This is an optimization exercise on Yosys and OpenROAD, whose aim is small area and a short achievable clock period, not a production implementation. At most, simulation tests tie the RTL to the original design; equivalence was not proved. The series may have gaps, and a smaller design here may also do less where the tests do not look. Only the layout flow was run in runs 5 to 11 and 15 to 19; the RTL was not checked for function there.

`flow/flow/run.sh`:
```
#!/bin/bash
set -euo pipefail
export BUFFER_PORTS_ARGS="-buffer_cell sky130_fd_sc_hd__buf_2"
bash standard.sh > standard_make.log 2>&1
```
`flow/standard.sh`:
```
#!/bin/bash
# synth_recipe.tcl (not shown) runs the flow's synth.tcl, then flattens the netlist and writes it again
# the make line also repeats each setting of config.mk as NAME=value (left out here)
make -C /OpenROAD-flow-scripts/flow DESIGN_CONFIG=/design/flow/config.mk WORK_HOME=/design/flow/orfs CLKGATE_MAP_FILE= SYNTH_SCRIPT=/design/flow/synth_recipe.tcl "${@:-finish}"
```
`flow/design.v`:
```
module pe (
    input clk,
    input [31:0] x,       
    input [15:0] eone,    
    input [15:0] etwo,    
    input [31:0] w,       
    input clr,            
    output [31:0] sum     
);
  reg [31:0] acc;        
  wire [31:0] accm = clr ? 32'd0 : acc;
  wire one0 = eone[0];
  wire two0 = etwo[0];
  wire neg0 = x[1];
  wire one1 = eone[1];
  wire two1 = etwo[1];
  wire neg1 = x[3];
  wire one2 = eone[2];
  wire two2 = etwo[2];
  wire neg2 = x[5];
  wire one3 = eone[3];
  wire two3 = etwo[3];
  wire neg3 = x[7];
  wire one4 = eone[4];
  wire two4 = etwo[4];
  wire neg4 = x[9];
  wire one5 = eone[5];
  wire two5 = etwo[5];
  wire neg5 = x[11];
  wire one6 = eone[6];
  wire two6 = etwo[6];
  wire neg6 = x[13];
  wire one7 = eone[7];
  wire two7 = etwo[7];
  wire neg7 = x[15];
  wire one8 = eone[8];
  wire two8 = etwo[8];
  wire neg8 = x[17];
  wire one9 = eone[9];
  wire two9 = etwo[9];
  wire neg9 = x[19];
  wire one10 = eone[10];
  wire two10 = etwo[10];
  wire neg10 = x[21];
  wire one11 = eone[11];
  wire two11 = etwo[11];
  wire neg11 = x[23];
  wire one12 = eone[12];
  wire two12 = etwo[12];
  wire neg12 = x[25];
  wire one13 = eone[13];
  wire two13 = etwo[13];
  wire neg13 = x[27];
  wire one14 = eone[14];
  wire two14 = etwo[14];
  wire neg14 = x[29];
  wire one15 = eone[15];
  wire two15 = etwo[15];
  wire neg15 = x[31];
  wire pp0_0 = (one0 & w[0]) ^ neg0;
  wire pp0_1 = ((one0 & w[1]) | (two0 & w[0])) ^ neg0;
  wire pp0_2 = ((one0 & w[2]) | (two0 & w[1])) ^ neg0;
  wire pp0_3 = ((one0 & w[3]) | (two0 & w[2])) ^ neg0;
  wire pp0_4 = ((one0 & w[4]) | (two0 & w[3])) ^ neg0;
  wire pp0_5 = ((one0 & w[5]) | (two0 & w[4])) ^ neg0;
  wire pp0_6 = ((one0 & w[6]) | (two0 & w[5])) ^ neg0;
  wire pp0_7 = ((one0 & w[7]) | (two0 & w[6])) ^ neg0;
  wire pp0_8 = ((one0 & w[8]) | (two0 & w[7])) ^ neg0;
  wire pp0_9 = ((one0 & w[9]) | (two0 & w[8])) ^ neg0;
  wire pp0_10 = ((one0 & w[10]) | (two0 & w[9])) ^ neg0;
  wire pp0_11 = ((one0 & w[11]) | (two0 & w[10])) ^ neg0;
  wire pp0_12 = ((one0 & w[12]) | (two0 & w[11])) ^ neg0;
  wire pp0_13 = ((one0 & w[13]) | (two0 & w[12])) ^ neg0;
  wire pp0_14 = ((one0 & w[14]) | (two0 & w[13])) ^ neg0;
  wire pp0_15 = ((one0 & w[15]) | (two0 & w[14])) ^ neg0;
  wire pp0_16 = ((one0 & w[16]) | (two0 & w[15])) ^ neg0;
  wire pp0_17 = ((one0 & w[17]) | (two0 & w[16])) ^ neg0;
  wire pp0_18 = ((one0 & w[18]) | (two0 & w[17])) ^ neg0;
  wire pp0_19 = ((one0 & w[19]) | (two0 & w[18])) ^ neg0;
  wire pp0_20 = ((one0 & w[20]) | (two0 & w[19])) ^ neg0;
  wire pp0_21 = ((one0 & w[21]) | (two0 & w[20])) ^ neg0;
  wire pp0_22 = ((one0 & w[22]) | (two0 & w[21])) ^ neg0;
  wire pp0_23 = ((one0 & w[23]) | (two0 & w[22])) ^ neg0;
  wire pp0_24 = ((one0 & w[24]) | (two0 & w[23])) ^ neg0;
  wire pp0_25 = ((one0 & w[25]) | (two0 & w[24])) ^ neg0;
  wire pp0_26 = ((one0 & w[26]) | (two0 & w[25])) ^ neg0;
  wire pp0_27 = ((one0 & w[27]) | (two0 & w[26])) ^ neg0;
  wire pp0_28 = ((one0 & w[28]) | (two0 & w[27])) ^ neg0;
  wire pp0_29 = ((one0 & w[29]) | (two0 & w[28])) ^ neg0;
  wire pp0_30 = ((one0 & w[30]) | (two0 & w[29])) ^ neg0;
  wire pp0_31 = ((one0 & w[31]) | (two0 & w[30])) ^ neg0;
  wire pp1_2 = (one1 & w[0]) ^ neg1;
  wire pp1_3 = ((one1 & w[1]) | (two1 & w[0])) ^ neg1;
  wire pp1_4 = ((one1 & w[2]) | (two1 & w[1])) ^ neg1;
  wire pp1_5 = ((one1 & w[3]) | (two1 & w[2])) ^ neg1;
  wire pp1_6 = ((one1 & w[4]) | (two1 & w[3])) ^ neg1;
  wire pp1_7 = ((one1 & w[5]) | (two1 & w[4])) ^ neg1;
  wire pp1_8 = ((one1 & w[6]) | (two1 & w[5])) ^ neg1;
  wire pp1_9 = ((one1 & w[7]) | (two1 & w[6])) ^ neg1;
  wire pp1_10 = ((one1 & w[8]) | (two1 & w[7])) ^ neg1;
  wire pp1_11 = ((one1 & w[9]) | (two1 & w[8])) ^ neg1;
  wire pp1_12 = ((one1 & w[10]) | (two1 & w[9])) ^ neg1;
  wire pp1_13 = ((one1 & w[11]) | (two1 & w[10])) ^ neg1;
  wire pp1_14 = ((one1 & w[12]) | (two1 & w[11])) ^ neg1;
  wire pp1_15 = ((one1 & w[13]) | (two1 & w[12])) ^ neg1;
  wire pp1_16 = ((one1 & w[14]) | (two1 & w[13])) ^ neg1;
  wire pp1_17 = ((one1 & w[15]) | (two1 & w[14])) ^ neg1;
  wire pp1_18 = ((one1 & w[16]) | (two1 & w[15])) ^ neg1;
  wire pp1_19 = ((one1 & w[17]) | (two1 & w[16])) ^ neg1;
  wire pp1_20 = ((one1 & w[18]) | (two1 & w[17])) ^ neg1;
  wire pp1_21 = ((one1 & w[19]) | (two1 & w[18])) ^ neg1;
  wire pp1_22 = ((one1 & w[20]) | (two1 & w[19])) ^ neg1;
  wire pp1_23 = ((one1 & w[21]) | (two1 & w[20])) ^ neg1;
  wire pp1_24 = ((one1 & w[22]) | (two1 & w[21])) ^ neg1;
  wire pp1_25 = ((one1 & w[23]) | (two1 & w[22])) ^ neg1;
  wire pp1_26 = ((one1 & w[24]) | (two1 & w[23])) ^ neg1;
  wire pp1_27 = ((one1 & w[25]) | (two1 & w[24])) ^ neg1;
  wire pp1_28 = ((one1 & w[26]) | (two1 & w[25])) ^ neg1;
  wire pp1_29 = ((one1 & w[27]) | (two1 & w[26])) ^ neg1;
  wire pp1_30 = ((one1 & w[28]) | (two1 & w[27])) ^ neg1;
  wire pp1_31 = ((one1 & w[29]) | (two1 & w[28])) ^ neg1;
  wire pp2_4 = (one2 & w[0]) ^ neg2;
  wire pp2_5 = ((one2 & w[1]) | (two2 & w[0])) ^ neg2;
  wire pp2_6 = ((one2 & w[2]) | (two2 & w[1])) ^ neg2;
  wire pp2_7 = ((one2 & w[3]) | (two2 & w[2])) ^ neg2;
  wire pp2_8 = ((one2 & w[4]) | (two2 & w[3])) ^ neg2;
  wire pp2_9 = ((one2 & w[5]) | (two2 & w[4])) ^ neg2;
  wire pp2_10 = ((one2 & w[6]) | (two2 & w[5])) ^ neg2;
  wire pp2_11 = ((one2 & w[7]) | (two2 & w[6])) ^ neg2;
  wire pp2_12 = ((one2 & w[8]) | (two2 & w[7])) ^ neg2;
  wire pp2_13 = ((one2 & w[9]) | (two2 & w[8])) ^ neg2;
  wire pp2_14 = ((one2 & w[10]) | (two2 & w[9])) ^ neg2;
  wire pp2_15 = ((one2 & w[11]) | (two2 & w[10])) ^ neg2;
  wire pp2_16 = ((one2 & w[12]) | (two2 & w[11])) ^ neg2;
  wire pp2_17 = ((one2 & w[13]) | (two2 & w[12])) ^ neg2;
  wire pp2_18 = ((one2 & w[14]) | (two2 & w[13])) ^ neg2;
  wire pp2_19 = ((one2 & w[15]) | (two2 & w[14])) ^ neg2;
  wire pp2_20 = ((one2 & w[16]) | (two2 & w[15])) ^ neg2;
  wire pp2_21 = ((one2 & w[17]) | (two2 & w[16])) ^ neg2;
  wire pp2_22 = ((one2 & w[18]) | (two2 & w[17])) ^ neg2;
  wire pp2_23 = ((one2 & w[19]) | (two2 & w[18])) ^ neg2;
  wire pp2_24 = ((one2 & w[20]) | (two2 & w[19])) ^ neg2;
  wire pp2_25 = ((one2 & w[21]) | (two2 & w[20])) ^ neg2;
  wire pp2_26 = ((one2 & w[22]) | (two2 & w[21])) ^ neg2;
  wire pp2_27 = ((one2 & w[23]) | (two2 & w[22])) ^ neg2;
  wire pp2_28 = ((one2 & w[24]) | (two2 & w[23])) ^ neg2;
  wire pp2_29 = ((one2 & w[25]) | (two2 & w[24])) ^ neg2;
  wire pp2_30 = ((one2 & w[26]) | (two2 & w[25])) ^ neg2;
  wire pp2_31 = ((one2 & w[27]) | (two2 & w[26])) ^ neg2;
  wire pp3_6 = (one3 & w[0]) ^ neg3;
  wire pp3_7 = ((one3 & w[1]) | (two3 & w[0])) ^ neg3;
  wire pp3_8 = ((one3 & w[2]) | (two3 & w[1])) ^ neg3;
  wire pp3_9 = ((one3 & w[3]) | (two3 & w[2])) ^ neg3;
  wire pp3_10 = ((one3 & w[4]) | (two3 & w[3])) ^ neg3;
  wire pp3_11 = ((one3 & w[5]) | (two3 & w[4])) ^ neg3;
  wire pp3_12 = ((one3 & w[6]) | (two3 & w[5])) ^ neg3;
  wire pp3_13 = ((one3 & w[7]) | (two3 & w[6])) ^ neg3;
  wire pp3_14 = ((one3 & w[8]) | (two3 & w[7])) ^ neg3;
  wire pp3_15 = ((one3 & w[9]) | (two3 & w[8])) ^ neg3;
  wire pp3_16 = ((one3 & w[10]) | (two3 & w[9])) ^ neg3;
  wire pp3_17 = ((one3 & w[11]) | (two3 & w[10])) ^ neg3;
  wire pp3_18 = ((one3 & w[12]) | (two3 & w[11])) ^ neg3;
  wire pp3_19 = ((one3 & w[13]) | (two3 & w[12])) ^ neg3;
  wire pp3_20 = ((one3 & w[14]) | (two3 & w[13])) ^ neg3;
  wire pp3_21 = ((one3 & w[15]) | (two3 & w[14])) ^ neg3;
  wire pp3_22 = ((one3 & w[16]) | (two3 & w[15])) ^ neg3;
  wire pp3_23 = ((one3 & w[17]) | (two3 & w[16])) ^ neg3;
  wire pp3_24 = ((one3 & w[18]) | (two3 & w[17])) ^ neg3;
  wire pp3_25 = ((one3 & w[19]) | (two3 & w[18])) ^ neg3;
  wire pp3_26 = ((one3 & w[20]) | (two3 & w[19])) ^ neg3;
  wire pp3_27 = ((one3 & w[21]) | (two3 & w[20])) ^ neg3;
  wire pp3_28 = ((one3 & w[22]) | (two3 & w[21])) ^ neg3;
  wire pp3_29 = ((one3 & w[23]) | (two3 & w[22])) ^ neg3;
  wire pp3_30 = ((one3 & w[24]) | (two3 & w[23])) ^ neg3;
  wire pp3_31 = ((one3 & w[25]) | (two3 & w[24])) ^ neg3;
  wire pp4_8 = (one4 & w[0]) ^ neg4;
  wire pp4_9 = ((one4 & w[1]) | (two4 & w[0])) ^ neg4;
  wire pp4_10 = ((one4 & w[2]) | (two4 & w[1])) ^ neg4;
  wire pp4_11 = ((one4 & w[3]) | (two4 & w[2])) ^ neg4;
  wire pp4_12 = ((one4 & w[4]) | (two4 & w[3])) ^ neg4;
  wire pp4_13 = ((one4 & w[5]) | (two4 & w[4])) ^ neg4;
  wire pp4_14 = ((one4 & w[6]) | (two4 & w[5])) ^ neg4;
  wire pp4_15 = ((one4 & w[7]) | (two4 & w[6])) ^ neg4;
  wire pp4_16 = ((one4 & w[8]) | (two4 & w[7])) ^ neg4;
  wire pp4_17 = ((one4 & w[9]) | (two4 & w[8])) ^ neg4;
  wire pp4_18 = ((one4 & w[10]) | (two4 & w[9])) ^ neg4;
  wire pp4_19 = ((one4 & w[11]) | (two4 & w[10])) ^ neg4;
  wire pp4_20 = ((one4 & w[12]) | (two4 & w[11])) ^ neg4;
  wire pp4_21 = ((one4 & w[13]) | (two4 & w[12])) ^ neg4;
  wire pp4_22 = ((one4 & w[14]) | (two4 & w[13])) ^ neg4;
  wire pp4_23 = ((one4 & w[15]) | (two4 & w[14])) ^ neg4;
  wire pp4_24 = ((one4 & w[16]) | (two4 & w[15])) ^ neg4;
  wire pp4_25 = ((one4 & w[17]) | (two4 & w[16])) ^ neg4;
  wire pp4_26 = ((one4 & w[18]) | (two4 & w[17])) ^ neg4;
  wire pp4_27 = ((one4 & w[19]) | (two4 & w[18])) ^ neg4;
  wire pp4_28 = ((one4 & w[20]) | (two4 & w[19])) ^ neg4;
  wire pp4_29 = ((one4 & w[21]) | (two4 & w[20])) ^ neg4;
  wire pp4_30 = ((one4 & w[22]) | (two4 & w[21])) ^ neg4;
  wire pp4_31 = ((one4 & w[23]) | (two4 & w[22])) ^ neg4;
  wire pp5_10 = (one5 & w[0]) ^ neg5;
  wire pp5_11 = ((one5 & w[1]) | (two5 & w[0])) ^ neg5;
  wire pp5_12 = ((one5 & w[2]) | (two5 & w[1])) ^ neg5;
  wire pp5_13 = ((one5 & w[3]) | (two5 & w[2])) ^ neg5;
  wire pp5_14 = ((one5 & w[4]) | (two5 & w[3])) ^ neg5;
  wire pp5_15 = ((one5 & w[5]) | (two5 & w[4])) ^ neg5;
  wire pp5_16 = ((one5 & w[6]) | (two5 & w[5])) ^ neg5;
  wire pp5_17 = ((one5 & w[7]) | (two5 & w[6])) ^ neg5;
  wire pp5_18 = ((one5 & w[8]) | (two5 & w[7])) ^ neg5;
  wire pp5_19 = ((one5 & w[9]) | (two5 & w[8])) ^ neg5;
  wire pp5_20 = ((one5 & w[10]) | (two5 & w[9])) ^ neg5;
  wire pp5_21 = ((one5 & w[11]) | (two5 & w[10])) ^ neg5;
  wire pp5_22 = ((one5 & w[12]) | (two5 & w[11])) ^ neg5;
  wire pp5_23 = ((one5 & w[13]) | (two5 & w[12])) ^ neg5;
  wire pp5_24 = ((one5 & w[14]) | (two5 & w[13])) ^ neg5;
  wire pp5_25 = ((one5 & w[15]) | (two5 & w[14])) ^ neg5;
  wire pp5_26 = ((one5 & w[16]) | (two5 & w[15])) ^ neg5;
  wire pp5_27 = ((one5 & w[17]) | (two5 & w[16])) ^ neg5;
  wire pp5_28 = ((one5 & w[18]) | (two5 & w[17])) ^ neg5;
  wire pp5_29 = ((one5 & w[19]) | (two5 & w[18])) ^ neg5;
  wire pp5_30 = ((one5 & w[20]) | (two5 & w[19])) ^ neg5;
  wire pp5_31 = ((one5 & w[21]) | (two5 & w[20])) ^ neg5;
  wire pp6_12 = (one6 & w[0]) ^ neg6;
  wire pp6_13 = ((one6 & w[1]) | (two6 & w[0])) ^ neg6;
  wire pp6_14 = ((one6 & w[2]) | (two6 & w[1])) ^ neg6;
  wire pp6_15 = ((one6 & w[3]) | (two6 & w[2])) ^ neg6;
  wire pp6_16 = ((one6 & w[4]) | (two6 & w[3])) ^ neg6;
  wire pp6_17 = ((one6 & w[5]) | (two6 & w[4])) ^ neg6;
  wire pp6_18 = ((one6 & w[6]) | (two6 & w[5])) ^ neg6;
  wire pp6_19 = ((one6 & w[7]) | (two6 & w[6])) ^ neg6;
  wire pp6_20 = ((one6 & w[8]) | (two6 & w[7])) ^ neg6;
  wire pp6_21 = ((one6 & w[9]) | (two6 & w[8])) ^ neg6;
  wire pp6_22 = ((one6 & w[10]) | (two6 & w[9])) ^ neg6;
  wire pp6_23 = ((one6 & w[11]) | (two6 & w[10])) ^ neg6;
  wire pp6_24 = ((one6 & w[12]) | (two6 & w[11])) ^ neg6;
  wire pp6_25 = ((one6 & w[13]) | (two6 & w[12])) ^ neg6;
  wire pp6_26 = ((one6 & w[14]) | (two6 & w[13])) ^ neg6;
  wire pp6_27 = ((one6 & w[15]) | (two6 & w[14])) ^ neg6;
  wire pp6_28 = ((one6 & w[16]) | (two6 & w[15])) ^ neg6;
  wire pp6_29 = ((one6 & w[17]) | (two6 & w[16])) ^ neg6;
  wire pp6_30 = ((one6 & w[18]) | (two6 & w[17])) ^ neg6;
  wire pp6_31 = ((one6 & w[19]) | (two6 & w[18])) ^ neg6;
  wire pp7_14 = (one7 & w[0]) ^ neg7;
  wire pp7_15 = ((one7 & w[1]) | (two7 & w[0])) ^ neg7;
  wire pp7_16 = ((one7 & w[2]) | (two7 & w[1])) ^ neg7;
  wire pp7_17 = ((one7 & w[3]) | (two7 & w[2])) ^ neg7;
  wire pp7_18 = ((one7 & w[4]) | (two7 & w[3])) ^ neg7;
  wire pp7_19 = ((one7 & w[5]) | (two7 & w[4])) ^ neg7;
  wire pp7_20 = ((one7 & w[6]) | (two7 & w[5])) ^ neg7;
  wire pp7_21 = ((one7 & w[7]) | (two7 & w[6])) ^ neg7;
  wire pp7_22 = ((one7 & w[8]) | (two7 & w[7])) ^ neg7;
  wire pp7_23 = ((one7 & w[9]) | (two7 & w[8])) ^ neg7;
  wire pp7_24 = ((one7 & w[10]) | (two7 & w[9])) ^ neg7;
  wire pp7_25 = ((one7 & w[11]) | (two7 & w[10])) ^ neg7;
  wire pp7_26 = ((one7 & w[12]) | (two7 & w[11])) ^ neg7;
  wire pp7_27 = ((one7 & w[13]) | (two7 & w[12])) ^ neg7;
  wire pp7_28 = ((one7 & w[14]) | (two7 & w[13])) ^ neg7;
  wire pp7_29 = ((one7 & w[15]) | (two7 & w[14])) ^ neg7;
  wire pp7_30 = ((one7 & w[16]) | (two7 & w[15])) ^ neg7;
  wire pp7_31 = ((one7 & w[17]) | (two7 & w[16])) ^ neg7;
  wire pp8_16 = (one8 & w[0]) ^ neg8;
  wire pp8_17 = ((one8 & w[1]) | (two8 & w[0])) ^ neg8;
  wire pp8_18 = ((one8 & w[2]) | (two8 & w[1])) ^ neg8;
  wire pp8_19 = ((one8 & w[3]) | (two8 & w[2])) ^ neg8;
  wire pp8_20 = ((one8 & w[4]) | (two8 & w[3])) ^ neg8;
  wire pp8_21 = ((one8 & w[5]) | (two8 & w[4])) ^ neg8;
  wire pp8_22 = ((one8 & w[6]) | (two8 & w[5])) ^ neg8;
  wire pp8_23 = ((one8 & w[7]) | (two8 & w[6])) ^ neg8;
  wire pp8_24 = ((one8 & w[8]) | (two8 & w[7])) ^ neg8;
  wire pp8_25 = ((one8 & w[9]) | (two8 & w[8])) ^ neg8;
  wire pp8_26 = ((one8 & w[10]) | (two8 & w[9])) ^ neg8;
  wire pp8_27 = ((one8 & w[11]) | (two8 & w[10])) ^ neg8;
  wire pp8_28 = ((one8 & w[12]) | (two8 & w[11])) ^ neg8;
  wire pp8_29 = ((one8 & w[13]) | (two8 & w[12])) ^ neg8;
  wire pp8_30 = ((one8 & w[14]) | (two8 & w[13])) ^ neg8;
  wire pp8_31 = ((one8 & w[15]) | (two8 & w[14])) ^ neg8;
  wire pp9_18 = (one9 & w[0]) ^ neg9;
  wire pp9_19 = ((one9 & w[1]) | (two9 & w[0])) ^ neg9;
  wire pp9_20 = ((one9 & w[2]) | (two9 & w[1])) ^ neg9;
  wire pp9_21 = ((one9 & w[3]) | (two9 & w[2])) ^ neg9;
  wire pp9_22 = ((one9 & w[4]) | (two9 & w[3])) ^ neg9;
  wire pp9_23 = ((one9 & w[5]) | (two9 & w[4])) ^ neg9;
  wire pp9_24 = ((one9 & w[6]) | (two9 & w[5])) ^ neg9;
  wire pp9_25 = ((one9 & w[7]) | (two9 & w[6])) ^ neg9;
  wire pp9_26 = ((one9 & w[8]) | (two9 & w[7])) ^ neg9;
  wire pp9_27 = ((one9 & w[9]) | (two9 & w[8])) ^ neg9;
  wire pp9_28 = ((one9 & w[10]) | (two9 & w[9])) ^ neg9;
  wire pp9_29 = ((one9 & w[11]) | (two9 & w[10])) ^ neg9;
  wire pp9_30 = ((one9 & w[12]) | (two9 & w[11])) ^ neg9;
  wire pp9_31 = ((one9 & w[13]) | (two9 & w[12])) ^ neg9;
  wire pp10_20 = (one10 & w[0]) ^ neg10;
  wire pp10_21 = ((one10 & w[1]) | (two10 & w[0])) ^ neg10;
  wire pp10_22 = ((one10 & w[2]) | (two10 & w[1])) ^ neg10;
  wire pp10_23 = ((one10 & w[3]) | (two10 & w[2])) ^ neg10;
  wire pp10_24 = ((one10 & w[4]) | (two10 & w[3])) ^ neg10;
  wire pp10_25 = ((one10 & w[5]) | (two10 & w[4])) ^ neg10;
  wire pp10_26 = ((one10 & w[6]) | (two10 & w[5])) ^ neg10;
  wire pp10_27 = ((one10 & w[7]) | (two10 & w[6])) ^ neg10;
  wire pp10_28 = ((one10 & w[8]) | (two10 & w[7])) ^ neg10;
  wire pp10_29 = ((one10 & w[9]) | (two10 & w[8])) ^ neg10;
  wire pp10_30 = ((one10 & w[10]) | (two10 & w[9])) ^ neg10;
  wire pp10_31 = ((one10 & w[11]) | (two10 & w[10])) ^ neg10;
  wire pp11_22 = (one11 & w[0]) ^ neg11;
  wire pp11_23 = ((one11 & w[1]) | (two11 & w[0])) ^ neg11;
  wire pp11_24 = ((one11 & w[2]) | (two11 & w[1])) ^ neg11;
  wire pp11_25 = ((one11 & w[3]) | (two11 & w[2])) ^ neg11;
  wire pp11_26 = ((one11 & w[4]) | (two11 & w[3])) ^ neg11;
  wire pp11_27 = ((one11 & w[5]) | (two11 & w[4])) ^ neg11;
  wire pp11_28 = ((one11 & w[6]) | (two11 & w[5])) ^ neg11;
  wire pp11_29 = ((one11 & w[7]) | (two11 & w[6])) ^ neg11;
  wire pp11_30 = ((one11 & w[8]) | (two11 & w[7])) ^ neg11;
  wire pp11_31 = ((one11 & w[9]) | (two11 & w[8])) ^ neg11;
  wire pp12_24 = (one12 & w[0]) ^ neg12;
  wire pp12_25 = ((one12 & w[1]) | (two12 & w[0])) ^ neg12;
  wire pp12_26 = ((one12 & w[2]) | (two12 & w[1])) ^ neg12;
  wire pp12_27 = ((one12 & w[3]) | (two12 & w[2])) ^ neg12;
  wire pp12_28 = ((one12 & w[4]) | (two12 & w[3])) ^ neg12;
  wire pp12_29 = ((one12 & w[5]) | (two12 & w[4])) ^ neg12;
  wire pp12_30 = ((one12 & w[6]) | (two12 & w[5])) ^ neg12;
  wire pp12_31 = ((one12 & w[7]) | (two12 & w[6])) ^ neg12;
  wire pp13_26 = (one13 & w[0]) ^ neg13;
  wire pp13_27 = ((one13 & w[1]) | (two13 & w[0])) ^ neg13;
  wire pp13_28 = ((one13 & w[2]) | (two13 & w[1])) ^ neg13;
  wire pp13_29 = ((one13 & w[3]) | (two13 & w[2])) ^ neg13;
  wire pp13_30 = ((one13 & w[4]) | (two13 & w[3])) ^ neg13;
  wire pp13_31 = ((one13 & w[5]) | (two13 & w[4])) ^ neg13;
  wire pp14_28 = (one14 & w[0]) ^ neg14;
  wire pp14_29 = ((one14 & w[1]) | (two14 & w[0])) ^ neg14;
  wire pp14_30 = ((one14 & w[2]) | (two14 & w[1])) ^ neg14;
  wire pp14_31 = ((one14 & w[3]) | (two14 & w[2])) ^ neg14;
  wire pp15_30 = (one15 & w[0]) ^ neg15;
  wire pp15_31 = ((one15 & w[1]) | (two15 & w[0])) ^ neg15;
  wire as1 = neg11 ^ accm[22];
  wire ac2 = neg11 & accm[22];
  wire as3 = accm[23] ^ pp0_23;
  wire ac4 = accm[23] & pp0_23;
  wire as5 = neg12 ^ accm[24] ^ pp0_24;
  wire ac6 = (neg12 & accm[24]) | (neg12 & pp0_24) | (accm[24] & pp0_24);
  wire as7 = pp1_24 ^ pp2_24;
  wire ac8 = pp1_24 & pp2_24;
  wire as9 = accm[25] ^ pp0_25 ^ pp1_25;
  wire ac10 = (accm[25] & pp0_25) | (accm[25] & pp1_25) | (pp0_25 & pp1_25);
  wire as11 = pp2_25 ^ pp3_25;
  wire ac12 = pp2_25 & pp3_25;
  wire as13 = neg13 ^ accm[26] ^ pp0_26;
  wire ac14 = (neg13 & accm[26]) | (neg13 & pp0_26) | (accm[26] & pp0_26);
  wire as15 = pp1_26 ^ pp2_26 ^ pp3_26;
  wire ac16 = (pp1_26 & pp2_26) | (pp1_26 & pp3_26) | (pp2_26 & pp3_26);
  wire as17 = pp4_26 ^ pp5_26;
  wire ac18 = pp4_26 & pp5_26;
  wire as19 = accm[27] ^ pp0_27 ^ pp1_27;
  wire ac20 = (accm[27] & pp0_27) | (accm[27] & pp1_27) | (pp0_27 & pp1_27);
  wire as21 = pp2_27 ^ pp3_27 ^ pp4_27;
  wire ac22 = (pp2_27 & pp3_27) | (pp2_27 & pp4_27) | (pp3_27 & pp4_27);
  wire as23 = pp5_27 ^ pp6_27;
  wire ac24 = pp5_27 & pp6_27;
  wire as25 = neg14 ^ accm[28] ^ pp0_28;
  wire ac26 = (neg14 & accm[28]) | (neg14 & pp0_28) | (accm[28] & pp0_28);
  wire as27 = pp1_28 ^ pp2_28 ^ pp3_28;
  wire ac28 = (pp1_28 & pp2_28) | (pp1_28 & pp3_28) | (pp2_28 & pp3_28);
  wire as29 = pp4_28 ^ pp5_28 ^ pp6_28;
  wire ac30 = (pp4_28 & pp5_28) | (pp4_28 & pp6_28) | (pp5_28 & pp6_28);
  wire as31 = pp7_28 ^ pp8_28;
  wire ac32 = pp7_28 & pp8_28;
  wire as33 = accm[29] ^ pp0_29 ^ pp1_29;
  wire ac34 = (accm[29] & pp0_29) | (accm[29] & pp1_29) | (pp0_29 & pp1_29);
  wire as35 = pp2_29 ^ pp3_29 ^ pp4_29;
  wire ac36 = (pp2_29 & pp3_29) | (pp2_29 & pp4_29) | (pp3_29 & pp4_29);
  wire as37 = pp5_29 ^ pp6_29 ^ pp7_29;
  wire ac38 = (pp5_29 & pp6_29) | (pp5_29 & pp7_29) | (pp6_29 & pp7_29);
  wire as39 = pp8_29 ^ pp9_29;
  wire ac40 = pp8_29 & pp9_29;
  wire as41 = neg15 ^ accm[30] ^ pp0_30;
  wire ac42 = (neg15 & accm[30]) | (neg15 & pp0_30) | (accm[30] & pp0_30);
  wire as43 = pp1_30 ^ pp2_30 ^ pp3_30;
  wire ac44 = (pp1_30 & pp2_30) | (pp1_30 & pp3_30) | (pp2_30 & pp3_30);
  wire as45 = pp4_30 ^ pp5_30 ^ pp6_30;
  wire ac46 = (pp4_30 & pp5_30) | (pp4_30 & pp6_30) | (pp5_30 & pp6_30);
  wire as47 = pp7_30 ^ pp8_30 ^ pp9_30;
  wire ac48 = (pp7_30 & pp8_30) | (pp7_30 & pp9_30) | (pp8_30 & pp9_30);
  wire as49 = pp10_30 ^ pp11_30;
  wire ac50 = pp10_30 & pp11_30;
  wire as51 = neg7 ^ accm[14];
  wire ac52 = neg7 & accm[14];
  wire as53 = accm[15] ^ pp0_15;
  wire ac54 = accm[15] & pp0_15;
  wire as55 = neg8 ^ accm[16] ^ pp0_16;
  wire ac56 = (neg8 & accm[16]) | (neg8 & pp0_16) | (accm[16] & pp0_16);
  wire as57 = pp1_16 ^ pp2_16;
  wire ac58 = pp1_16 & pp2_16;
  wire as59 = accm[17] ^ pp0_17 ^ pp1_17;
  wire ac60 = (accm[17] & pp0_17) | (accm[17] & pp1_17) | (pp0_17 & pp1_17);
  wire as61 = pp2_17 ^ pp3_17;
  wire ac62 = pp2_17 & pp3_17;
  wire as63 = neg9 ^ accm[18] ^ pp0_18;
  wire ac64 = (neg9 & accm[18]) | (neg9 & pp0_18) | (accm[18] & pp0_18);
  wire as65 = pp1_18 ^ pp2_18 ^ pp3_18;
  wire ac66 = (pp1_18 & pp2_18) | (pp1_18 & pp3_18) | (pp2_18 & pp3_18);
  wire as67 = pp4_18 ^ pp5_18;
  wire ac68 = pp4_18 & pp5_18;
  wire as69 = accm[19] ^ pp0_19 ^ pp1_19;
  wire ac70 = (accm[19] & pp0_19) | (accm[19] & pp1_19) | (pp0_19 & pp1_19);
  wire as71 = pp2_19 ^ pp3_19 ^ pp4_19;
  wire ac72 = (pp2_19 & pp3_19) | (pp2_19 & pp4_19) | (pp3_19 & pp4_19);
  wire as73 = pp5_19 ^ pp6_19;
  wire ac74 = pp5_19 & pp6_19;
  wire as75 = neg10 ^ accm[20] ^ pp0_20;
  wire ac76 = (neg10 & accm[20]) | (neg10 & pp0_20) | (accm[20] & pp0_20);
  wire as77 = pp1_20 ^ pp2_20 ^ pp3_20;
  wire ac78 = (pp1_20 & pp2_20) | (pp1_20 & pp3_20) | (pp2_20 & pp3_20);
  wire as79 = pp4_20 ^ pp5_20 ^ pp6_20;
  wire ac80 = (pp4_20 & pp5_20) | (pp4_20 & pp6_20) | (pp5_20 & pp6_20);
  wire as81 = pp7_20 ^ pp8_20;
  wire ac82 = pp7_20 & pp8_20;
  wire as83 = accm[21] ^ pp0_21 ^ pp1_21;
  wire ac84 = (accm[21] & pp0_21) | (accm[21] & pp1_21) | (pp0_21 & pp1_21);
  wire as85 = pp2_21 ^ pp3_21 ^ pp4_21;
  wire ac86 = (pp2_21 & pp3_21) | (pp2_21 & pp4_21) | (pp3_21 & pp4_21);
  wire as87 = pp5_21 ^ pp6_21 ^ pp7_21;
  wire ac88 = (pp5_21 & pp6_21) | (pp5_21 & pp7_21) | (pp6_21 & pp7_21);
  wire as89 = pp8_21 ^ pp9_21;
  wire ac90 = pp8_21 & pp9_21;
  wire as91 = pp0_22 ^ pp1_22 ^ pp2_22;
  wire ac92 = (pp0_22 & pp1_22) | (pp0_22 & pp2_22) | (pp1_22 & pp2_22);
  wire as93 = pp3_22 ^ pp4_22 ^ pp5_22;
  wire ac94 = (pp3_22 & pp4_22) | (pp3_22 & pp5_22) | (pp4_22 & pp5_22);
  wire as95 = pp6_22 ^ pp7_22 ^ pp8_22;
  wire ac96 = (pp6_22 & pp7_22) | (pp6_22 & pp8_22) | (pp7_22 & pp8_22);
  wire as97 = pp9_22 ^ pp10_22 ^ pp11_22;
  wire ac98 = (pp9_22 & pp10_22) | (pp9_22 & pp11_22) | (pp10_22 & pp11_22);
  wire as99 = pp1_23 ^ pp2_23 ^ pp3_23;
  wire ac100 = (pp1_23 & pp2_23) | (pp1_23 & pp3_23) | (pp2_23 & pp3_23);
  wire as101 = pp4_23 ^ pp5_23 ^ pp6_23;
  wire ac102 = (pp4_23 & pp5_23) | (pp4_23 & pp6_23) | (pp5_23 & pp6_23);
  wire as103 = pp7_23 ^ pp8_23 ^ pp9_23;
  wire ac104 = (pp7_23 & pp8_23) | (pp7_23 & pp9_23) | (pp8_23 & pp9_23);
  wire as105 = pp10_23 ^ pp11_23 ^ ac2;
  wire ac106 = (pp10_23 & pp11_23) | (pp10_23 & ac2) | (pp11_23 & ac2);
  wire as107 = pp3_24 ^ pp4_24 ^ pp5_24;
  wire ac108 = (pp3_24 & pp4_24) | (pp3_24 & pp5_24) | (pp4_24 & pp5_24);
  wire as109 = pp6_24 ^ pp7_24 ^ pp8_24;
  wire ac110 = (pp6_24 & pp7_24) | (pp6_24 & pp8_24) | (pp7_24 & pp8_24);
  wire as111 = pp9_24 ^ pp10_24 ^ pp11_24;
  wire ac112 = (pp9_24 & pp10_24) | (pp9_24 & pp11_24) | (pp10_24 & pp11_24);
  wire as113 = pp12_24 ^ as5 ^ ac4;
  wire ac114 = (pp12_24 & as5) | (pp12_24 & ac4) | (as5 & ac4);
  wire as115 = pp4_25 ^ pp5_25 ^ pp6_25;
  wire ac116 = (pp4_25 & pp5_25) | (pp4_25 & pp6_25) | (pp5_25 & pp6_25);
  wire as117 = pp7_25 ^ pp8_25 ^ pp9_25;
  wire ac118 = (pp7_25 & pp8_25) | (pp7_25 & pp9_25) | (pp8_25 & pp9_25);
  wire as119 = pp10_25 ^ pp11_25 ^ pp12_25;
  wire ac120 = (pp10_25 & pp11_25) | (pp10_25 & pp12_25) | (pp11_25 & pp12_25);
  wire as121 = ac6 ^ ac8 ^ as9;
  wire ac122 = (ac6 & ac8) | (ac6 & as9) | (ac8 & as9);
  wire as123 = pp6_26 ^ pp7_26 ^ pp8_26;
  wire ac124 = (pp6_26 & pp7_26) | (pp6_26 & pp8_26) | (pp7_26 & pp8_26);
  wire as125 = pp9_26 ^ pp10_26 ^ pp11_26;
  wire ac126 = (pp9_26 & pp10_26) | (pp9_26 & pp11_26) | (pp10_26 & pp11_26);
  wire as127 = pp12_26 ^ pp13_26 ^ as13;
  wire ac128 = (pp12_26 & pp13_26) | (pp12_26 & as13) | (pp13_26 & as13);
  wire as129 = ac10 ^ ac12 ^ as15;
  wire ac130 = (ac10 & ac12) | (ac10 & as15) | (ac12 & as15);
  wire as131 = pp7_27 ^ pp8_27 ^ pp9_27;
  wire ac132 = (pp7_27 & pp8_27) | (pp7_27 & pp9_27) | (pp8_27 & pp9_27);
  wire as133 = pp10_27 ^ pp11_27 ^ pp12_27;
  wire ac134 = (pp10_27 & pp11_27) | (pp10_27 & pp12_27) | (pp11_27 & pp12_27);
  wire as135 = pp13_27 ^ ac14 ^ ac16;
  wire ac136 = (pp13_27 & ac14) | (pp13_27 & ac16) | (ac14 & ac16);
  wire as137 = ac18 ^ as19 ^ as21;
  wire ac138 = (ac18 & as19) | (ac18 & as21) | (as19 & as21);
  wire as139 = pp9_28 ^ pp10_28 ^ pp11_28;
  wire ac140 = (pp9_28 & pp10_28) | (pp9_28 & pp11_28) | (pp10_28 & pp11_28);
  wire as141 = pp12_28 ^ pp13_28 ^ pp14_28;
  wire ac142 = (pp12_28 & pp13_28) | (pp12_28 & pp14_28) | (pp13_28 & pp14_28);
  wire as143 = as25 ^ ac20 ^ ac22;
  wire ac144 = (as25 & ac20) | (as25 & ac22) | (ac20 & ac22);
  wire as145 = ac24 ^ as27 ^ as29;
  wire ac146 = (ac24 & as27) | (ac24 & as29) | (as27 & as29);
  wire as147 = pp10_29 ^ pp11_29 ^ pp12_29;
  wire ac148 = (pp10_29 & pp11_29) | (pp10_29 & pp12_29) | (pp11_29 & pp12_29);
  wire as149 = pp13_29 ^ pp14_29 ^ ac26;
  wire ac150 = (pp13_29 & pp14_29) | (pp13_29 & ac26) | (pp14_29 & ac26);
  wire as151 = ac28 ^ ac30 ^ ac32;
  wire ac152 = (ac28 & ac30) | (ac28 & ac32) | (ac30 & ac32);
  wire as153 = as33 ^ as35 ^ as37;
  wire ac154 = (as33 & as35) | (as33 & as37) | (as35 & as37);
  wire as155 = pp12_30 ^ pp13_30 ^ pp14_30;
  wire ac156 = (pp12_30 & pp13_30) | (pp12_30 & pp14_30) | (pp13_30 & pp14_30);
  wire as157 = pp15_30 ^ as41 ^ ac34;
  wire ac158 = (pp15_30 & as41) | (pp15_30 & ac34) | (as41 & ac34);
  wire as159 = ac36 ^ ac38 ^ ac40;
  wire ac160 = (ac36 & ac38) | (ac36 & ac40) | (ac38 & ac40);
  wire as161 = as43 ^ as45 ^ as47;
  wire ac162 = (as43 & as45) | (as43 & as47) | (as45 & as47);
  wire as163 = neg4 ^ accm[8];
  wire ac164 = neg4 & accm[8];
  wire as165 = accm[9] ^ pp0_9;
  wire ac166 = accm[9] & pp0_9;
  wire as167 = neg5 ^ accm[10] ^ pp0_10;
  wire ac168 = (neg5 & accm[10]) | (neg5 & pp0_10) | (accm[10] & pp0_10);
  wire as169 = pp1_10 ^ pp2_10;
  wire ac170 = pp1_10 & pp2_10;
  wire as171 = accm[11] ^ pp0_11 ^ pp1_11;
  wire ac172 = (accm[11] & pp0_11) | (accm[11] & pp1_11) | (pp0_11 & pp1_11);
  wire as173 = pp2_11 ^ pp3_11;
  wire ac174 = pp2_11 & pp3_11;
  wire as175 = neg6 ^ accm[12] ^ pp0_12;
  wire ac176 = (neg6 & accm[12]) | (neg6 & pp0_12) | (accm[12] & pp0_12);
  wire as177 = pp1_12 ^ pp2_12 ^ pp3_12;
  wire ac178 = (pp1_12 & pp2_12) | (pp1_12 & pp3_12) | (pp2_12 & pp3_12);
  wire as179 = pp4_12 ^ pp5_12;
  wire ac180 = pp4_12 & pp5_12;
  wire as181 = accm[13] ^ pp0_13 ^ pp1_13;
  wire ac182 = (accm[13] & pp0_13) | (accm[13] & pp1_13) | (pp0_13 & pp1_13);
  wire as183 = pp2_13 ^ pp3_13 ^ pp4_13;
  wire ac184 = (pp2_13 & pp3_13) | (pp2_13 & pp4_13) | (pp3_13 & pp4_13);
  wire as185 = pp5_13 ^ pp6_13;
  wire ac186 = pp5_13 & pp6_13;
  wire as187 = pp0_14 ^ pp1_14 ^ pp2_14;
  wire ac188 = (pp0_14 & pp1_14) | (pp0_14 & pp2_14) | (pp1_14 & pp2_14);
  wire as189 = pp3_14 ^ pp4_14 ^ pp5_14;
  wire ac190 = (pp3_14 & pp4_14) | (pp3_14 & pp5_14) | (pp4_14 & pp5_14);
  wire as191 = pp6_14 ^ pp7_14 ^ as51;
  wire ac192 = (pp6_14 & pp7_14) | (pp6_14 & as51) | (pp7_14 & as51);
  wire as193 = pp1_15 ^ pp2_15 ^ pp3_15;
  wire ac194 = (pp1_15 & pp2_15) | (pp1_15 & pp3_15) | (pp2_15 & pp3_15);
  wire as195 = pp4_15 ^ pp5_15 ^ pp6_15;
  wire ac196 = (pp4_15 & pp5_15) | (pp4_15 & pp6_15) | (pp5_15 & pp6_15);
  wire as197 = pp7_15 ^ ac52 ^ as53;
  wire ac198 = (pp7_15 & ac52) | (pp7_15 & as53) | (ac52 & as53);
  wire as199 = pp3_16 ^ pp4_16 ^ pp5_16;
  wire ac200 = (pp3_16 & pp4_16) | (pp3_16 & pp5_16) | (pp4_16 & pp5_16);
  wire as201 = pp6_16 ^ pp7_16 ^ pp8_16;
  wire ac202 = (pp6_16 & pp7_16) | (pp6_16 & pp8_16) | (pp7_16 & pp8_16);
  wire as203 = as55 ^ ac54 ^ as57;
  wire ac204 = (as55 & ac54) | (as55 & as57) | (ac54 & as57);
  wire as205 = pp4_17 ^ pp5_17 ^ pp6_17;
  wire ac206 = (pp4_17 & pp5_17) | (pp4_17 & pp6_17) | (pp5_17 & pp6_17);
  wire as207 = pp7_17 ^ pp8_17 ^ ac56;
  wire ac208 = (pp7_17 & pp8_17) | (pp7_17 & ac56) | (pp8_17 & ac56);
  wire as209 = ac58 ^ as59 ^ as61;
  wire ac210 = (ac58 & as59) | (ac58 & as61) | (as59 & as61);
  wire as211 = pp6_18 ^ pp7_18 ^ pp8_18;
  wire ac212 = (pp6_18 & pp7_18) | (pp6_18 & pp8_18) | (pp7_18 & pp8_18);
  wire as213 = pp9_18 ^ as63 ^ ac60;
  wire ac214 = (pp9_18 & as63) | (pp9_18 & ac60) | (as63 & ac60);
  wire as215 = ac62 ^ as65 ^ as67;
  wire ac216 = (ac62 & as65) | (ac62 & as67) | (as65 & as67);
  wire as217 = pp7_19 ^ pp8_19 ^ pp9_19;
  wire ac218 = (pp7_19 & pp8_19) | (pp7_19 & pp9_19) | (pp8_19 & pp9_19);
  wire as219 = ac64 ^ ac66 ^ ac68;
  wire ac220 = (ac64 & ac66) | (ac64 & ac68) | (ac66 & ac68);
  wire as221 = as69 ^ as71 ^ as73;
  wire ac222 = (as69 & as71) | (as69 & as73) | (as71 & as73);
  wire as223 = pp9_20 ^ pp10_20 ^ as75;
  wire ac224 = (pp9_20 & pp10_20) | (pp9_20 & as75) | (pp10_20 & as75);
  wire as225 = ac70 ^ ac72 ^ ac74;
  wire ac226 = (ac70 & ac72) | (ac70 & ac74) | (ac72 & ac74);
  wire as227 = as77 ^ as79 ^ as81;
  wire ac228 = (as77 & as79) | (as77 & as81) | (as79 & as81);
  wire as229 = pp10_21 ^ ac76 ^ ac78;
  wire ac230 = (pp10_21 & ac76) | (pp10_21 & ac78) | (ac76 & ac78);
  wire as231 = ac80 ^ ac82 ^ as83;
  wire ac232 = (ac80 & ac82) | (ac80 & as83) | (ac82 & as83);
  wire as233 = as85 ^ as87 ^ as89;
  wire ac234 = (as85 & as87) | (as85 & as89) | (as87 & as89);
  wire as235 = as1 ^ ac84 ^ ac86;
  wire ac236 = (as1 & ac84) | (as1 & ac86) | (ac84 & ac86);
  wire as237 = ac88 ^ ac90 ^ as91;
  wire ac238 = (ac88 & ac90) | (ac88 & as91) | (ac90 & as91);
  wire as239 = as93 ^ as95 ^ as97;
  wire ac240 = (as93 & as95) | (as93 & as97) | (as95 & as97);
  wire as241 = as3 ^ ac92 ^ ac94;
  wire ac242 = (as3 & ac92) | (as3 & ac94) | (ac92 & ac94);
  wire as243 = ac96 ^ ac98 ^ as99;
  wire ac244 = (ac96 & ac98) | (ac96 & as99) | (ac98 & as99);
  wire as245 = as101 ^ as103 ^ as105;
  wire ac246 = (as101 & as103) | (as101 & as105) | (as103 & as105);
  wire as247 = as7 ^ ac100 ^ ac102;
  wire ac248 = (as7 & ac100) | (as7 & ac102) | (ac100 & ac102);
  wire as249 = ac104 ^ ac106 ^ as107;
  wire ac250 = (ac104 & ac106) | (ac104 & as107) | (ac106 & as107);
  wire as251 = as109 ^ as111 ^ as113;
  wire ac252 = (as109 & as111) | (as109 & as113) | (as111 & as113);
  wire as253 = as11 ^ ac108 ^ ac110;
  wire ac254 = (as11 & ac108) | (as11 & ac110) | (ac108 & ac110);
  wire as255 = ac112 ^ ac114 ^ as115;
  wire ac256 = (ac112 & ac114) | (ac112 & as115) | (ac114 & as115);
  wire as257 = as117 ^ as119 ^ as121;
  wire ac258 = (as117 & as119) | (as117 & as121) | (as119 & as121);
  wire as259 = as17 ^ ac116 ^ ac118;
  wire ac260 = (as17 & ac116) | (as17 & ac118) | (ac116 & ac118);
  wire as261 = ac120 ^ as123 ^ as125;
  wire ac262 = (ac120 & as123) | (ac120 & as125) | (as123 & as125);
  wire as263 = as127 ^ ac122 ^ as129;
  wire ac264 = (as127 & ac122) | (as127 & as129) | (ac122 & as129);
  wire as265 = as23 ^ ac124 ^ ac126;
  wire ac266 = (as23 & ac124) | (as23 & ac126) | (ac124 & ac126);
  wire as267 = ac128 ^ as131 ^ as133;
  wire ac268 = (ac128 & as131) | (ac128 & as133) | (as131 & as133);
  wire as269 = as135 ^ ac130 ^ as137;
  wire ac270 = (as135 & ac130) | (as135 & as137) | (ac130 & as137);
  wire as271 = as31 ^ ac132 ^ ac134;
  wire ac272 = (as31 & ac132) | (as31 & ac134) | (ac132 & ac134);
  wire as273 = ac136 ^ as139 ^ as141;
  wire ac274 = (ac136 & as139) | (ac136 & as141) | (as139 & as141);
  wire as275 = ac138 ^ as143 ^ as145;
  wire ac276 = (ac138 & as143) | (ac138 & as145) | (as143 & as145);
  wire as277 = as39 ^ ac140 ^ ac142;
  wire ac278 = (as39 & ac140) | (as39 & ac142) | (ac140 & ac142);
  wire as279 = as147 ^ as149 ^ ac144;
  wire ac280 = (as147 & as149) | (as147 & ac144) | (as149 & ac144);
  wire as281 = ac146 ^ as151 ^ as153;
  wire ac282 = (ac146 & as151) | (ac146 & as153) | (as151 & as153);
  wire as283 = as49 ^ ac148 ^ ac150;
  wire ac284 = (as49 & ac148) | (as49 & ac150) | (ac148 & ac150);
  wire as285 = as155 ^ as157 ^ ac152;
  wire ac286 = (as155 & as157) | (as155 & ac152) | (as157 & ac152);
  wire as287 = ac154 ^ as159 ^ as161;
  wire ac288 = (ac154 & as159) | (ac154 & as161) | (as159 & as161);
  wire as289 = neg2 ^ accm[4];
  wire ac290 = neg2 & accm[4];
  wire as291 = accm[5] ^ pp0_5;
  wire ac292 = accm[5] & pp0_5;
  wire as293 = neg3 ^ accm[6] ^ pp0_6;
  wire ac294 = (neg3 & accm[6]) | (neg3 & pp0_6) | (accm[6] & pp0_6);
  wire as295 = pp1_6 ^ pp2_6;
  wire ac296 = pp1_6 & pp2_6;
  wire as297 = accm[7] ^ pp0_7 ^ pp1_7;
  wire ac298 = (accm[7] & pp0_7) | (accm[7] & pp1_7) | (pp0_7 & pp1_7);
  wire as299 = pp2_7 ^ pp3_7;
  wire ac300 = pp2_7 & pp3_7;
  wire as301 = pp0_8 ^ pp1_8 ^ pp2_8;
  wire ac302 = (pp0_8 & pp1_8) | (pp0_8 & pp2_8) | (pp1_8 & pp2_8);
  wire as303 = pp3_8 ^ pp4_8 ^ as163;
  wire ac304 = (pp3_8 & pp4_8) | (pp3_8 & as163) | (pp4_8 & as163);
  wire as305 = pp1_9 ^ pp2_9 ^ pp3_9;
  wire ac306 = (pp1_9 & pp2_9) | (pp1_9 & pp3_9) | (pp2_9 & pp3_9);
  wire as307 = pp4_9 ^ ac164 ^ as165;
  wire ac308 = (pp4_9 & ac164) | (pp4_9 & as165) | (ac164 & as165);
  wire as309 = pp3_10 ^ pp4_10 ^ pp5_10;
  wire ac310 = (pp3_10 & pp4_10) | (pp3_10 & pp5_10) | (pp4_10 & pp5_10);
  wire as311 = as167 ^ ac166 ^ as169;
  wire ac312 = (as167 & ac166) | (as167 & as169) | (ac166 & as169);
  wire as313 = pp4_11 ^ pp5_11 ^ ac168;
  wire ac314 = (pp4_11 & pp5_11) | (pp4_11 & ac168) | (pp5_11 & ac168);
  wire as315 = ac170 ^ as171 ^ as173;
  wire ac316 = (ac170 & as171) | (ac170 & as173) | (as171 & as173);
  wire as317 = pp6_12 ^ as175 ^ ac172;
  wire ac318 = (pp6_12 & as175) | (pp6_12 & ac172) | (as175 & ac172);
  wire as319 = ac174 ^ as177 ^ as179;
  wire ac320 = (ac174 & as177) | (ac174 & as179) | (as177 & as179);
  wire as321 = ac176 ^ ac178 ^ ac180;
  wire ac322 = (ac176 & ac178) | (ac176 & ac180) | (ac178 & ac180);
  wire as323 = as181 ^ as183 ^ as185;
  wire ac324 = (as181 & as183) | (as181 & as185) | (as183 & as185);
  wire as325 = ac182 ^ ac184 ^ ac186;
  wire ac326 = (ac182 & ac184) | (ac182 & ac186) | (ac184 & ac186);
  wire as327 = as187 ^ as189 ^ as191;
  wire ac328 = (as187 & as189) | (as187 & as191) | (as189 & as191);
  wire as329 = ac188 ^ ac190 ^ ac192;
  wire ac330 = (ac188 & ac190) | (ac188 & ac192) | (ac190 & ac192);
  wire as331 = as193 ^ as195 ^ as197;
  wire ac332 = (as193 & as195) | (as193 & as197) | (as195 & as197);
  wire as333 = ac194 ^ ac196 ^ ac198;
  wire ac334 = (ac194 & ac196) | (ac194 & ac198) | (ac196 & ac198);
  wire as335 = as199 ^ as201 ^ as203;
  wire ac336 = (as199 & as201) | (as199 & as203) | (as201 & as203);
  wire as337 = ac200 ^ ac202 ^ as205;
  wire ac338 = (ac200 & ac202) | (ac200 & as205) | (ac202 & as205);
  wire as339 = as207 ^ ac204 ^ as209;
  wire ac340 = (as207 & ac204) | (as207 & as209) | (ac204 & as209);
  wire as341 = ac206 ^ ac208 ^ as211;
  wire ac342 = (ac206 & ac208) | (ac206 & as211) | (ac208 & as211);
  wire as343 = as213 ^ ac210 ^ as215;
  wire ac344 = (as213 & ac210) | (as213 & as215) | (ac210 & as215);
  wire as345 = ac212 ^ ac214 ^ as217;
  wire ac346 = (ac212 & ac214) | (ac212 & as217) | (ac214 & as217);
  wire as347 = ac216 ^ as219 ^ as221;
  wire ac348 = (ac216 & as219) | (ac216 & as221) | (as219 & as221);
  wire as349 = ac218 ^ as223 ^ ac220;
  wire ac350 = (ac218 & as223) | (ac218 & ac220) | (as223 & ac220);
  wire as351 = ac222 ^ as225 ^ as227;
  wire ac352 = (ac222 & as225) | (ac222 & as227) | (as225 & as227);
  wire as353 = ac224 ^ as229 ^ ac226;
  wire ac354 = (ac224 & as229) | (ac224 & ac226) | (as229 & ac226);
  wire as355 = ac228 ^ as231 ^ as233;
  wire ac356 = (ac228 & as231) | (ac228 & as233) | (as231 & as233);
  wire as357 = ac230 ^ ac232 ^ ac234;
  wire ac358 = (ac230 & ac232) | (ac230 & ac234) | (ac232 & ac234);
  wire as359 = as235 ^ as237 ^ as239;
  wire ac360 = (as235 & as237) | (as235 & as239) | (as237 & as239);
  wire as361 = ac236 ^ ac238 ^ ac240;
  wire ac362 = (ac236 & ac238) | (ac236 & ac240) | (ac238 & ac240);
  wire as363 = as241 ^ as243 ^ as245;
  wire ac364 = (as241 & as243) | (as241 & as245) | (as243 & as245);
  wire as365 = ac242 ^ ac244 ^ ac246;
  wire ac366 = (ac242 & ac244) | (ac242 & ac246) | (ac244 & ac246);
  wire as367 = as247 ^ as249 ^ as251;
  wire ac368 = (as247 & as249) | (as247 & as251) | (as249 & as251);
  wire as369 = ac248 ^ ac250 ^ ac252;
  wire ac370 = (ac248 & ac250) | (ac248 & ac252) | (ac250 & ac252);
  wire as371 = as253 ^ as255 ^ as257;
  wire ac372 = (as253 & as255) | (as253 & as257) | (as255 & as257);
  wire as373 = ac254 ^ ac256 ^ ac258;
  wire ac374 = (ac254 & ac256) | (ac254 & ac258) | (ac256 & ac258);
  wire as375 = as259 ^ as261 ^ as263;
  wire ac376 = (as259 & as261) | (as259 & as263) | (as261 & as263);
  wire as377 = ac260 ^ ac262 ^ as265;
  wire ac378 = (ac260 & ac262) | (ac260 & as265) | (ac262 & as265);
  wire as379 = as267 ^ ac264 ^ as269;
  wire ac380 = (as267 & ac264) | (as267 & as269) | (ac264 & as269);
  wire as381 = ac266 ^ ac268 ^ as271;
  wire ac382 = (ac266 & ac268) | (ac266 & as271) | (ac268 & as271);
  wire as383 = as273 ^ ac270 ^ as275;
  wire ac384 = (as273 & ac270) | (as273 & as275) | (ac270 & as275);
  wire as385 = ac272 ^ ac274 ^ as277;
  wire ac386 = (ac272 & ac274) | (ac272 & as277) | (ac274 & as277);
  wire as387 = as279 ^ ac276 ^ as281;
  wire ac388 = (as279 & ac276) | (as279 & as281) | (ac276 & as281);
  wire as389 = ac278 ^ ac280 ^ as283;
  wire ac390 = (ac278 & ac280) | (ac278 & as283) | (ac280 & as283);
  wire as391 = as285 ^ ac282 ^ as287;
  wire ac392 = (as285 & ac282) | (as285 & as287) | (ac282 & as287);
  wire ax393 = accm[31] ^ pp0_31;
  wire ax394 = pp1_31 ^ pp2_31;
  wire ax395 = pp3_31 ^ pp4_31;
  wire ax396 = pp5_31 ^ pp6_31;
  wire ax397 = pp7_31 ^ pp8_31;
  wire ax398 = pp9_31 ^ pp10_31;
  wire ax399 = pp11_31 ^ pp12_31;
  wire ax400 = pp13_31 ^ pp14_31;
  wire ax401 = pp15_31 ^ ac42;
  wire ax402 = ax393 ^ ax394;
  wire ax403 = ax395 ^ ax396;
  wire ax404 = ax397 ^ ax398;
  wire ax405 = ax399 ^ ax400;
  wire ax406 = ax401 ^ ac44;
  wire ax407 = ac46 ^ ac48;
  wire ax408 = ac50 ^ ac156;
  wire ax409 = ac158 ^ ax402;
  wire ax410 = ax403 ^ ax404;
  wire ax411 = ax405 ^ ax406;
  wire ax412 = ax407 ^ ax408;
  wire ax413 = ax409 ^ ax410;
  wire ax414 = ac160 ^ ac162;
  wire ax415 = ac284 ^ ac286;
  wire ax416 = ax411 ^ ax412;
  wire ax417 = ax413 ^ ax414;
  wire ax418 = ax415 ^ ax416;
  wire ax419 = ac288 ^ ac390;
  reg ra_0_0;
  reg ra_0_1;
  reg ra_0_2;
  reg ra_1_0;
  reg ra_1_1;
  reg ra_2_0;
  reg ra_2_1;
  reg ra_2_2;
  reg ra_2_3;
  reg ra_3_0;
  reg ra_3_1;
  reg ra_3_2;
  reg ra_4_0;
  reg ra_4_1;
  reg ra_4_2;
  reg ra_4_3;
  reg ra_5_0;
  reg ra_5_1;
  reg ra_5_2;
  reg ra_5_3;
  reg ra_6_0;
  reg ra_6_1;
  reg ra_6_2;
  reg ra_6_3;
  reg ra_7_0;
  reg ra_7_1;
  reg ra_7_2;
  reg ra_7_3;
  reg ra_8_0;
  reg ra_8_1;
  reg ra_8_2;
  reg ra_8_3;
  reg ra_9_0;
  reg ra_9_1;
  reg ra_9_2;
  reg ra_9_3;
  reg ra_10_0;
  reg ra_10_1;
  reg ra_10_2;
  reg ra_10_3;
  reg ra_11_0;
  reg ra_11_1;
  reg ra_11_2;
  reg ra_11_3;
  reg ra_12_0;
  reg ra_12_1;
  reg ra_12_2;
  reg ra_12_3;
  reg ra_13_0;
  reg ra_13_1;
  reg ra_13_2;
  reg ra_13_3;
  reg ra_14_0;
  reg ra_14_1;
  reg ra_14_2;
  reg ra_14_3;
  reg ra_15_0;
  reg ra_15_1;
  reg ra_15_2;
  reg ra_15_3;
  reg ra_16_0;
  reg ra_16_1;
  reg ra_16_2;
  reg ra_16_3;
  reg ra_17_0;
  reg ra_17_1;
  reg ra_17_2;
  reg ra_17_3;
  reg ra_18_0;
  reg ra_18_1;
  reg ra_18_2;
  reg ra_18_3;
  reg ra_19_0;
  reg ra_19_1;
  reg ra_19_2;
  reg ra_19_3;
  reg ra_20_0;
  reg ra_20_1;
  reg ra_20_2;
  reg ra_20_3;
  reg ra_21_0;
  reg ra_21_1;
  reg ra_21_2;
  reg ra_21_3;
  reg ra_22_0;
  reg ra_22_1;
  reg ra_22_2;
  reg ra_22_3;
  reg ra_23_0;
  reg ra_23_1;
  reg ra_23_2;
  reg ra_23_3;
  reg ra_24_0;
  reg ra_24_1;
  reg ra_24_2;
  reg ra_24_3;
  reg ra_25_0;
  reg ra_25_1;
  reg ra_25_2;
  reg ra_25_3;
  reg ra_26_0;
  reg ra_26_1;
  reg ra_26_2;
  reg ra_26_3;
  reg ra_27_0;
  reg ra_27_1;
  reg ra_27_2;
  reg ra_27_3;
  reg ra_28_0;
  reg ra_28_1;
  reg ra_28_2;
  reg ra_28_3;
  reg ra_29_0;
  reg ra_29_1;
  reg ra_29_2;
  reg ra_29_3;
  reg ra_30_0;
  reg ra_30_1;
  reg ra_30_2;
  reg ra_30_3;
  reg ra_31_0;
  reg ra_31_1;
  reg ra_31_2;
  reg ra_31_3;
  always @(posedge clk) begin
    ra_0_0 <= neg0;
    ra_0_1 <= accm[0];
    ra_0_2 <= pp0_0;
    ra_1_0 <= accm[1];
    ra_1_1 <= pp0_1;
    ra_2_0 <= neg1;
    ra_2_1 <= accm[2];
    ra_2_2 <= pp0_2;
    ra_2_3 <= pp1_2;
    ra_3_0 <= accm[3];
    ra_3_1 <= pp0_3;
    ra_3_2 <= pp1_3;
    ra_4_0 <= pp0_4;
    ra_4_1 <= pp1_4;
    ra_4_2 <= pp2_4;
    ra_4_3 <= as289;
    ra_5_0 <= pp1_5;
    ra_5_1 <= pp2_5;
    ra_5_2 <= ac290;
    ra_5_3 <= as291;
    ra_6_0 <= pp3_6;
    ra_6_1 <= ac292;
    ra_6_2 <= as293;
    ra_6_3 <= as295;
    ra_7_0 <= ac294;
    ra_7_1 <= ac296;
    ra_7_2 <= as297;
    ra_7_3 <= as299;
    ra_8_0 <= ac298;
    ra_8_1 <= ac300;
    ra_8_2 <= as301;
    ra_8_3 <= as303;
    ra_9_0 <= ac302;
    ra_9_1 <= ac304;
    ra_9_2 <= as305;
    ra_9_3 <= as307;
    ra_10_0 <= ac306;
    ra_10_1 <= ac308;
    ra_10_2 <= as309;
    ra_10_3 <= as311;
    ra_11_0 <= ac310;
    ra_11_1 <= ac312;
    ra_11_2 <= as313;
    ra_11_3 <= as315;
    ra_12_0 <= ac314;
    ra_12_1 <= ac316;
    ra_12_2 <= as317;
    ra_12_3 <= as319;
    ra_13_0 <= ac318;
    ra_13_1 <= ac320;
    ra_13_2 <= as321;
    ra_13_3 <= as323;
    ra_14_0 <= ac322;
    ra_14_1 <= ac324;
    ra_14_2 <= as325;
    ra_14_3 <= as327;
    ra_15_0 <= ac326;
    ra_15_1 <= ac328;
    ra_15_2 <= as329;
    ra_15_3 <= as331;
    ra_16_0 <= ac330;
    ra_16_1 <= ac332;
    ra_16_2 <= as333;
    ra_16_3 <= as335;
    ra_17_0 <= ac334;
    ra_17_1 <= ac336;
    ra_17_2 <= as337;
    ra_17_3 <= as339;
    ra_18_0 <= ac338;
    ra_18_1 <= ac340;
    ra_18_2 <= as341;
    ra_18_3 <= as343;
    ra_19_0 <= ac342;
    ra_19_1 <= ac344;
    ra_19_2 <= as345;
    ra_19_3 <= as347;
    ra_20_0 <= ac346;
    ra_20_1 <= ac348;
    ra_20_2 <= as349;
    ra_20_3 <= as351;
    ra_21_0 <= ac350;
    ra_21_1 <= ac352;
    ra_21_2 <= as353;
    ra_21_3 <= as355;
    ra_22_0 <= ac354;
    ra_22_1 <= ac356;
    ra_22_2 <= as357;
    ra_22_3 <= as359;
    ra_23_0 <= ac358;
    ra_23_1 <= ac360;
    ra_23_2 <= as361;
    ra_23_3 <= as363;
    ra_24_0 <= ac362;
    ra_24_1 <= ac364;
    ra_24_2 <= as365;
    ra_24_3 <= as367;
    ra_25_0 <= ac366;
    ra_25_1 <= ac368;
    ra_25_2 <= as369;
    ra_25_3 <= as371;
    ra_26_0 <= ac370;
    ra_26_1 <= ac372;
    ra_26_2 <= as373;
    ra_26_3 <= as375;
    ra_27_0 <= ac374;
    ra_27_1 <= ac376;
    ra_27_2 <= as377;
    ra_27_3 <= as379;
    ra_28_0 <= ac378;
    ra_28_1 <= ac380;
    ra_28_2 <= as381;
    ra_28_3 <= as383;
    ra_29_0 <= ac382;
    ra_29_1 <= ac384;
    ra_29_2 <= as385;
    ra_29_3 <= as387;
    ra_30_0 <= ac386;
    ra_30_1 <= ac388;
    ra_30_2 <= as389;
    ra_30_3 <= as391;
    ra_31_0 <= ax417;
    ra_31_1 <= ax418;
    ra_31_2 <= ac392;
    ra_31_3 <= ax419;
  end
  wire bs1 = ra_2_0 ^ ra_2_1;
  wire bc2 = ra_2_0 & ra_2_1;
  wire bs3 = ra_3_0 ^ ra_3_1;
  wire bc4 = ra_3_0 & ra_3_1;
  wire bs5 = ra_4_0 ^ ra_4_1 ^ ra_4_2;
  wire bc6 = (ra_4_0 & ra_4_1) | (ra_4_0 & ra_4_2) | (ra_4_1 & ra_4_2);
  wire bs7 = ra_5_0 ^ ra_5_1 ^ ra_5_2;
  wire bc8 = (ra_5_0 & ra_5_1) | (ra_5_0 & ra_5_2) | (ra_5_1 & ra_5_2);
  wire bs9 = ra_6_0 ^ ra_6_1 ^ ra_6_2;
  wire bc10 = (ra_6_0 & ra_6_1) | (ra_6_0 & ra_6_2) | (ra_6_1 & ra_6_2);
  wire bs11 = ra_7_0 ^ ra_7_1 ^ ra_7_2;
  wire bc12 = (ra_7_0 & ra_7_1) | (ra_7_0 & ra_7_2) | (ra_7_1 & ra_7_2);
  wire bs13 = ra_8_0 ^ ra_8_1 ^ ra_8_2;
  wire bc14 = (ra_8_0 & ra_8_1) | (ra_8_0 & ra_8_2) | (ra_8_1 & ra_8_2);
  wire bs15 = ra_9_0 ^ ra_9_1 ^ ra_9_2;
  wire bc16 = (ra_9_0 & ra_9_1) | (ra_9_0 & ra_9_2) | (ra_9_1 & ra_9_2);
  wire bs17 = ra_10_0 ^ ra_10_1 ^ ra_10_2;
  wire bc18 = (ra_10_0 & ra_10_1) | (ra_10_0 & ra_10_2) | (ra_10_1 & ra_10_2);
  wire bs19 = ra_11_0 ^ ra_11_1 ^ ra_11_2;
  wire bc20 = (ra_11_0 & ra_11_1) | (ra_11_0 & ra_11_2) | (ra_11_1 & ra_11_2);
  wire bs21 = ra_12_0 ^ ra_12_1 ^ ra_12_2;
  wire bc22 = (ra_12_0 & ra_12_1) | (ra_12_0 & ra_12_2) | (ra_12_1 & ra_12_2);
  wire bs23 = ra_13_0 ^ ra_13_1 ^ ra_13_2;
  wire bc24 = (ra_13_0 & ra_13_1) | (ra_13_0 & ra_13_2) | (ra_13_1 & ra_13_2);
  wire bs25 = ra_14_0 ^ ra_14_1 ^ ra_14_2;
  wire bc26 = (ra_14_0 & ra_14_1) | (ra_14_0 & ra_14_2) | (ra_14_1 & ra_14_2);
  wire bs27 = ra_15_0 ^ ra_15_1 ^ ra_15_2;
  wire bc28 = (ra_15_0 & ra_15_1) | (ra_15_0 & ra_15_2) | (ra_15_1 & ra_15_2);
  wire bs29 = ra_16_0 ^ ra_16_1 ^ ra_16_2;
  wire bc30 = (ra_16_0 & ra_16_1) | (ra_16_0 & ra_16_2) | (ra_16_1 & ra_16_2);
  wire bs31 = ra_17_0 ^ ra_17_1 ^ ra_17_2;
  wire bc32 = (ra_17_0 & ra_17_1) | (ra_17_0 & ra_17_2) | (ra_17_1 & ra_17_2);
  wire bs33 = ra_18_0 ^ ra_18_1 ^ ra_18_2;
  wire bc34 = (ra_18_0 & ra_18_1) | (ra_18_0 & ra_18_2) | (ra_18_1 & ra_18_2);
  wire bs35 = ra_19_0 ^ ra_19_1 ^ ra_19_2;
  wire bc36 = (ra_19_0 & ra_19_1) | (ra_19_0 & ra_19_2) | (ra_19_1 & ra_19_2);
  wire bs37 = ra_20_0 ^ ra_20_1 ^ ra_20_2;
  wire bc38 = (ra_20_0 & ra_20_1) | (ra_20_0 & ra_20_2) | (ra_20_1 & ra_20_2);
  wire bs39 = ra_21_0 ^ ra_21_1 ^ ra_21_2;
  wire bc40 = (ra_21_0 & ra_21_1) | (ra_21_0 & ra_21_2) | (ra_21_1 & ra_21_2);
  wire bs41 = ra_22_0 ^ ra_22_1 ^ ra_22_2;
  wire bc42 = (ra_22_0 & ra_22_1) | (ra_22_0 & ra_22_2) | (ra_22_1 & ra_22_2);
  wire bs43 = ra_23_0 ^ ra_23_1 ^ ra_23_2;
  wire bc44 = (ra_23_0 & ra_23_1) | (ra_23_0 & ra_23_2) | (ra_23_1 & ra_23_2);
  wire bs45 = ra_24_0 ^ ra_24_1 ^ ra_24_2;
  wire bc46 = (ra_24_0 & ra_24_1) | (ra_24_0 & ra_24_2) | (ra_24_1 & ra_24_2);
  wire bs47 = ra_25_0 ^ ra_25_1 ^ ra_25_2;
  wire bc48 = (ra_25_0 & ra_25_1) | (ra_25_0 & ra_25_2) | (ra_25_1 & ra_25_2);
  wire bs49 = ra_26_0 ^ ra_26_1 ^ ra_26_2;
  wire bc50 = (ra_26_0 & ra_26_1) | (ra_26_0 & ra_26_2) | (ra_26_1 & ra_26_2);
  wire bs51 = ra_27_0 ^ ra_27_1 ^ ra_27_2;
  wire bc52 = (ra_27_0 & ra_27_1) | (ra_27_0 & ra_27_2) | (ra_27_1 & ra_27_2);
  wire bs53 = ra_28_0 ^ ra_28_1 ^ ra_28_2;
  wire bc54 = (ra_28_0 & ra_28_1) | (ra_28_0 & ra_28_2) | (ra_28_1 & ra_28_2);
  wire bs55 = ra_29_0 ^ ra_29_1 ^ ra_29_2;
  wire bc56 = (ra_29_0 & ra_29_1) | (ra_29_0 & ra_29_2) | (ra_29_1 & ra_29_2);
  wire bs57 = ra_30_0 ^ ra_30_1 ^ ra_30_2;
  wire bc58 = (ra_30_0 & ra_30_1) | (ra_30_0 & ra_30_2) | (ra_30_1 & ra_30_2);
  wire bs59 = ra_0_0 ^ ra_0_1;
  wire bc60 = ra_0_0 & ra_0_1;
  wire bs61 = ra_1_0 ^ ra_1_1;
  wire bc62 = ra_1_0 & ra_1_1;
  wire bs63 = ra_2_2 ^ ra_2_3 ^ bs1;
  wire bc64 = (ra_2_2 & ra_2_3) | (ra_2_2 & bs1) | (ra_2_3 & bs1);
  wire bs65 = ra_3_2 ^ bc2 ^ bs3;
  wire bc66 = (ra_3_2 & bc2) | (ra_3_2 & bs3) | (bc2 & bs3);
  wire bs67 = ra_4_3 ^ bc4 ^ bs5;
  wire bc68 = (ra_4_3 & bc4) | (ra_4_3 & bs5) | (bc4 & bs5);
  wire bs69 = ra_5_3 ^ bc6 ^ bs7;
  wire bc70 = (ra_5_3 & bc6) | (ra_5_3 & bs7) | (bc6 & bs7);
  wire bs71 = ra_6_3 ^ bc8 ^ bs9;
  wire bc72 = (ra_6_3 & bc8) | (ra_6_3 & bs9) | (bc8 & bs9);
  wire bs73 = ra_7_3 ^ bc10 ^ bs11;
  wire bc74 = (ra_7_3 & bc10) | (ra_7_3 & bs11) | (bc10 & bs11);
  wire bs75 = ra_8_3 ^ bc12 ^ bs13;
  wire bc76 = (ra_8_3 & bc12) | (ra_8_3 & bs13) | (bc12 & bs13);
  wire bs77 = ra_9_3 ^ bc14 ^ bs15;
  wire bc78 = (ra_9_3 & bc14) | (ra_9_3 & bs15) | (bc14 & bs15);
  wire bs79 = ra_10_3 ^ bc16 ^ bs17;
  wire bc80 = (ra_10_3 & bc16) | (ra_10_3 & bs17) | (bc16 & bs17);
  wire bs81 = ra_11_3 ^ bc18 ^ bs19;
  wire bc82 = (ra_11_3 & bc18) | (ra_11_3 & bs19) | (bc18 & bs19);
  wire bs83 = ra_12_3 ^ bc20 ^ bs21;
  wire bc84 = (ra_12_3 & bc20) | (ra_12_3 & bs21) | (bc20 & bs21);
  wire bs85 = ra_13_3 ^ bc22 ^ bs23;
  wire bc86 = (ra_13_3 & bc22) | (ra_13_3 & bs23) | (bc22 & bs23);
  wire bs87 = ra_14_3 ^ bc24 ^ bs25;
  wire bc88 = (ra_14_3 & bc24) | (ra_14_3 & bs25) | (bc24 & bs25);
  wire bs89 = ra_15_3 ^ bc26 ^ bs27;
  wire bc90 = (ra_15_3 & bc26) | (ra_15_3 & bs27) | (bc26 & bs27);
  wire bs91 = ra_16_3 ^ bc28 ^ bs29;
  wire bc92 = (ra_16_3 & bc28) | (ra_16_3 & bs29) | (bc28 & bs29);
  wire bs93 = ra_17_3 ^ bc30 ^ bs31;
  wire bc94 = (ra_17_3 & bc30) | (ra_17_3 & bs31) | (bc30 & bs31);
  wire bs95 = ra_18_3 ^ bc32 ^ bs33;
  wire bc96 = (ra_18_3 & bc32) | (ra_18_3 & bs33) | (bc32 & bs33);
  wire bs97 = ra_19_3 ^ bc34 ^ bs35;
  wire bc98 = (ra_19_3 & bc34) | (ra_19_3 & bs35) | (bc34 & bs35);
  wire bs99 = ra_20_3 ^ bc36 ^ bs37;
  wire bc100 = (ra_20_3 & bc36) | (ra_20_3 & bs37) | (bc36 & bs37);
  wire bs101 = ra_21_3 ^ bc38 ^ bs39;
  wire bc102 = (ra_21_3 & bc38) | (ra_21_3 & bs39) | (bc38 & bs39);
  wire bs103 = ra_22_3 ^ bc40 ^ bs41;
  wire bc104 = (ra_22_3 & bc40) | (ra_22_3 & bs41) | (bc40 & bs41);
  wire bs105 = ra_23_3 ^ bc42 ^ bs43;
  wire bc106 = (ra_23_3 & bc42) | (ra_23_3 & bs43) | (bc42 & bs43);
  wire bs107 = ra_24_3 ^ bc44 ^ bs45;
  wire bc108 = (ra_24_3 & bc44) | (ra_24_3 & bs45) | (bc44 & bs45);
  wire bs109 = ra_25_3 ^ bc46 ^ bs47;
  wire bc110 = (ra_25_3 & bc46) | (ra_25_3 & bs47) | (bc46 & bs47);
  wire bs111 = ra_26_3 ^ bc48 ^ bs49;
  wire bc112 = (ra_26_3 & bc48) | (ra_26_3 & bs49) | (bc48 & bs49);
  wire bs113 = ra_27_3 ^ bc50 ^ bs51;
  wire bc114 = (ra_27_3 & bc50) | (ra_27_3 & bs51) | (bc50 & bs51);
  wire bs115 = ra_28_3 ^ bc52 ^ bs53;
  wire bc116 = (ra_28_3 & bc52) | (ra_28_3 & bs53) | (bc52 & bs53);
  wire bs117 = ra_29_3 ^ bc54 ^ bs55;
  wire bc118 = (ra_29_3 & bc54) | (ra_29_3 & bs55) | (bc54 & bs55);
  wire bs119 = ra_30_3 ^ bc56 ^ bs57;
  wire bc120 = (ra_30_3 & bc56) | (ra_30_3 & bs57) | (bc56 & bs57);
  wire bx121 = ra_31_0 ^ ra_31_1;
  wire bx122 = ra_31_2 ^ ra_31_3;
  wire bx123 = bx121 ^ bx122;
  wire bx124 = bc58 ^ bx123;
  wire [31:0] r0 = {bc120, bc118, bc116, bc114, bc112, bc110, bc108, bc106, bc104, bc102, bc100, bc98, bc96, bc94, bc92, bc90, bc88, bc86, bc84, bc82, bc80, bc78, bc76, bc74, bc72, bc70, bc68, bc66, bc64, bc62, bc60, ra_0_2};
  wire [31:0] r1 = {bx124, bs119, bs117, bs115, bs113, bs111, bs109, bs107, bs105, bs103, bs101, bs99, bs97, bs95, bs93, bs91, bs89, bs87, bs85, bs83, bs81, bs79, bs77, bs75, bs73, bs71, bs69, bs67, bs65, bs63, bs61, bs59};
  assign sum = r0 + r1;
  always @(posedge clk) acc <= sum;
endmodule
module systolic_array #(
    parameter M           = 5,
    parameter N           = 3,
    parameter K           = 4,
    parameter DATA_WIDTH  = 32
) (
    input clk,
    input rst_n,
    input [DATA_WIDTH*M-1:0] X,
    input [DATA_WIDTH*K-1:0] W,
    output reg [DATA_WIDTH*M*K-1:0] Y,
    output done
);
reg [3:0] cnt;
reg done_q;
always @(posedge clk or negedge rst_n) begin
    if (!rst_n) begin
        cnt <= 4'd0;
        done_q <= 1'b0;
    end else begin
        if (cnt != 4'd15) cnt <= cnt + 4'd1;
        if (cnt == 4'd13) done_q <= 1'b1;
    end
end
assign done = done_q;
reg [2:0] ld;     
reg [M-1:0] clr;  
reg [3:0] wy;     
always @(posedge clk or negedge rst_n) begin
    if (!rst_n) begin
        ld <= 3'b001;
        clr <= {M{1'b0}};
        wy <= 4'd0;
    end else begin
        ld <= {cnt == 4'd1, cnt == 4'd0, 1'b0};
        clr <= {M{(cnt == 4'd0) | (cnt == 4'd1) | (cnt == 4'd6) | (cnt == 4'd7)}};
        wy[0] <= (cnt == 4'd5);
        wy[1] <= (cnt == 4'd6);
        wy[2] <= (cnt == 4'd11);
        wy[3] <= (cnt == 4'd12);
    end
end
wire ldany = |ld;
reg [31:0] wq [0:9];
wire [31:0] wq0_d = (ld[0] | ld[2]) ? W[0 +: 32] : ld[1] ? W[32 +: 32] : wq[1];
integer q;
always @(posedge clk) begin
    for (q = 0; q < 9; q = q + 1) wq[q] <= wq[q+1];
    if (ld[0] | ld[2]) begin
        wq[0] <= W[0 +: 32];  wq[3] <= W[32 +: 32];
        wq[6] <= W[64 +: 32]; wq[9] <= W[96 +: 32];
    end else if (ld[1]) begin
        wq[0] <= W[32 +: 32]; wq[3] <= W[0 +: 32];
        wq[6] <= W[96 +: 32]; wq[9] <= W[64 +: 32];
    end else begin
        wq[9] <= W[64 +: 32];
    end
end
function [15:0] bone(input [31:0] x);
    integer k;
    begin
        for (k = 0; k < 16; k = k + 1)
            bone[k] = x[2*k] ^ ((k == 0) ? 1'b0 : x[(k == 0) ? 0 : 2*k-1]);
    end
endfunction
function [15:0] btwo(input [31:0] x);
    integer k;
    reg b2, b1, b0;
    begin
        for (k = 0; k < 16; k = k + 1) begin
            b2 = x[2*k+1];
            b1 = x[2*k];
            b0 = (k == 0) ? 1'b0 : x[(k == 0) ? 0 : 2*k-1];
            btwo[k] = (b2 & ~b1 & ~b0) | (~b2 & b1 & b0);
        end
    end
endfunction
genvar i;
generate
    for (i = 0; i < M; i = i + 1) begin : row
        reg [31:0] xr0, xr1, xr2;
        reg [15:0] eone, etwo;       
        wire [31:0] xr0_d = ldany ? X[32*i +: 32] : xr1;
        always @(posedge clk) begin
            xr0 <= xr0_d;
            eone <= bone(xr0_d);
            etwo <= btwo(xr0_d);
            xr1 <= xr2;
            xr2 <= xr0;
        end
        reg [31:0] wl;
        always @(posedge clk) wl <= wq0_d;
        wire [31:0] sum;
        pe u (.clk(clk), .x(xr0), .eone(eone), .etwo(etwo), .w(wl), .clr(clr[i]), .sum(sum));
        always @(posedge clk) begin
            if (wy[0]) Y[32*(4*i+0) +: 32] <= sum;
            if (wy[1]) Y[32*(4*i+1) +: 32] <= sum;
            if (wy[2]) Y[32*(4*i+2) +: 32] <= sum;
            if (wy[3]) Y[32*(4*i+3) +: 32] <= sum;
        end
    end
endgenerate
endmodule
```
`flow/constraint.sdc`:
```
create_clock -name core_clock -period 8.5 [get_ports {clk}]
set_input_delay 1.7000 -clock core_clock [delete_from_list [all_inputs] [get_ports {clk}]]
set_output_delay 1.7000 -clock core_clock [all_outputs]
set_load 0.01 [all_outputs]
```
`flow/config.mk`:
```
export PLATFORM = sky130hd
export DESIGN_NAME = systolic_array
export DESIGN_NICKNAME = systolic_array
export VERILOG_FILES = /design/flow/design.v
export SDC_FILE = /design/flow/constraint.sdc
export NUM_CORES = 8
export LEC_CHECK = 0
export ABC_AREA = 1
export CAP_MARGIN = 20
export CORE_MARGIN = 2
export CORE_UTILIZATION = 60
export PLACE_DENSITY = 0.7
export SETUP_SLACK_MARGIN = 5
export SLEW_MARGIN = 20
```
Fig. 1: run 1, register map, names as in the netlist
Other sequential cells in the stronger gray, the rest of the logic in the fainter gray.
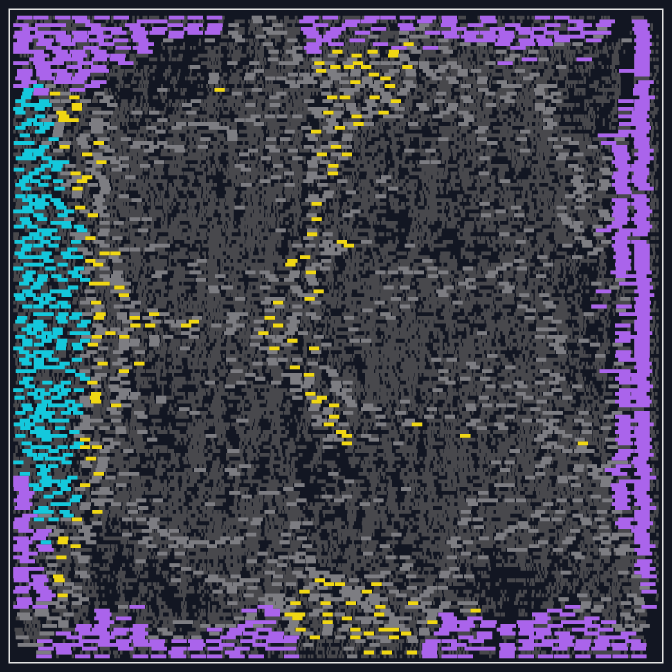
signal	color	placed flops
row.xr1	yellow	160
Y	purple	640
wq	cyan	288
not colored	1290
sequential portion of the cell area: 0.364

Fig. 2: run 1, PDN straps and rails
Pins as bars on the die edge.
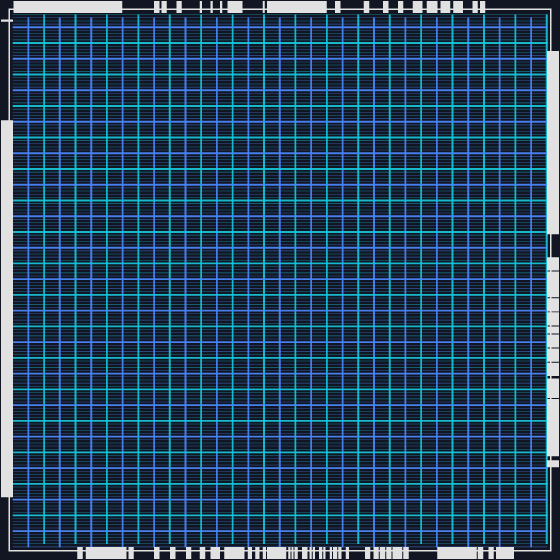
net	color
VDD	cyan
VSS	blue
rows	169
met1 rails	170
chip width: 466 um
die height: 466 um
Core ar.: 0.212 sq mm

Fig. 3: run 1, metal 1
Bar = 100 um. Supply wires on this layer in gray.
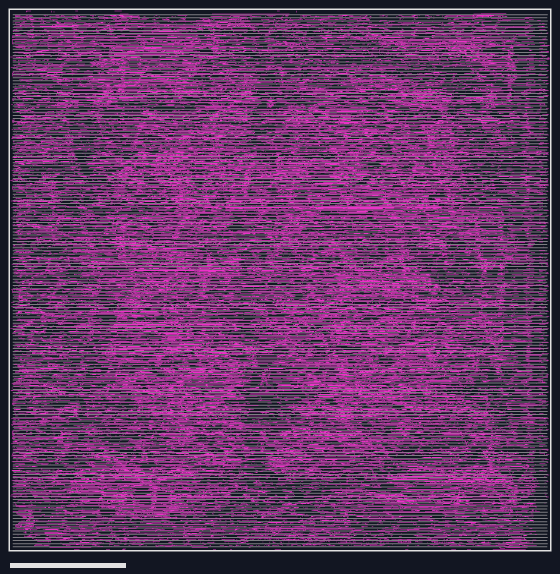
share of all routed wire	38%
main direction	horizontal
longest straight run	101 um
Routed WL: 440 mm
GR Util met1: 0.516
Vias: 99100

==> impl_metrics.csv, run 1 <==
group,metric,value,unit
critical_path,critPathLaunch,"row[0].wl[25]$_DFF_P_",
yosys,synth_fa_ha_area_frac,0.207,
worst_hold_path,hold_start,"row[4].xr2[7]$_DFF_P_",
yosys,yosys_warnings,3,
cells_and_area,final-clk-cell-share,0.0554,
timing,setup_tns,0,ns
worst_hold_path,min_path_type,"reg2reg",
cells_and_area,largest_reg_flops,640,
place,port_buffers,930,
routing,wl_met1,167,mm
grt,busiest_layer,"met2",
routing,drc_errors,0,
critical_path,cp-end-kind,"register",
yosys,seq_area_frac_synth,0.421,
yosys,yosysMostFrequentCell,"inv_1",
floorplanning,fp.dieArea,0.218,sq mm
yosys,yosysTopAreaCell,"dfxtp_1",
critical_path,path_cells,"clkinvlp_4 -> buf_12 -> clkbuf_16 -> buf_12 -> o22ai_2 -> xor2_1 -> fa_1 -> fa_1 -> fa_1 -> inv_2 -> fa_2",
critical_path,max_stage_delay,0.55,ns
clocking,path_clk_slew,0.07,ns
critical_path,r2r_slack,4.92,ns
routing,wl_met2,188,mm
floorplanning,start_util,0.604,
cells_and_area,layout-drive-gt1-share,0.174,
yosys,synth.avg_cell_area,10.0,sq um
timing,worst_slack,4.92,ns
critical_path,cp_slowest_cell,"fa_2",
grt,grt_pass1_vias,99500,
cells_and_area,multi_input_area_share,0.429,
clocking,cts_tree,"built",
cells_and_area,final-nonclk-buf-share,0.0603,
yosys,synthFlopType,"dfxtp_1",
clocking,post_cts_buffers,103,
routing,first_iter_violations,12100,
floorplanning,tap_cells,2821,
yosys,synth_top_area_frac,0.269,
routing,wl_per_cell,26.2,um
cells_and_area,reg_top3,"Y (640), wq (288)",
yosys,synth_compound_area_frac,0.0958,
yosys,syn-num-nets,14500,
place,place_ws,3.38,ns
timing,fin_crit_sh,0.421,
cells_and_area,n_all_inverters,2435,
timing,hold_ws,0.311,ns
critical_path,path_class,"reg2reg",
grt,grt_pass1_wl,636,mm
timing,hold_violations,0,
clocking,clock_sinks,2378,
cells_and_area,final_cell_mix,"inv_1, dfxtp_1, xor2_1, nand2_1, o22ai_1",
timing,fmax,279,MHz
yosys,synthTopCellsByCount,"inv_1, dfxtp_1, xor2_1, nand2_1, o22ai_1",
cells_and_area,signal_buffers,1303,
critical_path,critPathMaxFanout,6,
cells_and_area,mostFrequentLayoutCell,"inv_1",
critical_path,cp_top_family,"adder cells",
routing,avgViaCountPerCell,5.91,
timing,finalCriticalPeriod,3.58,ns
critical_path,critical_path_arrival,4.43,ns
cells_and_area,num-nets-final,15500,
status,status,"complete, no violations",
cells_and_area,dominant-cell-class,"multi-input gates",
routing,ant_nets,0,
yosys,syn_inst,12800,
critical_path,r2r_cells,11,
clocking,cts_buffers,236,
timing,tightest_slew,1.11,ns
timing,setup_viol,0,
yosys,synth_top_family_by_area,"adder cells",
place,routabilityCongestion,0.973,
cells_and_area,fillers,16000,
place,dp_hpwl,299,mm
yosys,synth_seq_cells,2378,
critical_path,critical_path.endpoint,"row[1].u.ra_30_3$_DFF_P_",
critical_path,required,9.35,ns
clocking,clkLatencyLatePin,0.93,ns
cells_and_area,multi_input_area,0.0639,sq mm
worst_hold_path,min_to,"row[4].xr1[7]$_DFF_P_",
yosys,async_reset_ff_frac,0.00547,
clocking,cts_hold_buffers,0,
cells_and_area,final_area,0.149,sq mm
critical_path,worst-path-buf-inv,5,
cells_and_area,top_register,"Y",
grt,grt_usage,0.394,
yosys,synth_simple_gate_area_frac,0.0728,
cells_and_area,antenna_cells,18,
timing,relSlewSlack,0.255,
run,cap_violations,0,
floorplanning,io_pins,931,
cells_and_area,finalNonFillerCells,16800,
grt,use_met2,0.584,
routing,top_layer,"met5",
clocking,cts_buffer_depth,3,
critical_path,r2r_start,"row[0].wl[25]$_DFF_P_",
clocking,ctsRootBufferMaster,"clkbuf_16",
grt,met3_usage,0.126,
grt,grt_max_degree,163,
cells_and_area,multi_input_gates,7372,
routing,drt-pass1-iter-count,11,
cells_and_area,syn_to_final_growth,16.0,%
yosys,muxShareOfSynthArea,0.00316,
critical_path,worst-path-stages,11,
timing,rsz0062_at_grt,"true",
cells_and_area,flops_and_latches,2378,
yosys,synth_edf_count,640,
place,place_area,0.135,sq mm
place,dp.cells,16000,
clocking,htreeDepth,4,
critical_path,crit_path_frequent_cell,"fa_1",
cells_and_area,final_util,0.701,
Fig. 4: run 1, clock wires, drivers and flops
Bar = 100 um.
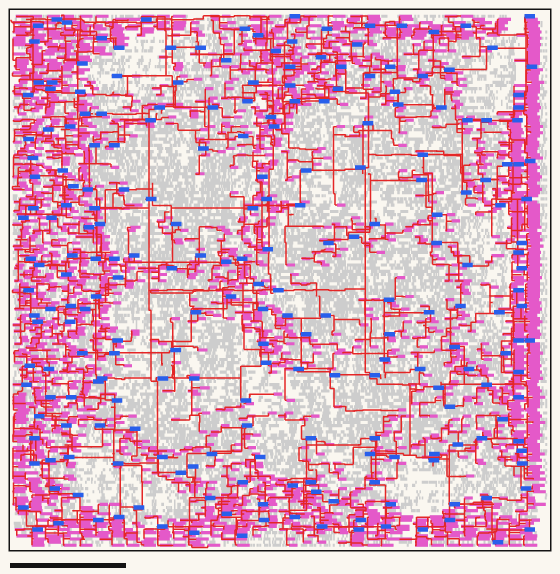

==> run 2, diff against run 1 <==
--- a/flow/config.mk
+++ b/flow/config.mk
@@ -12,3 +12,4 @@
 export PLACE_DENSITY = 0.7
 export SETUP_SLACK_MARGIN = 5
 export SLEW_MARGIN = 20
+export TNS_END_PERCENT = 10
Fig. 5: run 2, clock wires, drivers and flops
Bar = 100 um.
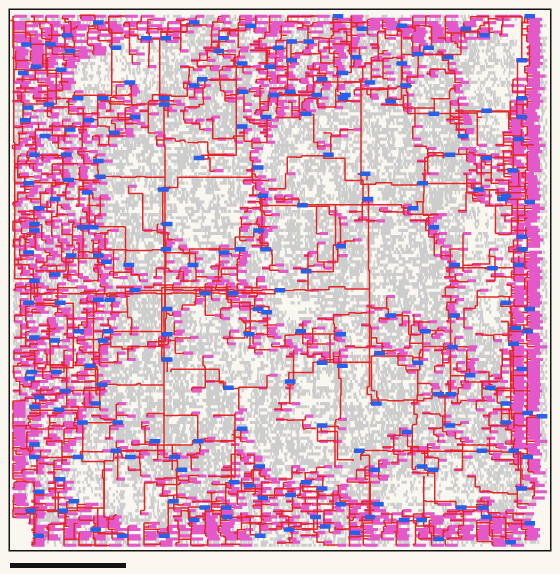
[flip-flops] magenta | count: 2378
[clock wires] red | length: 27.4 mm
[clock-net drivers] blue | count: 236
flops lie	all over the die
worst skew pair latency: 0.94 ns
Final Skew: 0.0555 ns

==> run 2 against run 1 <==
Sequential share of layout area grew 0.55 points. Area after synthesis is the same. Clock skew grew 0.0068 ns. Register-to-register slack lost 0.09 ns. Sequential cell count is the same. Worst hold slack lost 0.0025 ns. Final cell count shrank 0.59%. Non-clock buffer count shrank 81. Via count shrank 1.2%. First-iteration DRC count shrank 5.7%. Critical endpoint is now row[2].u.ra_29_3$_DFF_P_. Highest routed layer unchanged.
==> impl_metrics.csv, run 2 <==
group,metric,value,unit
critical_path,path_class,"reg2reg",
timing,rsz0062_at_grt,"true",
critical_path,worst-path-buf-inv,2,
grt,grt_pass1_vias,100000,
grt,grt_pass1_wl,632,mm
routing,ant_nets,0,
cells_and_area,fillers,16500,
routing,wl_met1,164,mm
floorplanning,start_util,0.604,
critical_path,max_stage_delay,0.53,ns
critical_path,cp-end-kind,"register",
cells_and_area,multi_input_gates,7372,
yosys,synth_edf_count,640,
worst_hold_path,min_path_type,"reg2reg",
yosys,synth_top_family_by_area,"adder cells",
critical_path,cp_slowest_cell,"dfxtp_1",
cells_and_area,final-nonclk-buf-share,0.0543,
yosys,synthTopCellsByCount,"inv_1, dfxtp_1, xor2_1, nand2_1, o22ai_1",
critical_path,critical_path_arrival,4.44,ns
cells_and_area,multi_input_area,0.0629,sq mm
yosys,synth_seq_cells,2378,
cells_and_area,num-nets-final,15400,
cells_and_area,antenna_cells,16,
critical_path,required,9.27,ns
place,place_ws,3.31,ns
place,port_buffers,930,
grt,grt_max_degree,98,
critical_path,worst-path-stages,8,
critical_path,crit_path_frequent_cell,"fa_1",
clocking,cts_tree,"built",
cells_and_area,flops_and_latches,2378,
timing,fmax,272,MHz
clocking,cts_hold_buffers,0,
critical_path,path_cells,"inv_1 -> o22ai_1 -> xor2_1 -> fa_1 -> fa_1 -> fa_1 -> inv_1 -> fa_1",
routing,wl_per_cell,26.0,um
yosys,async_reset_ff_frac,0.00547,
clocking,ctsRootBufferMaster,"clkbuf_16",
status,status,"complete, no violations",
cells_and_area,mostFrequentLayoutCell,"inv_1",
yosys,synth_top_area_frac,0.269,
critical_path,cp_top_family,"adder cells",
timing,hold_violations,0,
yosys,synth.avg_cell_area,10.0,sq um
routing,vias,97900,
grt,busiest_layer,"met2",
grt,met3_usage,0.133,
critical_path,critPathMaxFanout,16,
place,dp.cells,16100,
timing,fin_crit_sh,0.432,
yosys,synth_compound_area_frac,0.0958,
yosys,synth_simple_gate_area_frac,0.0728,
place,dp_hpwl,300,mm
cells_and_area,largest_reg_flops,640,
routing,wl_met2,183,mm
cells_and_area,final_cell_mix,"inv_1, dfxtp_1, xor2_1, nand2_1, o22ai_1",
grt,use_met2,0.571,
clocking,cts_buffer_depth,3,
critical_path,r2r_slack,4.83,ns
Fig. 6: run 2, register map, names as in the netlist
Other sequential cells in the stronger gray, the rest of the logic in the fainter gray.
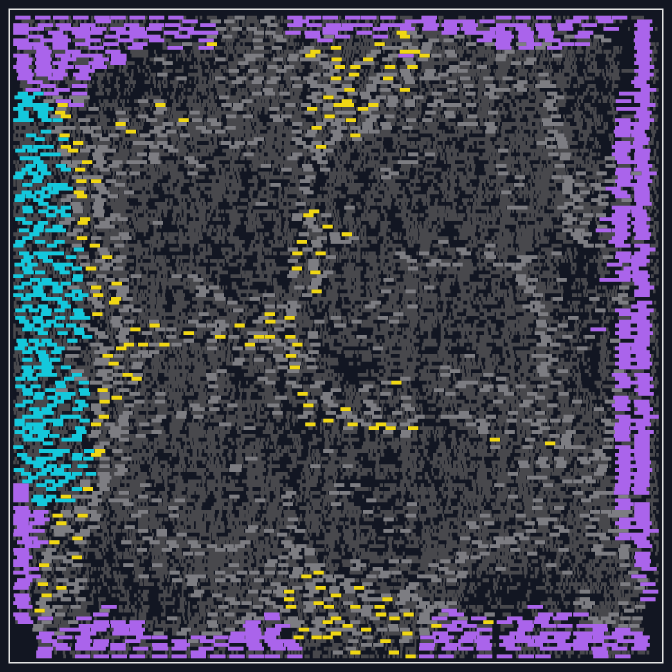
signal	color	placed flops
row.xr1	yellow	160
Y	purple	640
wq	cyan	288
fin util: 0.691
sequential portion of the cell area: 0.370
FF/Latch Area: 0.0543 sq mm

Fig. 7: run 2, metal 1
Bar = 100 um. Supply wires on this layer in gray.
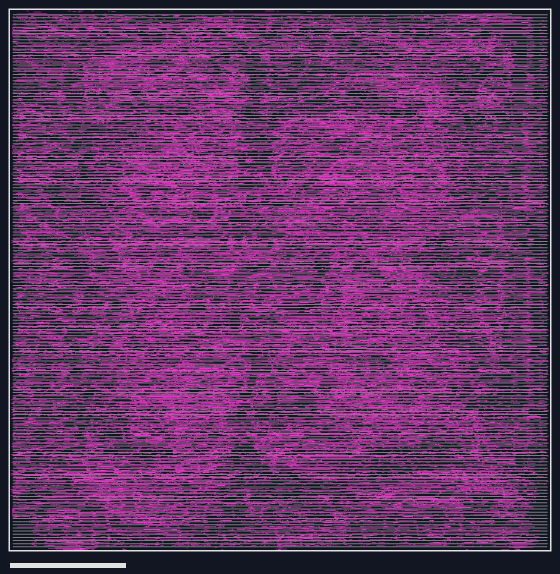

==> run 3, diff against run 2 <==
--- a/flow/config.mk
+++ b/flow/config.mk
@@ -9,7 +9,7 @@
 export CAP_MARGIN = 20
 export CORE_MARGIN = 2
 export CORE_UTILIZATION = 60
+export CTS_BUF_LIST = sky130_fd_sc_hd__clkbuf_4 sky130_fd_sc_hd__clkbuf_8
 export PLACE_DENSITY = 0.7
 export SETUP_SLACK_MARGIN = 5
 export SLEW_MARGIN = 20
-export TNS_END_PERCENT = 10
Fig. 8: run 3, metal 1
Bar = 100 um. Supply wires on this layer in gray.
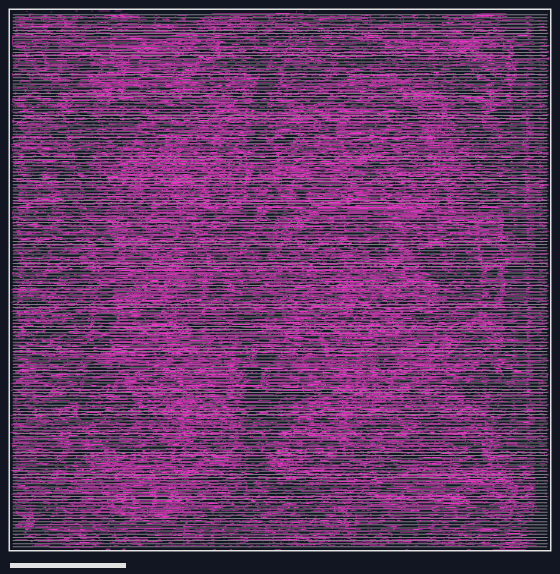
longest straight run	119 um
wire length on this layer	166 mm
share of all routed wire	38%
nets with wire on the layer	14628
main direction	horizontal
Vias: 99800
GR Util met1: 0.513
Routed WL: 441 mm

==> run 3 against run 2 <==
Sequential cell count is the same. First-iteration DRC count rose by 2.6%. Clock-buffer cell count increased by 266. Final area is 1.6% higher. Sequential share of layout area fell by 0.57 points. Via count increased by 2.0%. Worst hold slack worse by 0.023 ns. Final cell count is 2.2% higher.
==> impl_metrics.csv, run 3 <==
group,metric,value,unit
timing,fmax,273,MHz
timing,hold_violations,0,
clocking,htreeDepth,5,
timing,setup_tns,0,ns
clocking,cts_tree,"built",
critical_path,critPathLaunch,"row[0].wl[30]$_DFF_P_",
place,place_area,0.135,sq mm
timing,hold_ws,0.285,ns
timing,finalCriticalPeriod,3.67,ns
cells_and_area,syn_to_final_growth,16.1,%
cells_and_area,num-nets-final,15600,
cells_and_area,multi_input_area,0.0637,sq mm
critical_path,r2r_slack,4.83,ns
clocking,cts_hold_buffers,0,
timing,skew,0.0668,ns
clocking,clkLatencyLatePin,1.14,ns
critical_path,max_stage_delay,0.53,ns
cells_and_area,reg_top3,"Y (640), wq (288)",
clocking,post_cts_buffers,96,
routing,ant_nets,0,
grt,grt_max_degree,163,
timing,setup_viol,0,
cells_and_area,final_cell_mix,"inv_1, dfxtp_1, xor2_1, nand2_1, o22ai_1",
worst_hold_path,min_path_type,"reg2reg",
yosys,yosysTopAreaCell,"dfxtp_1",
cells_and_area,dominant-cell-class,"multi-input gates",
yosys,synth_compound_area_frac,0.0958,
yosys,synth.avg_cell_area,10.0,sq um
status,status,"complete, no violations",
floorplanning,start_util,0.604,
floorplanning,fp.dieArea,0.218,sq mm
cells_and_area,largest_reg_flops,640,
grt,grt_pass1_wl,637,mm
cells_and_area,mostFrequentLayoutCell,"inv_1",
critical_path,critical_path.endpoint,"row[0].u.ra_31_1$_DFF_P_",
clocking,path_clk_slew,0.07,ns
yosys,synthTopCellsByCount,"inv_1, dfxtp_1, xor2_1, nand2_1, o22ai_1",
yosys,syn-num-nets,14500,
critical_path,required,9.53,ns
timing,fin_crit_sh,0.432,
routing,drt-pass1-iter-count,8,
yosys,synthFlopType,"dfxtp_1",
yosys,async_reset_ff_frac,0.00547,
critical_path,worst-path-buf-inv,6,
cells_and_area,fillers,16200,
cells_and_area,layout-drive-gt1-share,0.190,
cells_and_area,final-clk-cell-share,0.0565,
timing,tightest_slew,1.30,ns
critical_path,path_cells,"buf_12 -> clkinvlp_4 -> buf_6 -> buf_12 -> o22ai_4 -> xor2_2 -> fa_1 -> fa_1 -> inv_1 -> fa_2 -> xor2_2 -> nand3b_1 -> nand3_1 -> nand2_1 -> nand3b_1 -> nand2_1 -> inv_1",
routing,wl_met1,166,mm
yosys,synth_seq_cells,2378,
timing,relSlewSlack,0.125,
place,dp_hpwl,299,mm
critical_path,cp-end-kind,"register",
routing,top_layer,"met5",
clocking,cts_buffers,394,
routing,wl_met2,186,mm
yosys,synth_simple_gate_area_frac,0.0728,
cells_and_area,final_area,0.149,sq mm
floorplanning,die_h,466,um
critical_path,critPathMaxFanout,4,
grt,grt_pass1_vias,100000,
cells_and_area,finalNonFillerCells,17000,
critical_path,r2r_start,"row[0].wl[30]$_DFF_P_",
grt,use_met2,0.576,
critical_path,cp_top_family,"adder cells",
routing,first_iter_violations,11700,
yosys,syn_inst,12800,
critical_path,worst-path-stages,17,
critical_path,r2r_cells,17,
yosys,seq_area_frac_synth,0.421,
cells_and_area,top_register,"Y",
yosys,synth_edf_count,640,
run,cap_violations,0,
clocking,ctsRootBufferMaster,"clkbuf_8",
place,dp.cells,16000,
floorplanning,dieWidth,466,um
cells_and_area,n_all_inverters,2435,
critical_path,critical_path_arrival,4.70,ns
floorplanning,core,0.212,sq mm
cells_and_area,antenna_cells,19,
Fig. 9: run 3, register map, names as in the netlist
Other sequential cells in the stronger gray, the rest of the logic in the fainter gray.
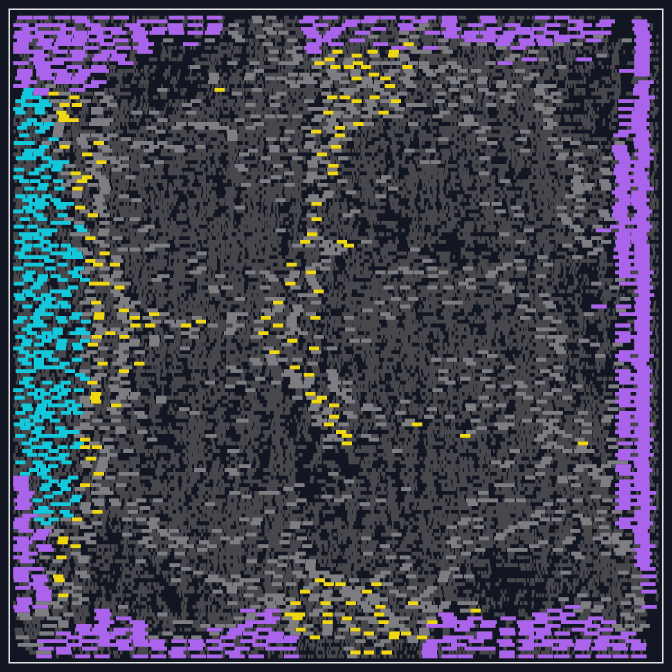
signal	color	placed flops
wq	cyan	288
Y	purple	640
row.xr1	yellow	160
sequential portion of the cell area: 0.364
FF/Latch Area: 0.0543 sq mm
fin util: 0.702

Fig. 10: run 3, clock tree branches
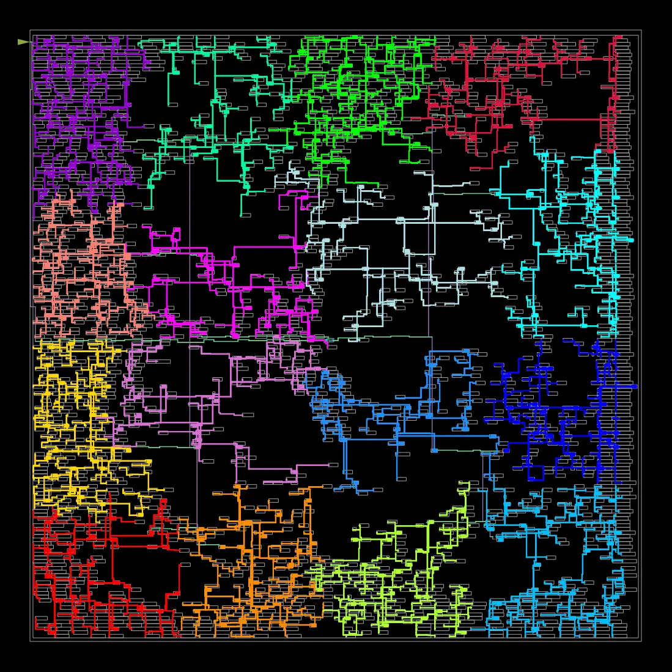

==> run 4, diff against run 3 <==
--- a/flow/config.mk
+++ b/flow/config.mk
@@ -9,7 +9,8 @@
 export CAP_MARGIN = 20
 export CORE_MARGIN = 2
 export CORE_UTILIZATION = 60
-export CTS_BUF_LIST = sky130_fd_sc_hd__clkbuf_4 sky130_fd_sc_hd__clkbuf_8
+export CTS_BUF_LIST = sky130_fd_sc_hd__clkbuf_8
+export CTS_CLUSTER_SIZE = 20
 export PLACE_DENSITY = 0.7
 export SETUP_SLACK_MARGIN = 5
 export SLEW_MARGIN = 20
Fig. 11: run 4, clock tree branches
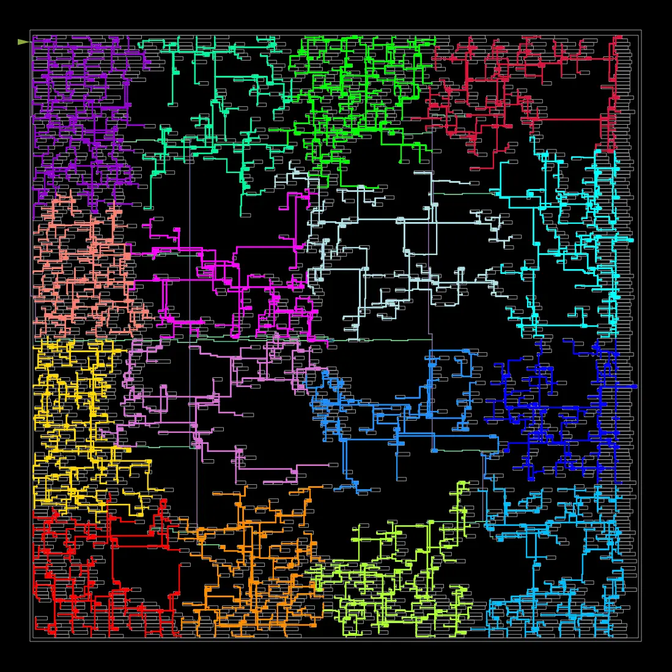
clk root buf: clkbuf_8
htree depth: 5
number of buffers created by CTS: 394
clock sinks: 2378
Seq Cell Count: 2378

==> run 4 against run 3 <==
First-iteration DRC count down 1.5%. Sequential cell count unchanged. Register-to-register slack gained 0.13 ns. Still clean on timing, DRC and antenna. Routed wire length shrank 0.82%.
==> impl_metrics.csv, run 4 <==
group,metric,value,unit
status,status,"complete, no violations",
yosys,synth.avg_cell_area,10.0,sq um
critical_path,critPathMaxFanout,63,
timing,slew_violations,0,
place,place_area,0.135,sq mm
yosys,synth_simple_gate_area_frac,0.0728,
worst_hold_path,min_path_cells,0,
floorplanning,start_util,0.604,
yosys,synth_cell_types,46,
cells_and_area,reg_top3,"Y (640), wq (288)",
cells_and_area,layout-drive-gt1-share,0.180,
critical_path,crit_path_frequent_cell,"nand2_1",
cells_and_area,n_all_inverters,2437,
cells_and_area,fillers,16200,
yosys,async_reset_ff_frac,0.00547,
cells_and_area,multi_input_gates,7372,
timing,skew,0.0711,ns
grt,busiest_layer,"met2",
critical_path,critical_path.endpoint,"row[4].u.ra_31_1$_DFF_P_",
yosys,synth_seq_cells,2378,
timing,fin_crit_sh,0.416,
timing,fmax,283,MHz
timing,hold_violations,0,
clocking,post_cts_buffers,96,
routing,wl_per_cell,25.7,um
place,dp.cells,16000,
floorplanning,core,0.212,sq mm
yosys,netlist_area,0.128,sq mm
routing,drc_errors,0,
floorplanning,die_h,466,um
cells_and_area,mostFrequentLayoutCell,"inv_1",
timing,tightest_slew,1.19,ns
yosys,yosysMostFrequentCell,"inv_1",
clocking,cts_buffer_depth,4,
run,cap_violations,0,
routing,drt-pass1-iter-count,10,
yosys,synth_fa_ha_area_frac,0.207,
critical_path,required,9.50,ns
place,routabilityCongestion,0.973,
yosys,syn_inst,12800,
worst_hold_path,min_path_type,"reg2reg",
timing,setup_viol,0,
floorplanning,fp.dieArea,0.218,sq mm
cells_and_area,dominant-cell-class,"multi-input gates",
cells_and_area,top_register,"Y",
yosys,synth-xor-area-share,0.108,
cells_and_area,register_area,0.0543,sq mm
critical_path,r2r_slack,4.96,ns
grt,grt_max_degree,163,
critical_path,r2r_start,"row[0].wl[7]$_DFF_P_",
grt,grt.overflow.total,0,
cells_and_area,final-nonclk-buf-share,0.0598,
grt,use_met2,0.577,
timing,setup_tns,0,ns
grt,grt_usage,0.394,
critical_path,path_cells,"buf_4 -> inv_4 -> buf_6 -> o22ai_1 -> xor2_1 -> ha_1 -> fa_1 -> xnor2_2 -> or2_2 -> nand2_1 -> nand2_1 -> nand2_1 -> nand2_1 -> nand2_1 -> nand2_1 -> inv_1 -> nor2_1",
grt,met3_usage,0.135,
routing,avgViaCountPerCell,5.82,
clocking,path_clk_slew,0.06,ns
critical_path,cp_top_family,"buffers and inverters",
critical_path,critPathLaunch,"row[0].wl[7]$_DFF_P_",
timing,rsz0062_at_grt,"true",
floorplanning,dieWidth,466,um
routing,top_layer,"met5",
place,port_buffers,930,
cells_and_area,final_area,0.148,sq mm
yosys,muxShareOfSynthArea,0.00316,
grt,grt_pass1_wl,637,mm
critical_path,r2r_cells,17,
yosys,synth_compound_area_frac,0.0958,
critical_path,critical_path_arrival,4.53,ns
cells_and_area,final_cell_mix,"inv_1, dfxtp_1, xor2_1, nand2_1, o22ai_1",
place,place_ws,3.38,ns
timing,worst_slack,4.96,ns
cells_and_area,signal_buffers,1301,
critical_path,worst-path-buf-inv,4,
grt,grt_antenna_before_repair,60,
yosys,yosysTopAreaCell,"dfxtp_1",
yosys,synth_top_family_by_area,"adder cells",
cells_and_area,syn_to_final_growth,15.6,%
clocking,cts_hold_buffers,0,
critical_path,max_stage_delay,0.55,ns
routing,first_iter_violations,11500,
critical_path,cp_slowest_cell,"buf_6",
floorplanning,io_pins,931,
routing,wl_met1,164,mm
clocking,ctsResizeCount,398,
cells_and_area,finalNonFillerCells,17000,
cells_and_area,final_util,0.699,
cells_and_area,seq-cell-share,0.366,
grt,grt_pass1_vias,101000,
yosys,synthTopCellsByCount,"inv_1, dfxtp_1, xor2_1, nand2_1, o22ai_1",
critical_path,worst-path-stages,17,
critical_path,critPathLaunchType,"register",
clocking,cts_tree,"built",
routing,wl_met2,186,mm
yosys,synthFlopType,"dfxtp_1",
timing,hold_ws,0.288,ns
cells_and_area,num-nets-final,15600,
cells_and_area,largest_reg_flops,640,
worst_hold_path,min_to,"wq[8][29]$_DFF_P_",
yosys,syn-num-nets,14500,
worst_hold_path,hold_start,"wq[9][29]$_DFF_P_",
timing,relSlewSlack,0.199,
cells_and_area,antenna_cells,15,
yosys,synth_edf_count,640,
timing,finalCriticalPeriod,3.54,ns
clocking,clkLatencyLatePin,1.14,ns
critical_path,path_class,"reg2reg",
critical_path,cp-end-kind,"register",
cells_and_area,nClkBuffers,472,
cells_and_area,multi_input_area_share,0.429,
yosys,yosys_warnings,3,
yosys,synth_top_area_frac,0.269,
routing,ant_nets,0,
routing,route.met3.wl,57.9,mm
floorplanning,tap_cells,2821,
floorplanning,core.rowCount,169,
cells_and_area,final-clk-cell-share,0.0540,
yosys,seq_area_frac_synth,0.421,
cells_and_area,multi_input_area,0.0636,sq mm
yosys,synth_area_leaders,"dfxtp_1, fa_1, edfxtp_1",
place,dp_hpwl,299,mm
critical_path,rr_endpoint,"row[4].u.ra_31_1$_DFF_P_",
Fig. 12: run 4, metal 1
Bar = 100 um. Supply wires on this layer in gray.
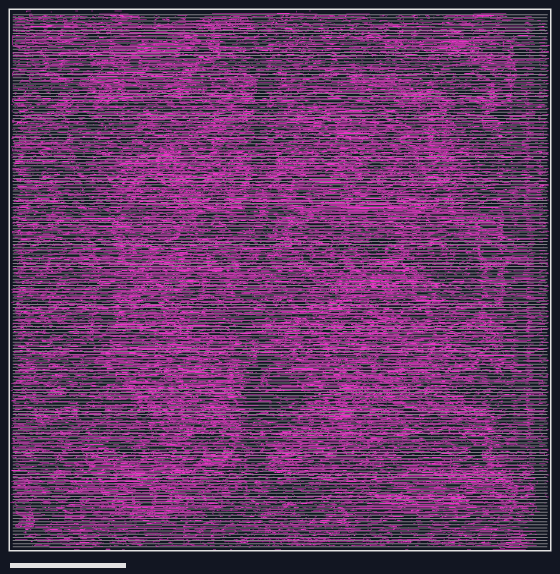
main direction	horizontal
longest straight run	102 um
nets with wire on the layer	14659
wire length on this layer	164 mm
share of all routed wire	37%
Vias: 99200
Routed WL: 438 mm
GR Util met1: 0.509

Fig. 13: run 4, clock wires, drivers and flops
Bar = 100 um.
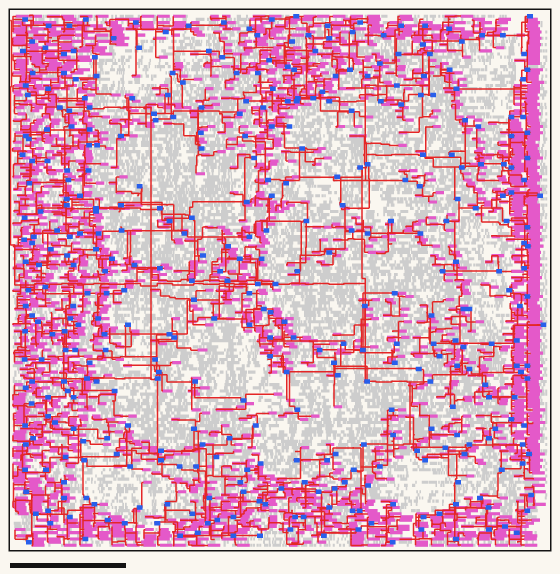

==> run 5, diff against run 4 <==
--- a/flow/design.v
+++ b/flow/design.v
@@ -3,10 +3,12 @@
     input [31:0] x,       
     input [15:0] eone,    
     input [15:0] etwo,    
-    input [31:0] w,       
+    input [31:0] wd,      
     input clr,            
     output [31:0] sum     
 );
+  reg [31:0] w;
+  always @(posedge clk) w <= wd;
   reg [31:0] acc;        
   wire [31:0] accm = clr ? 32'd0 : acc;
   wire one0 = eone[0];
@@ -1217,10 +1219,8 @@
             xr1 <= xr2;
             xr2 <= xr0;
         end
-        reg [31:0] wl;
-        always @(posedge clk) wl <= wq0_d;
         wire [31:0] sum;
-        pe u (.clk(clk), .x(xr0), .eone(eone), .etwo(etwo), .w(wl), .clr(clr[i]), .sum(sum));
+        pe u (.clk(clk), .x(xr0), .eone(eone), .etwo(etwo), .wd(wq0_d), .clr(clr[i]), .sum(sum));
         always @(posedge clk) begin
             if (wy[0]) Y[32*(4*i+0) +: 32] <= sum;
             if (wy[1]) Y[32*(4*i+1) +: 32] <= sum;
--- a/flow/config.mk
+++ b/flow/config.mk
@@ -9,8 +9,7 @@
 export CAP_MARGIN = 20
 export CORE_MARGIN = 2
 export CORE_UTILIZATION = 60
-export CTS_BUF_LIST = sky130_fd_sc_hd__clkbuf_8
-export CTS_CLUSTER_SIZE = 20
 export PLACE_DENSITY = 0.7
 export SETUP_SLACK_MARGIN = 5
 export SLEW_MARGIN = 20
+export SYNTH_HIERARCHICAL = 1
Fig. 14: run 5, clock wires, drivers and flops
Bar = 100 um.
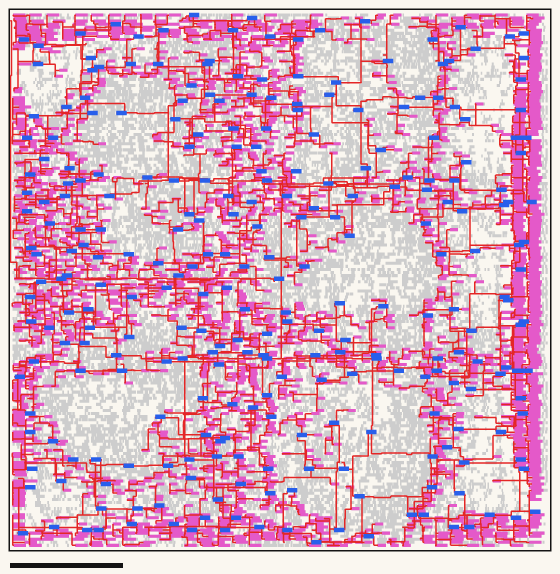
[clock-net drivers] blue | count: 278
[clock wires] red | length: 29.6 mm
[flip-flops] magenta | count: 2516
flops lie	all over the die
Final Skew: 0.0612 ns
worst skew pair latency: 0.98 ns

==> run 5 against run 4 <==
Critical path depth decreased by 9. Area after synthesis increased by 5.5%. Clock-buffer cell count fell by 98. Worst setup slack worse by 0.019 ns. Maximum frequency shrank 0.55%. Critical path type unchanged. Global-route usage fell by 2.1 points. Worst hold slack improved by 0.0077 ns. Still clean. Synthesized cell count increased by 11%.
==> impl_metrics.csv, run 5 <==
group,metric,value,unit
floorplanning,dieWidth,479,um
critical_path,r2r_cells,8,
clocking,clock_sinks,2516,
yosys,synth_simple_gate_area_frac,0.112,
routing,top_layer,"met5",
routing,ant_nets,0,
clocking,post_cts_buffers,79,
worst_hold_path,min_to,"row[4].xr2[24]$_DFF_P_",
critical_path,worst-path-buf-inv,2,
routing,first_iter_violations,11500,
yosys,synth_compound_area_frac,0.0791,
critical_path,required,9.29,ns
critical_path,critPathLaunch,"row[1].eone[8]$_DFF_P_",
grt,grt_usage,0.373,
critical_path,crit_path_frequent_cell,"fa_1",
yosys,synth_fa_ha_area_frac,0.196,
routing,drc_errors,0,
yosys,synth_top_family_by_area,"adder cells",
critical_path,path_class,"reg2reg",
place,port_buffers,930,
grt,met3_usage,0.104,
critical_path,critPathLaunchType,"register",
place,routabilityCongestion,0.984,
worst_hold_path,min_path_cells,0,
yosys,seq_area_frac_synth,0.420,
clocking,cts_tree,"built",
timing,hold_ws,0.296,ns
cells_and_area,fillers,17500,
cells_and_area,flops_and_latches,2516,
yosys,synth_edf_count,640,
floorplanning,die_h,479,um
yosys,synthTopCellsByCount,"inv_1, nand2_1, dfxtp_1, xor2_1, o22ai_1",
routing,avgViaCountPerCell,5.74,
yosys,async_reset_ff_frac,0.00517,
timing,setup_tns,0,ns
place,dp_hpwl,314,mm
cells_and_area,final-nonclk-buf-share,0.0448,
floorplanning,io_pins,931,
cells_and_area,dominant-cell-class,"multi-input gates",
cells_and_area,nClkBuffers,374,
floorplanning,tap_cells,2992,
yosys,yosysTopAreaCell,"dfxtp_1",
critical_path,rr_endpoint,"row[1].u.ra_30_3$_DFF_P_",
yosys,muxShareOfSynthArea,0.00258,
critical_path,critical_path.endpoint,"row[1].u.ra_30_3$_DFF_P_",
timing,fmax,281,MHz
timing,slew_violations,0,
routing,wl_per_cell,23.9,um
critical_path,r2r_slack,4.94,ns
floorplanning,start_util,0.603,
critical_path,critical_path_arrival,4.34,ns
grt,grt.overflow.total,0,
status,status,"complete, no violations",
timing,hold_violations,0,
cells_and_area,final_area,0.154,sq mm
clocking,cts_buffers,278,
critical_path,cp-end-kind,"register",
timing,fin_crit_sh,0.418,
yosys,syn-num-nets,15900,
place,place_ws,4.20,ns
floorplanning,core.rowCount,174,
critical_path,critPathMaxFanout,14,
critical_path,worst-path-stages,8,
yosys,synth-xor-area-share,0.0964,
cells_and_area,layout-drive-gt1-share,0.144,
routing,wl,438,mm
routing,wl_met2,192,mm
cells_and_area,multi_input_area,0.0668,sq mm
yosys,synth_seq_cells,2516,
yosys,synth_cell_types,43,
grt,use_met2,0.559,
cells_and_area,mostFrequentLayoutCell,"inv_1",
yosys,netlist_area,0.135,sq mm
cells_and_area,num-nets-final,16800,
clocking,htreeDepth,5,
critical_path,cp_slowest_cell,"dfxtp_1",
cells_and_area,antenna_cells,77,
grt,grt_util_met1,0.487,
critical_path,path_cells,"inv_1 -> o22ai_1 -> xor2_1 -> fa_1 -> fa_1 -> fa_1 -> inv_1 -> fa_1",
clocking,path_clk_slew,0.07,ns
clocking,cts_buffer_depth,4,
worst_hold_path,hold_start,"row[4].xr0[24]$_DFF_P_",
critical_path,r2r_start,"row[1].eone[8]$_DFF_P_",
routing,wl_met1,170,mm
cells_and_area,largest_reg_flops,640,
clocking,ctsResizeCount,169,
cells_and_area,finalNonFillerCells,18300,
grt,grt_max_degree,149,
cells_and_area,top_register,"Y",
routing,vias,105000,
floorplanning,fp.dieArea,0.230,sq mm
timing,setup_viol,0,
cells_and_area,signal_buffers,1173,
grt,grt_antenna_before_repair,97,
timing,rsz0062_at_grt,"true",
place,dp.cells,17600,
routing,route.met3.wl,48.2,mm
yosys,yosys_warnings,9,
yosys,yosysMostFrequentCell,"inv_1",
cells_and_area,final_cell_mix,"inv_1, nand2_1, dfxtp_1, xor2_1, o22ai_1",
worst_hold_path,min_path_type,"reg2reg",
critical_path,cp_top_family,"adder cells",
critical_path,max_stage_delay,0.53,ns
run,cap_violations,0,
timing,tightest_slew,1.14,ns
timing,worst_slack,4.94,ns
timing,relSlewSlack,0.240,
yosys,synth_area_leaders,"dfxtp_1, fa_1, edfxtp_1",
grt,busiest_layer,"met2",
grt,grt_pass1_wl,645,mm
Fig. 15: run 5, register map, names as in the netlist
Other sequential cells in the stronger gray, the rest of the logic in the fainter gray.
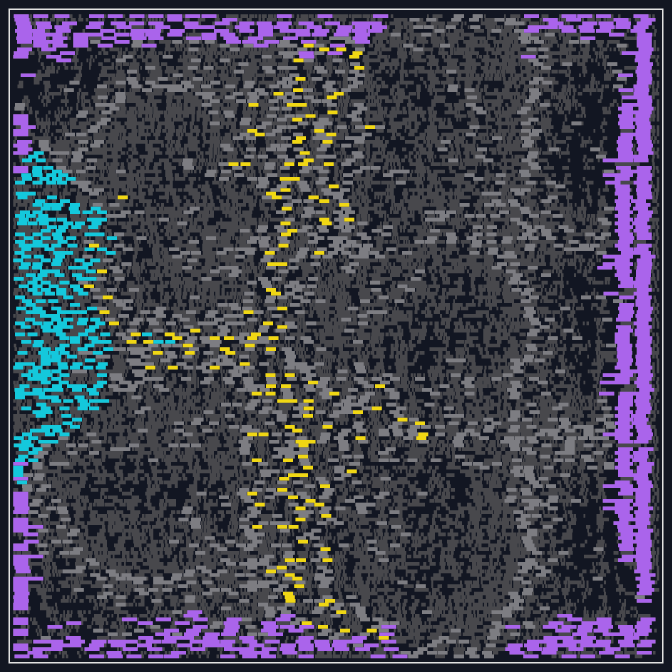
signal	color	placed flops	where
wq	cyan	288	west
Y	purple	640	all over the die
row.xr1	yellow	160	a vertical strip down the middle
not colored	1428
sequential portion of the cell area: 0.370
FF/Latch Area: 0.0569 sq mm

Fig. 16: run 5, PDN straps and rails
Pins as bars on the die edge.
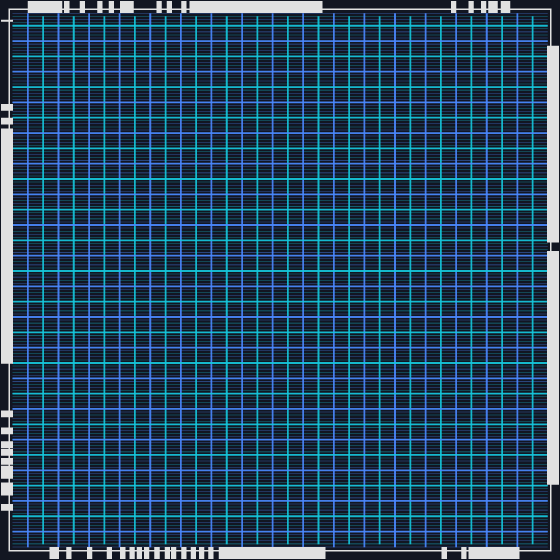

==> run 6, diff against run 5 <==
--- a/flow/design.v
+++ b/flow/design.v
@@ -1,64 +1,60 @@
 module pe (
     input clk,
     input [31:0] x,       
-    input [15:0] eone,    
-    input [15:0] etwo,    
-    input [31:0] wd,      
+    input [31:0] w,       
     input clr,            
     output [31:0] sum     
 );
-  reg [31:0] w;
-  always @(posedge clk) w <= wd;
   reg [31:0] acc;        
   wire [31:0] accm = clr ? 32'd0 : acc;
-  wire one0 = eone[0];
-  wire two0 = etwo[0];
   wire neg0 = x[1];
-  wire one1 = eone[1];
-  wire two1 = etwo[1];
+  wire one0 = x[0] ^ 1'b0;
+  wire two0 = (x[1] & ~x[0] & ~1'b0) | (~x[1] & x[0] & 1'b0);
   wire neg1 = x[3];
-  wire one2 = eone[2];
-  wire two2 = etwo[2];
+  wire one1 = x[2] ^ x[1];
+  wire two1 = (x[3] & ~x[2] & ~x[1]) | (~x[3] & x[2] & x[1]);
   wire neg2 = x[5];
-  wire one3 = eone[3];
-  wire two3 = etwo[3];
+  wire one2 = x[4] ^ x[3];
+  wire two2 = (x[5] & ~x[4] & ~x[3]) | (~x[5] & x[4] & x[3]);
   wire neg3 = x[7];
-  wire one4 = eone[4];
-  wire two4 = etwo[4];
+  wire one3 = x[6] ^ x[5];
+  wire two3 = (x[7] & ~x[6] & ~x[5]) | (~x[7] & x[6] & x[5]);
   wire neg4 = x[9];
-  wire one5 = eone[5];
-  wire two5 = etwo[5];
+  wire one4 = x[8] ^ x[7];
+  wire two4 = (x[9] & ~x[8] & ~x[7]) | (~x[9] & x[8] & x[7]);
   wire neg5 = x[11];
-  wire one6 = eone[6];
-  wire two6 = etwo[6];
+  wire one5 = x[10] ^ x[9];
+  wire two5 = (x[11] & ~x[10] & ~x[9]) | (~x[11] & x[10] & x[9]);
   wire neg6 = x[13];
-  wire one7 = eone[7];
-  wire two7 = etwo[7];
+  wire one6 = x[12] ^ x[11];
+  wire two6 = (x[13] & ~x[12] & ~x[11]) | (~x[13] & x[12] & x[11]);
   wire neg7 = x[15];
-  wire one8 = eone[8];
-  wire two8 = etwo[8];
+  wire one7 = x[14] ^ x[13];
+  wire two7 = (x[15] & ~x[14] & ~x[13]) | (~x[15] & x[14] & x[13]);
   wire neg8 = x[17];
-  wire one9 = eone[9];
-  wire two9 = etwo[9];
+  wire one8 = x[16] ^ x[15];
+  wire two8 = (x[17] & ~x[16] & ~x[15]) | (~x[17] & x[16] & x[15]);
   wire neg9 = x[19];
-  wire one10 = eone[10];
-  wire two10 = etwo[10];
+  wire one9 = x[18] ^ x[17];
+  wire two9 = (x[19] & ~x[18] & ~x[17]) | (~x[19] & x[18] & x[17]);
   wire neg10 = x[21];
-  wire one11 = eone[11];
-  wire two11 = etwo[11];
+  wire one10 = x[20] ^ x[19];
+  wire two10 = (x[21] & ~x[20] & ~x[19]) | (~x[21] & x[20] & x[19]);
   wire neg11 = x[23];
-  wire one12 = eone[12];
-  wire two12 = etwo[12];
+  wire one11 = x[22] ^ x[21];
+  wire two11 = (x[23] & ~x[22] & ~x[21]) | (~x[23] & x[22] & x[21]);
   wire neg12 = x[25];
-  wire one13 = eone[13];
-  wire two13 = etwo[13];
+  wire one12 = x[24] ^ x[23];
+  wire two12 = (x[25] & ~x[24] & ~x[23]) | (~x[25] & x[24] & x[23]);
   wire neg13 = x[27];
-  wire one14 = eone[14];
-  wire two14 = etwo[14];
+  wire one13 = x[26] ^ x[25];
+  wire two13 = (x[27] & ~x[26] & ~x[25]) | (~x[27] & x[26] & x[25]);
   wire neg14 = x[29];
-  wire one15 = eone[15];
-  wire two15 = etwo[15];
+  wire one14 = x[28] ^ x[27];
+  wire two14 = (x[29] & ~x[28] & ~x[27]) | (~x[29] & x[28] & x[27]);
   wire neg15 = x[31];
+  wire one15 = x[30] ^ x[29];
+  wire two15 = (x[31] & ~x[30] & ~x[29]) | (~x[31] & x[30] & x[29]);
   wire pp0_0 = (one0 & w[0]) ^ neg0;
   wire pp0_1 = ((one0 & w[1]) | (two0 & w[0])) ^ neg0;
   wire pp0_2 = ((one0 & w[2]) | (two0 & w[1])) ^ neg0;
@@ -1173,7 +1169,6 @@
 end
 wire ldany = |ld;
 reg [31:0] wq [0:9];
-wire [31:0] wq0_d = (ld[0] | ld[2]) ? W[0 +: 32] : ld[1] ? W[32 +: 32] : wq[1];
 integer q;
 always @(posedge clk) begin
     for (q = 0; q < 9; q = q + 1) wq[q] <= wq[q+1];
@@ -1187,40 +1182,17 @@
         wq[9] <= W[64 +: 32];
     end
 end
-function [15:0] bone(input [31:0] x);
-    integer k;
-    begin
-        for (k = 0; k < 16; k = k + 1)
-            bone[k] = x[2*k] ^ ((k == 0) ? 1'b0 : x[(k == 0) ? 0 : 2*k-1]);
-    end
-endfunction
-function [15:0] btwo(input [31:0] x);
-    integer k;
-    reg b2, b1, b0;
-    begin
-        for (k = 0; k < 16; k = k + 1) begin
-            b2 = x[2*k+1];
-            b1 = x[2*k];
-            b0 = (k == 0) ? 1'b0 : x[(k == 0) ? 0 : 2*k-1];
-            btwo[k] = (b2 & ~b1 & ~b0) | (~b2 & b1 & b0);
-        end
-    end
-endfunction
 genvar i;
 generate
     for (i = 0; i < M; i = i + 1) begin : row
         reg [31:0] xr0, xr1, xr2;
-        reg [15:0] eone, etwo;       
-        wire [31:0] xr0_d = ldany ? X[32*i +: 32] : xr1;
         always @(posedge clk) begin
-            xr0 <= xr0_d;
-            eone <= bone(xr0_d);
-            etwo <= btwo(xr0_d);
+            xr0 <= ldany ? X[32*i +: 32] : xr1;
             xr1 <= xr2;
             xr2 <= xr0;
         end
         wire [31:0] sum;
-        pe u (.clk(clk), .x(xr0), .eone(eone), .etwo(etwo), .wd(wq0_d), .clr(clr[i]), .sum(sum));
+        pe u (.clk(clk), .x(xr0), .w(wq[0]), .clr(clr[i]), .sum(sum));
         always @(posedge clk) begin
             if (wy[0]) Y[32*(4*i+0) +: 32] <= sum;
             if (wy[1]) Y[32*(4*i+1) +: 32] <= sum;
==> flow/run.sh (new file) <==
#!/bin/bash
# synth_recipe.tcl (not shown) runs the flow's synth.tcl, then flattens the netlist and writes it again
# the make line also repeats each setting of config.mk as NAME=value (left out here)
make -C /OpenROAD-flow-scripts/flow DESIGN_CONFIG=/design/flow/config.mk WORK_HOME=/design/flow/orfs CLKGATE_MAP_FILE= SYNTH_SCRIPT=/design/flow/synth_recipe.tcl finish
--- a/flow/config.mk
+++ b/flow/config.mk
@@ -10,6 +10,5 @@
 export CORE_MARGIN = 2
 export CORE_UTILIZATION = 60
 export PLACE_DENSITY = 0.7
-export SETUP_SLACK_MARGIN = 5
+export SETUP_SLACK_MARGIN = 4
 export SLEW_MARGIN = 20
-export SYNTH_HIERARCHICAL = 1
removed: flow/flow/run.sh
removed: flow/standard.sh
Fig. 17: run 6, PDN straps and rails
Pins as bars on the die edge.
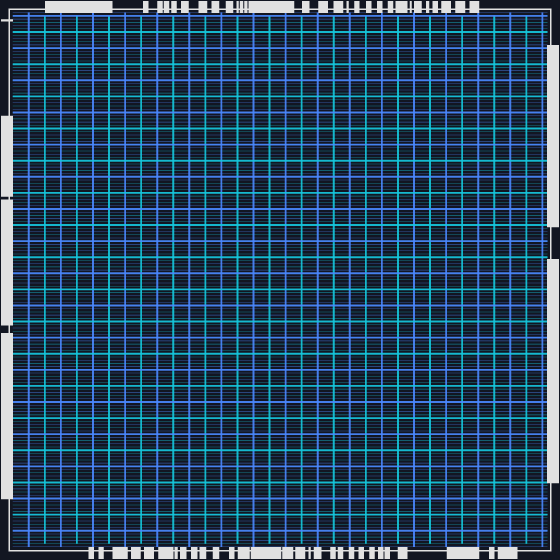
net	color
VSS	blue
VDD	cyan
met1 rails	167
met4 straps	33
rows	166
die height: 457 um
chip width: 457 um
Core ar.: 0.204 sq mm

==> run 6 against run 5 <==
Critical path depth increased by 2. Final cell count decreased by 16%. Final area decreased by 7.7%. Worst hold slack improved by 0.023 ns. Clock skew decreased by 0.022 ns. Synthesized cell count decreased by 16%. Clock-buffer cell count decreased by 74. Non-clock buffer count decreased by 71.
==> impl_metrics.csv, run 6 <==
group,metric,value,unit
status,status,"complete, no violations",
place,place_area,0.134,sq mm
cells_and_area,num-nets-final,14300,
routing,ant_nets,0,
cells_and_area,fillers,15400,
timing,finalCriticalPeriod,4.50,ns
grt,met3_usage,0.100,
clocking,cts_hold_buffers,0,
timing,fmax,222,MHz
yosys,synth_area_leaders,"dfxtp_1, fa_1, edfxtp_1",
routing,top_layer,"met5",
critical_path,path_class,"reg2reg",
critical_path,critical_path_arrival,5.28,ns
worst_hold_path,min_to,"row[2].xr1[31]$_DFF_P_",
yosys,syn-num-nets,13600,
routing,wl_met1,146,mm
grt,grt.overflow.total,0,
yosys,async_reset_ff_frac,0.00585,
yosys,synth-xor-area-share,0.110,
timing,hold_ws,0.319,ns
critical_path,critPathLaunchType,"register",
clocking,htreeDepth,4,
clocking,clock_sinks,2223,
cells_and_area,reg_top3,"Y (640), wq (320)",
cells_and_area,final_util,0.696,
yosys,synth_top_family_by_area,"adder cells",
place,dp.cells,15000,
cells_and_area,final-nonclk-buf-share,0.0753,
cells_and_area,mostFrequentLayoutCell,"inv_1",
routing,wl,380,mm
clocking,cts_tree,"built",
cells_and_area,dominant-cell-class,"multi-input gates",
worst_hold_path,min_path_type,"reg2reg",
cells_and_area,n_all_inverters,1988,
grt,busiest_layer,"met2",
routing,wl_per_cell,24.6,um
worst_hold_path,hold_start,"row[2].xr2[31]$_DFF_P_",
cells_and_area,flops_and_latches,2223,
yosys,synthFlopType,"dfxtp_1",
cells_and_area,antenna_cells,2,
grt,grt_util_met1,0.465,
grt,grt_pass1_vias,91300,
cells_and_area,signal_buffers,1102,
timing,rsz0062_at_grt,"true",
place,port_buffers,930,
critical_path,critical_path.endpoint,"row[0].u.ra_30_3$_DFF_P_",
floorplanning,start_util,0.602,
critical_path,cp_top_family,"adder cells",
timing,slew_violations,0,
critical_path,critPathMaxFanout,42,
place,dp_hpwl,275,mm
yosys,synthTopCellsByCount,"inv_1, dfxtp_1, xor2_1, o22ai_1, fa_1",
timing,fin_crit_sh,0.530,
cells_and_area,final_cell_mix,"inv_1, dfxtp_1, xor2_1, o22ai_1, fa_1",
cells_and_area,final_area,0.142,sq mm
yosys,synth_edf_count,640,
yosys,netlist_area,0.123,sq mm
cells_and_area,multi_input_gates,7004,
timing,tightest_slew,1.16,ns
yosys,synth_fa_ha_area_frac,0.216,
clocking,clkLatencyLatePin,0.92,ns
timing,relSlewSlack,0.224,
critical_path,rr_endpoint,"row[0].u.ra_30_3$_DFF_P_",
grt,grt_max_degree,115,
critical_path,cp-end-kind,"register",
grt,use_met2,0.561,
routing,vias,89600,
timing,worst_slack,4.00,ns
yosys,syn_inst,11900,
critical_path,r2r_slack,4.00,ns
critical_path,path_cells,"clkinv_4 -> buf_4 -> o22ai_1 -> xor2_1 -> ha_1 -> fa_1 -> inv_1 -> fa_1 -> inv_1 -> fa_1",
cells_and_area,register_area,0.0510,sq mm
clocking,ctsResizeCount,36,
critical_path,r2r_start,"wq[0][10]$_DFF_P_",
routing,avgViaCountPerCell,5.81,
floorplanning,io_pins,931,
yosys,synth_seq_cells,2223,
floorplanning,core.rowCount,166,
routing,drt-pass1-iter-count,11,
grt,grt_pass1_wl,566,mm
timing,skew,0.0395,ns
clocking,path_clk_slew,0.07,ns
yosys,synth_top_area_frac,0.256,
routing,wl_met2,172,mm
critical_path,critPathLaunch,"wq[0][10]$_DFF_P_",
cells_and_area,layout-drive-gt1-share,0.0769,
yosys,yosysMostFrequentCell,"inv_1",
run,cap_violations,0,
critical_path,max_stage_delay,0.97,ns
cells_and_area,top_register,"Y",
place,routabilityCongestion,0.948,
place,place_ws,3.49,ns
critical_path,cp_slowest_cell,"dfxtp_1",
cells_and_area,multi_input_area_share,0.433,
clocking,cts_buffer_depth,3,
floorplanning,tap_cells,2688,
yosys,synth.avg_cell_area,10.3,sq um
critical_path,r2r_cells,10,
cells_and_area,multi_input_area,0.0615,sq mm
yosys,muxShareOfSynthArea,0.0175,
cells_and_area,syn_to_final_growth,15.6,%
timing,setup_tns,0,ns
yosys,yosysTopAreaCell,"dfxtp_1",
cells_and_area,finalNonFillerCells,15400,
critical_path,worst-path-buf-inv,4,
grt,grt_usage,0.360,
critical_path,worst-path-stages,10,
yosys,synth_cell_types,60,
timing,setup_viol,0,
cells_and_area,final-clk-cell-share,0.0549,
yosys,seq_area_frac_synth,0.415,
critical_path,crit_path_frequent_cell,"fa_1",
cells_and_area,nClkBuffers,300,
routing,drc_errors,0,
Fig. 18: run 6, clock tree branches
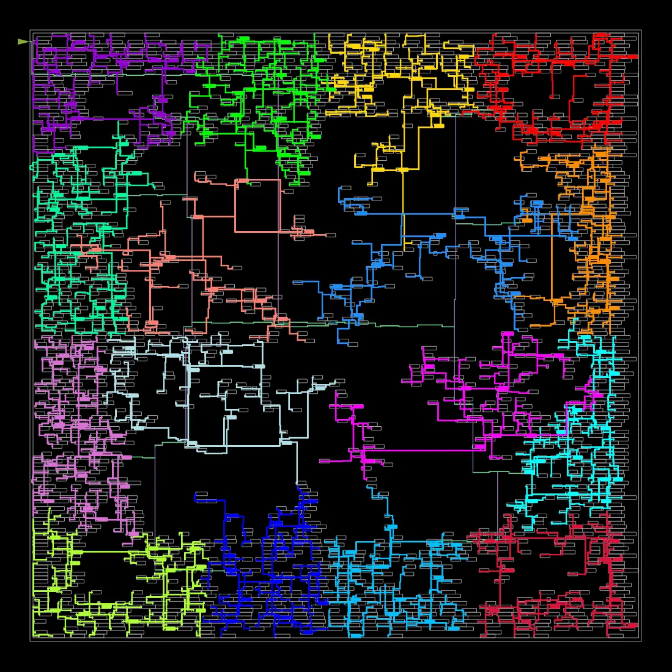
number of buffers created by CTS: 220
clk root buf: clkbuf_16

Fig. 19: run 6, register map, names as in the netlist
Other sequential cells in the stronger gray, the rest of the logic in the fainter gray.
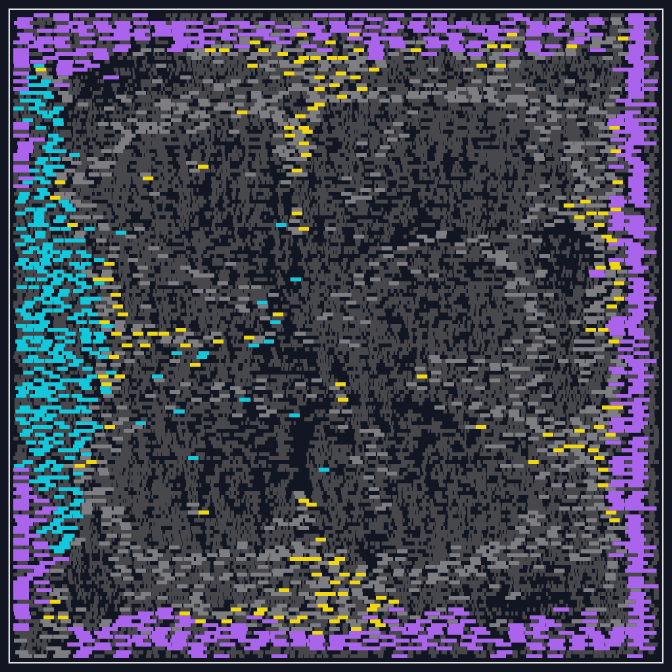

==> run 7, diff against run 6 <==
--- a/flow/design.v
+++ b/flow/design.v
@@ -1169,6 +1169,7 @@
 end
 wire ldany = |ld;
 reg [31:0] wq [0:9];
+wire [31:0] wq0_d = (ld[0] | ld[2]) ? W[0 +: 32] : ld[1] ? W[32 +: 32] : wq[1];
 integer q;
 always @(posedge clk) begin
     for (q = 0; q < 9; q = q + 1) wq[q] <= wq[q+1];
@@ -1191,8 +1192,10 @@
             xr1 <= xr2;
             xr2 <= xr0;
         end
+        reg [31:0] wl;
+        always @(posedge clk) wl <= wq0_d;
         wire [31:0] sum;
-        pe u (.clk(clk), .x(xr0), .w(wq[0]), .clr(clr[i]), .sum(sum));
+        pe u (.clk(clk), .x(xr0), .w(wl), .clr(clr[i]), .sum(sum));
         always @(posedge clk) begin
             if (wy[0]) Y[32*(4*i+0) +: 32] <= sum;
             if (wy[1]) Y[32*(4*i+1) +: 32] <= sum;
Fig. 20: run 7, register map, names as in the netlist
Other sequential cells in the stronger gray, the rest of the logic in the fainter gray.
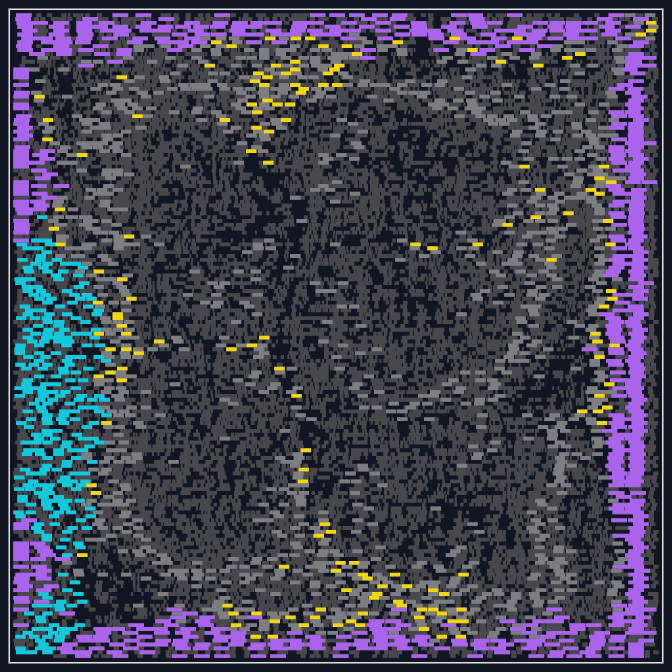
signal	color	placed flops
Y	purple	640
wq	cyan	288
row.xr1	yellow	160
FF/Latch Area: 0.0510 sq mm
fin util: 0.695
sequential portion of the cell area: 0.360

Fig. 21: run 7, clock wires, drivers and flops
Bar = 100 um.
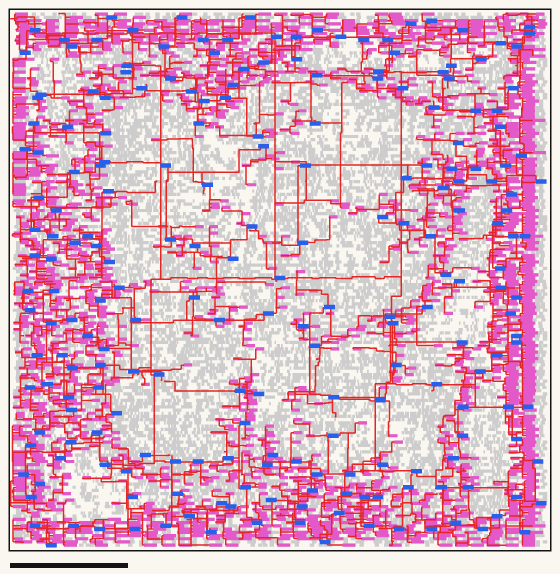
[clock wires] red | length: 26.1 mm
[clock-net drivers] blue | count: 220
[flip-flops] magenta | count: 2223
routed clock nets	221
worst skew pair latency: 0.92 ns
Final Skew: 0.0470 ns

==> run 7 against run 6 <==
Still clean. Clock skew up 0.0075 ns. Worst setup slack better by 0.0061 ns. Utilization down 0.055 points. Final cell count fell by 0.16%. Synthesized cell count fell by 0.23%. First-iteration DRC count is 1.8% higher. Largest cell class unchanged.
==> impl_metrics.csv, run 7 <==
group,metric,value,unit
cells_and_area,multi_input_area,0.0614,sq mm
routing,wl,382,mm
worst_hold_path,min_path_type,"reg2reg",
critical_path,path_cells,"inv_4 -> buf_4 -> o22ai_1 -> xor2_1 -> fa_1 -> fa_1 -> inv_1 -> fa_1",
critical_path,critPathMaxFanout,60,
timing,tightest_slew,1.20,ns
cells_and_area,antenna_cells,6,
yosys,synth_seq_cells,2223,
yosys,synth_cell_types,61,
place,dp_hpwl,279,mm
cells_and_area,syn_to_final_growth,15.5,%
grt,grt_pass1_vias,90500,
clocking,cts_buffers,220,
place,place_ws,3.50,ns
floorplanning,tap_cells,2688,
cells_and_area,final-clk-cell-share,0.0544,
yosys,muxShareOfSynthArea,0.0175,
critical_path,rr_endpoint,"row[4].u.ra_25_3$_DFF_P_",
yosys,synth_simple_gate_area_frac,0.0619,
grt,grt_antenna_before_repair,34,
critical_path,critPathLaunch,"row[0].wl[0]$_DFF_P_",
timing,fin_crit_sh,0.529,
floorplanning,start_util,0.602,
timing,worst_slack,4.00,ns
critical_path,critPathLaunchType,"register",
timing,slew_violations,0,
yosys,async_reset_ff_frac,0.00585,
yosys,synth_fa_ha_area_frac,0.216,
yosys,synth_compound_area_frac,0.0936,
worst_hold_path,min_to,"wq[1][5]$_DFF_P_",
yosys,syn-num-nets,13600,
timing,rsz0062_at_grt,"true",
clocking,ctsResizeCount,8,
cells_and_area,fillers,15500,
critical_path,path_class,"reg2reg",
critical_path,critical_path.endpoint,"row[4].u.ra_25_3$_DFF_P_",
cells_and_area,reg_top3,"Y (640), wq (288)",
clocking,cts_hold_buffers,0,
grt,grt_usage,0.362,
grt,use_met2,0.554,
cells_and_area,multi_input_gates,6971,
routing,drc_errors,0,
yosys,yosysTopAreaCell,"dfxtp_1",
timing,setup_viol,0,
clocking,ctsRootBufferMaster,"clkbuf_16",
cells_and_area,top_register,"Y",
critical_path,cp_slowest_cell,"buf_4",
yosys,synth-xor-area-share,0.110,
critical_path,r2r_slack,4.00,ns
cells_and_area,num-nets-final,14200,
yosys,yosys_warnings,3,
cells_and_area,n_all_inverters,1991,
timing,hold_ws,0.312,ns
cells_and_area,multi_input_area_share,0.433,
grt,grt_util_met1,0.479,
critical_path,r2r_start,"row[0].wl[0]$_DFF_P_",
floorplanning,dieWidth,456,um
clocking,htreeDepth,4,
cells_and_area,finalNonFillerCells,15400,
yosys,synth.avg_cell_area,10.4,sq um
critical_path,max_stage_delay,0.87,ns
place,port_buffers,930,
critical_path,cp_top_family,"buffers and inverters",
routing,wl_met1,150,mm
clocking,cts_buffer_depth,3,
place,place_area,0.134,sq mm
routing,route.met3.wl,41.6,mm
cells_and_area,layout-drive-gt1-share,0.0768,
clocking,cts_tree,"built",
clocking,clock_sinks,2223,
worst_hold_path,hold_start,"wq[2][5]$_DFF_P_",
yosys,seq_area_frac_synth,0.415,
cells_and_area,mostFrequentLayoutCell,"inv_1",
run,cap_violations,0,
cells_and_area,final_area,0.142,sq mm
place,routabilityCongestion,0.970,
yosys,syn_inst,11900,
timing,hold_violations,0,
yosys,yosysMostFrequentCell,"inv_1",
yosys,synthTopCellsByCount,"inv_1, dfxtp_1, xor2_1, o22ai_1, fa_1",
routing,first_iter_violations,10100,
yosys,synth_top_area_frac,0.256,
grt,busiest_layer,"met2",
floorplanning,die_h,456,um
critical_path,cp-end-kind,"register",
place,dp.cells,14900,
critical_path,critical_path_arrival,5.27,ns
clocking,path_clk_slew,0.06,ns
grt,grt_pass1_wl,568,mm
worst_hold_path,min_path_cells,0,
critical_path,r2r_cells,8,
cells_and_area,largest_reg_flops,640,
routing,drt-pass1-iter-count,7,
yosys,synth_edf_count,640,
yosys,netlist_area,0.123,sq mm
cells_and_area,final-nonclk-buf-share,0.0756,
timing,setup_tns,0,ns
routing,ant_nets,0,
yosys,synth_top_family_by_area,"adder cells",
critical_path,required,9.27,ns
cells_and_area,flops_and_latches,2223,
routing,vias,89400,
floorplanning,core.rowCount,166,
cells_and_area,nClkBuffers,301,
status,status,"complete, no violations",
floorplanning,core,0.204,sq mm
yosys,synth_area_leaders,"dfxtp_1, fa_1, edfxtp_1",
critical_path,worst-path-stages,8,
grt,grt_max_degree,103,
timing,finalCriticalPeriod,4.50,ns
cells_and_area,dominant-cell-class,"multi-input gates",
Fig. 22: run 7, PDN straps and rails
Pins as bars on the die edge.
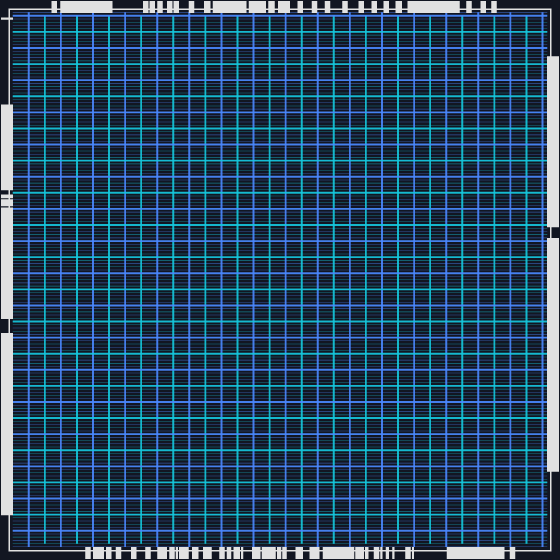

==> run 8, diff against run 7 <==
--- a/flow/config.mk
+++ b/flow/config.mk
@@ -10,5 +10,5 @@
 export CORE_MARGIN = 2
 export CORE_UTILIZATION = 60
 export PLACE_DENSITY = 0.7
-export SETUP_SLACK_MARGIN = 4
+export SETUP_SLACK_MARGIN = 5
 export SLEW_MARGIN = 20
Fig. 23: run 8, PDN straps and rails
Pins as bars on the die edge.
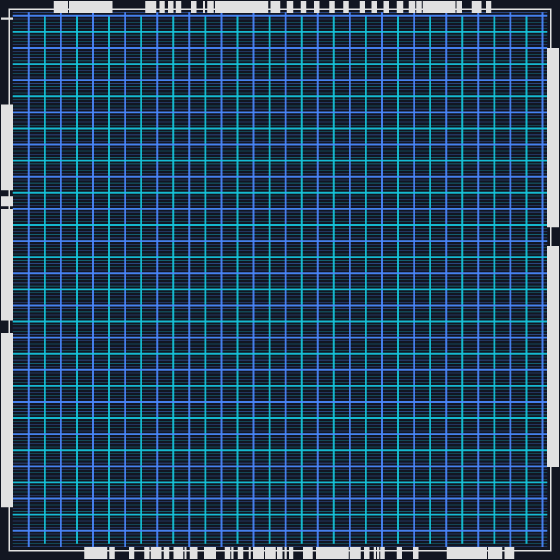
net	color
VSS	blue
VDD	cyan
met5 straps	33
met1 rails	167
met4 straps	33
rows	166
die height: 456 um
chip width: 456 um
Core ar.: 0.204 sq mm

==> run 8 against run 7 <==
Via count increased by 6.3%. Routed wire length increased by 10%. Final area increased by 8.0%. Worst hold slack improved by 0.0093 ns. Critical endpoint is now row[0].u.ra_28_3$_DFF_P_. Still clean on timing, DRC and antenna.
==> impl_metrics.csv, run 8 <==
group,metric,value,unit
status,status,"complete, no violations",
critical_path,max_stage_delay,0.53,ns
cells_and_area,syn_to_final_growth,24.7,%
worst_hold_path,min_path_cells,0,
critical_path,crit_path_frequent_cell,"inv_2",
routing,top_layer,"met5",
critical_path,cp_top_family,"adder cells",
critical_path,worst-path-buf-inv,7,
yosys,synth_area_leaders,"dfxtp_1, fa_1, edfxtp_1",
yosys,synth_edf_count,640,
critical_path,worst-path-stages,16,
yosys,yosys_warnings,3,
routing,wl_met1,156,mm
grt,grt_pass1_wl,609,mm
timing,skew,0.0348,ns
yosys,syn-num-nets,13600,
floorplanning,core.rowCount,166,
routing,first_iter_violations,11800,
routing,drc_errors,0,
cells_and_area,final-clk-cell-share,0.0492,
timing,hold_ws,0.321,ns
clocking,cts_hold_buffers,0,
timing,rsz0062_at_grt,"true",
worst_hold_path,min_path_type,"reg2reg",
routing,wl_per_cell,26.5,um
yosys,yosysTopAreaCell,"dfxtp_1",
place,dp.cells,15000,
yosys,synth.avg_cell_area,10.4,sq um
timing,setup_viol,0,
critical_path,cp-end-kind,"register",
clocking,cts_buffer_depth,3,
cells_and_area,mostFrequentLayoutCell,"inv_1",
yosys,synthTopCellsByCount,"inv_1, dfxtp_1, xor2_1, o22ai_1, fa_1",
clocking,cts_buffers,220,
yosys,netlist_area,0.123,sq mm
critical_path,r2r_cells,16,
routing,route.met3.wl,52.7,mm
timing,relSlewSlack,0.209,
place,dp_hpwl,277,mm
place,place_area,0.134,sq mm
routing,ant_nets,0,
cells_and_area,finalNonFillerCells,15900,
floorplanning,io_pins,931,
clocking,ctsRootBufferMaster,"clkbuf_16",
floorplanning,tap_cells,2688,
grt,use_met2,0.589,
place,port_buffers,930,
yosys,synth_top_family_by_area,"adder cells",
critical_path,path_class,"reg2reg",
clocking,ctsResizeCount,1549,
yosys,synth-xor-area-share,0.110,
yosys,synth_fa_ha_area_frac,0.216,
cells_and_area,final_area,0.153,sq mm
cells_and_area,final-nonclk-buf-share,0.110,
cells_and_area,reg_top3,"Y (640), wq (288)",
clocking,path_clk_slew,0.07,ns
critical_path,critPathLaunchType,"register",
yosys,synth_seq_cells,2223,
critical_path,path_cells,"buf_12 -> nor2_4 -> nand2_2 -> o21ai_4 -> clkinvlp_4 -> buf_6 -> buf_6 -> o22ai_4 -> xor2_2 -> fa_2 -> inv_2 -> fa_1 -> inv_2 -> fa_1 -> inv_2 -> fa_2",
routing,avgViaCountPerCell,5.97,
timing,fin_crit_sh,0.445,
grt,grt_pass1_vias,94800,
worst_hold_path,hold_start,"row[2].xr2[15]$_DFF_P_",
timing,slew_violations,0,
timing,setup_tns,0,ns
yosys,seq_area_frac_synth,0.415,
critical_path,critPathMaxFanout,4,
run,cap_violations,0,
place,routabilityCongestion,0.967,
clocking,post_cts_buffers,273,
yosys,yosysMostFrequentCell,"inv_1",
cells_and_area,register_area,0.0512,sq mm
cells_and_area,layout-drive-gt1-share,0.167,
floorplanning,start_util,0.602,
yosys,syn_inst,11900,
place,place_ws,3.52,ns
cells_and_area,final_util,0.751,
cells_and_area,multi_input_area_share,0.428,
cells_and_area,largest_reg_flops,640,
worst_hold_path,min_to,"row[2].xr1[15]$_DFF_P_",
critical_path,critical_path_arrival,4.60,ns
cells_and_area,signal_buffers,1574,
cells_and_area,dominant-cell-class,"multi-input gates",
cells_and_area,num-nets-final,14800,
yosys,muxShareOfSynthArea,0.0175,
yosys,synth_compound_area_frac,0.0936,
critical_path,r2r_start,"row[0].xr0[7]$_DFF_P_",
Fig. 24: run 8, metal 1
Bar = 100 um. Supply wires on this layer in gray.
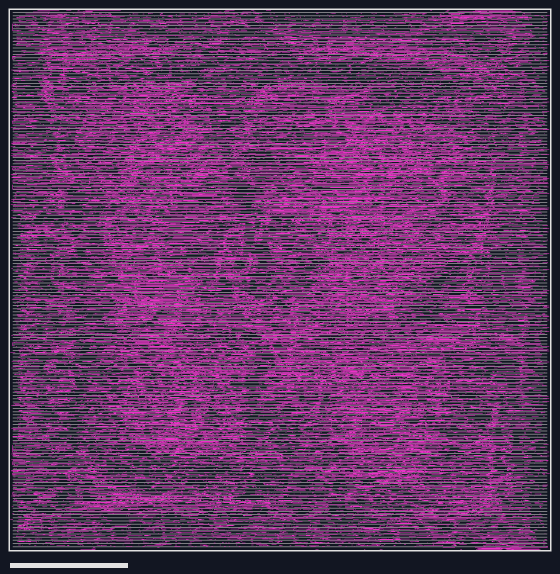
main direction	horizontal
longest straight run	105 um
share of all routed wire	37%
wire length on this layer	156 mm
GR Util met1: 0.502
Vias: 95000
Routed WL: 421 mm

Fig. 25: run 8, clock wires, drivers and flops
Bar = 100 um.
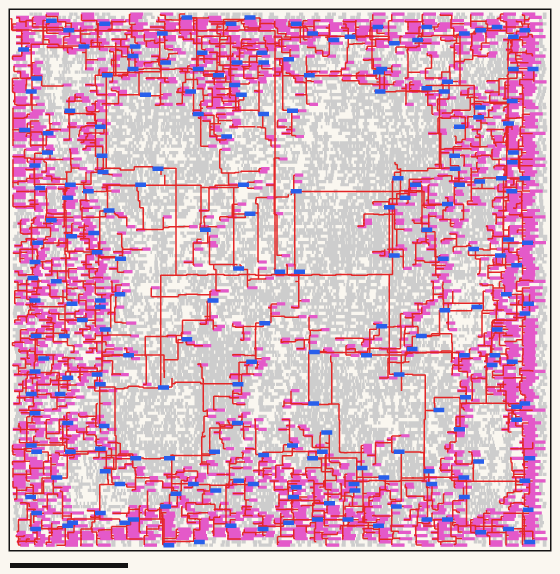

==> run 9, diff against run 8 <==
==> flow/flow/run.sh (new file) <==
#!/bin/bash
set -euo pipefail
export BUFFER_PORTS_ARGS="-buffer_cell sky130_fd_sc_hd__buf_2"
bash standard.sh > standard_make.log 2>&1
==> flow/standard.sh (new file) <==
#!/bin/bash
# synth_recipe.tcl (not shown) runs the flow's synth.tcl, then flattens the netlist and writes it again
# the make line also repeats each setting of config.mk as NAME=value (left out here)
make -C /OpenROAD-flow-scripts/flow DESIGN_CONFIG=/design/flow/config.mk WORK_HOME=/design/flow/orfs CLKGATE_MAP_FILE= SYNTH_SCRIPT=/design/flow/synth_recipe.tcl "${@:-finish}"
removed: flow/run.sh
Fig. 26: run 9, clock wires, drivers and flops
Bar = 100 um.
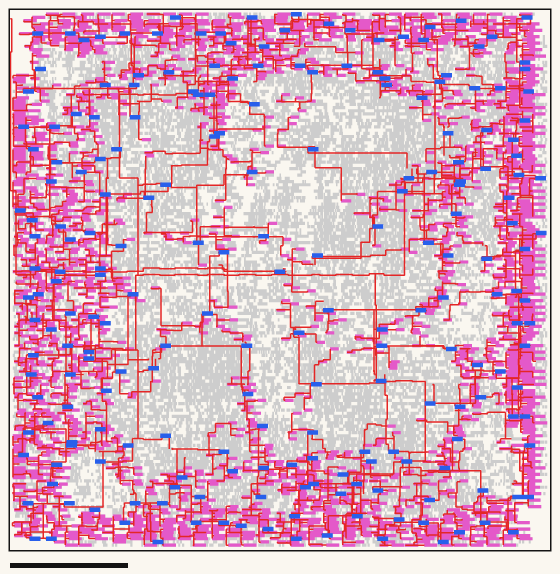
[clock-net drivers] blue | count: 218
[clock wires] red | length: 26.1 mm
[flip-flops] magenta | count: 2223
flops lie	all over the die
routed clock nets	219

==> run 9 against run 8 <==
Utilization shrank 2.0 points. Sequential share of layout area grew 0.93 points. Clock-buffer cell count shrank 12. First-iteration DRC count grew 1.3%. Worst setup slack gained 0.10 ns. Worst hold slack lost 0.025 ns.
==> impl_metrics.csv, run 9 <==
group,metric,value,unit
floorplanning,core,0.204,sq mm
cells_and_area,nClkBuffers,279,
yosys,synth_seq_cells,2223,
critical_path,required,9.29,ns
grt,grt_max_degree,98,
critical_path,cp_slowest_cell,"fa_1",
run,cap_violations,0,
cells_and_area,seq-cell-share,0.344,
floorplanning,fp.dieArea,0.208,sq mm
timing,finalCriticalPeriod,3.68,ns
clocking,cts_buffer_depth,3,
yosys,synthFlopType,"dfxtp_1",
cells_and_area,syn_to_final_growth,21.3,%
routing,drt-pass1-iter-count,19,
critical_path,critPathLaunchType,"register",
critical_path,max_stage_delay,0.50,ns
timing,rsz0062_at_grt,"true",
yosys,yosysMostFrequentCell,"inv_1",
critical_path,r2r_start,"row[1].xr0[3]$_DFF_P_",
yosys,syn_inst,11900,
cells_and_area,flops_and_latches,2223,
place,place_ws,3.62,ns
cells_and_area,n_all_inverters,2015,
yosys,synth-xor-area-share,0.110,
worst_hold_path,min_to,"row[2].xr1[31]$_DFF_P_",
yosys,syn-num-nets,13600,
grt,grt_antenna_before_repair,50,
grt,met3_usage,0.131,
timing,skew,0.0620,ns
yosys,synth_cell_types,61,
cells_and_area,fillers,14300,
cells_and_area,multi_input_area_share,0.440,
place,dp_hpwl,275,mm
cells_and_area,top_register,"Y",
cells_and_area,final_area,0.149,sq mm
critical_path,critical_path.endpoint,"row[1].u.ra_29_3$_DFF_P_",
clocking,cts_hold_buffers,0,
worst_hold_path,min_path_type,"reg2reg",
status,status,"complete, no violations",
floorplanning,start_util,0.602,
clocking,ctsResizeCount,1086,
yosys,synth_compound_area_frac,0.0936,
floorplanning,core.rowCount,166,
yosys,synth_fa_ha_area_frac,0.216,
yosys,synth_top_family_by_area,"adder cells",
yosys,synth_edf_count,640,
timing,hold_violations,0,
timing,tightest_slew,1.22,ns
yosys,netlist_area,0.123,sq mm
cells_and_area,final-nonclk-buf-share,0.0827,
cells_and_area,register_area,0.0512,sq mm
routing,route.met3.wl,55.3,mm
clocking,ctsRootBufferMaster,"clkbuf_16",
cells_and_area,finalNonFillerCells,15900,
critical_path,path_cells,"buf_12 -> nand2_8 -> nor2_4 -> a21oi_4 -> buf_12 -> o22ai_2 -> xor2_1 -> fa_1 -> inv_1 -> fa_2 -> fa_1 -> inv_1 -> fa_1",
routing,wl_met2,181,mm
cells_and_area,final_cell_mix,"inv_1, dfxtp_1, xor2_1, o22ai_1, fa_1",
cells_and_area,antenna_cells,15,
grt,busiest_layer,"met2",
yosys,synth_simple_gate_area_frac,0.0619,
yosys,synth_area_leaders,"dfxtp_1, fa_1, edfxtp_1",
clocking,path_clk_slew,0.07,ns
yosys,yosysTopAreaCell,"dfxtp_1",
floorplanning,die_h,456,um
floorplanning,dieWidth,456,um
yosys,synthTopCellsByCount,"inv_1, dfxtp_1, xor2_1, o22ai_1, fa_1",
floorplanning,tap_cells,2688,
floorplanning,io_pins,931,
routing,wl_met1,155,mm
cells_and_area,layout-drive-gt1-share,0.238,
yosys,async_reset_ff_frac,0.00585,
yosys,synth.avg_cell_area,10.4,sq um
cells_and_area,final-clk-cell-share,0.0527,
cells_and_area,reg_top3,"Y (640), wq (288)",
critical_path,r2r_cells,13,
critical_path,critPathMaxFanout,7,
clocking,cts_tree,"built",
routing,drc_errors,0,
clocking,clkLatencyLatePin,0.94,ns
routing,wl_per_cell,26.6,um
clocking,cts_buffers,218,
routing,ant_nets,0,
Fig. 27: run 9, metal 1
Bar = 100 um. Supply wires on this layer in gray.
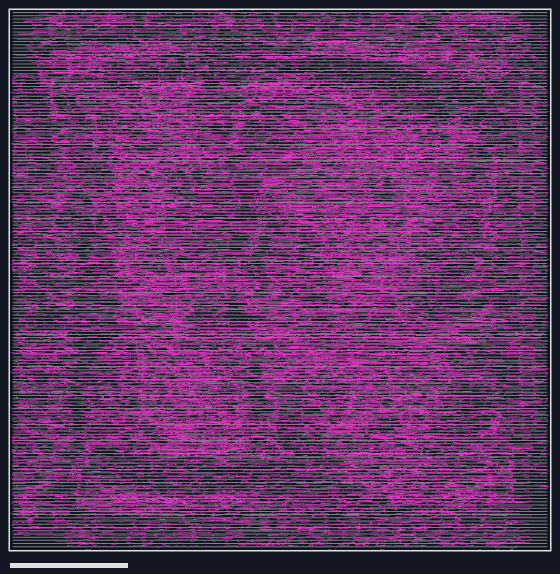
share of all routed wire	37%
main direction	horizontal
longest straight run	144 um
Vias: 95000
GR Util met1: 0.506

Fig. 28: run 9, register map, names as in the netlist
Other sequential cells in the stronger gray, the rest of the logic in the fainter gray.
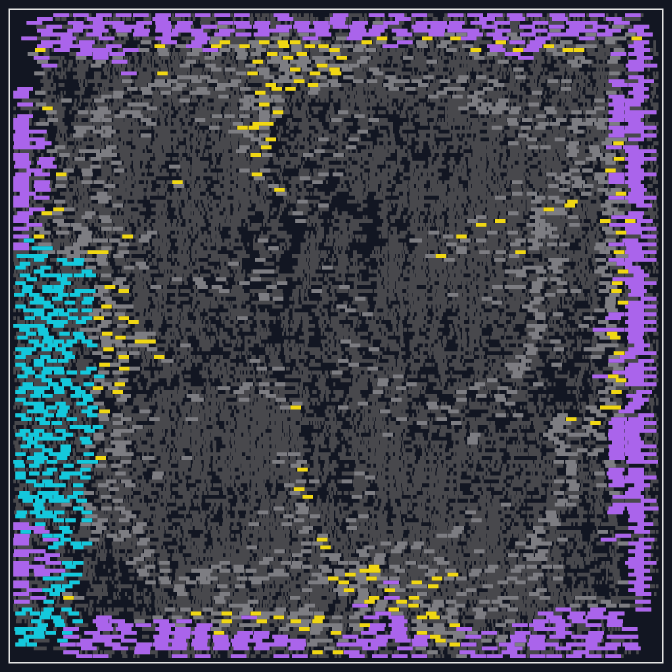

==> run 10, diff against run 9 <==
--- a/flow/design.v
+++ b/flow/design.v
@@ -1,10 +1,12 @@
 module pe (
     input clk,
     input [31:0] x,       
-    input [31:0] w,       
+    input [31:0] wd,      
     input clr,            
     output [31:0] sum     
 );
+  reg [31:0] w;
+  always @(posedge clk) w <= wd;
   reg [31:0] acc;        
   wire [31:0] accm = clr ? 32'd0 : acc;
   wire neg0 = x[1];
@@ -1192,10 +1194,8 @@
             xr1 <= xr2;
             xr2 <= xr0;
         end
-        reg [31:0] wl;
-        always @(posedge clk) wl <= wq0_d;
         wire [31:0] sum;
-        pe u (.clk(clk), .x(xr0), .w(wl), .clr(clr[i]), .sum(sum));
+        pe u (.clk(clk), .x(xr0), .wd(wq0_d), .clr(clr[i]), .sum(sum));
         always @(posedge clk) begin
             if (wy[0]) Y[32*(4*i+0) +: 32] <= sum;
             if (wy[1]) Y[32*(4*i+1) +: 32] <= sum;
==> flow/run.sh (new file) <==
#!/bin/bash
# synth_recipe.tcl (not shown) runs the flow's synth.tcl, then flattens the netlist and writes it again
# the make line also repeats each setting of config.mk as NAME=value (left out here)
make -C /OpenROAD-flow-scripts/flow DESIGN_CONFIG=/design/flow/config.mk WORK_HOME=/design/flow/orfs CLKGATE_MAP_FILE= SYNTH_SCRIPT=/design/flow/synth_recipe.tcl finish
--- a/flow/config.mk
+++ b/flow/config.mk
@@ -12,3 +12,4 @@
 export PLACE_DENSITY = 0.7
 export SETUP_SLACK_MARGIN = 5
 export SLEW_MARGIN = 20
+export SYNTH_HIERARCHICAL = 1
removed: flow/flow/run.sh
removed: flow/standard.sh
Fig. 29: run 10, register map, names as in the netlist
Other sequential cells in the stronger gray, the rest of the logic in the fainter gray.
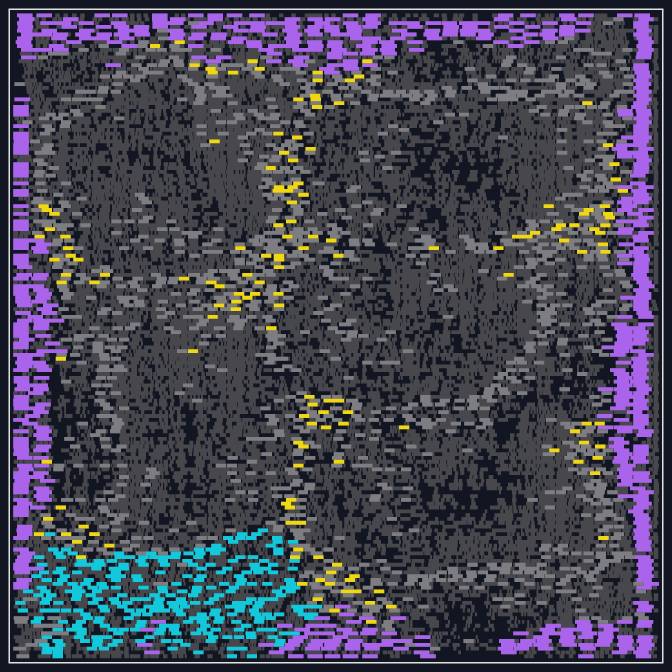
signal	color	placed flops
row.xr1	yellow	160
Y	purple	640
wq	cyan	288
not colored	1273
sequential portion of the cell area: 0.342
fin util: 0.746
FF/Latch Area: 0.0539 sq mm

==> run 10 against run 9 <==
Global-route usage shrank 1.4 points. Routed wire length is 0.36% higher. Sequential cell count is 138 higher. Maximum frequency is 0.20% lower. First-iteration DRC count is 7.5% lower. Critical endpoint is now row[4].u.ra_28_3$_DFF_P_. Largest cell class unchanged. Highest routed layer unchanged.
==> impl_metrics.csv, run 10 <==
group,metric,value,unit
cells_and_area,dominant-cell-class,"multi-input gates",
timing,slew_violations,0,
cells_and_area,final_area,0.158,sq mm
yosys,synth_compound_area_frac,0.0812,
floorplanning,tap_cells,2821,
routing,wl_met1,161,mm
cells_and_area,syn_to_final_growth,23.9,%
status,status,"complete, no violations",
critical_path,cp-end-kind,"register",
timing,hold_ws,0.291,ns
cells_and_area,signal_buffers,1546,
critical_path,critPathLaunch,"row[4].xr0[10]$_DFF_P_",
cells_and_area,n_all_inverters,2345,
yosys,synthFlopType,"dfxtp_1",
critical_path,path_cells,"nor2_1 -> nor2_4 -> clkinvlp_4 -> buf_4 -> buf_4 -> o22ai_1 -> xor2_1 -> ha_1 -> fa_1 -> inv_1 -> fa_1 -> inv_1 -> fa_2",
timing,fmax,271,MHz
yosys,yosysMostFrequentCell,"inv_1",
place,dp_hpwl,286,mm
cells_and_area,finalNonFillerCells,17100,
cells_and_area,largest_reg_flops,640,
cells_and_area,final-clk-cell-share,0.0538,
grt,grt_pass1_vias,98700,
floorplanning,io_pins,931,
grt,grt_util_met1,0.499,
critical_path,max_stage_delay,0.60,ns
routing,vias,98800,
worst_hold_path,min_path_cells,0,
cells_and_area,antenna_cells,70,
worst_hold_path,min_path_type,"reg2reg",
yosys,synthTopCellsByCount,"inv_1, nand2_1, dfxtp_1, xor2_1, o22ai_1",
cells_and_area,multi_input_area_share,0.420,
floorplanning,dieWidth,465,um
yosys,muxShareOfSynthArea,0,
yosys,synth_seq_cells,2361,
place,port_buffers,930,
cells_and_area,nClkBuffers,302,
routing,drc_errors,0,
yosys,netlist_area,0.127,sq mm
clocking,post_cts_buffers,247,
routing,ant_nets,0,
run,cap_violations,0,
critical_path,rr_endpoint,"row[4].u.ra_28_3$_DFF_P_",
cells_and_area,final-nonclk-buf-share,0.0995,
critical_path,cp_top_family,"adder cells",
clocking,ctsRootBufferMaster,"clkbuf_16",
yosys,synth-xor-area-share,0.106,
yosys,synth_cell_types,49,
grt,use_met2,0.582,
critical_path,required,9.33,ns
place,place_area,0.138,sq mm
cells_and_area,multi_input_gates,7477,
yosys,synth_top_family_by_area,"adder cells",
timing,hold_violations,0,
worst_hold_path,hold_start,"row[3].xr2[10]$_DFF_P_",
cells_and_area,mostFrequentLayoutCell,"inv_1",
clocking,ctsResizeCount,1507,
Fig. 30: run 10, clock tree branches
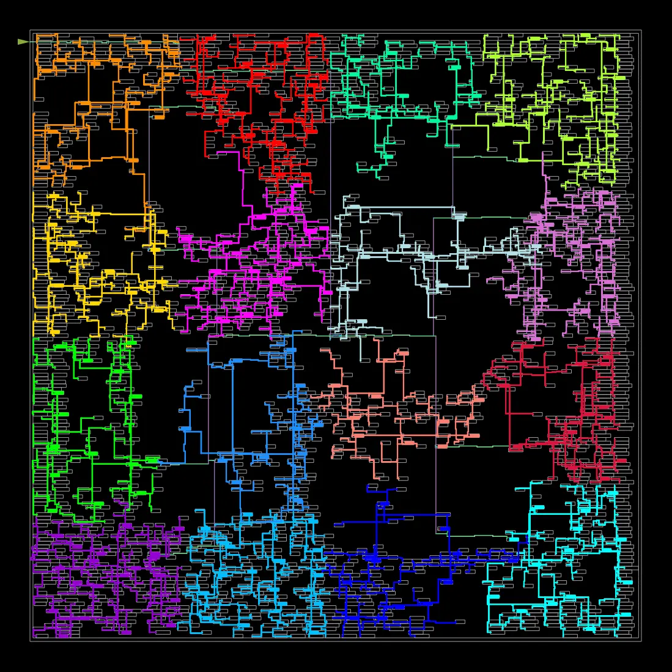
clock sinks: 2361
htree depth: 4
Seq Cell Count: 2361

Fig. 31: run 10, clock wires, drivers and flops
Bar = 100 um.
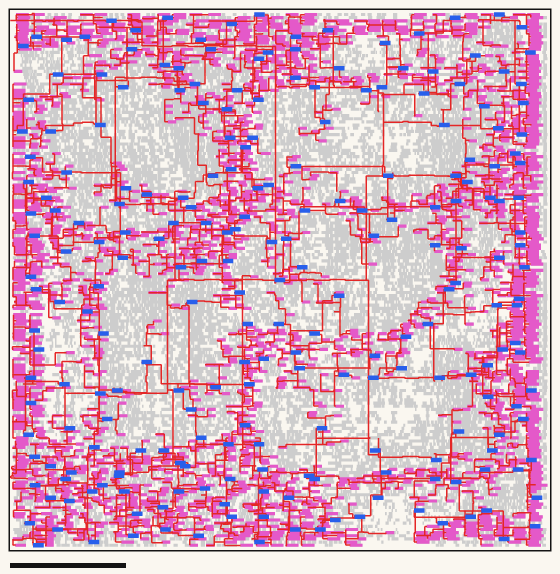

==> run 11, diff against run 10 <==
--- a/flow/config.mk
+++ b/flow/config.mk
@@ -10,6 +10,6 @@
 export CORE_MARGIN = 2
 export CORE_UTILIZATION = 60
 export PLACE_DENSITY = 0.7
-export SETUP_SLACK_MARGIN = 5
+export SETUP_SLACK_MARGIN = 4
 export SLEW_MARGIN = 20
 export SYNTH_HIERARCHICAL = 1
Fig. 32: run 11, clock wires, drivers and flops
Bar = 100 um.
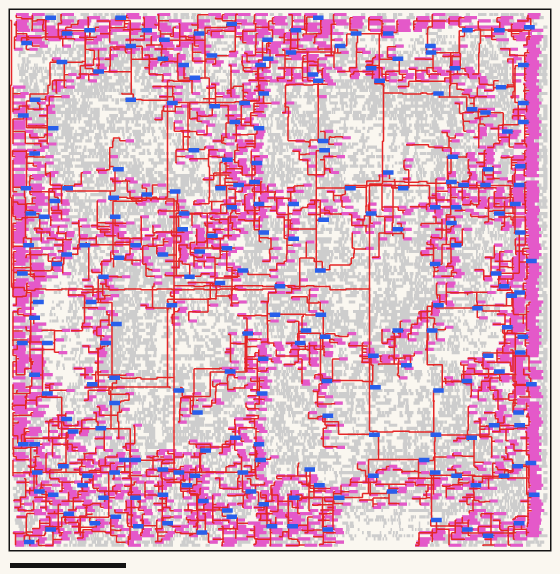
[clock-net drivers] blue | count: 230
[flip-flops] magenta | count: 2361
[clock wires] red | length: 26.8 mm
flops lie	all over the die
worst skew pair latency: 0.91 ns
Final Skew: 0.0591 ns

==> run 11 against run 10 <==
Critical path depth down 2. First-iteration DRC count fell by 12%. Worst hold slack worse by 0.0011 ns. Sequential cell count is the same. Sequential share of layout area is 2.6 points higher. Clock skew fell by 0.019 ns. Critical path type unchanged. Highest routed layer unchanged.
==> impl_metrics.csv, run 11 <==
group,metric,value,unit
status,status,"complete, no violations",
clocking,post_cts_buffers,0,
critical_path,critical_path_arrival,5.13,ns
critical_path,worst-path-stages,11,
place,place_ws,3.31,ns
floorplanning,start_util,0.602,
floorplanning,core,0.212,sq mm
routing,first_iter_violations,9730,
yosys,synth_area_leaders,"dfxtp_1, fa_1, edfxtp_1",
cells_and_area,finalNonFillerCells,16500,
cells_and_area,flops_and_latches,2361,
critical_path,critPathLaunch,"row[2].xr0[15]$_DFF_P_",
timing,slew_violations,0,
critical_path,crit_path_frequent_cell,"fa_1",
routing,wl_met1,155,mm
cells_and_area,final_util,0.691,
cells_and_area,multi_input_area,0.0620,sq mm
cells_and_area,n_all_inverters,2313,
place,dp.cells,16000,
critical_path,max_stage_delay,0.55,ns
critical_path,critPathMaxFanout,19,
yosys,synth_fa_ha_area_frac,0.208,
cells_and_area,largest_reg_flops,640,
timing,worst_slack,4.10,ns
cells_and_area,layout-drive-gt1-share,0.0561,
floorplanning,io_pins,931,
routing,vias,93400,
cells_and_area,signal_buffers,1056,
cells_and_area,num-nets-final,15200,
critical_path,r2r_start,"row[2].xr0[15]$_DFF_P_",
cells_and_area,mostFrequentLayoutCell,"inv_1",
routing,wl_met2,176,mm
floorplanning,die_h,465,um
routing,avgViaCountPerCell,5.65,
yosys,syn-num-nets,14500,
clocking,cts_buffer_depth,3,
place,routabilityCongestion,0.970,
worst_hold_path,hold_start,"row[3].xr2[20]$_DFF_P_",
timing,tightest_slew,1.29,ns
yosys,synthTopCellsByCount,"inv_1, nand2_1, dfxtp_1, xor2_1, o22ai_1",
clocking,ctsResizeCount,4,
place,dp_hpwl,283,mm
critical_path,cp-end-kind,"register",
yosys,muxShareOfSynthArea,0,
cells_and_area,syn_to_final_growth,14.8,%
yosys,netlist_area,0.127,sq mm
floorplanning,tap_cells,2821,
critical_path,path_class,"reg2reg",
timing,hold_violations,0,
grt,grt_pass1_vias,93800,
routing,drt-pass1-iter-count,14,
grt,grt_util_met1,0.475,
clocking,ctsRootBufferMaster,"clkbuf_16",
yosys,yosysMostFrequentCell,"inv_1",
timing,setup_viol,0,
grt,use_met2,0.545,
grt,grt_usage,0.353,
yosys,async_reset_ff_frac,0.00551,
timing,fmax,227,MHz
routing,wl_per_cell,23.4,um
clocking,path_clk_slew,0.07,ns
clocking,clock_sinks,2361,
critical_path,required,9.23,ns
critical_path,cp_slowest_cell,"nand2_1",
place,place_area,0.138,sq mm
timing,finalCriticalPeriod,4.40,ns
yosys,synthFlopType,"dfxtp_1",
critical_path,r2r_slack,4.10,ns
cells_and_area,antenna_cells,57,
timing,setup_tns,0,ns
cells_and_area,final_cell_mix,"inv_1, nand2_1, dfxtp_1, xor2_1, o22ai_1",
critical_path,path_cells,"buf_4 -> inv_2 -> nand2_1 -> nand2_1 -> o22ai_1 -> xor2_1 -> fa_1 -> fa_1 -> fa_1 -> inv_1 -> fa_1",
cells_and_area,final-nonclk-buf-share,0.0708,
timing,fin_crit_sh,0.517,
yosys,yosys_warnings,9,
critical_path,critical_path.endpoint,"row[2].u.ra_29_3$_DFF_P_",
grt,grt_antenna_before_repair,54,
yosys,syn_inst,12800,
cells_and_area,final-clk-cell-share,0.0532,
cells_and_area,reg_top3,"Y (640), wq (288)",
yosys,seq_area_frac_synth,0.422,
clocking,cts_buffers,230,
floorplanning,core.rowCount,169,
timing,relSlewSlack,0.137,
yosys,synth_cell_types,49,
critical_path,r2r_cells,11,
cells_and_area,multi_input_gates,7469,
routing,top_layer,"met5",
clocking,htreeDepth,4,
critical_path,worst-path-buf-inv,3,
critical_path,critPathLaunchType,"register",
yosys,synth-xor-area-share,0.106,
critical_path,cp_top_family,"adder cells",
yosys,synth_edf_count,640,
cells_and_area,multi_input_area_share,0.424,
cells_and_area,top_register,"Y",
floorplanning,dieWidth,465,um
yosys,synth_top_family_by_area,"adder cells",
place,port_buffers,930,
worst_hold_path,min_path_type,"reg2reg",
cells_and_area,dominant-cell-class,"multi-input gates",
routing,route.met3.wl,36.6,mm
cells_and_area,final_area,0.146,sq mm
grt,grt_pass1_wl,578,mm
cells_and_area,fillers,15900,
yosys,synth_compound_area_frac,0.0812,
yosys,synth.avg_cell_area,9.98,sq um
routing,drc_errors,0,
worst_hold_path,min_to,"row[3].xr1[20]$_DFF_P_",
routing,wl,387,mm
grt,grt_max_degree,180,
grt,busiest_layer,"met2",
routing,ant_nets,0,
cells_and_area,seq-cell-share,0.367,
yosys,synth_seq_cells,2361,
timing,rsz0062_at_grt,"false",
critical_path,rr_endpoint,"row[2].u.ra_29_3$_DFF_P_",
clocking,cts_hold_buffers,0,
Fig. 33: run 11, register map, names as in the netlist
Other sequential cells in the stronger gray, the rest of the logic in the fainter gray.
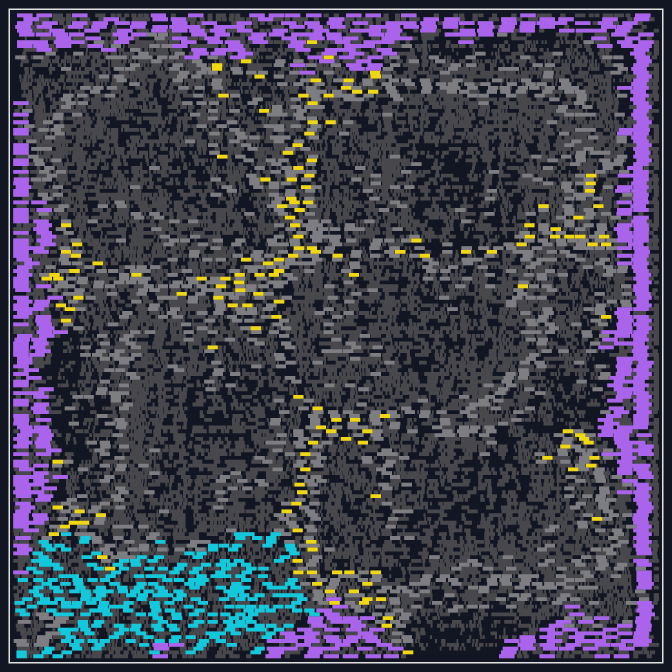
signal	color	placed flops	where
Y	purple	640	all over the die
row.xr1	yellow	160	all over the die
wq	cyan	288	south-west
FF/Latch Area: 0.0538 sq mm

Fig. 34: run 11, clock tree branches
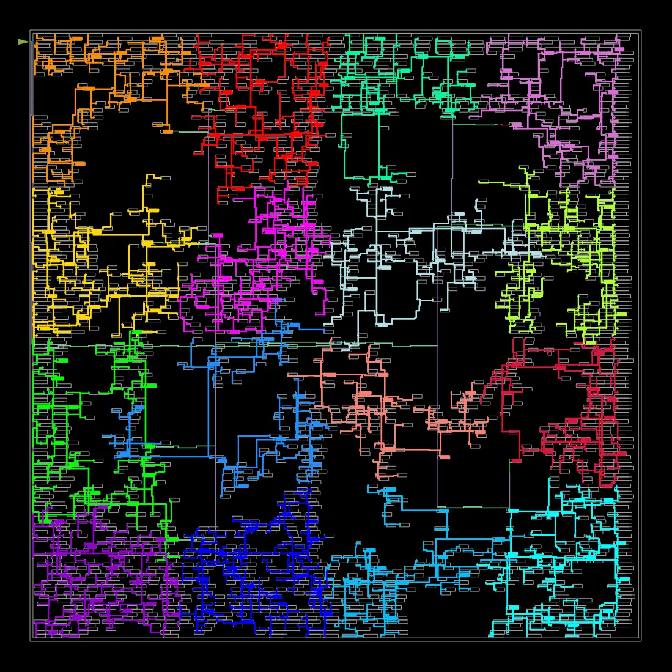

==> run 12, diff against run 11 <==
--- a/flow/design.v
+++ b/flow/design.v
@@ -1,62 +1,62 @@
 module pe (
     input clk,
     input [31:0] x,       
-    input [31:0] wd,      
+    input [15:0] eone,    
+    input [15:0] etwo,    
+    input [31:0] w,       
     input clr,            
     output [31:0] sum     
 );
-  reg [31:0] w;
-  always @(posedge clk) w <= wd;
   reg [31:0] acc;        
   wire [31:0] accm = clr ? 32'd0 : acc;
+  wire one0 = eone[0];
+  wire two0 = etwo[0];
   wire neg0 = x[1];
-  wire one0 = x[0] ^ 1'b0;
-  wire two0 = (x[1] & ~x[0] & ~1'b0) | (~x[1] & x[0] & 1'b0);
+  wire one1 = eone[1];
+  wire two1 = etwo[1];
   wire neg1 = x[3];
-  wire one1 = x[2] ^ x[1];
-  wire two1 = (x[3] & ~x[2] & ~x[1]) | (~x[3] & x[2] & x[1]);
+  wire one2 = eone[2];
+  wire two2 = etwo[2];
   wire neg2 = x[5];
-  wire one2 = x[4] ^ x[3];
-  wire two2 = (x[5] & ~x[4] & ~x[3]) | (~x[5] & x[4] & x[3]);
+  wire one3 = eone[3];
+  wire two3 = etwo[3];
   wire neg3 = x[7];
-  wire one3 = x[6] ^ x[5];
-  wire two3 = (x[7] & ~x[6] & ~x[5]) | (~x[7] & x[6] & x[5]);
+  wire one4 = eone[4];
+  wire two4 = etwo[4];
   wire neg4 = x[9];
-  wire one4 = x[8] ^ x[7];
-  wire two4 = (x[9] & ~x[8] & ~x[7]) | (~x[9] & x[8] & x[7]);
+  wire one5 = eone[5];
+  wire two5 = etwo[5];
   wire neg5 = x[11];
-  wire one5 = x[10] ^ x[9];
-  wire two5 = (x[11] & ~x[10] & ~x[9]) | (~x[11] & x[10] & x[9]);
+  wire one6 = eone[6];
+  wire two6 = etwo[6];
   wire neg6 = x[13];
-  wire one6 = x[12] ^ x[11];
-  wire two6 = (x[13] & ~x[12] & ~x[11]) | (~x[13] & x[12] & x[11]);
+  wire one7 = eone[7];
+  wire two7 = etwo[7];
   wire neg7 = x[15];
-  wire one7 = x[14] ^ x[13];
-  wire two7 = (x[15] & ~x[14] & ~x[13]) | (~x[15] & x[14] & x[13]);
+  wire one8 = eone[8];
+  wire two8 = etwo[8];
   wire neg8 = x[17];
-  wire one8 = x[16] ^ x[15];
-  wire two8 = (x[17] & ~x[16] & ~x[15]) | (~x[17] & x[16] & x[15]);
+  wire one9 = eone[9];
+  wire two9 = etwo[9];
   wire neg9 = x[19];
-  wire one9 = x[18] ^ x[17];
-  wire two9 = (x[19] & ~x[18] & ~x[17]) | (~x[19] & x[18] & x[17]);
+  wire one10 = eone[10];
+  wire two10 = etwo[10];
   wire neg10 = x[21];
-  wire one10 = x[20] ^ x[19];
-  wire two10 = (x[21] & ~x[20] & ~x[19]) | (~x[21] & x[20] & x[19]);
+  wire one11 = eone[11];
+  wire two11 = etwo[11];
   wire neg11 = x[23];
-  wire one11 = x[22] ^ x[21];
-  wire two11 = (x[23] & ~x[22] & ~x[21]) | (~x[23] & x[22] & x[21]);
+  wire one12 = eone[12];
+  wire two12 = etwo[12];
   wire neg12 = x[25];
-  wire one12 = x[24] ^ x[23];
-  wire two12 = (x[25] & ~x[24] & ~x[23]) | (~x[25] & x[24] & x[23]);
+  wire one13 = eone[13];
+  wire two13 = etwo[13];
   wire neg13 = x[27];
-  wire one13 = x[26] ^ x[25];
-  wire two13 = (x[27] & ~x[26] & ~x[25]) | (~x[27] & x[26] & x[25]);
+  wire one14 = eone[14];
+  wire two14 = etwo[14];
   wire neg14 = x[29];
-  wire one14 = x[28] ^ x[27];
-  wire two14 = (x[29] & ~x[28] & ~x[27]) | (~x[29] & x[28] & x[27]);
+  wire one15 = eone[15];
+  wire two15 = etwo[15];
   wire neg15 = x[31];
-  wire one15 = x[30] ^ x[29];
-  wire two15 = (x[31] & ~x[30] & ~x[29]) | (~x[31] & x[30] & x[29]);
   wire pp0_0 = (one0 & w[0]) ^ neg0;
   wire pp0_1 = ((one0 & w[1]) | (two0 & w[0])) ^ neg0;
   wire pp0_2 = ((one0 & w[2]) | (two0 & w[1])) ^ neg0;
@@ -1185,17 +1185,42 @@
         wq[9] <= W[64 +: 32];
     end
 end
+function [15:0] bone(input [31:0] x);
+    integer k;
+    begin
+        for (k = 0; k < 16; k = k + 1)
+            bone[k] = x[2*k] ^ ((k == 0) ? 1'b0 : x[(k == 0) ? 0 : 2*k-1]);
+    end
+endfunction
+function [15:0] btwo(input [31:0] x);
+    integer k;
+    reg b2, b1, b0;
+    begin
+        for (k = 0; k < 16; k = k + 1) begin
+            b2 = x[2*k+1];
+            b1 = x[2*k];
+            b0 = (k == 0) ? 1'b0 : x[(k == 0) ? 0 : 2*k-1];
+            btwo[k] = (b2 & ~b1 & ~b0) | (~b2 & b1 & b0);
+        end
+    end
+endfunction
 genvar i;
 generate
     for (i = 0; i < M; i = i + 1) begin : row
         reg [31:0] xr0, xr1, xr2;
+        reg [15:0] eone, etwo;       
+        wire [31:0] xr0_d = ldany ? X[32*i +: 32] : xr1;
         always @(posedge clk) begin
-            xr0 <= ldany ? X[32*i +: 32] : xr1;
+            xr0 <= xr0_d;
+            eone <= bone(xr0_d);
+            etwo <= btwo(xr0_d);
             xr1 <= xr2;
             xr2 <= xr0;
         end
+        reg [31:0] wl;
+        always @(posedge clk) wl <= wq0_d;
         wire [31:0] sum;
-        pe u (.clk(clk), .x(xr0), .wd(wq0_d), .clr(clr[i]), .sum(sum));
+        pe u (.clk(clk), .x(xr0), .eone(eone), .etwo(etwo), .w(wl), .clr(clr[i]), .sum(sum));
         always @(posedge clk) begin
             if (wy[0]) Y[32*(4*i+0) +: 32] <= sum;
             if (wy[1]) Y[32*(4*i+1) +: 32] <= sum;
==> flow/flow/run.sh (new file) <==
#!/bin/bash
# The standard layout with two changes:
#  - input and output ports are buffered with plain buffers (buf_2) instead
#    of the delay cells buffer_ports picks by default;
#  - after the standard synthesis, fa_polarity.py complements some full
#    adders (a full adder is self-dual) so that fewer inverters are needed
#    between them; registers and all other cells are unchanged.
set -euo pipefail
export BUFFER_PORTS_ARGS="-buffer_cell sky130_fd_sc_hd__buf_2"
RES=orfs/results/${FLOW_PLATFORM}/systolic_array/base
bash standard.sh synth > make_synth.log 2>&1
python3 flow/fa_polarity.py $RES/1_2_yosys.v $RES/1_2_yosys.pol.v > fa_polarity.log 2>&1
cp $RES/1_2_yosys.v 1_2_yosys.standard.v
mv $RES/1_2_yosys.pol.v $RES/1_2_yosys.v
rm -f $RES/1_synth.odb $RES/1_synth.sdc
bash standard.sh > make_layout.log 2>&1
==> flow/flow/fa_polarity.py (new file) <==
#!/usr/bin/env python3
"""Remove inverters around full adders in a mapped netlist.

A full adder is self-dual: complementing its three inputs complements both
outputs.  This script chooses, for each sky130 fa cell, whether to use it in
complemented form so that as few inverters as possible are needed, removes
the netlist's inverters (inv/clkinv) and inserts one inverter per net that
still needs a complemented copy.  Registers, ports and every other cell are
left as they are; the netlist computes the same function.

usage: fa_polarity.py IN.v OUT.v
"""
import re, sys, random, collections

src = open(sys.argv[1]).read()
cell_re = re.compile(r'^(\s*)(sky130_fd_sc_hd__\w+)\s+(\S+)\s*\((.*?)\);\s*$', re.S | re.M)
pin_re = re.compile(r'\.(\w+)\(([^()]*)\)')
OUTPINS = {'X', 'Y', 'Q', 'Q_N', 'SUM', 'COUT', 'HI', 'LO'}

m = re.search(r'^\s*module\s+(\w+)\s*\(([^)]*)\);', src, re.M)
ports = set(p.strip() for p in m.group(2).split(','))
def is_port_net(n):
    base = n.split('[')[0].strip()
    return base in ports

cells = []   # [typ, name, pins(dict pin->net), span]
for mm in cell_re.finditer(src):
    typ = mm.group(2).split('__')[1]
    pins = {p: n.strip() for p, n in pin_re.findall(mm.group(4))}
    cells.append([typ, mm.group(3), pins, mm.span()])

def is_inv(t): return re.match(r'(clk)?inv_\d+$', t) is not None
def is_fa(t): return re.match(r'fa_\d+$', t) is not None

drv = {}
for i, (t, n, pins, _) in enumerate(cells):
    for p, net in pins.items():
        if p in OUTPINS:
            drv[net] = i
# inverters we may remove: those whose output is not a port
removable = set()
for i, (t, n, pins, _) in enumerate(cells):
    if is_inv(t) and not is_port_net(pins['Y']):
        removable.add(i)

def source(net):
    par = 0
    seen = 0
    while net in drv and drv[net] in removable:
        par ^= 1
        net = cells[drv[net]][2]['A']
        seen += 1
        assert seen < 100
    return net, par

# every input pin of a kept cell: (cell, pin, source net, parity)
uses = []
for i, (t, n, pins, _) in enumerate(cells):
    if i in removable:
        continue
    for p, net in pins.items():
        if p in OUTPINS:
            continue
        if not (net.startswith('_') or net.startswith('\\') or re.match(r'[A-Za-z]', net)):
            continue  # constants
        s, par = source(net)
        uses.append((i, p, s, par))

fas = [i for i, c in enumerate(cells) if is_fa(c[0])]
flip = collections.defaultdict(int)
bysrc = collections.defaultdict(list)
for u in uses:
    bysrc[u[2]].append(u)

def netcost(s):
    d = drv.get(s)
    fd = flip[d] if d is not None else 0
    need1 = any(par ^ fd ^ flip[i] for (i, p, _, par) in bysrc[s])
    return 1 if need1 else 0

famnets = collections.defaultdict(set)
for s, us in bysrc.items():
    d = drv.get(s)
    if d is not None and is_fa(cells[d][0]):
        famnets[d].add(s)
    for (i, p, _, par) in us:
        if is_fa(cells[i][0]):
            famnets[i].add(s)

def total():
    return sum(netcost(s) for s in bysrc)

before = total()
rng = random.Random(1)
best = before
order = list(fas)
for rnd in range(40):
    rng.shuffle(order)
    changed = False
    for f in order:
        nets = famnets[f]
        b = sum(netcost(s) for s in nets)
        flip[f] ^= 1
        a = sum(netcost(s) for s in nets)
        if a < b or (a == b and rng.random() < 0.3):
            changed = changed or a < b
        else:
            flip[f] ^= 1
    cur = total()
    if cur < best:
        best = cur
        bestflip = dict(flip)
    if rnd > 10 and not changed:
        break
if best < before:
    flip = collections.defaultdict(int, bestflip)
else:
    flip = collections.defaultdict(int)
after = total()

# rewrite
newinv = {}
newwires = []
def inverted(s):
    if s not in newinv:
        k = len(newinv)
        w = f"_polinv{k}_"
        newinv[s] = w
        newwires.append(w)
    return newinv[s]

out_cells = {}
for i, (t, n, pins, span) in enumerate(cells):
    if i in removable:
        out_cells[i] = None
        continue
    np = dict(pins)
    for p, net in pins.items():
        if p in OUTPINS:
            continue
    out_cells[i] = np
for (i, p, s, par) in uses:
    d = drv.get(s)
    fd = flip[d] if d is not None else 0
    need = par ^ fd ^ flip[i]
    out_cells[i][p] = inverted(s) if need else s

def esc(v):
    return v + " " if v.startswith("\\") else v

def fmt(t, n, pins, indent):
    body = ",\n".join(f"{indent}  .{p}({esc(v)})" for p, v in pins.items())
    return f"{indent}sky130_fd_sc_hd__{t} {n} (\n{body}\n{indent});"

pieces = []
last = 0
for i, (t, n, pins, span) in enumerate(cells):
    pieces.append(src[last:span[0]])
    last = span[1]
    if out_cells[i] is None:
        continue
    # keep original formatting of the instance, only pin values change
    indent = re.match(r'\s*', src[span[0]:span[1]]).group(0).lstrip('\n')
    pieces.append("\n" + fmt(t, n, out_cells[i], indent if indent else "  "))
pieces.append(src[last:])
text = "".join(pieces)
# declarations and new inverters
decl = "".join(f"  wire {w};\n" for w in newwires)
insts = "".join(f"  sky130_fd_sc_hd__inv_1 _polinvc{k}_ (\n    .A({esc(s)}),\n    .Y({w})\n  );\n"
                for k, (s, w) in enumerate(newinv.items()))
pos = text.rfind("endmodule")
text = text[:pos] + insts + text[pos:]
# wires right after the module's port list declarations: before first cell
first = cell_re.search(text).start()
text = text[:first] + "\n" + decl + text[first:]
open(sys.argv[2], "w").write(text)
print(f"fa_polarity: {len(fas)} full adders, {sum(flip.values())} complemented; "
      f"inverters {len(removable)} removable -> {len(newinv)} inserted (cost before flips {before})",
      file=sys.stderr)
==> flow/standard.sh (new file) <==
#!/bin/bash
# synth_recipe.tcl (not shown) runs the flow's synth.tcl, then flattens the netlist and writes it again
# the make line also repeats each setting of config.mk as NAME=value (left out here)
make -C /OpenROAD-flow-scripts/flow DESIGN_CONFIG=/design/flow/config.mk WORK_HOME=/design/flow/orfs CLKGATE_MAP_FILE= SYNTH_SCRIPT=/design/flow/synth_recipe.tcl "${@:-finish}"
--- a/flow/config.mk
+++ b/flow/config.mk
@@ -10,6 +10,5 @@
 export CORE_MARGIN = 2
 export CORE_UTILIZATION = 60
 export PLACE_DENSITY = 0.7
-export SETUP_SLACK_MARGIN = 4
+export SETUP_SLACK_MARGIN = 5
 export SLEW_MARGIN = 20
-export SYNTH_HIERARCHICAL = 1
removed: flow/run.sh
Fig. 35: run 12, clock tree branches
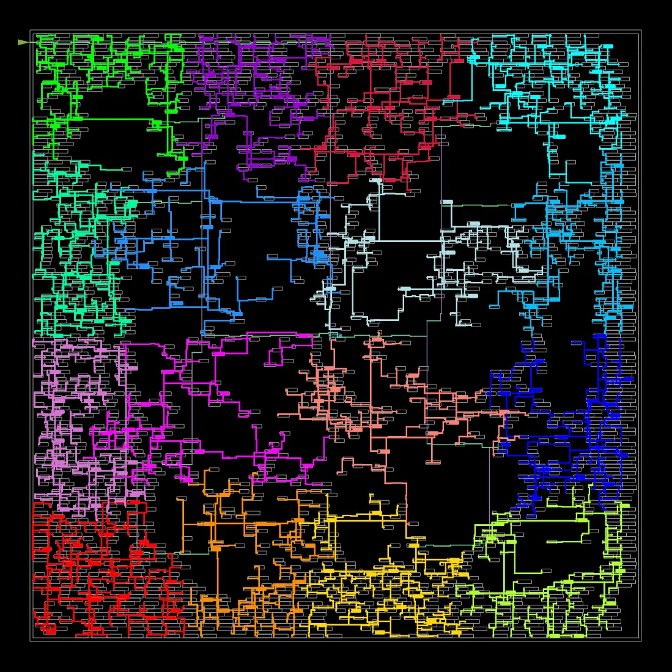
Seq Cell Count: 2378
number of buffers created by CTS: 233
clock sinks: 2378

Fig. 36: run 12, register map, names as in the netlist
Other sequential cells in the stronger gray, the rest of the logic in the fainter gray.
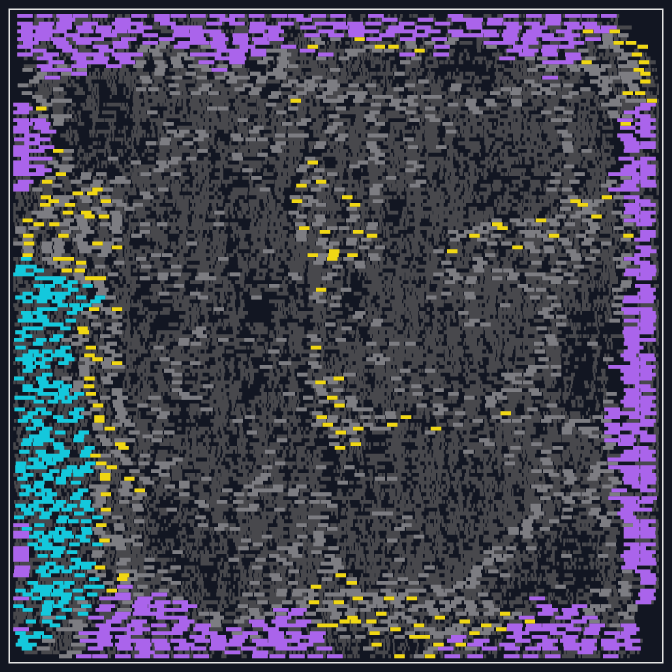
signal	color	placed flops
Y	purple	640
row.xr1	yellow	160
wq	cyan	288
not colored	1290
FF/Latch Area: 0.0542 sq mm
sequential portion of the cell area: 0.374
fin util: 0.701

==> run 12 against run 11 <==
Worst setup slack better by 0.77 ns. Maximum frequency is 21% higher. Critical path depth is 5 higher. Clock-buffer cell count is 2 higher. Worst hold slack worse by 0.0039 ns. Routed wire length is 13% higher. Synthesized cell count is 7.5% lower. Sequential share of layout area is 0.63 points higher.
==> impl_metrics.csv, run 12 <==
group,metric,value,unit
clocking,cts_hold_buffers,0,
yosys,yosys_warnings,3,
timing,slew_violations,0,
clocking,htreeDepth,4,
worst_hold_path,min_path_cells,0,
status,status,"complete, no violations",
critical_path,worst-path-buf-inv,5,
critical_path,cp-end-kind,"register",
clocking,clkLatencyLatePin,0.94,ns
timing,rsz0062_at_grt,"true",
cells_and_area,finalNonFillerCells,15700,
cells_and_area,nClkBuffers,320,
place,dp_hpwl,294,mm
critical_path,path_class,"reg2reg",
timing,hold_ws,0.286,ns
grt,grt.overflow.total,0,
timing,setup_viol,0,
timing,worst_slack,4.88,ns
clocking,cts_tree,"built",
critical_path,cp_slowest_cell,"buf_8",
grt,grt_antenna_before_repair,53,
clocking,path_clk_slew,0.07,ns
critical_path,worst-path-stages,16,
grt,grt_util_met1,0.514,
place,port_buffers,930,
critical_path,critical_path.endpoint,"row[0].u.ra_31_1$_DFF_P_",
critical_path,cp_top_family,"buffers and inverters",
cells_and_area,top_register,"Y",
worst_hold_path,min_to,"row[4].xr1[27]$_DFF_P_",
critical_path,critical_path_arrival,4.45,ns
grt,busiest_layer,"met2",
yosys,synth.avg_cell_area,10.5,sq um
cells_and_area,multi_input_area,0.0635,sq mm
routing,wl_met2,185,mm
clocking,ctsResizeCount,381,
yosys,syn_inst,11800,
critical_path,critPathLaunchType,"register",
cells_and_area,dominant-cell-class,"multi-input gates",
floorplanning,die_h,460,um
worst_hold_path,hold_start,"row[4].xr2[27]$_DFF_P_",
timing,relSlewSlack,0.267,
critical_path,crit_path_frequent_cell,"nand2_1",
cells_and_area,reg_top3,"Y (640), wq (288)",
critical_path,critPathMaxFanout,45,
floorplanning,io_pins,931,
place,place_ws,3.50,ns
cells_and_area,mostFrequentLayoutCell,"dfxtp_1",
timing,hold_violations,0,
routing,vias,96200,
floorplanning,core.rowCount,167,
critical_path,rr_endpoint,"row[0].u.ra_31_1$_DFF_P_",
run,cap_violations,0,
critical_path,r2r_slack,4.88,ns
critical_path,r2r_cells,16,
timing,finalCriticalPeriod,3.62,ns
grt,grt_pass1_vias,96500,
cells_and_area,final-clk-cell-share,0.0568,
grt,use_met2,0.590,
routing,drt-pass1-iter-count,12,
grt,grt_usage,0.402,
clocking,post_cts_buffers,119,
yosys,netlist_area,0.125,sq mm
cells_and_area,syn_to_final_growth,16.4,%
grt,met3_usage,0.147,
place,dp.cells,15000,
routing,ant_nets,0,
grt,grt_pass1_wl,626,mm
place,place_area,0.131,sq mm
floorplanning,core,0.207,sq mm
cells_and_area,multi_input_area_share,0.438,
cells_and_area,fillers,15400,
cells_and_area,largest_reg_flops,640,
cells_and_area,layout-drive-gt1-share,0.178,
critical_path,max_stage_delay,0.48,ns
timing,fmax,276,MHz
worst_hold_path,min_path_type,"reg2reg",
yosys,syn-num-nets,13600,
routing,avgViaCountPerCell,6.11,
critical_path,required,9.33,ns
cells_and_area,final_area,0.145,sq mm
routing,top_layer,"met5",
routing,first_iter_violations,12200,
floorplanning,start_util,0.603,
cells_and_area,final_cell_mix,"dfxtp_1, xor2_1, nand2_1, inv_1, o22ai_1",
clocking,ctsRootBufferMaster,"clkbuf_16",
clocking,cts_buffer_depth,3,
grt,grt_max_degree,128,
routing,wl,436,mm
timing,fin_crit_sh,0.426,
timing,setup_tns,0,ns
timing,skew,0.0502,ns
routing,route.met3.wl,59.4,mm
floorplanning,dieWidth,460,um
cells_and_area,multi_input_gates,7374,
timing,tightest_slew,1.09,ns
cells_and_area,n_all_inverters,1451,
cells_and_area,antenna_cells,26,
critical_path,path_cells,"buf_16 -> clkinv_2 -> buf_8 -> o22ai_1 -> xor2_1 -> fa_1 -> fa_1 -> inv_1 -> xor2_2 -> nand3b_1 -> nand2_1 -> nand2_1 -> nand2_1 -> nand3b_1 -> nand2_1 -> inv_1",
floorplanning,tap_cells,2704,
critical_path,critPathLaunch,"row[0].wl[0]$_DFF_P_",
routing,wl_per_cell,27.7,um
cells_and_area,final-nonclk-buf-share,0.0650,
routing,wl_met1,161,mm
place,routabilityCongestion,0.989,
cells_and_area,num-nets-final,14500,
floorplanning,fp.dieArea,0.211,sq mm
routing,drc_errors,0,
cells_and_area,signal_buffers,1371,
critical_path,r2r_start,"row[0].wl[0]$_DFF_P_",
Fig. 37: run 12, clock wires, drivers and flops
Bar = 100 um.
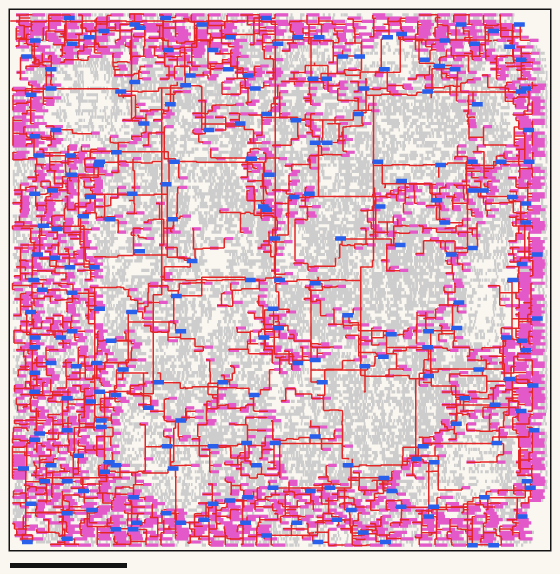

==> run 13, diff against run 12 <==
--- a/flow/config.mk
+++ b/flow/config.mk
@@ -9,6 +9,8 @@
 export CAP_MARGIN = 20
 export CORE_MARGIN = 2
 export CORE_UTILIZATION = 60
+export CTS_CLUSTER_DIAMETER = 100
+export CTS_CLUSTER_SIZE = 24
 export PLACE_DENSITY = 0.7
 export SETUP_SLACK_MARGIN = 5
 export SLEW_MARGIN = 20
Fig. 38: run 13, clock wires, drivers and flops
Bar = 100 um.
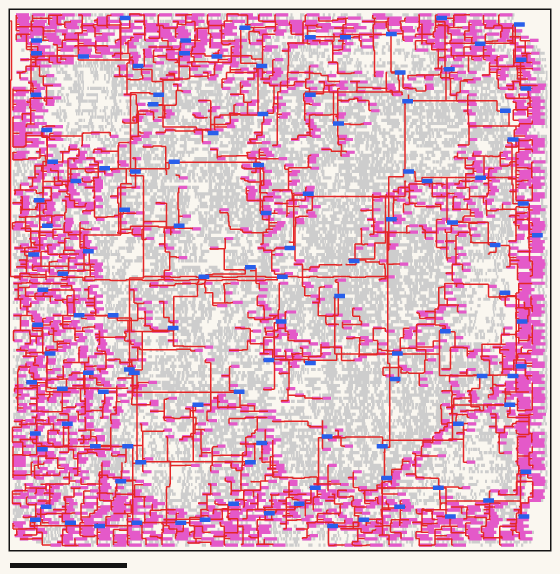
[flip-flops] magenta | count: 2378
[clock wires] red | length: 24.8 mm
[clock-net drivers] blue | count: 118
flops lie	all over the die
Final Skew: 0.0428 ns
worst skew pair latency: 0.86 ns

Fig. 39: run 13, register map, names as in the netlist
Other sequential cells in the stronger gray, the rest of the logic in the fainter gray.
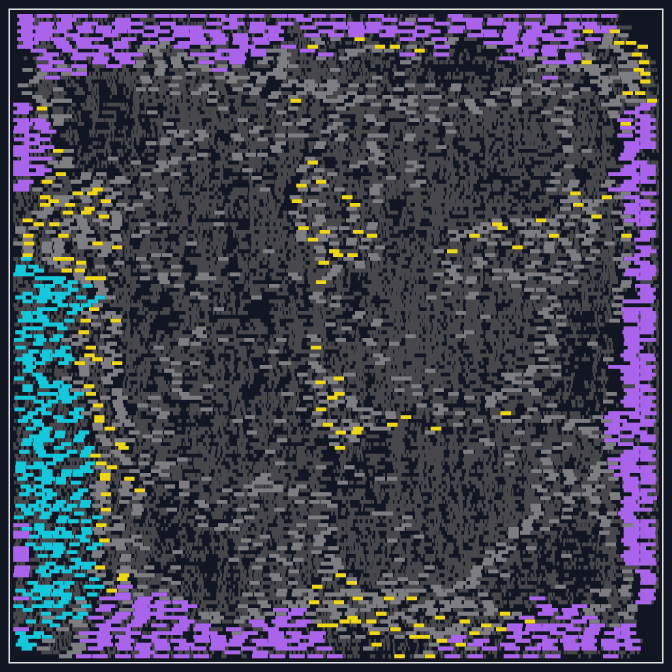
signal	color	placed flops
Y	purple	640
wq	cyan	288
row.xr1	yellow	160
sequential portion of the cell area: 0.385
fin util: 0.681
FF/Latch Area: 0.0542 sq mm

==> run 13 against run 12 <==
Still clean. Utilization shrank 2.0 points. Critical path depth shrank 6. Sequential cell count is the same. Critical path type unchanged. Largest cell class unchanged.
==> impl_metrics.csv, run 13 <==
group,metric,value,unit
status,status,"complete, no violations",
yosys,yosys_warnings,3,
yosys,syn_inst,11800,
cells_and_area,nClkBuffers,168,
timing,fmax,276,MHz
timing,tightest_slew,1.07,ns
clocking,cts_buffer_depth,3,
critical_path,required,9.28,ns
routing,vias,95000,
cells_and_area,multi_input_area,0.0638,sq mm
clocking,clock_sinks,2378,
grt,met3_usage,0.135,
routing,top_layer,"met5",
critical_path,crit_path_frequent_cell,"fa_1",
critical_path,cp_top_family,"adder cells",
critical_path,path_cells,"buf_12 -> inv_8 -> buf_12 -> o22ai_1 -> xor2_1 -> fa_1 -> fa_1 -> fa_1 -> inv_1 -> fa_2",
critical_path,cp_slowest_cell,"fa_1",
routing,wl_met1,160,mm
place,routabilityCongestion,0.989,
place,place_ws,3.50,ns
cells_and_area,final_area,0.141,sq mm
floorplanning,die_h,460,um
timing,rsz0062_at_grt,"true",
cells_and_area,final-nonclk-buf-share,0.0680,
clocking,cts_buffers,118,
clocking,ctsResizeCount,394,
yosys,netlist_area,0.125,sq mm
routing,drt-pass1-iter-count,10,
timing,worst_slack,4.88,ns
timing,hold_ws,0.311,ns
floorplanning,dieWidth,460,um
routing,drc_errors,0,
cells_and_area,flops_and_latches,2378,
clocking,ctsRootBufferMaster,"clkbuf_16",
place,place_area,0.131,sq mm
worst_hold_path,min_path_type,"reg2reg",
critical_path,worst-path-buf-inv,4,
routing,wl_met2,183,mm
timing,fin_crit_sh,0.426,
timing,slew_violations,0,
timing,hold_violations,0,
floorplanning,start_util,0.603,
place,port_buffers,930,
cells_and_area,reg_top3,"Y (640), wq (288)",
critical_path,critical_path.endpoint,"row[2].u.ra_26_3$_DFF_P_",
critical_path,critPathLaunch,"row[0].wl[23]$_DFF_P_",
timing,setup_tns,0,ns
critical_path,rr_endpoint,"row[2].u.ra_26_3$_DFF_P_",
yosys,synth.avg_cell_area,10.5,sq um
clocking,cts_hold_buffers,0,
cells_and_area,syn_to_final_growth,13.0,%
cells_and_area,largest_reg_flops,640,
cells_and_area,layout-drive-gt1-share,0.166,
grt,busiest_layer,"met2",
grt,grt_max_degree,128,
grt,grt_util_met1,0.513,
cells_and_area,fillers,16000,
cells_and_area,multi_input_area_share,0.453,
floorplanning,core,0.207,sq mm
clocking,path_clk_slew,0.11,ns
cells_and_area,signal_buffers,1377,
cells_and_area,antenna_cells,21,
critical_path,critPathMaxFanout,24,
place,dp.cells,15000,
critical_path,cp-end-kind,"register",
run,cap_violations,0,
grt,grt_antenna_before_repair,57,
floorplanning,core.rowCount,167,
clocking,cts_tree,"built",
critical_path,r2r_start,"row[0].wl[23]$_DFF_P_",
routing,ant_nets,0,
critical_path,r2r_slack,4.88,ns
routing,wl,431,mm
timing,setup_viol,0,
routing,wl_per_cell,27.8,um
cells_and_area,top_register,"Y",
cells_and_area,mostFrequentLayoutCell,"dfxtp_1",
timing,relSlewSlack,0.280,
cells_and_area,n_all_inverters,1451,
critical_path,worst-path-stages,10,
critical_path,critical_path_arrival,4.39,ns
cells_and_area,final_cell_mix,"dfxtp_1, xor2_1, nand2_1, inv_1, o22ai_1",
yosys,syn-num-nets,13600,
clocking,htreeDepth,3,
worst_hold_path,hold_start,"row[3].xr0[16]$_DFF_P_",
routing,first_iter_violations,12300,
cells_and_area,final-clk-cell-share,0.0257,
routing,route.met3.wl,58.2,mm
Fig. 40: run 13, clock tree branches
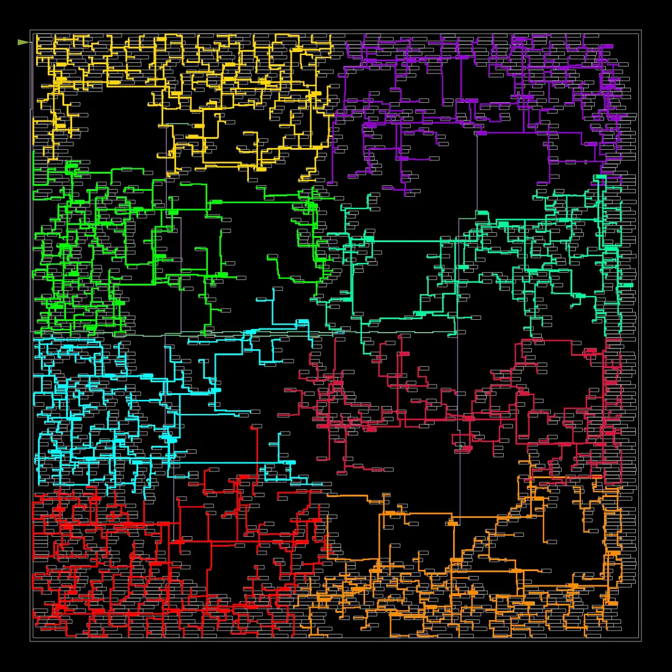

==> run 14, diff against run 13 <==
--- a/flow/config.mk
+++ b/flow/config.mk
@@ -9,8 +9,8 @@
 export CAP_MARGIN = 20
 export CORE_MARGIN = 2
 export CORE_UTILIZATION = 60
-export CTS_CLUSTER_DIAMETER = 100
-export CTS_CLUSTER_SIZE = 24
+export CTS_CLUSTER_DIAMETER = 150
+export CTS_CLUSTER_SIZE = 20
 export PLACE_DENSITY = 0.7
 export SETUP_SLACK_MARGIN = 5
 export SLEW_MARGIN = 20
Fig. 41: run 14, clock tree branches
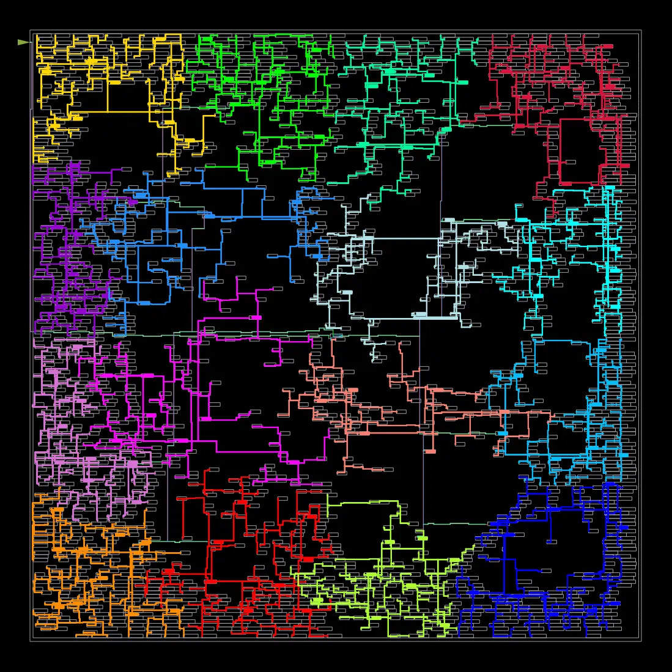
number of buffers created by CTS: 136

Fig. 42: run 14, clock wires, drivers and flops
Bar = 100 um.
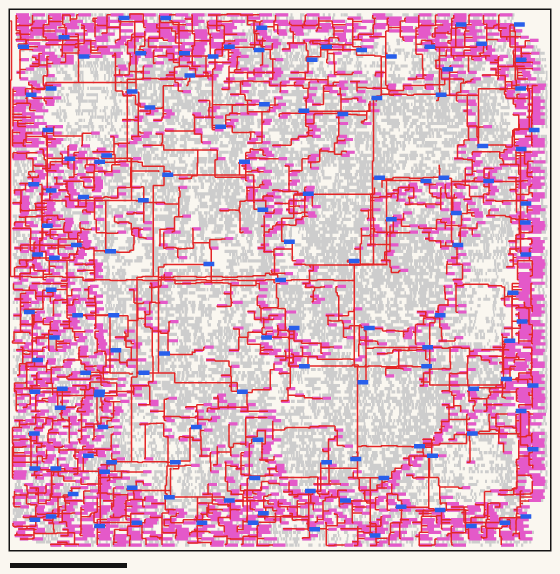
[flip-flops] magenta | count: 2378
[clock wires] red | length: 25.7 mm
[clock-net drivers] blue | count: 136
routed clock nets	137
Final Skew: 0.0655 ns
worst skew pair latency: 0.90 ns

==> run 14 against run 13 <==
Area after synthesis unchanged. Utilization decreased by 0.079 points. Final cell count about the same. Routed wire length decreased by 0.21%. Non-clock buffer count decreased by 12. Via count about the same. Worst setup slack improved by 0.013 ns. Sequential cell count unchanged. First-iteration DRC count decreased by 2.4%. Critical path type unchanged. Largest cell class unchanged.
==> impl_metrics.csv, run 14 <==
group,metric,value,unit
status,status,"complete, no violations",
cells_and_area,fillers,16000,
routing,drt-pass1-iter-count,7,
grt,grt_antenna_before_repair,52,
critical_path,cp-end-kind,"register",
floorplanning,core,0.207,sq mm
cells_and_area,final-clk-cell-share,0.0278,
cells_and_area,layout-drive-gt1-share,0.162,
grt,use_met2,0.583,
floorplanning,die_h,460,um
timing,finalCriticalPeriod,3.60,ns
critical_path,critical_path.endpoint,"row[0].u.ra_31_1$_DFF_P_",
yosys,netlist_area,0.125,sq mm
timing,rsz0062_at_grt,"true",
critical_path,rr_endpoint,"row[0].u.ra_31_1$_DFF_P_",
grt,grt_pass1_vias,94600,
clocking,path_clk_slew,0.11,ns
routing,avgViaCountPerCell,6.12,
cells_and_area,mostFrequentLayoutCell,"dfxtp_1",
grt,met3_usage,0.139,
worst_hold_path,min_path_type,"reg2reg",
floorplanning,dieWidth,460,um
cells_and_area,largest_reg_flops,640,
grt,busiest_layer,"met2",
routing,wl,430,mm
cells_and_area,signal_buffers,1365,
routing,vias,94900,
floorplanning,fp.dieArea,0.211,sq mm
cells_and_area,multi_input_gates,7373,
cells_and_area,register_area,0.0542,sq mm
floorplanning,tap_cells,2704,
grt,grt_usage,0.396,
place,dp.cells,15000,
place,dp_hpwl,294,mm
critical_path,cp_top_family,"adder cells",
routing,top_layer,"met5",
routing,route.met3.wl,56.0,mm
critical_path,r2r_start,"row[0].wl[0]$_DFF_P_",
clocking,htreeDepth,4,
critical_path,r2r_slack,4.90,ns
critical_path,max_stage_delay,0.44,ns
timing,worst_slack,4.90,ns
timing,slew_violations,0,
clocking,post_cts_buffers,106,
floorplanning,start_util,0.603,
worst_hold_path,hold_start,"wq[2][9]$_DFF_P_",
critical_path,critPathLaunch,"row[0].wl[0]$_DFF_P_",
timing,hold_violations,0,
cells_and_area,final_util,0.680,
cells_and_area,dominant-cell-class,"multi-input gates",
clocking,clock_sinks,2378,
cells_and_area,final_cell_mix,"dfxtp_1, xor2_1, nand2_1, inv_1, o22ai_1",
cells_and_area,multi_input_area,0.0635,sq mm
cells_and_area,final-nonclk-buf-share,0.0668,
clocking,cts_hold_buffers,0,
cells_and_area,reg_top3,"Y (640), wq (288)",
place,routabilityCongestion,0.989,
Fig. 43: run 14, metal 1
Bar = 100 um. Supply wires on this layer in gray.
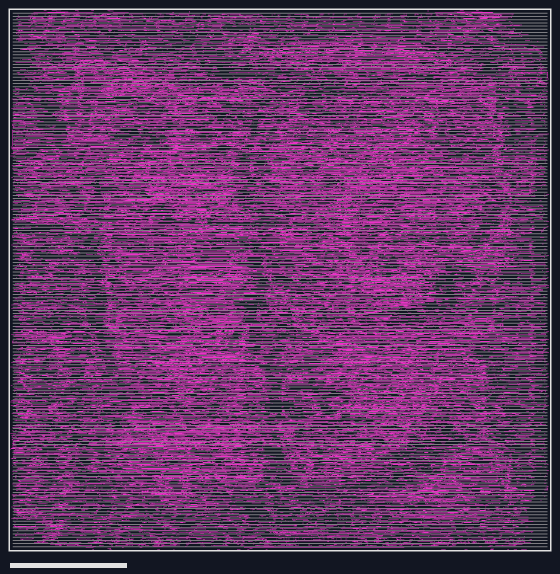

==> run 15, diff against run 14 <==
--- a/flow/design.v
+++ b/flow/design.v
@@ -1155,15 +1155,18 @@
 reg [2:0] ld;     
 reg [M-1:0] clr;  
 reg [3:0] wy;     
+reg rot;          
 always @(posedge clk or negedge rst_n) begin
     if (!rst_n) begin
         ld <= 3'b001;
         clr <= {M{1'b0}};
         wy <= 4'd0;
+        rot <= 1'b1;
     end else begin
         ld <= {cnt == 4'd1, cnt == 4'd0, 1'b0};
         clr <= {M{(cnt == 4'd0) | (cnt == 4'd1) | (cnt == 4'd6) | (cnt == 4'd7)}};
         wy[0] <= (cnt == 4'd5);
+        rot <= (cnt <= 4'd10);
         wy[1] <= (cnt == 4'd6);
         wy[2] <= (cnt == 4'd11);
         wy[3] <= (cnt == 4'd12);
@@ -1207,15 +1210,15 @@
 genvar i;
 generate
     for (i = 0; i < M; i = i + 1) begin : row
-        reg [31:0] xr0, xr1, xr2;
+        reg [31:0] xr0;
+        wire [31:0] xr1 = Y[32*(4*i+2) +: 32];
+        wire [31:0] xr2 = Y[32*(4*i+3) +: 32];
         reg [15:0] eone, etwo;       
         wire [31:0] xr0_d = ldany ? X[32*i +: 32] : xr1;
         always @(posedge clk) begin
             xr0 <= xr0_d;
             eone <= bone(xr0_d);
             etwo <= btwo(xr0_d);
-            xr1 <= xr2;
-            xr2 <= xr0;
         end
         reg [31:0] wl;
         always @(posedge clk) wl <= wq0_d;
@@ -1225,7 +1228,9 @@
             if (wy[0]) Y[32*(4*i+0) +: 32] <= sum;
             if (wy[1]) Y[32*(4*i+1) +: 32] <= sum;
             if (wy[2]) Y[32*(4*i+2) +: 32] <= sum;
+            else if (rot) Y[32*(4*i+2) +: 32] <= xr2;
             if (wy[3]) Y[32*(4*i+3) +: 32] <= sum;
+            else if (rot) Y[32*(4*i+3) +: 32] <= xr0;
         end
     end
 endgenerate
Fig. 44: run 15, metal 1
Bar = 100 um. Supply wires on this layer in gray.
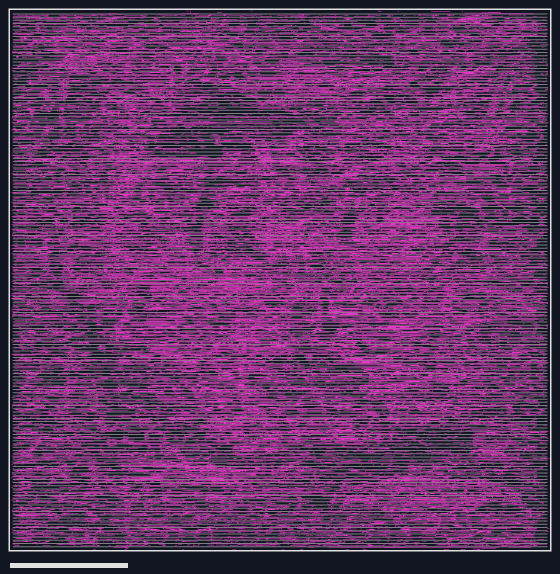
main direction	horizontal
wire length on this layer	162 mm
longest straight run	144 um
nets with wire on the layer	14224
Vias: 101000
Routed WL: 461 mm
GR Util met1: 0.520

==> run 15 against run 14 <==
Synthesized cell count grew 8.7%. Largest cell class unchanged. Worst setup slack lost 0.066 ns. Via count grew 6.7%. Area after synthesis shrank 0.96%.
==> impl_metrics.csv, run 15 <==
group,metric,value,unit
cells_and_area,largest_reg_flops,640,
cells_and_area,layout-drive-gt1-share,0.160,
floorplanning,fp.dieArea,0.209,sq mm
yosys,syn_inst,12800,
critical_path,cp-end-kind,"register",
place,dp.cells,15900,
cells_and_area,finalNonFillerCells,16500,
floorplanning,die_h,458,um
clocking,clock_sinks,2069,
timing,fmax,272,MHz
clocking,cts_tree,"built",
place,place_ws,3.79,ns
status,status,"complete, no violations",
critical_path,critPathLaunch,"row[0].wl[27]$_DFF_P_",
routing,top_layer,"met5",
timing,worst_slack,4.83,ns
timing,setup_tns,0,ns
worst_hold_path,min_path_cells,0,
cells_and_area,reg_top3,"Y (640), wq (288), row.u.acc (160)",
worst_hold_path,min_path_type,"reg2reg",
routing,route.met3.wl,57.8,mm
place,routabilityCongestion,1.00,
cells_and_area,signal_buffers,1410,
timing,fin_crit_sh,0.432,
routing,drt-pass1-iter-count,11,
critical_path,worst-path-stages,12,
cells_and_area,multi_input_gates,8400,
routing,first_iter_violations,12900,
critical_path,critical_path.endpoint,"row[3].u.ra_27_3$_DFF_P_",
timing,slew_violations,0,
critical_path,r2r_slack,4.83,ns
critical_path,critical_path_arrival,4.40,ns
timing,skew,0.0748,ns
cells_and_area,dominant-cell-class,"multi-input gates",
critical_path,rr_endpoint,"row[3].u.ra_27_3$_DFF_P_",
grt,grt.overflow.total,0,
cells_and_area,antenna_cells,22,
cells_and_area,n_all_inverters,1686,
clocking,post_cts_buffers,146,
timing,hold_violations,0,
critical_path,worst-path-buf-inv,6,
grt,grt_pass1_vias,101000,
critical_path,r2r_start,"row[0].wl[27]$_DFF_P_",
routing,avgViaCountPerCell,6.15,
grt,grt_max_degree,112,
timing,relSlewSlack,0.135,
floorplanning,core.rowCount,166,
cells_and_area,final_cell_mix,"nand2_1, inv_1, xor2_1, dfxtp_1, o22ai_1",
critical_path,path_cells,"buf_12 -> clkinvlp_4 -> buf_12 -> clkbuf_16 -> buf_12 -> o22ai_4 -> xor2_2 -> fa_1 -> fa_2 -> fa_2 -> fa_2 -> inv_1",
grt,grt_antenna_before_repair,50,
cells_and_area,nClkBuffers,181,
clocking,cts_buffers,114,
floorplanning,start_util,0.603,
clocking,ctsRootBufferMaster,"clkbuf_16",
cells_and_area,multi_input_area,0.0674,sq mm
run,cap_violations,0,
critical_path,max_stage_delay,0.57,ns
cells_and_area,num-nets-final,15400,
Fig. 45: run 15, register map, names as in the netlist
Other sequential cells in the stronger gray, the rest of the logic in the fainter gray.
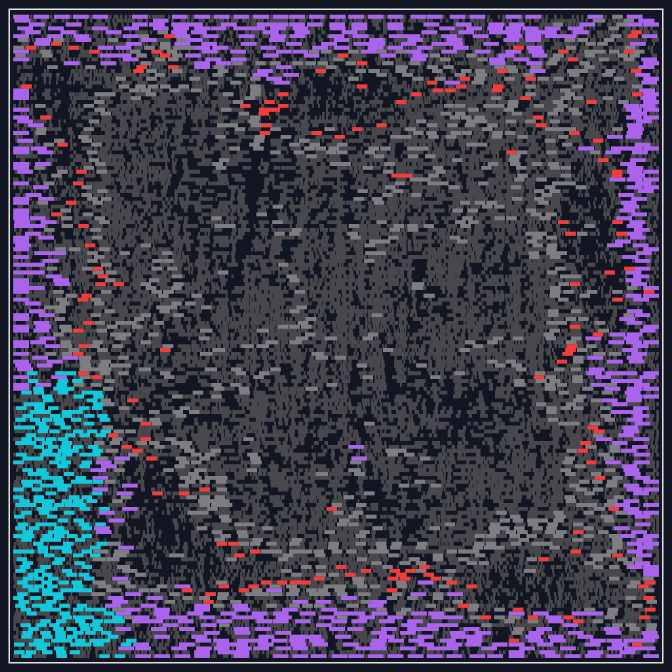
signal	color	placed flops	where
wq	cyan	288	south-west
Y	purple	640	all over the die
row.u.acc	red	160	all over the die
not colored	981
sequential portion of the cell area: 0.346
fin util: 0.681
FF/Latch Area: 0.0482 sq mm

Fig. 46: run 15, PDN straps and rails
Pins as bars on the die edge.
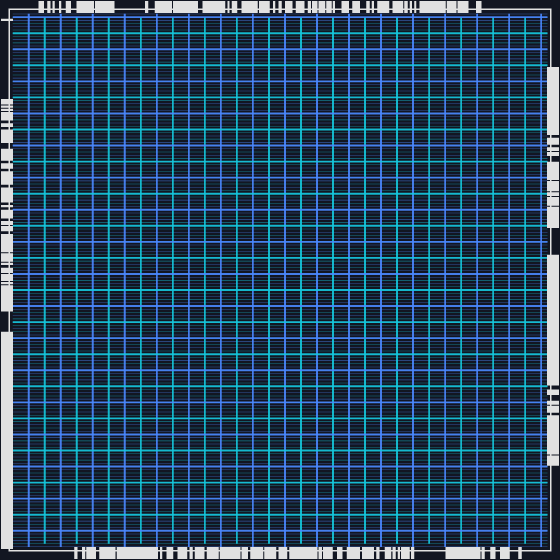

==> run 16, diff against run 15 <==
--- a/flow/design.v
+++ b/flow/design.v
@@ -1188,6 +1188,11 @@
         wq[9] <= W[64 +: 32];
     end
 end
+reg [31:0] wla, wlb;
+always @(posedge clk) begin
+    wla <= wq0_d;
+    wlb <= ~wq0_d;
+end
 function [15:0] bone(input [31:0] x);
     integer k;
     begin
@@ -1220,10 +1225,9 @@
             eone <= bone(xr0_d);
             etwo <= btwo(xr0_d);
         end
-        reg [31:0] wl;
-        always @(posedge clk) wl <= wq0_d;
+        wire [31:0] wh = (i < 3) ? wla : ~wlb;
         wire [31:0] sum;
-        pe u (.clk(clk), .x(xr0), .eone(eone), .etwo(etwo), .w(wl), .clr(clr[i]), .sum(sum));
+        pe u (.clk(clk), .x(xr0), .eone(eone), .etwo(etwo), .w(wh), .clr(clr[i]), .sum(sum));
         always @(posedge clk) begin
             if (wy[0]) Y[32*(4*i+0) +: 32] <= sum;
             if (wy[1]) Y[32*(4*i+1) +: 32] <= sum;
Fig. 47: run 16, PDN straps and rails
Pins as bars on the die edge.
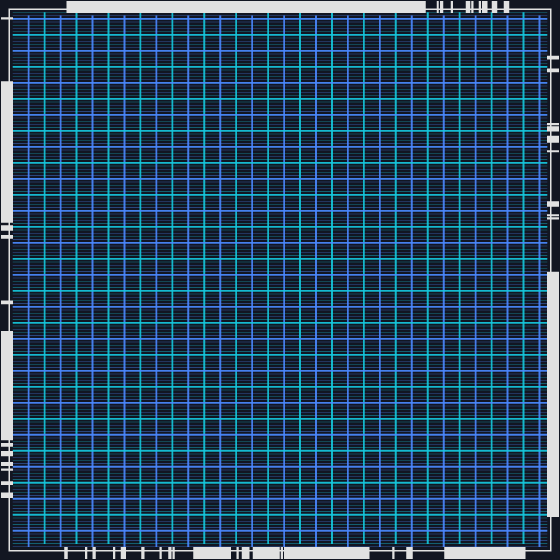
net	color
VSS	blue
VDD	cyan
signal pins	931
met1 rails	168
met4 straps	33
rows	167
Core ar.: 0.206 sq mm
die height: 459 um

Fig. 48: run 16, clock wires, drivers and flops
Bar = 100 um.
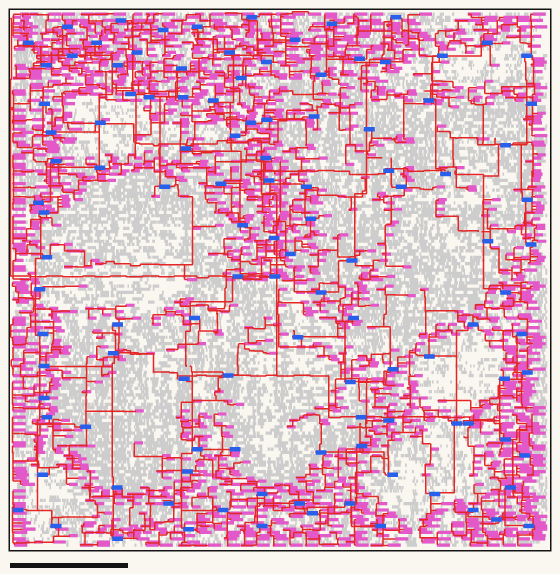
[clock-net drivers] blue | count: 116
[clock wires] red | length: 24.3 mm
[flip-flops] magenta | count: 2101
routed clock nets	117

==> run 16 against run 15 <==
Still clean on timing, DRC and antenna. First-iteration DRC count up 14%. Sequential cell count up 32. Worst setup slack worse by 0.015 ns. Area after synthesis up 0.65%. Final area up 0.16%. Sequential share of layout area up 0.36 points. Routed wire length up 6.2%. Highest routed layer unchanged.
==> impl_metrics.csv, run 16 <==
group,metric,value,unit
floorplanning,core.rowCount,167,
timing,setup_viol,0,
cells_and_area,multi_input_gates,8417,
routing,first_iter_violations,14600,
routing,route.met3.wl,63.5,mm
routing,drt-pass1-iter-count,9,
cells_and_area,flops_and_latches,2101,
yosys,netlist_area,0.124,sq mm
grt,grt_util_met1,0.586,
status,status,"complete, no violations",
place,port_buffers,930,
cells_and_area,final_util,0.676,
cells_and_area,multi_input_area_share,0.488,
cells_and_area,n_all_inverters,1690,
critical_path,critPathMaxFanout,31,
critical_path,path_class,"reg2reg",
cells_and_area,antenna_cells,29,
grt,grt_pass1_wl,691,mm
timing,setup_tns,0,ns
critical_path,r2r_cells,17,
clocking,clkLatencyLatePin,0.90,ns
cells_and_area,final_cell_mix,"nand2_1, inv_1, xor2_1, dfxtp_1, o22ai_1",
clocking,htreeDepth,3,
yosys,yosys_warnings,3,
cells_and_area,final-clk-cell-share,0.0246,
clocking,cts_tree,"built",
run,cap_violations,0,
cells_and_area,reg_top3,"Y (640), wq (288), row.u.acc (160)",
clocking,path_clk_slew,0.10,ns
critical_path,worst-path-buf-inv,4,
timing,relSlewSlack,0.175,
clocking,cts_buffer_depth,3,
place,place_area,0.131,sq mm
cells_and_area,mostFrequentLayoutCell,"nand2_1",
floorplanning,io_pins,931,
critical_path,cp_top_family,"adder cells",
timing,hold_violations,0,
critical_path,max_stage_delay,0.58,ns
yosys,syn-num-nets,14600,
worst_hold_path,min_path_type,"reg2reg",
critical_path,cp-end-kind,"register",
place,dp.cells,16000,
routing,wl,490,mm
place,routabilityCongestion,1.06,
routing,wl_met2,205,mm
clocking,cts_hold_buffers,0,
floorplanning,fp.dieArea,0.211,sq mm
critical_path,crit_path_frequent_cell,"nand2_1",
grt,met3_usage,0.138,
floorplanning,tap_cells,2704,
grt,grt_max_degree,194,
critical_path,critPathLaunchType,"register",
timing,rsz0062_at_grt,"true",
critical_path,critical_path_arrival,4.43,ns
grt,grt_usage,0.452,
critical_path,worst-path-stages,17,
cells_and_area,num-nets-final,15500,
cells_and_area,final_area,0.140,sq mm
worst_hold_path,min_path_cells,0,
clocking,clock_sinks,2101,
cells_and_area,dominant-cell-class,"multi-input gates",
cells_and_area,signal_buffers,1391,
timing,hold_ws,0.321,ns
routing,vias,103000,
critical_path,path_cells,"inv_2 -> buf_4 -> o22ai_1 -> xor2_1 -> fa_1 -> inv_1 -> fa_1 -> xnor2_1 -> or2_2 -> nand2_1 -> nand2_1 -> nand2_1 -> nand2_1 -> nand2_1 -> nand2_1 -> nand2_1 -> inv_1",
place,place_ws,4.31,ns
grt,busiest_layer,"met2",
clocking,ctsRootBufferMaster,"clkbuf_16",
timing,finalCriticalPeriod,3.69,ns
routing,ant_nets,0,
critical_path,cp_slowest_cell,"fa_1",
yosys,syn_inst,12900,
routing,drc_errors,0,
timing,slew_violations,0,
grt,use_met2,0.655,
cells_and_area,layout-drive-gt1-share,0.165,
routing,avgViaCountPerCell,6.24,
floorplanning,dieWidth,459,um
worst_hold_path,min_to,"wq[5][14]$_DFF_P_",
timing,worst_slack,4.81,ns
grt,grt_pass1_vias,101000,
critical_path,critPathLaunch,"wla[4]$_DFF_P_",
grt,grt.overflow.total,0,
critical_path,critical_path.endpoint,"row[2].u.ra_31_1$_DFF_P_",
cells_and_area,fillers,16400,
floorplanning,start_util,0.602,
timing,skew,0.0850,ns
cells_and_area,final-nonclk-buf-share,0.0641,
cells_and_area,syn_to_final_growth,12.3,%
routing,top_layer,"met5",
cells_and_area,largest_reg_flops,640,
routing,wl_per_cell,29.6,um
timing,tightest_slew,1.23,ns
critical_path,r2r_start,"wla[4]$_DFF_P_",
place,dp_hpwl,357,mm
clocking,post_cts_buffers,140,
timing,fmax,271,MHz
yosys,synth.avg_cell_area,9.63,sq um
cells_and_area,nClkBuffers,196,
routing,wl_met1,178,mm
critical_path,rr_endpoint,"row[2].u.ra_31_1$_DFF_P_",
critical_path,required,9.24,ns
grt,grt_antenna_before_repair,40,
critical_path,r2r_slack,4.81,ns
timing,fin_crit_sh,0.434,
cells_and_area,register_area,0.0487,sq mm
cells_and_area,top_register,"Y",
cells_and_area,finalNonFillerCells,16500,
cells_and_area,multi_input_area,0.0681,sq mm
clocking,cts_buffers,116,
worst_hold_path,hold_start,"wq[6][14]$_DFF_P_",
clocking,ctsResizeCount,289,
cells_and_area,seq-cell-share,0.349,
Fig. 49: run 16, register map, names as in the netlist
Other sequential cells in the stronger gray, the rest of the logic in the fainter gray.
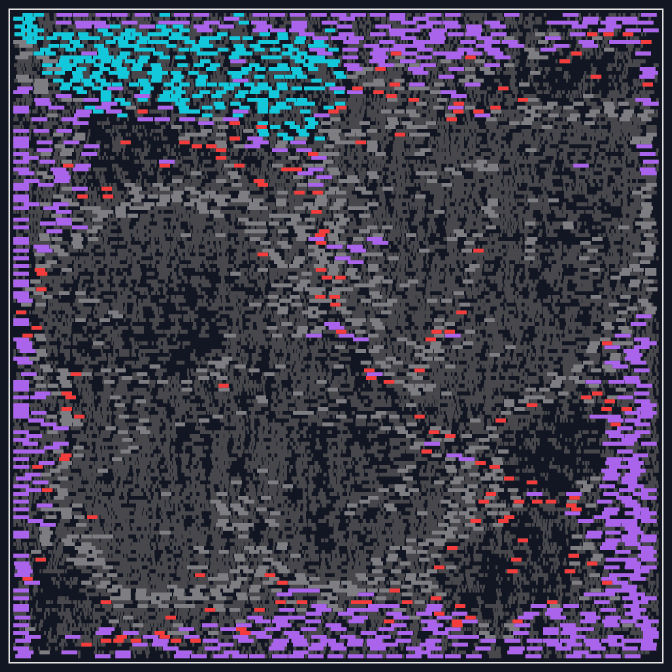

==> run 17, diff against run 16 <==
--- a/flow/design.v
+++ b/flow/design.v
@@ -746,8 +746,6 @@
   wire ax415 = ac284 ^ ac286;
   wire ax416 = ax411 ^ ax412;
   wire ax417 = ax413 ^ ax414;
-  wire ax418 = ax415 ^ ax416;
-  wire ax419 = ac288 ^ ac390;
   reg ra_0_0;
   reg ra_0_1;
   reg ra_0_2;
@@ -872,6 +870,8 @@
   reg ra_31_1;
   reg ra_31_2;
   reg ra_31_3;
+  reg ra_31_4;
+  reg ra_31_5;
   always @(posedge clk) begin
     ra_0_0 <= neg0;
     ra_0_1 <= accm[0];
@@ -993,10 +993,12 @@
     ra_30_1 <= ac388;
     ra_30_2 <= as389;
     ra_30_3 <= as391;
-    ra_31_0 <= ax417;
-    ra_31_1 <= ax418;
-    ra_31_2 <= ac392;
-    ra_31_3 <= ax419;
+    ra_31_0 <= ax415;
+    ra_31_1 <= ax416;
+    ra_31_2 <= ac288;
+    ra_31_3 <= ac390;
+    ra_31_4 <= ac392;
+    ra_31_5 <= ax417;
   end
   wire bs1 = ra_2_0 ^ ra_2_1;
   wire bc2 = ra_2_0 & ra_2_1;
@@ -1120,10 +1122,12 @@
   wire bc120 = (ra_30_3 & bc56) | (ra_30_3 & bs57) | (bc56 & bs57);
   wire bx121 = ra_31_0 ^ ra_31_1;
   wire bx122 = ra_31_2 ^ ra_31_3;
-  wire bx123 = bx121 ^ bx122;
-  wire bx124 = bc58 ^ bx123;
+  wire bx123 = ra_31_4 ^ ra_31_5;
+  wire bx124 = bx121 ^ bx122;
+  wire bx125 = bx123 ^ bc58;
+  wire bx126 = bx124 ^ bx125;
   wire [31:0] r0 = {bc120, bc118, bc116, bc114, bc112, bc110, bc108, bc106, bc104, bc102, bc100, bc98, bc96, bc94, bc92, bc90, bc88, bc86, bc84, bc82, bc80, bc78, bc76, bc74, bc72, bc70, bc68, bc66, bc64, bc62, bc60, ra_0_2};
-  wire [31:0] r1 = {bx124, bs119, bs117, bs115, bs113, bs111, bs109, bs107, bs105, bs103, bs101, bs99, bs97, bs95, bs93, bs91, bs89, bs87, bs85, bs83, bs81, bs79, bs77, bs75, bs73, bs71, bs69, bs67, bs65, bs63, bs61, bs59};
+  wire [31:0] r1 = {bx126, bs119, bs117, bs115, bs113, bs111, bs109, bs107, bs105, bs103, bs101, bs99, bs97, bs95, bs93, bs91, bs89, bs87, bs85, bs83, bs81, bs79, bs77, bs75, bs73, bs71, bs69, bs67, bs65, bs63, bs61, bs59};
   assign sum = r0 + r1;
   always @(posedge clk) acc <= sum;
 endmodule
Fig. 50: run 17, register map, names as in the netlist
Other sequential cells in the stronger gray, the rest of the logic in the fainter gray.
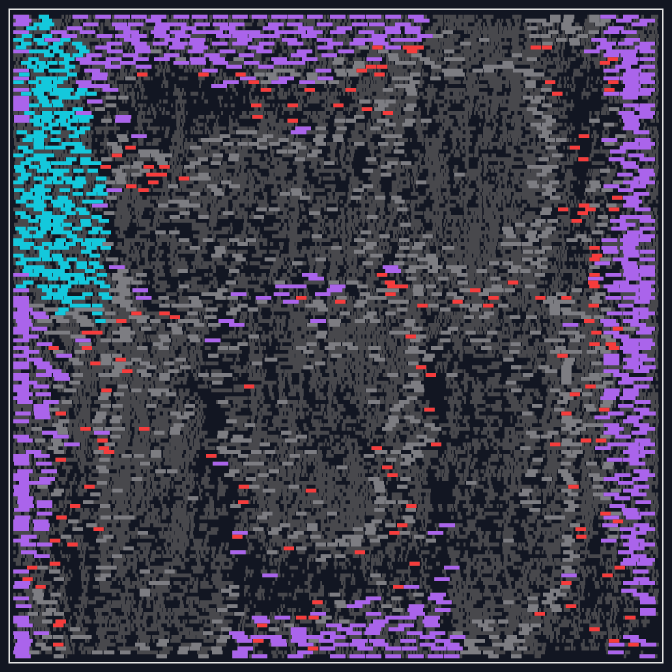
signal	color	placed flops
wq	cyan	288
row.u.acc	red	160
Y	purple	640
FF/Latch Area: 0.0490 sq mm
fin util: 0.677

==> run 17 against run 16 <==
Still clean on timing, DRC and antenna. Utilization up 0.078 points. Clock skew is 0.025 ns lower. Synthesized cell count increased by 2.8%. Die area up 0.55%. Register-to-register slack about the same. Worst setup slack lost 0.0032 ns. Final cell count increased by 2.6%. Critical endpoint is now Y[86]$_DFFE_PP_. Largest cell class unchanged.
==> impl_metrics.csv, run 17 <==
group,metric,value,unit
clocking,htreeDepth,3,
cells_and_area,multi_input_gates,8621,
cells_and_area,antenna_cells,37,
timing,rsz0062_at_grt,"true",
clocking,cts_tree,"built",
critical_path,r2r_start,"row[0].u.ra_8_2$_DFF_P_",
critical_path,critPathLaunch,"row[0].u.ra_8_2$_DFF_P_",
floorplanning,tap_cells,2788,
worst_hold_path,min_path_type,"reg2reg",
timing,slew_violations,0,
cells_and_area,final_cell_mix,"nand2_1, inv_1, xor2_1, dfxtp_1, o22ai_1",
critical_path,required,9.12,ns
routing,avgViaCountPerCell,6.20,
grt,grt_util_met1,0.549,
timing,skew,0.0599,ns
place,place_area,0.132,sq mm
worst_hold_path,hold_start,"wq[2][17]$_DFF_P_",
cells_and_area,final_area,0.140,sq mm
cells_and_area,signal_buffers,1401,
worst_hold_path,min_path_cells,0,
routing,vias,105000,
place,port_buffers,930,
cells_and_area,syn_to_final_growth,12.2,%
routing,route.met3.wl,68.2,mm
critical_path,path_class,"reg2reg",
yosys,netlist_area,0.125,sq mm
timing,hold_ws,0.315,ns
clocking,ctsRootBufferMaster,"clkbuf_16",
critical_path,cp_slowest_cell,"fa_1",
run,cap_violations,0,
cells_and_area,largest_reg_flops,640,
clocking,post_cts_buffers,177,
cells_and_area,reg_top3,"Y (640), wq (288), row.u.acc (160)",
cells_and_area,flops_and_latches,2111,
clocking,clkLatencyLatePin,0.90,ns
cells_and_area,nClkBuffers,188,
cells_and_area,layout-drive-gt1-share,0.150,
critical_path,r2r_cells,13,
routing,wl_met2,216,mm
timing,worst_slack,4.81,ns
routing,first_iter_violations,14200,
routing,ant_nets,0,
grt,met3_usage,0.166,
cells_and_area,num-nets-final,15800,
routing,drc_errors,0,
yosys,synth.avg_cell_area,9.42,sq um
floorplanning,core.rowCount,167,
grt,use_met2,0.693,
cells_and_area,final-nonclk-buf-share,0.0640,
cells_and_area,multi_input_area,0.0680,sq mm
critical_path,critical_path.endpoint,"Y[86]$_DFFE_PP_",
routing,wl_met1,170,mm
status,status,"complete, no violations",
critical_path,worst-path-stages,13,
cells_and_area,top_register,"Y",
cells_and_area,final-clk-cell-share,0.0238,
grt,grt_pass1_vias,104000,
critical_path,rr_endpoint,"Y[86]$_DFFE_PP_",
place,dp.cells,16400,
place,dp_hpwl,367,mm
grt,grt_usage,0.469,
timing,setup_tns,0,ns
critical_path,max_stage_delay,0.56,ns
timing,setup_viol,0,
critical_path,path_cells,"fa_1 -> fa_1 -> ha_1 -> nand2_1 -> inv_1 -> nand2_1 -> nand2_1 -> a21oi_1 -> nand2_2 -> nand2_1 -> nand3b_1 -> nand3_2 -> nand2_1",
floorplanning,io_pins,931,
critical_path,cp_top_family,"adder cells",
clocking,clock_sinks,2111,
cells_and_area,dominant-cell-class,"multi-input gates",
critical_path,critical_path_arrival,4.31,ns
critical_path,cp-end-kind,"register",
clocking,ctsResizeCount,312,
routing,drt-pass1-iter-count,10,
Fig. 51: run 17, PDN straps and rails
Pins as bars on the die edge.
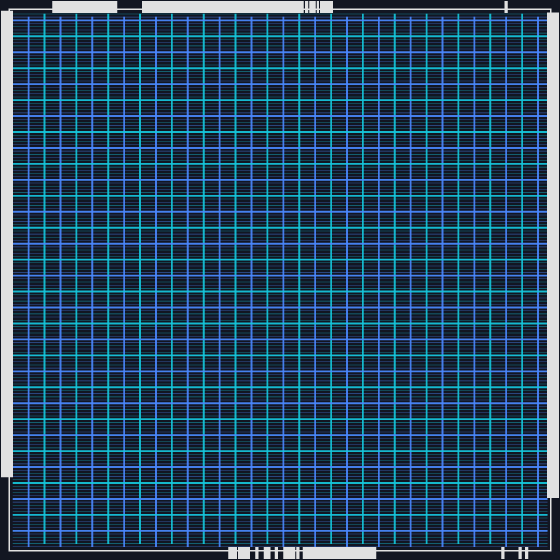
net	color
VDD	cyan
VSS	blue
signal pins	931
rows	167
die height: 460 um
chip width: 460 um

Fig. 52: run 17, clock wires, drivers and flops
Bar = 100 um.
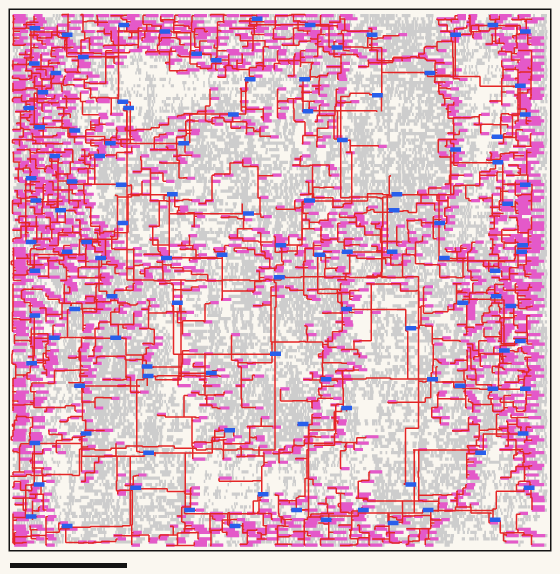

## Run 18: large edit since run 17, in outline
flow/design.v: 1245 -> 1149 lines; modules unchanged: 0
  pe: edited, 1133 -> 1071 lines
  systolic_array: edited, 112 -> 78 lines
==> module systolic_array as of run 18 <==
module systolic_array #(
    parameter M           = 5,
    parameter N           = 3,
    parameter K           = 4,
    parameter DATA_WIDTH  = 32
) (
    input clk,
    input rst_n,
    input [DATA_WIDTH*M-1:0] X,
    input [DATA_WIDTH*K-1:0] W,
    output reg [DATA_WIDTH*M*K-1:0] Y,
    output done
);
reg [3:0] cnt;
reg done_q;
always @(posedge clk or negedge rst_n) begin
    if (!rst_n) begin
        cnt <= 4'd0;
        done_q <= 1'b0;
    end else begin
        if (cnt != 4'd15) cnt <= cnt + 4'd1;
        if (cnt == 4'd13) done_q <= 1'b1;
    end
end
assign done = done_q;
reg [2:0] ld;     
reg [M-1:0] clr;  
reg [3:0] wy;     
always @(posedge clk or negedge rst_n) begin
    if (!rst_n) begin
        ld <= 3'b001;
        clr <= {M{1'b0}};
        wy <= 4'd0;
    end else begin
        ld <= {cnt == 4'd1, cnt == 4'd0, 1'b0};
        clr <= {M{(cnt == 4'd0) | (cnt == 4'd1) | (cnt == 4'd6) | (cnt == 4'd7)}};
        wy[0] <= (cnt == 4'd5);
        wy[1] <= (cnt == 4'd6);
        wy[2] <= (cnt == 4'd11);
        wy[3] <= (cnt == 4'd12);
    end
end
wire ldany = |ld;
reg [31:0] wq [0:9];
wire [31:0] wq0_d = (ld[0] | ld[2]) ? W[0 +: 32] : ld[1] ? W[32 +: 32] : wq[1];
integer q;
always @(posedge clk) begin
    for (q = 0; q < 9; q = q + 1) wq[q] <= wq[q+1];
    if (ld[0] | ld[2]) begin
        wq[0] <= W[0 +: 32];  wq[3] <= W[32 +: 32];
        wq[6] <= W[64 +: 32]; wq[9] <= W[96 +: 32];
    end else if (ld[1]) begin
        wq[0] <= W[32 +: 32]; wq[3] <= W[0 +: 32];
        wq[6] <= W[96 +: 32]; wq[9] <= W[64 +: 32];
    end else begin
        wq[9] <= W[64 +: 32];
    end
end
genvar i;
generate
    for (i = 0; i < M; i = i + 1) begin : row
        reg [31:0] xr0, xr1, xr2;
        always @(posedge clk) begin
            xr0 <= ldany ? X[32*i +: 32] : xr1;
            xr1 <= xr2;
            xr2 <= xr0;
        end
        wire [31:0] sum;
        pe u (.clk(clk), .x(xr0), .wd(wq0_d), .clr(clr[i]), .sum(sum));
        always @(posedge clk) begin
            if (wy[0]) Y[32*(4*i+0) +: 32] <= sum;
            if (wy[1]) Y[32*(4*i+1) +: 32] <= sum;
            if (wy[2]) Y[32*(4*i+2) +: 32] <= sum;
            if (wy[3]) Y[32*(4*i+3) +: 32] <= sum;
        end
    end
endgenerate
endmodule
==> flow/run.sh (new file) <==
#!/bin/bash
# synth_recipe.tcl (not shown) runs the flow's synth.tcl, then flattens the netlist and writes it again
# the make line also repeats each setting of config.mk as NAME=value (left out here)
make -C /OpenROAD-flow-scripts/flow DESIGN_CONFIG=/design/flow/config.mk WORK_HOME=/design/flow/orfs CLKGATE_MAP_FILE= SYNTH_SCRIPT=/design/flow/synth_recipe.tcl finish
--- a/flow/config.mk
+++ b/flow/config.mk
@@ -10,7 +10,6 @@
 export CORE_MARGIN = 2
 export CORE_UTILIZATION = 60
-export CTS_CLUSTER_DIAMETER = 150
-export CTS_CLUSTER_SIZE = 20
 export PLACE_DENSITY = 0.7
 export SETUP_SLACK_MARGIN = 5
 export SLEW_MARGIN = 20
+export SYNTH_HIERARCHICAL = 1
removed: flow/flow/run.sh
removed: flow/flow/fa_polarity.py
removed: flow/standard.sh
Fig. 53: run 18, clock wires, drivers and flops
Bar = 100 um.
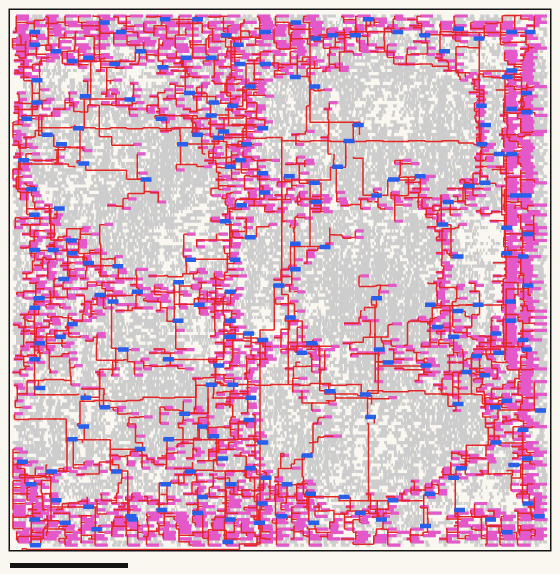
[flip-flops] magenta | count: 2216
[clock-net drivers] blue | count: 220
[clock wires] red | length: 25.5 mm
routed clock nets	221
flops lie	all over the die
Final Skew: 0.0609 ns

Fig. 54: run 18, clock tree branches
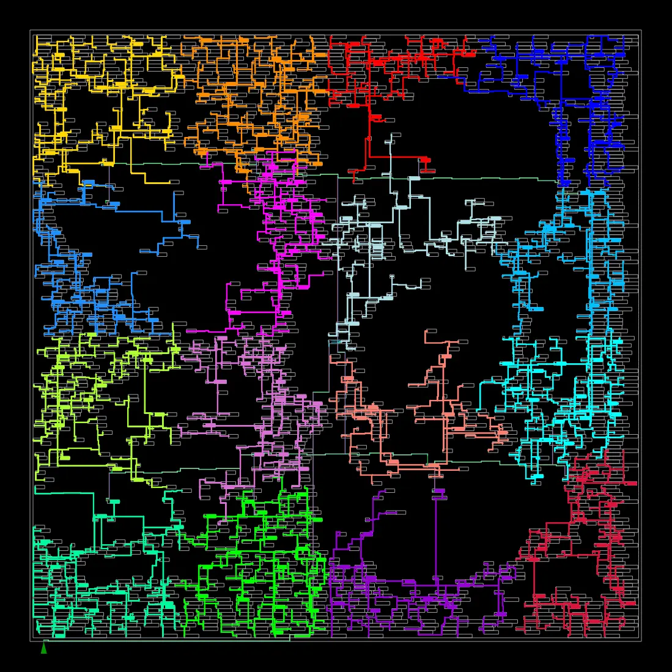
clock sinks: 2216
number of buffers created by CTS: 220
Seq Cell Count: 2216

==> run 18 against run 17 <==
Worst setup slack lost 0.40 ns. Critical path type unchanged. Still clean. Routed wire length shrank 15%.
==> impl_metrics.csv, run 18 <==
group,metric,value,unit
routing,route.met3.wl,52.6,mm
routing,drt-pass1-iter-count,9,
cells_and_area,mostFrequentLayoutCell,"nand2_1",
floorplanning,start_util,0.604,
timing,rsz0062_at_grt,"true",
yosys,synth_edf_count,640,
yosys,seq_area_frac_synth,0.411,
critical_path,max_stage_delay,0.51,ns
grt,grt_max_degree,144,
floorplanning,dieWidth,458,um
routing,wl,433,mm
routing,wl_met2,191,mm
cells_and_area,dominant-cell-class,"multi-input gates",
floorplanning,fp.dieArea,0.210,sq mm
yosys,synth_simple_gate_area_frac,0.0991,
worst_hold_path,min_to,"row[4].xr1[2]$_DFF_P_",
yosys,syn-num-nets,14200,
grt,busiest_layer,"met2",
yosys,synthFlopType,"dfxtp_1",
status,status,"complete, no violations",
routing,drc_errors,0,
yosys,netlist_area,0.124,sq mm
cells_and_area,fillers,13700,
floorplanning,tap_cells,2688,
timing,relSlewSlack,0.231,
worst_hold_path,min_path_cells,0,
cells_and_area,finalNonFillerCells,16700,
timing,fmax,245,MHz
timing,tightest_slew,1.15,ns
yosys,yosys_warnings,9,
cells_and_area,final-clk-cell-share,0.0498,
clocking,clkLatencyLatePin,0.90,ns
timing,finalCriticalPeriod,4.09,ns
place,port_buffers,930,
yosys,synth_top_area_frac,0.253,
clocking,cts_tree,"built",
critical_path,worst-path-buf-inv,4,
cells_and_area,largest_reg_flops,640,
cells_and_area,seq-cell-share,0.328,
routing,first_iter_violations,13200,
critical_path,critPathLaunchType,"register",
timing,setup_tns,0,ns
cells_and_area,final-nonclk-buf-share,0.110,
cells_and_area,top_register,"Y",
worst_hold_path,hold_start,"row[4].xr2[2]$_DFF_P_",
critical_path,cp_top_family,"adder cells",
place,dp_hpwl,291,mm
cells_and_area,multi_input_gates,7624,
clocking,post_cts_buffers,459,
timing,slew_violations,0,
grt,grt_util_met1,0.519,
timing,hold_violations,0,
yosys,synth_seq_cells,2216,
yosys,synth_top_family_by_area,"adder cells",
timing,hold_ws,0.297,ns
grt,use_met2,0.605,
critical_path,critPathMaxFanout,16,
yosys,synth_fa_ha_area_frac,0.215,
Fig. 55: run 18, PDN straps and rails
Pins as bars on the die edge.
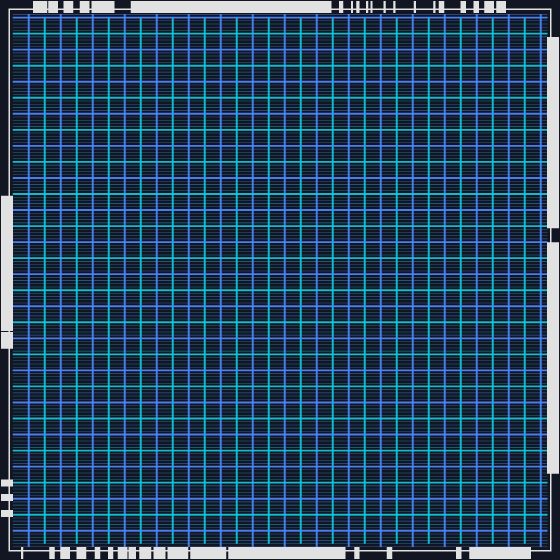

==> run 19: too many edits to list; what changed since run 18 <==
flow/design.v: 1149 -> 1179 lines; modules unchanged: 0
  pe: edited, 1071 -> 1118 lines
  systolic_array: edited, 78 -> 61 lines
==> module systolic_array as of run 19 <==
module systolic_array #(
    parameter M           = 5,
    parameter N           = 3,
    parameter K           = 4,
    parameter DATA_WIDTH  = 32
) (
    input clk,
    input rst_n,
    input [DATA_WIDTH*M-1:0] X,
    input [DATA_WIDTH*K-1:0] W,
    output reg [DATA_WIDTH*M*K-1:0] Y,
    output done
);
reg [3:0] cnt;
reg done_q;
always @(posedge clk or negedge rst_n) begin
    if (!rst_n) begin
        cnt <= 4'd0;
        done_q <= 1'b0;
    end else begin
        if (cnt != 4'd15) cnt <= cnt + 4'd1;
        if (cnt == 4'd13) done_q <= 1'b1;
    end
end
assign done = done_q;
wire ld  = (cnt <= 4'd2);                        
wire clr = (cnt == 4'd2) | (cnt == 4'd5) | (cnt == 4'd8) | (cnt == 4'd11);
wire [3:0] wy;                                   
assign wy[0] = (cnt == 4'd4);
assign wy[1] = (cnt == 4'd7);
assign wy[2] = (cnt == 4'd10);
assign wy[3] = (cnt == 4'd13);
reg [31:0] wq [0:9];
integer p;
always @(posedge clk) begin
    for (p = 0; p < 9; p = p + 1) begin
        if (p % 3 == 0 && ld) wq[p] <= W[32*(p/3) +: 32];
        else wq[p] <= wq[p+1];
    end
    wq[9] <= W[96 +: 32];
end
genvar i;
generate
    for (i = 0; i < M; i = i + 1) begin : row
        reg [31:0] xr0, xr1, xr2;
        always @(posedge clk) begin
            xr0 <= ld ? X[32*i +: 32] : xr1;
            xr1 <= xr2;
            xr2 <= xr0;
        end
        wire [31:0] sum;
        pe u (.clk(clk), .x(xr0), .w(wq[0]), .clr(clr), .sum(sum));
        always @(posedge clk) begin
            if (wy[0]) Y[32*(4*i+0) +: 32] <= sum;
            if (wy[1]) Y[32*(4*i+1) +: 32] <= sum;
            if (wy[2]) Y[32*(4*i+2) +: 32] <= sum;
            if (wy[3]) Y[32*(4*i+3) +: 32] <= sum;
        end
    end
endgenerate
endmodule
--- a/flow/config.mk
+++ b/flow/config.mk
@@ -6,10 +6,8 @@
 export NUM_CORES = 8
 export LEC_CHECK = 0
-export ABC_AREA = 1
+export ABC_CLOCK_PERIOD_IN_PS = 3000
 export CAP_MARGIN = 20
 export CORE_MARGIN = 2
-export CORE_UTILIZATION = 60
-export PLACE_DENSITY = 0.7
+export CORE_UTILIZATION = 40
 export SETUP_SLACK_MARGIN = 5
 export SLEW_MARGIN = 20
-export SYNTH_HIERARCHICAL = 1
Fig. 56: run 19, PDN straps and rails
Pins as bars on the die edge.
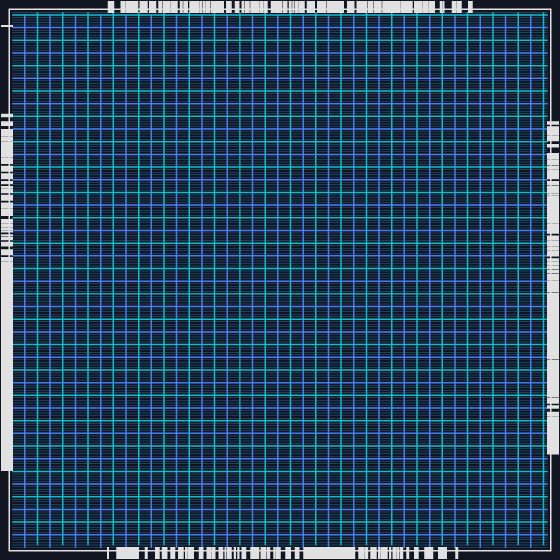
net	color
VDD	cyan
VSS	blue
rows	211
signal pins	931
Core ar.: 0.330 sq mm
chip width: 579 um
die height: 579 um

==> run 19 against run 18 <==
Global-route usage shrank 12 points. First-iteration DRC count grew 3.4%. Critical path type unchanged. Sequential cell count shrank 31. Area after synthesis grew 7.0%. Synthesized cell count grew 10%. Highest routed layer unchanged. Critical path depth grew 5. Sequential share of layout area shrank 2.9 points. Routed wire length grew 16%. Final cell count grew 14%. Final area grew 8.4%. Still clean on timing, DRC and antenna. Register-to-register slack lost 1.4 ns.
==> impl_metrics.csv, run 19 <==
group,metric,value,unit
status,status,"complete, no violations",
cells_and_area,fillers,29300,
floorplanning,fp.dieArea,0.335,sq mm
yosys,syn_inst,13700,
place,dp_hpwl,300,mm
yosys,netlist_area,0.132,sq mm
worst_hold_path,hold_start,"row[2].xr2[4]$_DFF_P_",
grt,grt_pass1_vias,104000,
clocking,ctsResizeCount,2147,
clocking,cts_tree,"built",
yosys,syn-num-nets,15400,
cells_and_area,multi_input_area,0.0784,sq mm
critical_path,cp-end-kind,"register",
cells_and_area,nClkBuffers,299,
timing,fmax,183,MHz
cells_and_area,register_area,0.0505,sq mm
timing,setup_tns,0,ns
yosys,synth_simple_gate_area_frac,0.0906,
routing,wl_per_cell,26.5,um
cells_and_area,num-nets-final,16200,
cells_and_area,n_all_inverters,1280,
yosys,muxShareOfSynthArea,0.0222,
critical_path,critical_path.endpoint,"Y[319]$_DFFE_PN_",
cells_and_area,reg_top3,"Y (640), wq (320)",
routing,wl_met2,219,mm
critical_path,critPathLaunch,"cnt[0]$_DFFE_PN0P_",
cells_and_area,final-clk-cell-share,0.0472,
critical_path,worst-path-stages,25,
cells_and_area,multi_input_area_share,0.464,
worst_hold_path,min_path_type,"reg2reg",
routing,wl_met1,197,mm
routing,top_layer,"met5",
floorplanning,tap_cells,4366,
worst_hold_path,min_path_cells,0,
grt,grt.overflow.total,0,
run,cap_violations,0,
clocking,htreeDepth,4,
timing,relSlewSlack,0.384,
timing,slew_violations,0,
cells_and_area,final_area,0.169,sq mm
cells_and_area,layout-drive-gt1-share,0.189,
yosys,synth_edf_count,640,
floorplanning,core.rowCount,211,
place,port_buffers,930,
critical_path,r2r_start,"cnt[0]$_DFFE_PN0P_",
routing,drt-pass1-iter-count,7,
cells_and_area,seq-cell-share,0.299,
yosys,synth_fa_ha_area_frac,0.206,
clocking,cts_hold_buffers,0,
yosys,synth.avg_cell_area,9.66,sq um
yosys,synth_top_area_frac,0.233,
cells_and_area,dominant-cell-class,"multi-input gates",
critical_path,cp_top_family,"compound AO/OA/AOI/OAI gates",
grt,use_met2,0.437,
clocking,path_clk_slew,0.06,ns
place,routabilityCongestion,0.888,
grt,met3_usage,0.0750,
place,place_ws,2.41,ns
cells_and_area,final_util,0.513,
yosys,synth_cell_types,85,
yosys,synth_seq_cells,2185,
critical_path,critPathLaunchType,"register",
critical_path,path_class,"reg2reg",
critical_path,critical_path_arrival,6.09,ns
cells_and_area,final_cell_mix,"nor2_1, dfxtp_1, inv_1, fa_1, a211oi_1",
clocking,clkLatencyLatePin,0.98,ns
grt,grt_pass1_wl,709,mm
yosys,synthTopCellsByCount,"nor2_1, dfxtp_1, inv_1, clkbuf_1, fa_1",
yosys,synthFlopType,"dfxtp_1",
yosys,yosysTopAreaCell,"dfxtp_1",
clocking,cts_buffers,226,
critical_path,worst-path-buf-inv,7,
yosys,async_reset_ff_frac,0.00229,
cells_and_area,multi_input_gates,8879,
floorplanning,start_util,0.401,
timing,rsz0062_at_grt,"true",
yosys,yosysMostFrequentCell,"nor2_1",
routing,route.met3.wl,56.5,mm
timing,worst_slack,3.04,ns
yosys,synth-xor-area-share,0.0451,
cells_and_area,top_register,"Y",
critical_path,required,9.13,ns
yosys,synth_compound_area_frac,0.182,
routing,avgViaCountPerCell,5.77,
timing,setup_viol,0,
critical_path,cp_slowest_cell,"fa_1",
critical_path,r2r_slack,3.04,ns
cells_and_area,final-nonclk-buf-share,0.128,
critical_path,rr_endpoint,"Y[319]$_DFFE_PN_",
timing,finalCriticalPeriod,5.46,ns
cells_and_area,largest_reg_flops,640,
timing,skew,0.0923,ns
yosys,synth_top_family_by_area,"adder cells",
grt,grt_max_degree,106,
clocking,post_cts_buffers,399,
cells_and_area,antenna_cells,14,
cells_and_area,flops_and_latches,2185,
clocking,ctsRootBufferMaster,"clkbuf_16",
grt,grt_antenna_before_repair,59,
yosys,seq_area_frac_synth,0.379,
critical_path,r2r_cells,25,
timing,hold_violations,0,
clocking,clock_sinks,2185,
cells_and_area,finalNonFillerCells,19000,
yosys,yosys_warnings,4,
grt,grt_usage,0.284,
timing,fin_crit_sh,0.643,
routing,ant_nets,0,
clocking,cts_buffer_depth,4,
cells_and_area,signal_buffers,1892,
floorplanning,io_pins,931,
yosys,synth_area_leaders,"dfxtp_1, fa_1, edfxtp_1",
grt,busiest_layer,"met2",
cells_and_area,mostFrequentLayoutCell,"nor2_1",
routing,first_iter_violations,13600,
place,place_area,0.145,sq mm
cells_and_area,syn_to_final_growth,27.7,%
routing,drc_errors,0,
worst_hold_path,min_to,"row[2].xr1[4]$_DFF_P_",
place,dp.cells,17900,
timing,tightest_slew,0.924,ns
timing,hold_ws,0.262,ns
critical_path,critPathMaxFanout,7,
critical_path,max_stage_delay,0.53,ns
Fig. 57: run 19, metal 1
Bar = 200 um. Supply wires on this layer in gray.
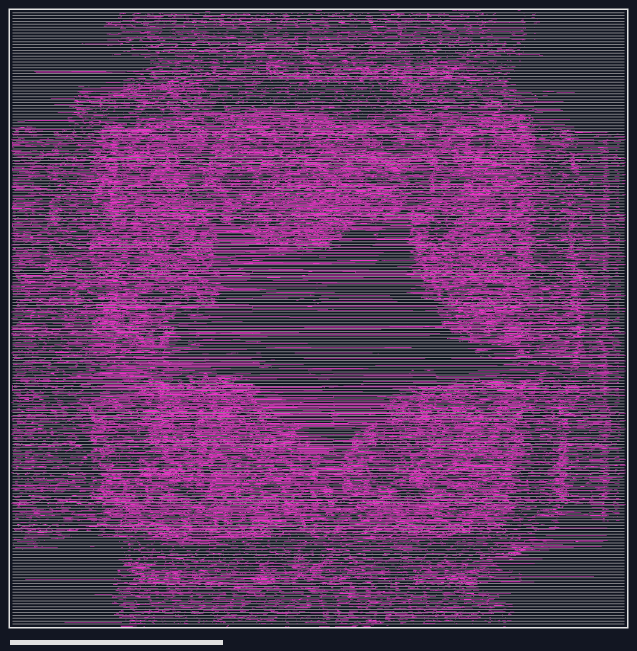
longest straight run	215 um
share of all routed wire	39%
GR Util met1: 0.371
Routed WL: 504 mm
Vias: 110000

-- port drivers added, routing unchanged --
No port has a modelled driver above. Below, the same layouts with a new extraction and two added sets of constraints.
Step 1 sets driving cells, clkbuf_16 on the clock port and buf_2 on the other inputs (assumed; they add their load-dependent delay and slew).
Step 2 also shifts input and output timing later by t, the mid clock arrival at the registers, as if the neighbouring blocks saw the same clock.
a / b / c = no drivers / after step 1 / after step 2; a / b = the first two.
run	t (ns)	setup slack, ns	worst slew at a driven data input, ns
run 1	1.005	4.920 / 4.920 / 4.920	0.18
run 2	1.014	4.827 / 4.827 / 4.827	0.17
run 3	1.198	4.832 / 4.832 / 4.832	0.18
run 4	1.200	4.964 / 4.908 / 4.964	0.18
run 5	1.048	4.945 / 4.945 / 4.945	0.33
run 6	0.996	3.995 / 3.995 / 3.995	0.16
run 7	1.000	4.001 / 4.001 / 4.001	0.17
run 8	0.997	4.721 / 4.721 / 4.721	0.19
run 9	1.011	4.822 / 4.822 / 4.822	0.11
run 10	1.003	4.815 / 4.815 / 4.815	0.18
run 11	0.985	4.103 / 4.103 / 4.103	0.17
run 12	1.014	4.876 / 4.876 / 4.876	0.10
run 13	0.933	4.882 / 4.882 / 4.882	0.09
run 14	0.963	4.895 / 4.895 / 4.895	0.10
run 15	0.915	4.829 / 4.829 / 4.829	0.15
run 16	0.952	4.814 / 4.814 / 4.814	0.15
run 17	0.970	4.811 / 4.811 / 4.811	0.17
run 18	0.970	4.415 / 4.415 / 4.415	0.23
run 19	1.034	3.035 / 3.035 / 3.035	0.33
After both steps setup and hold are still met in every run listed.
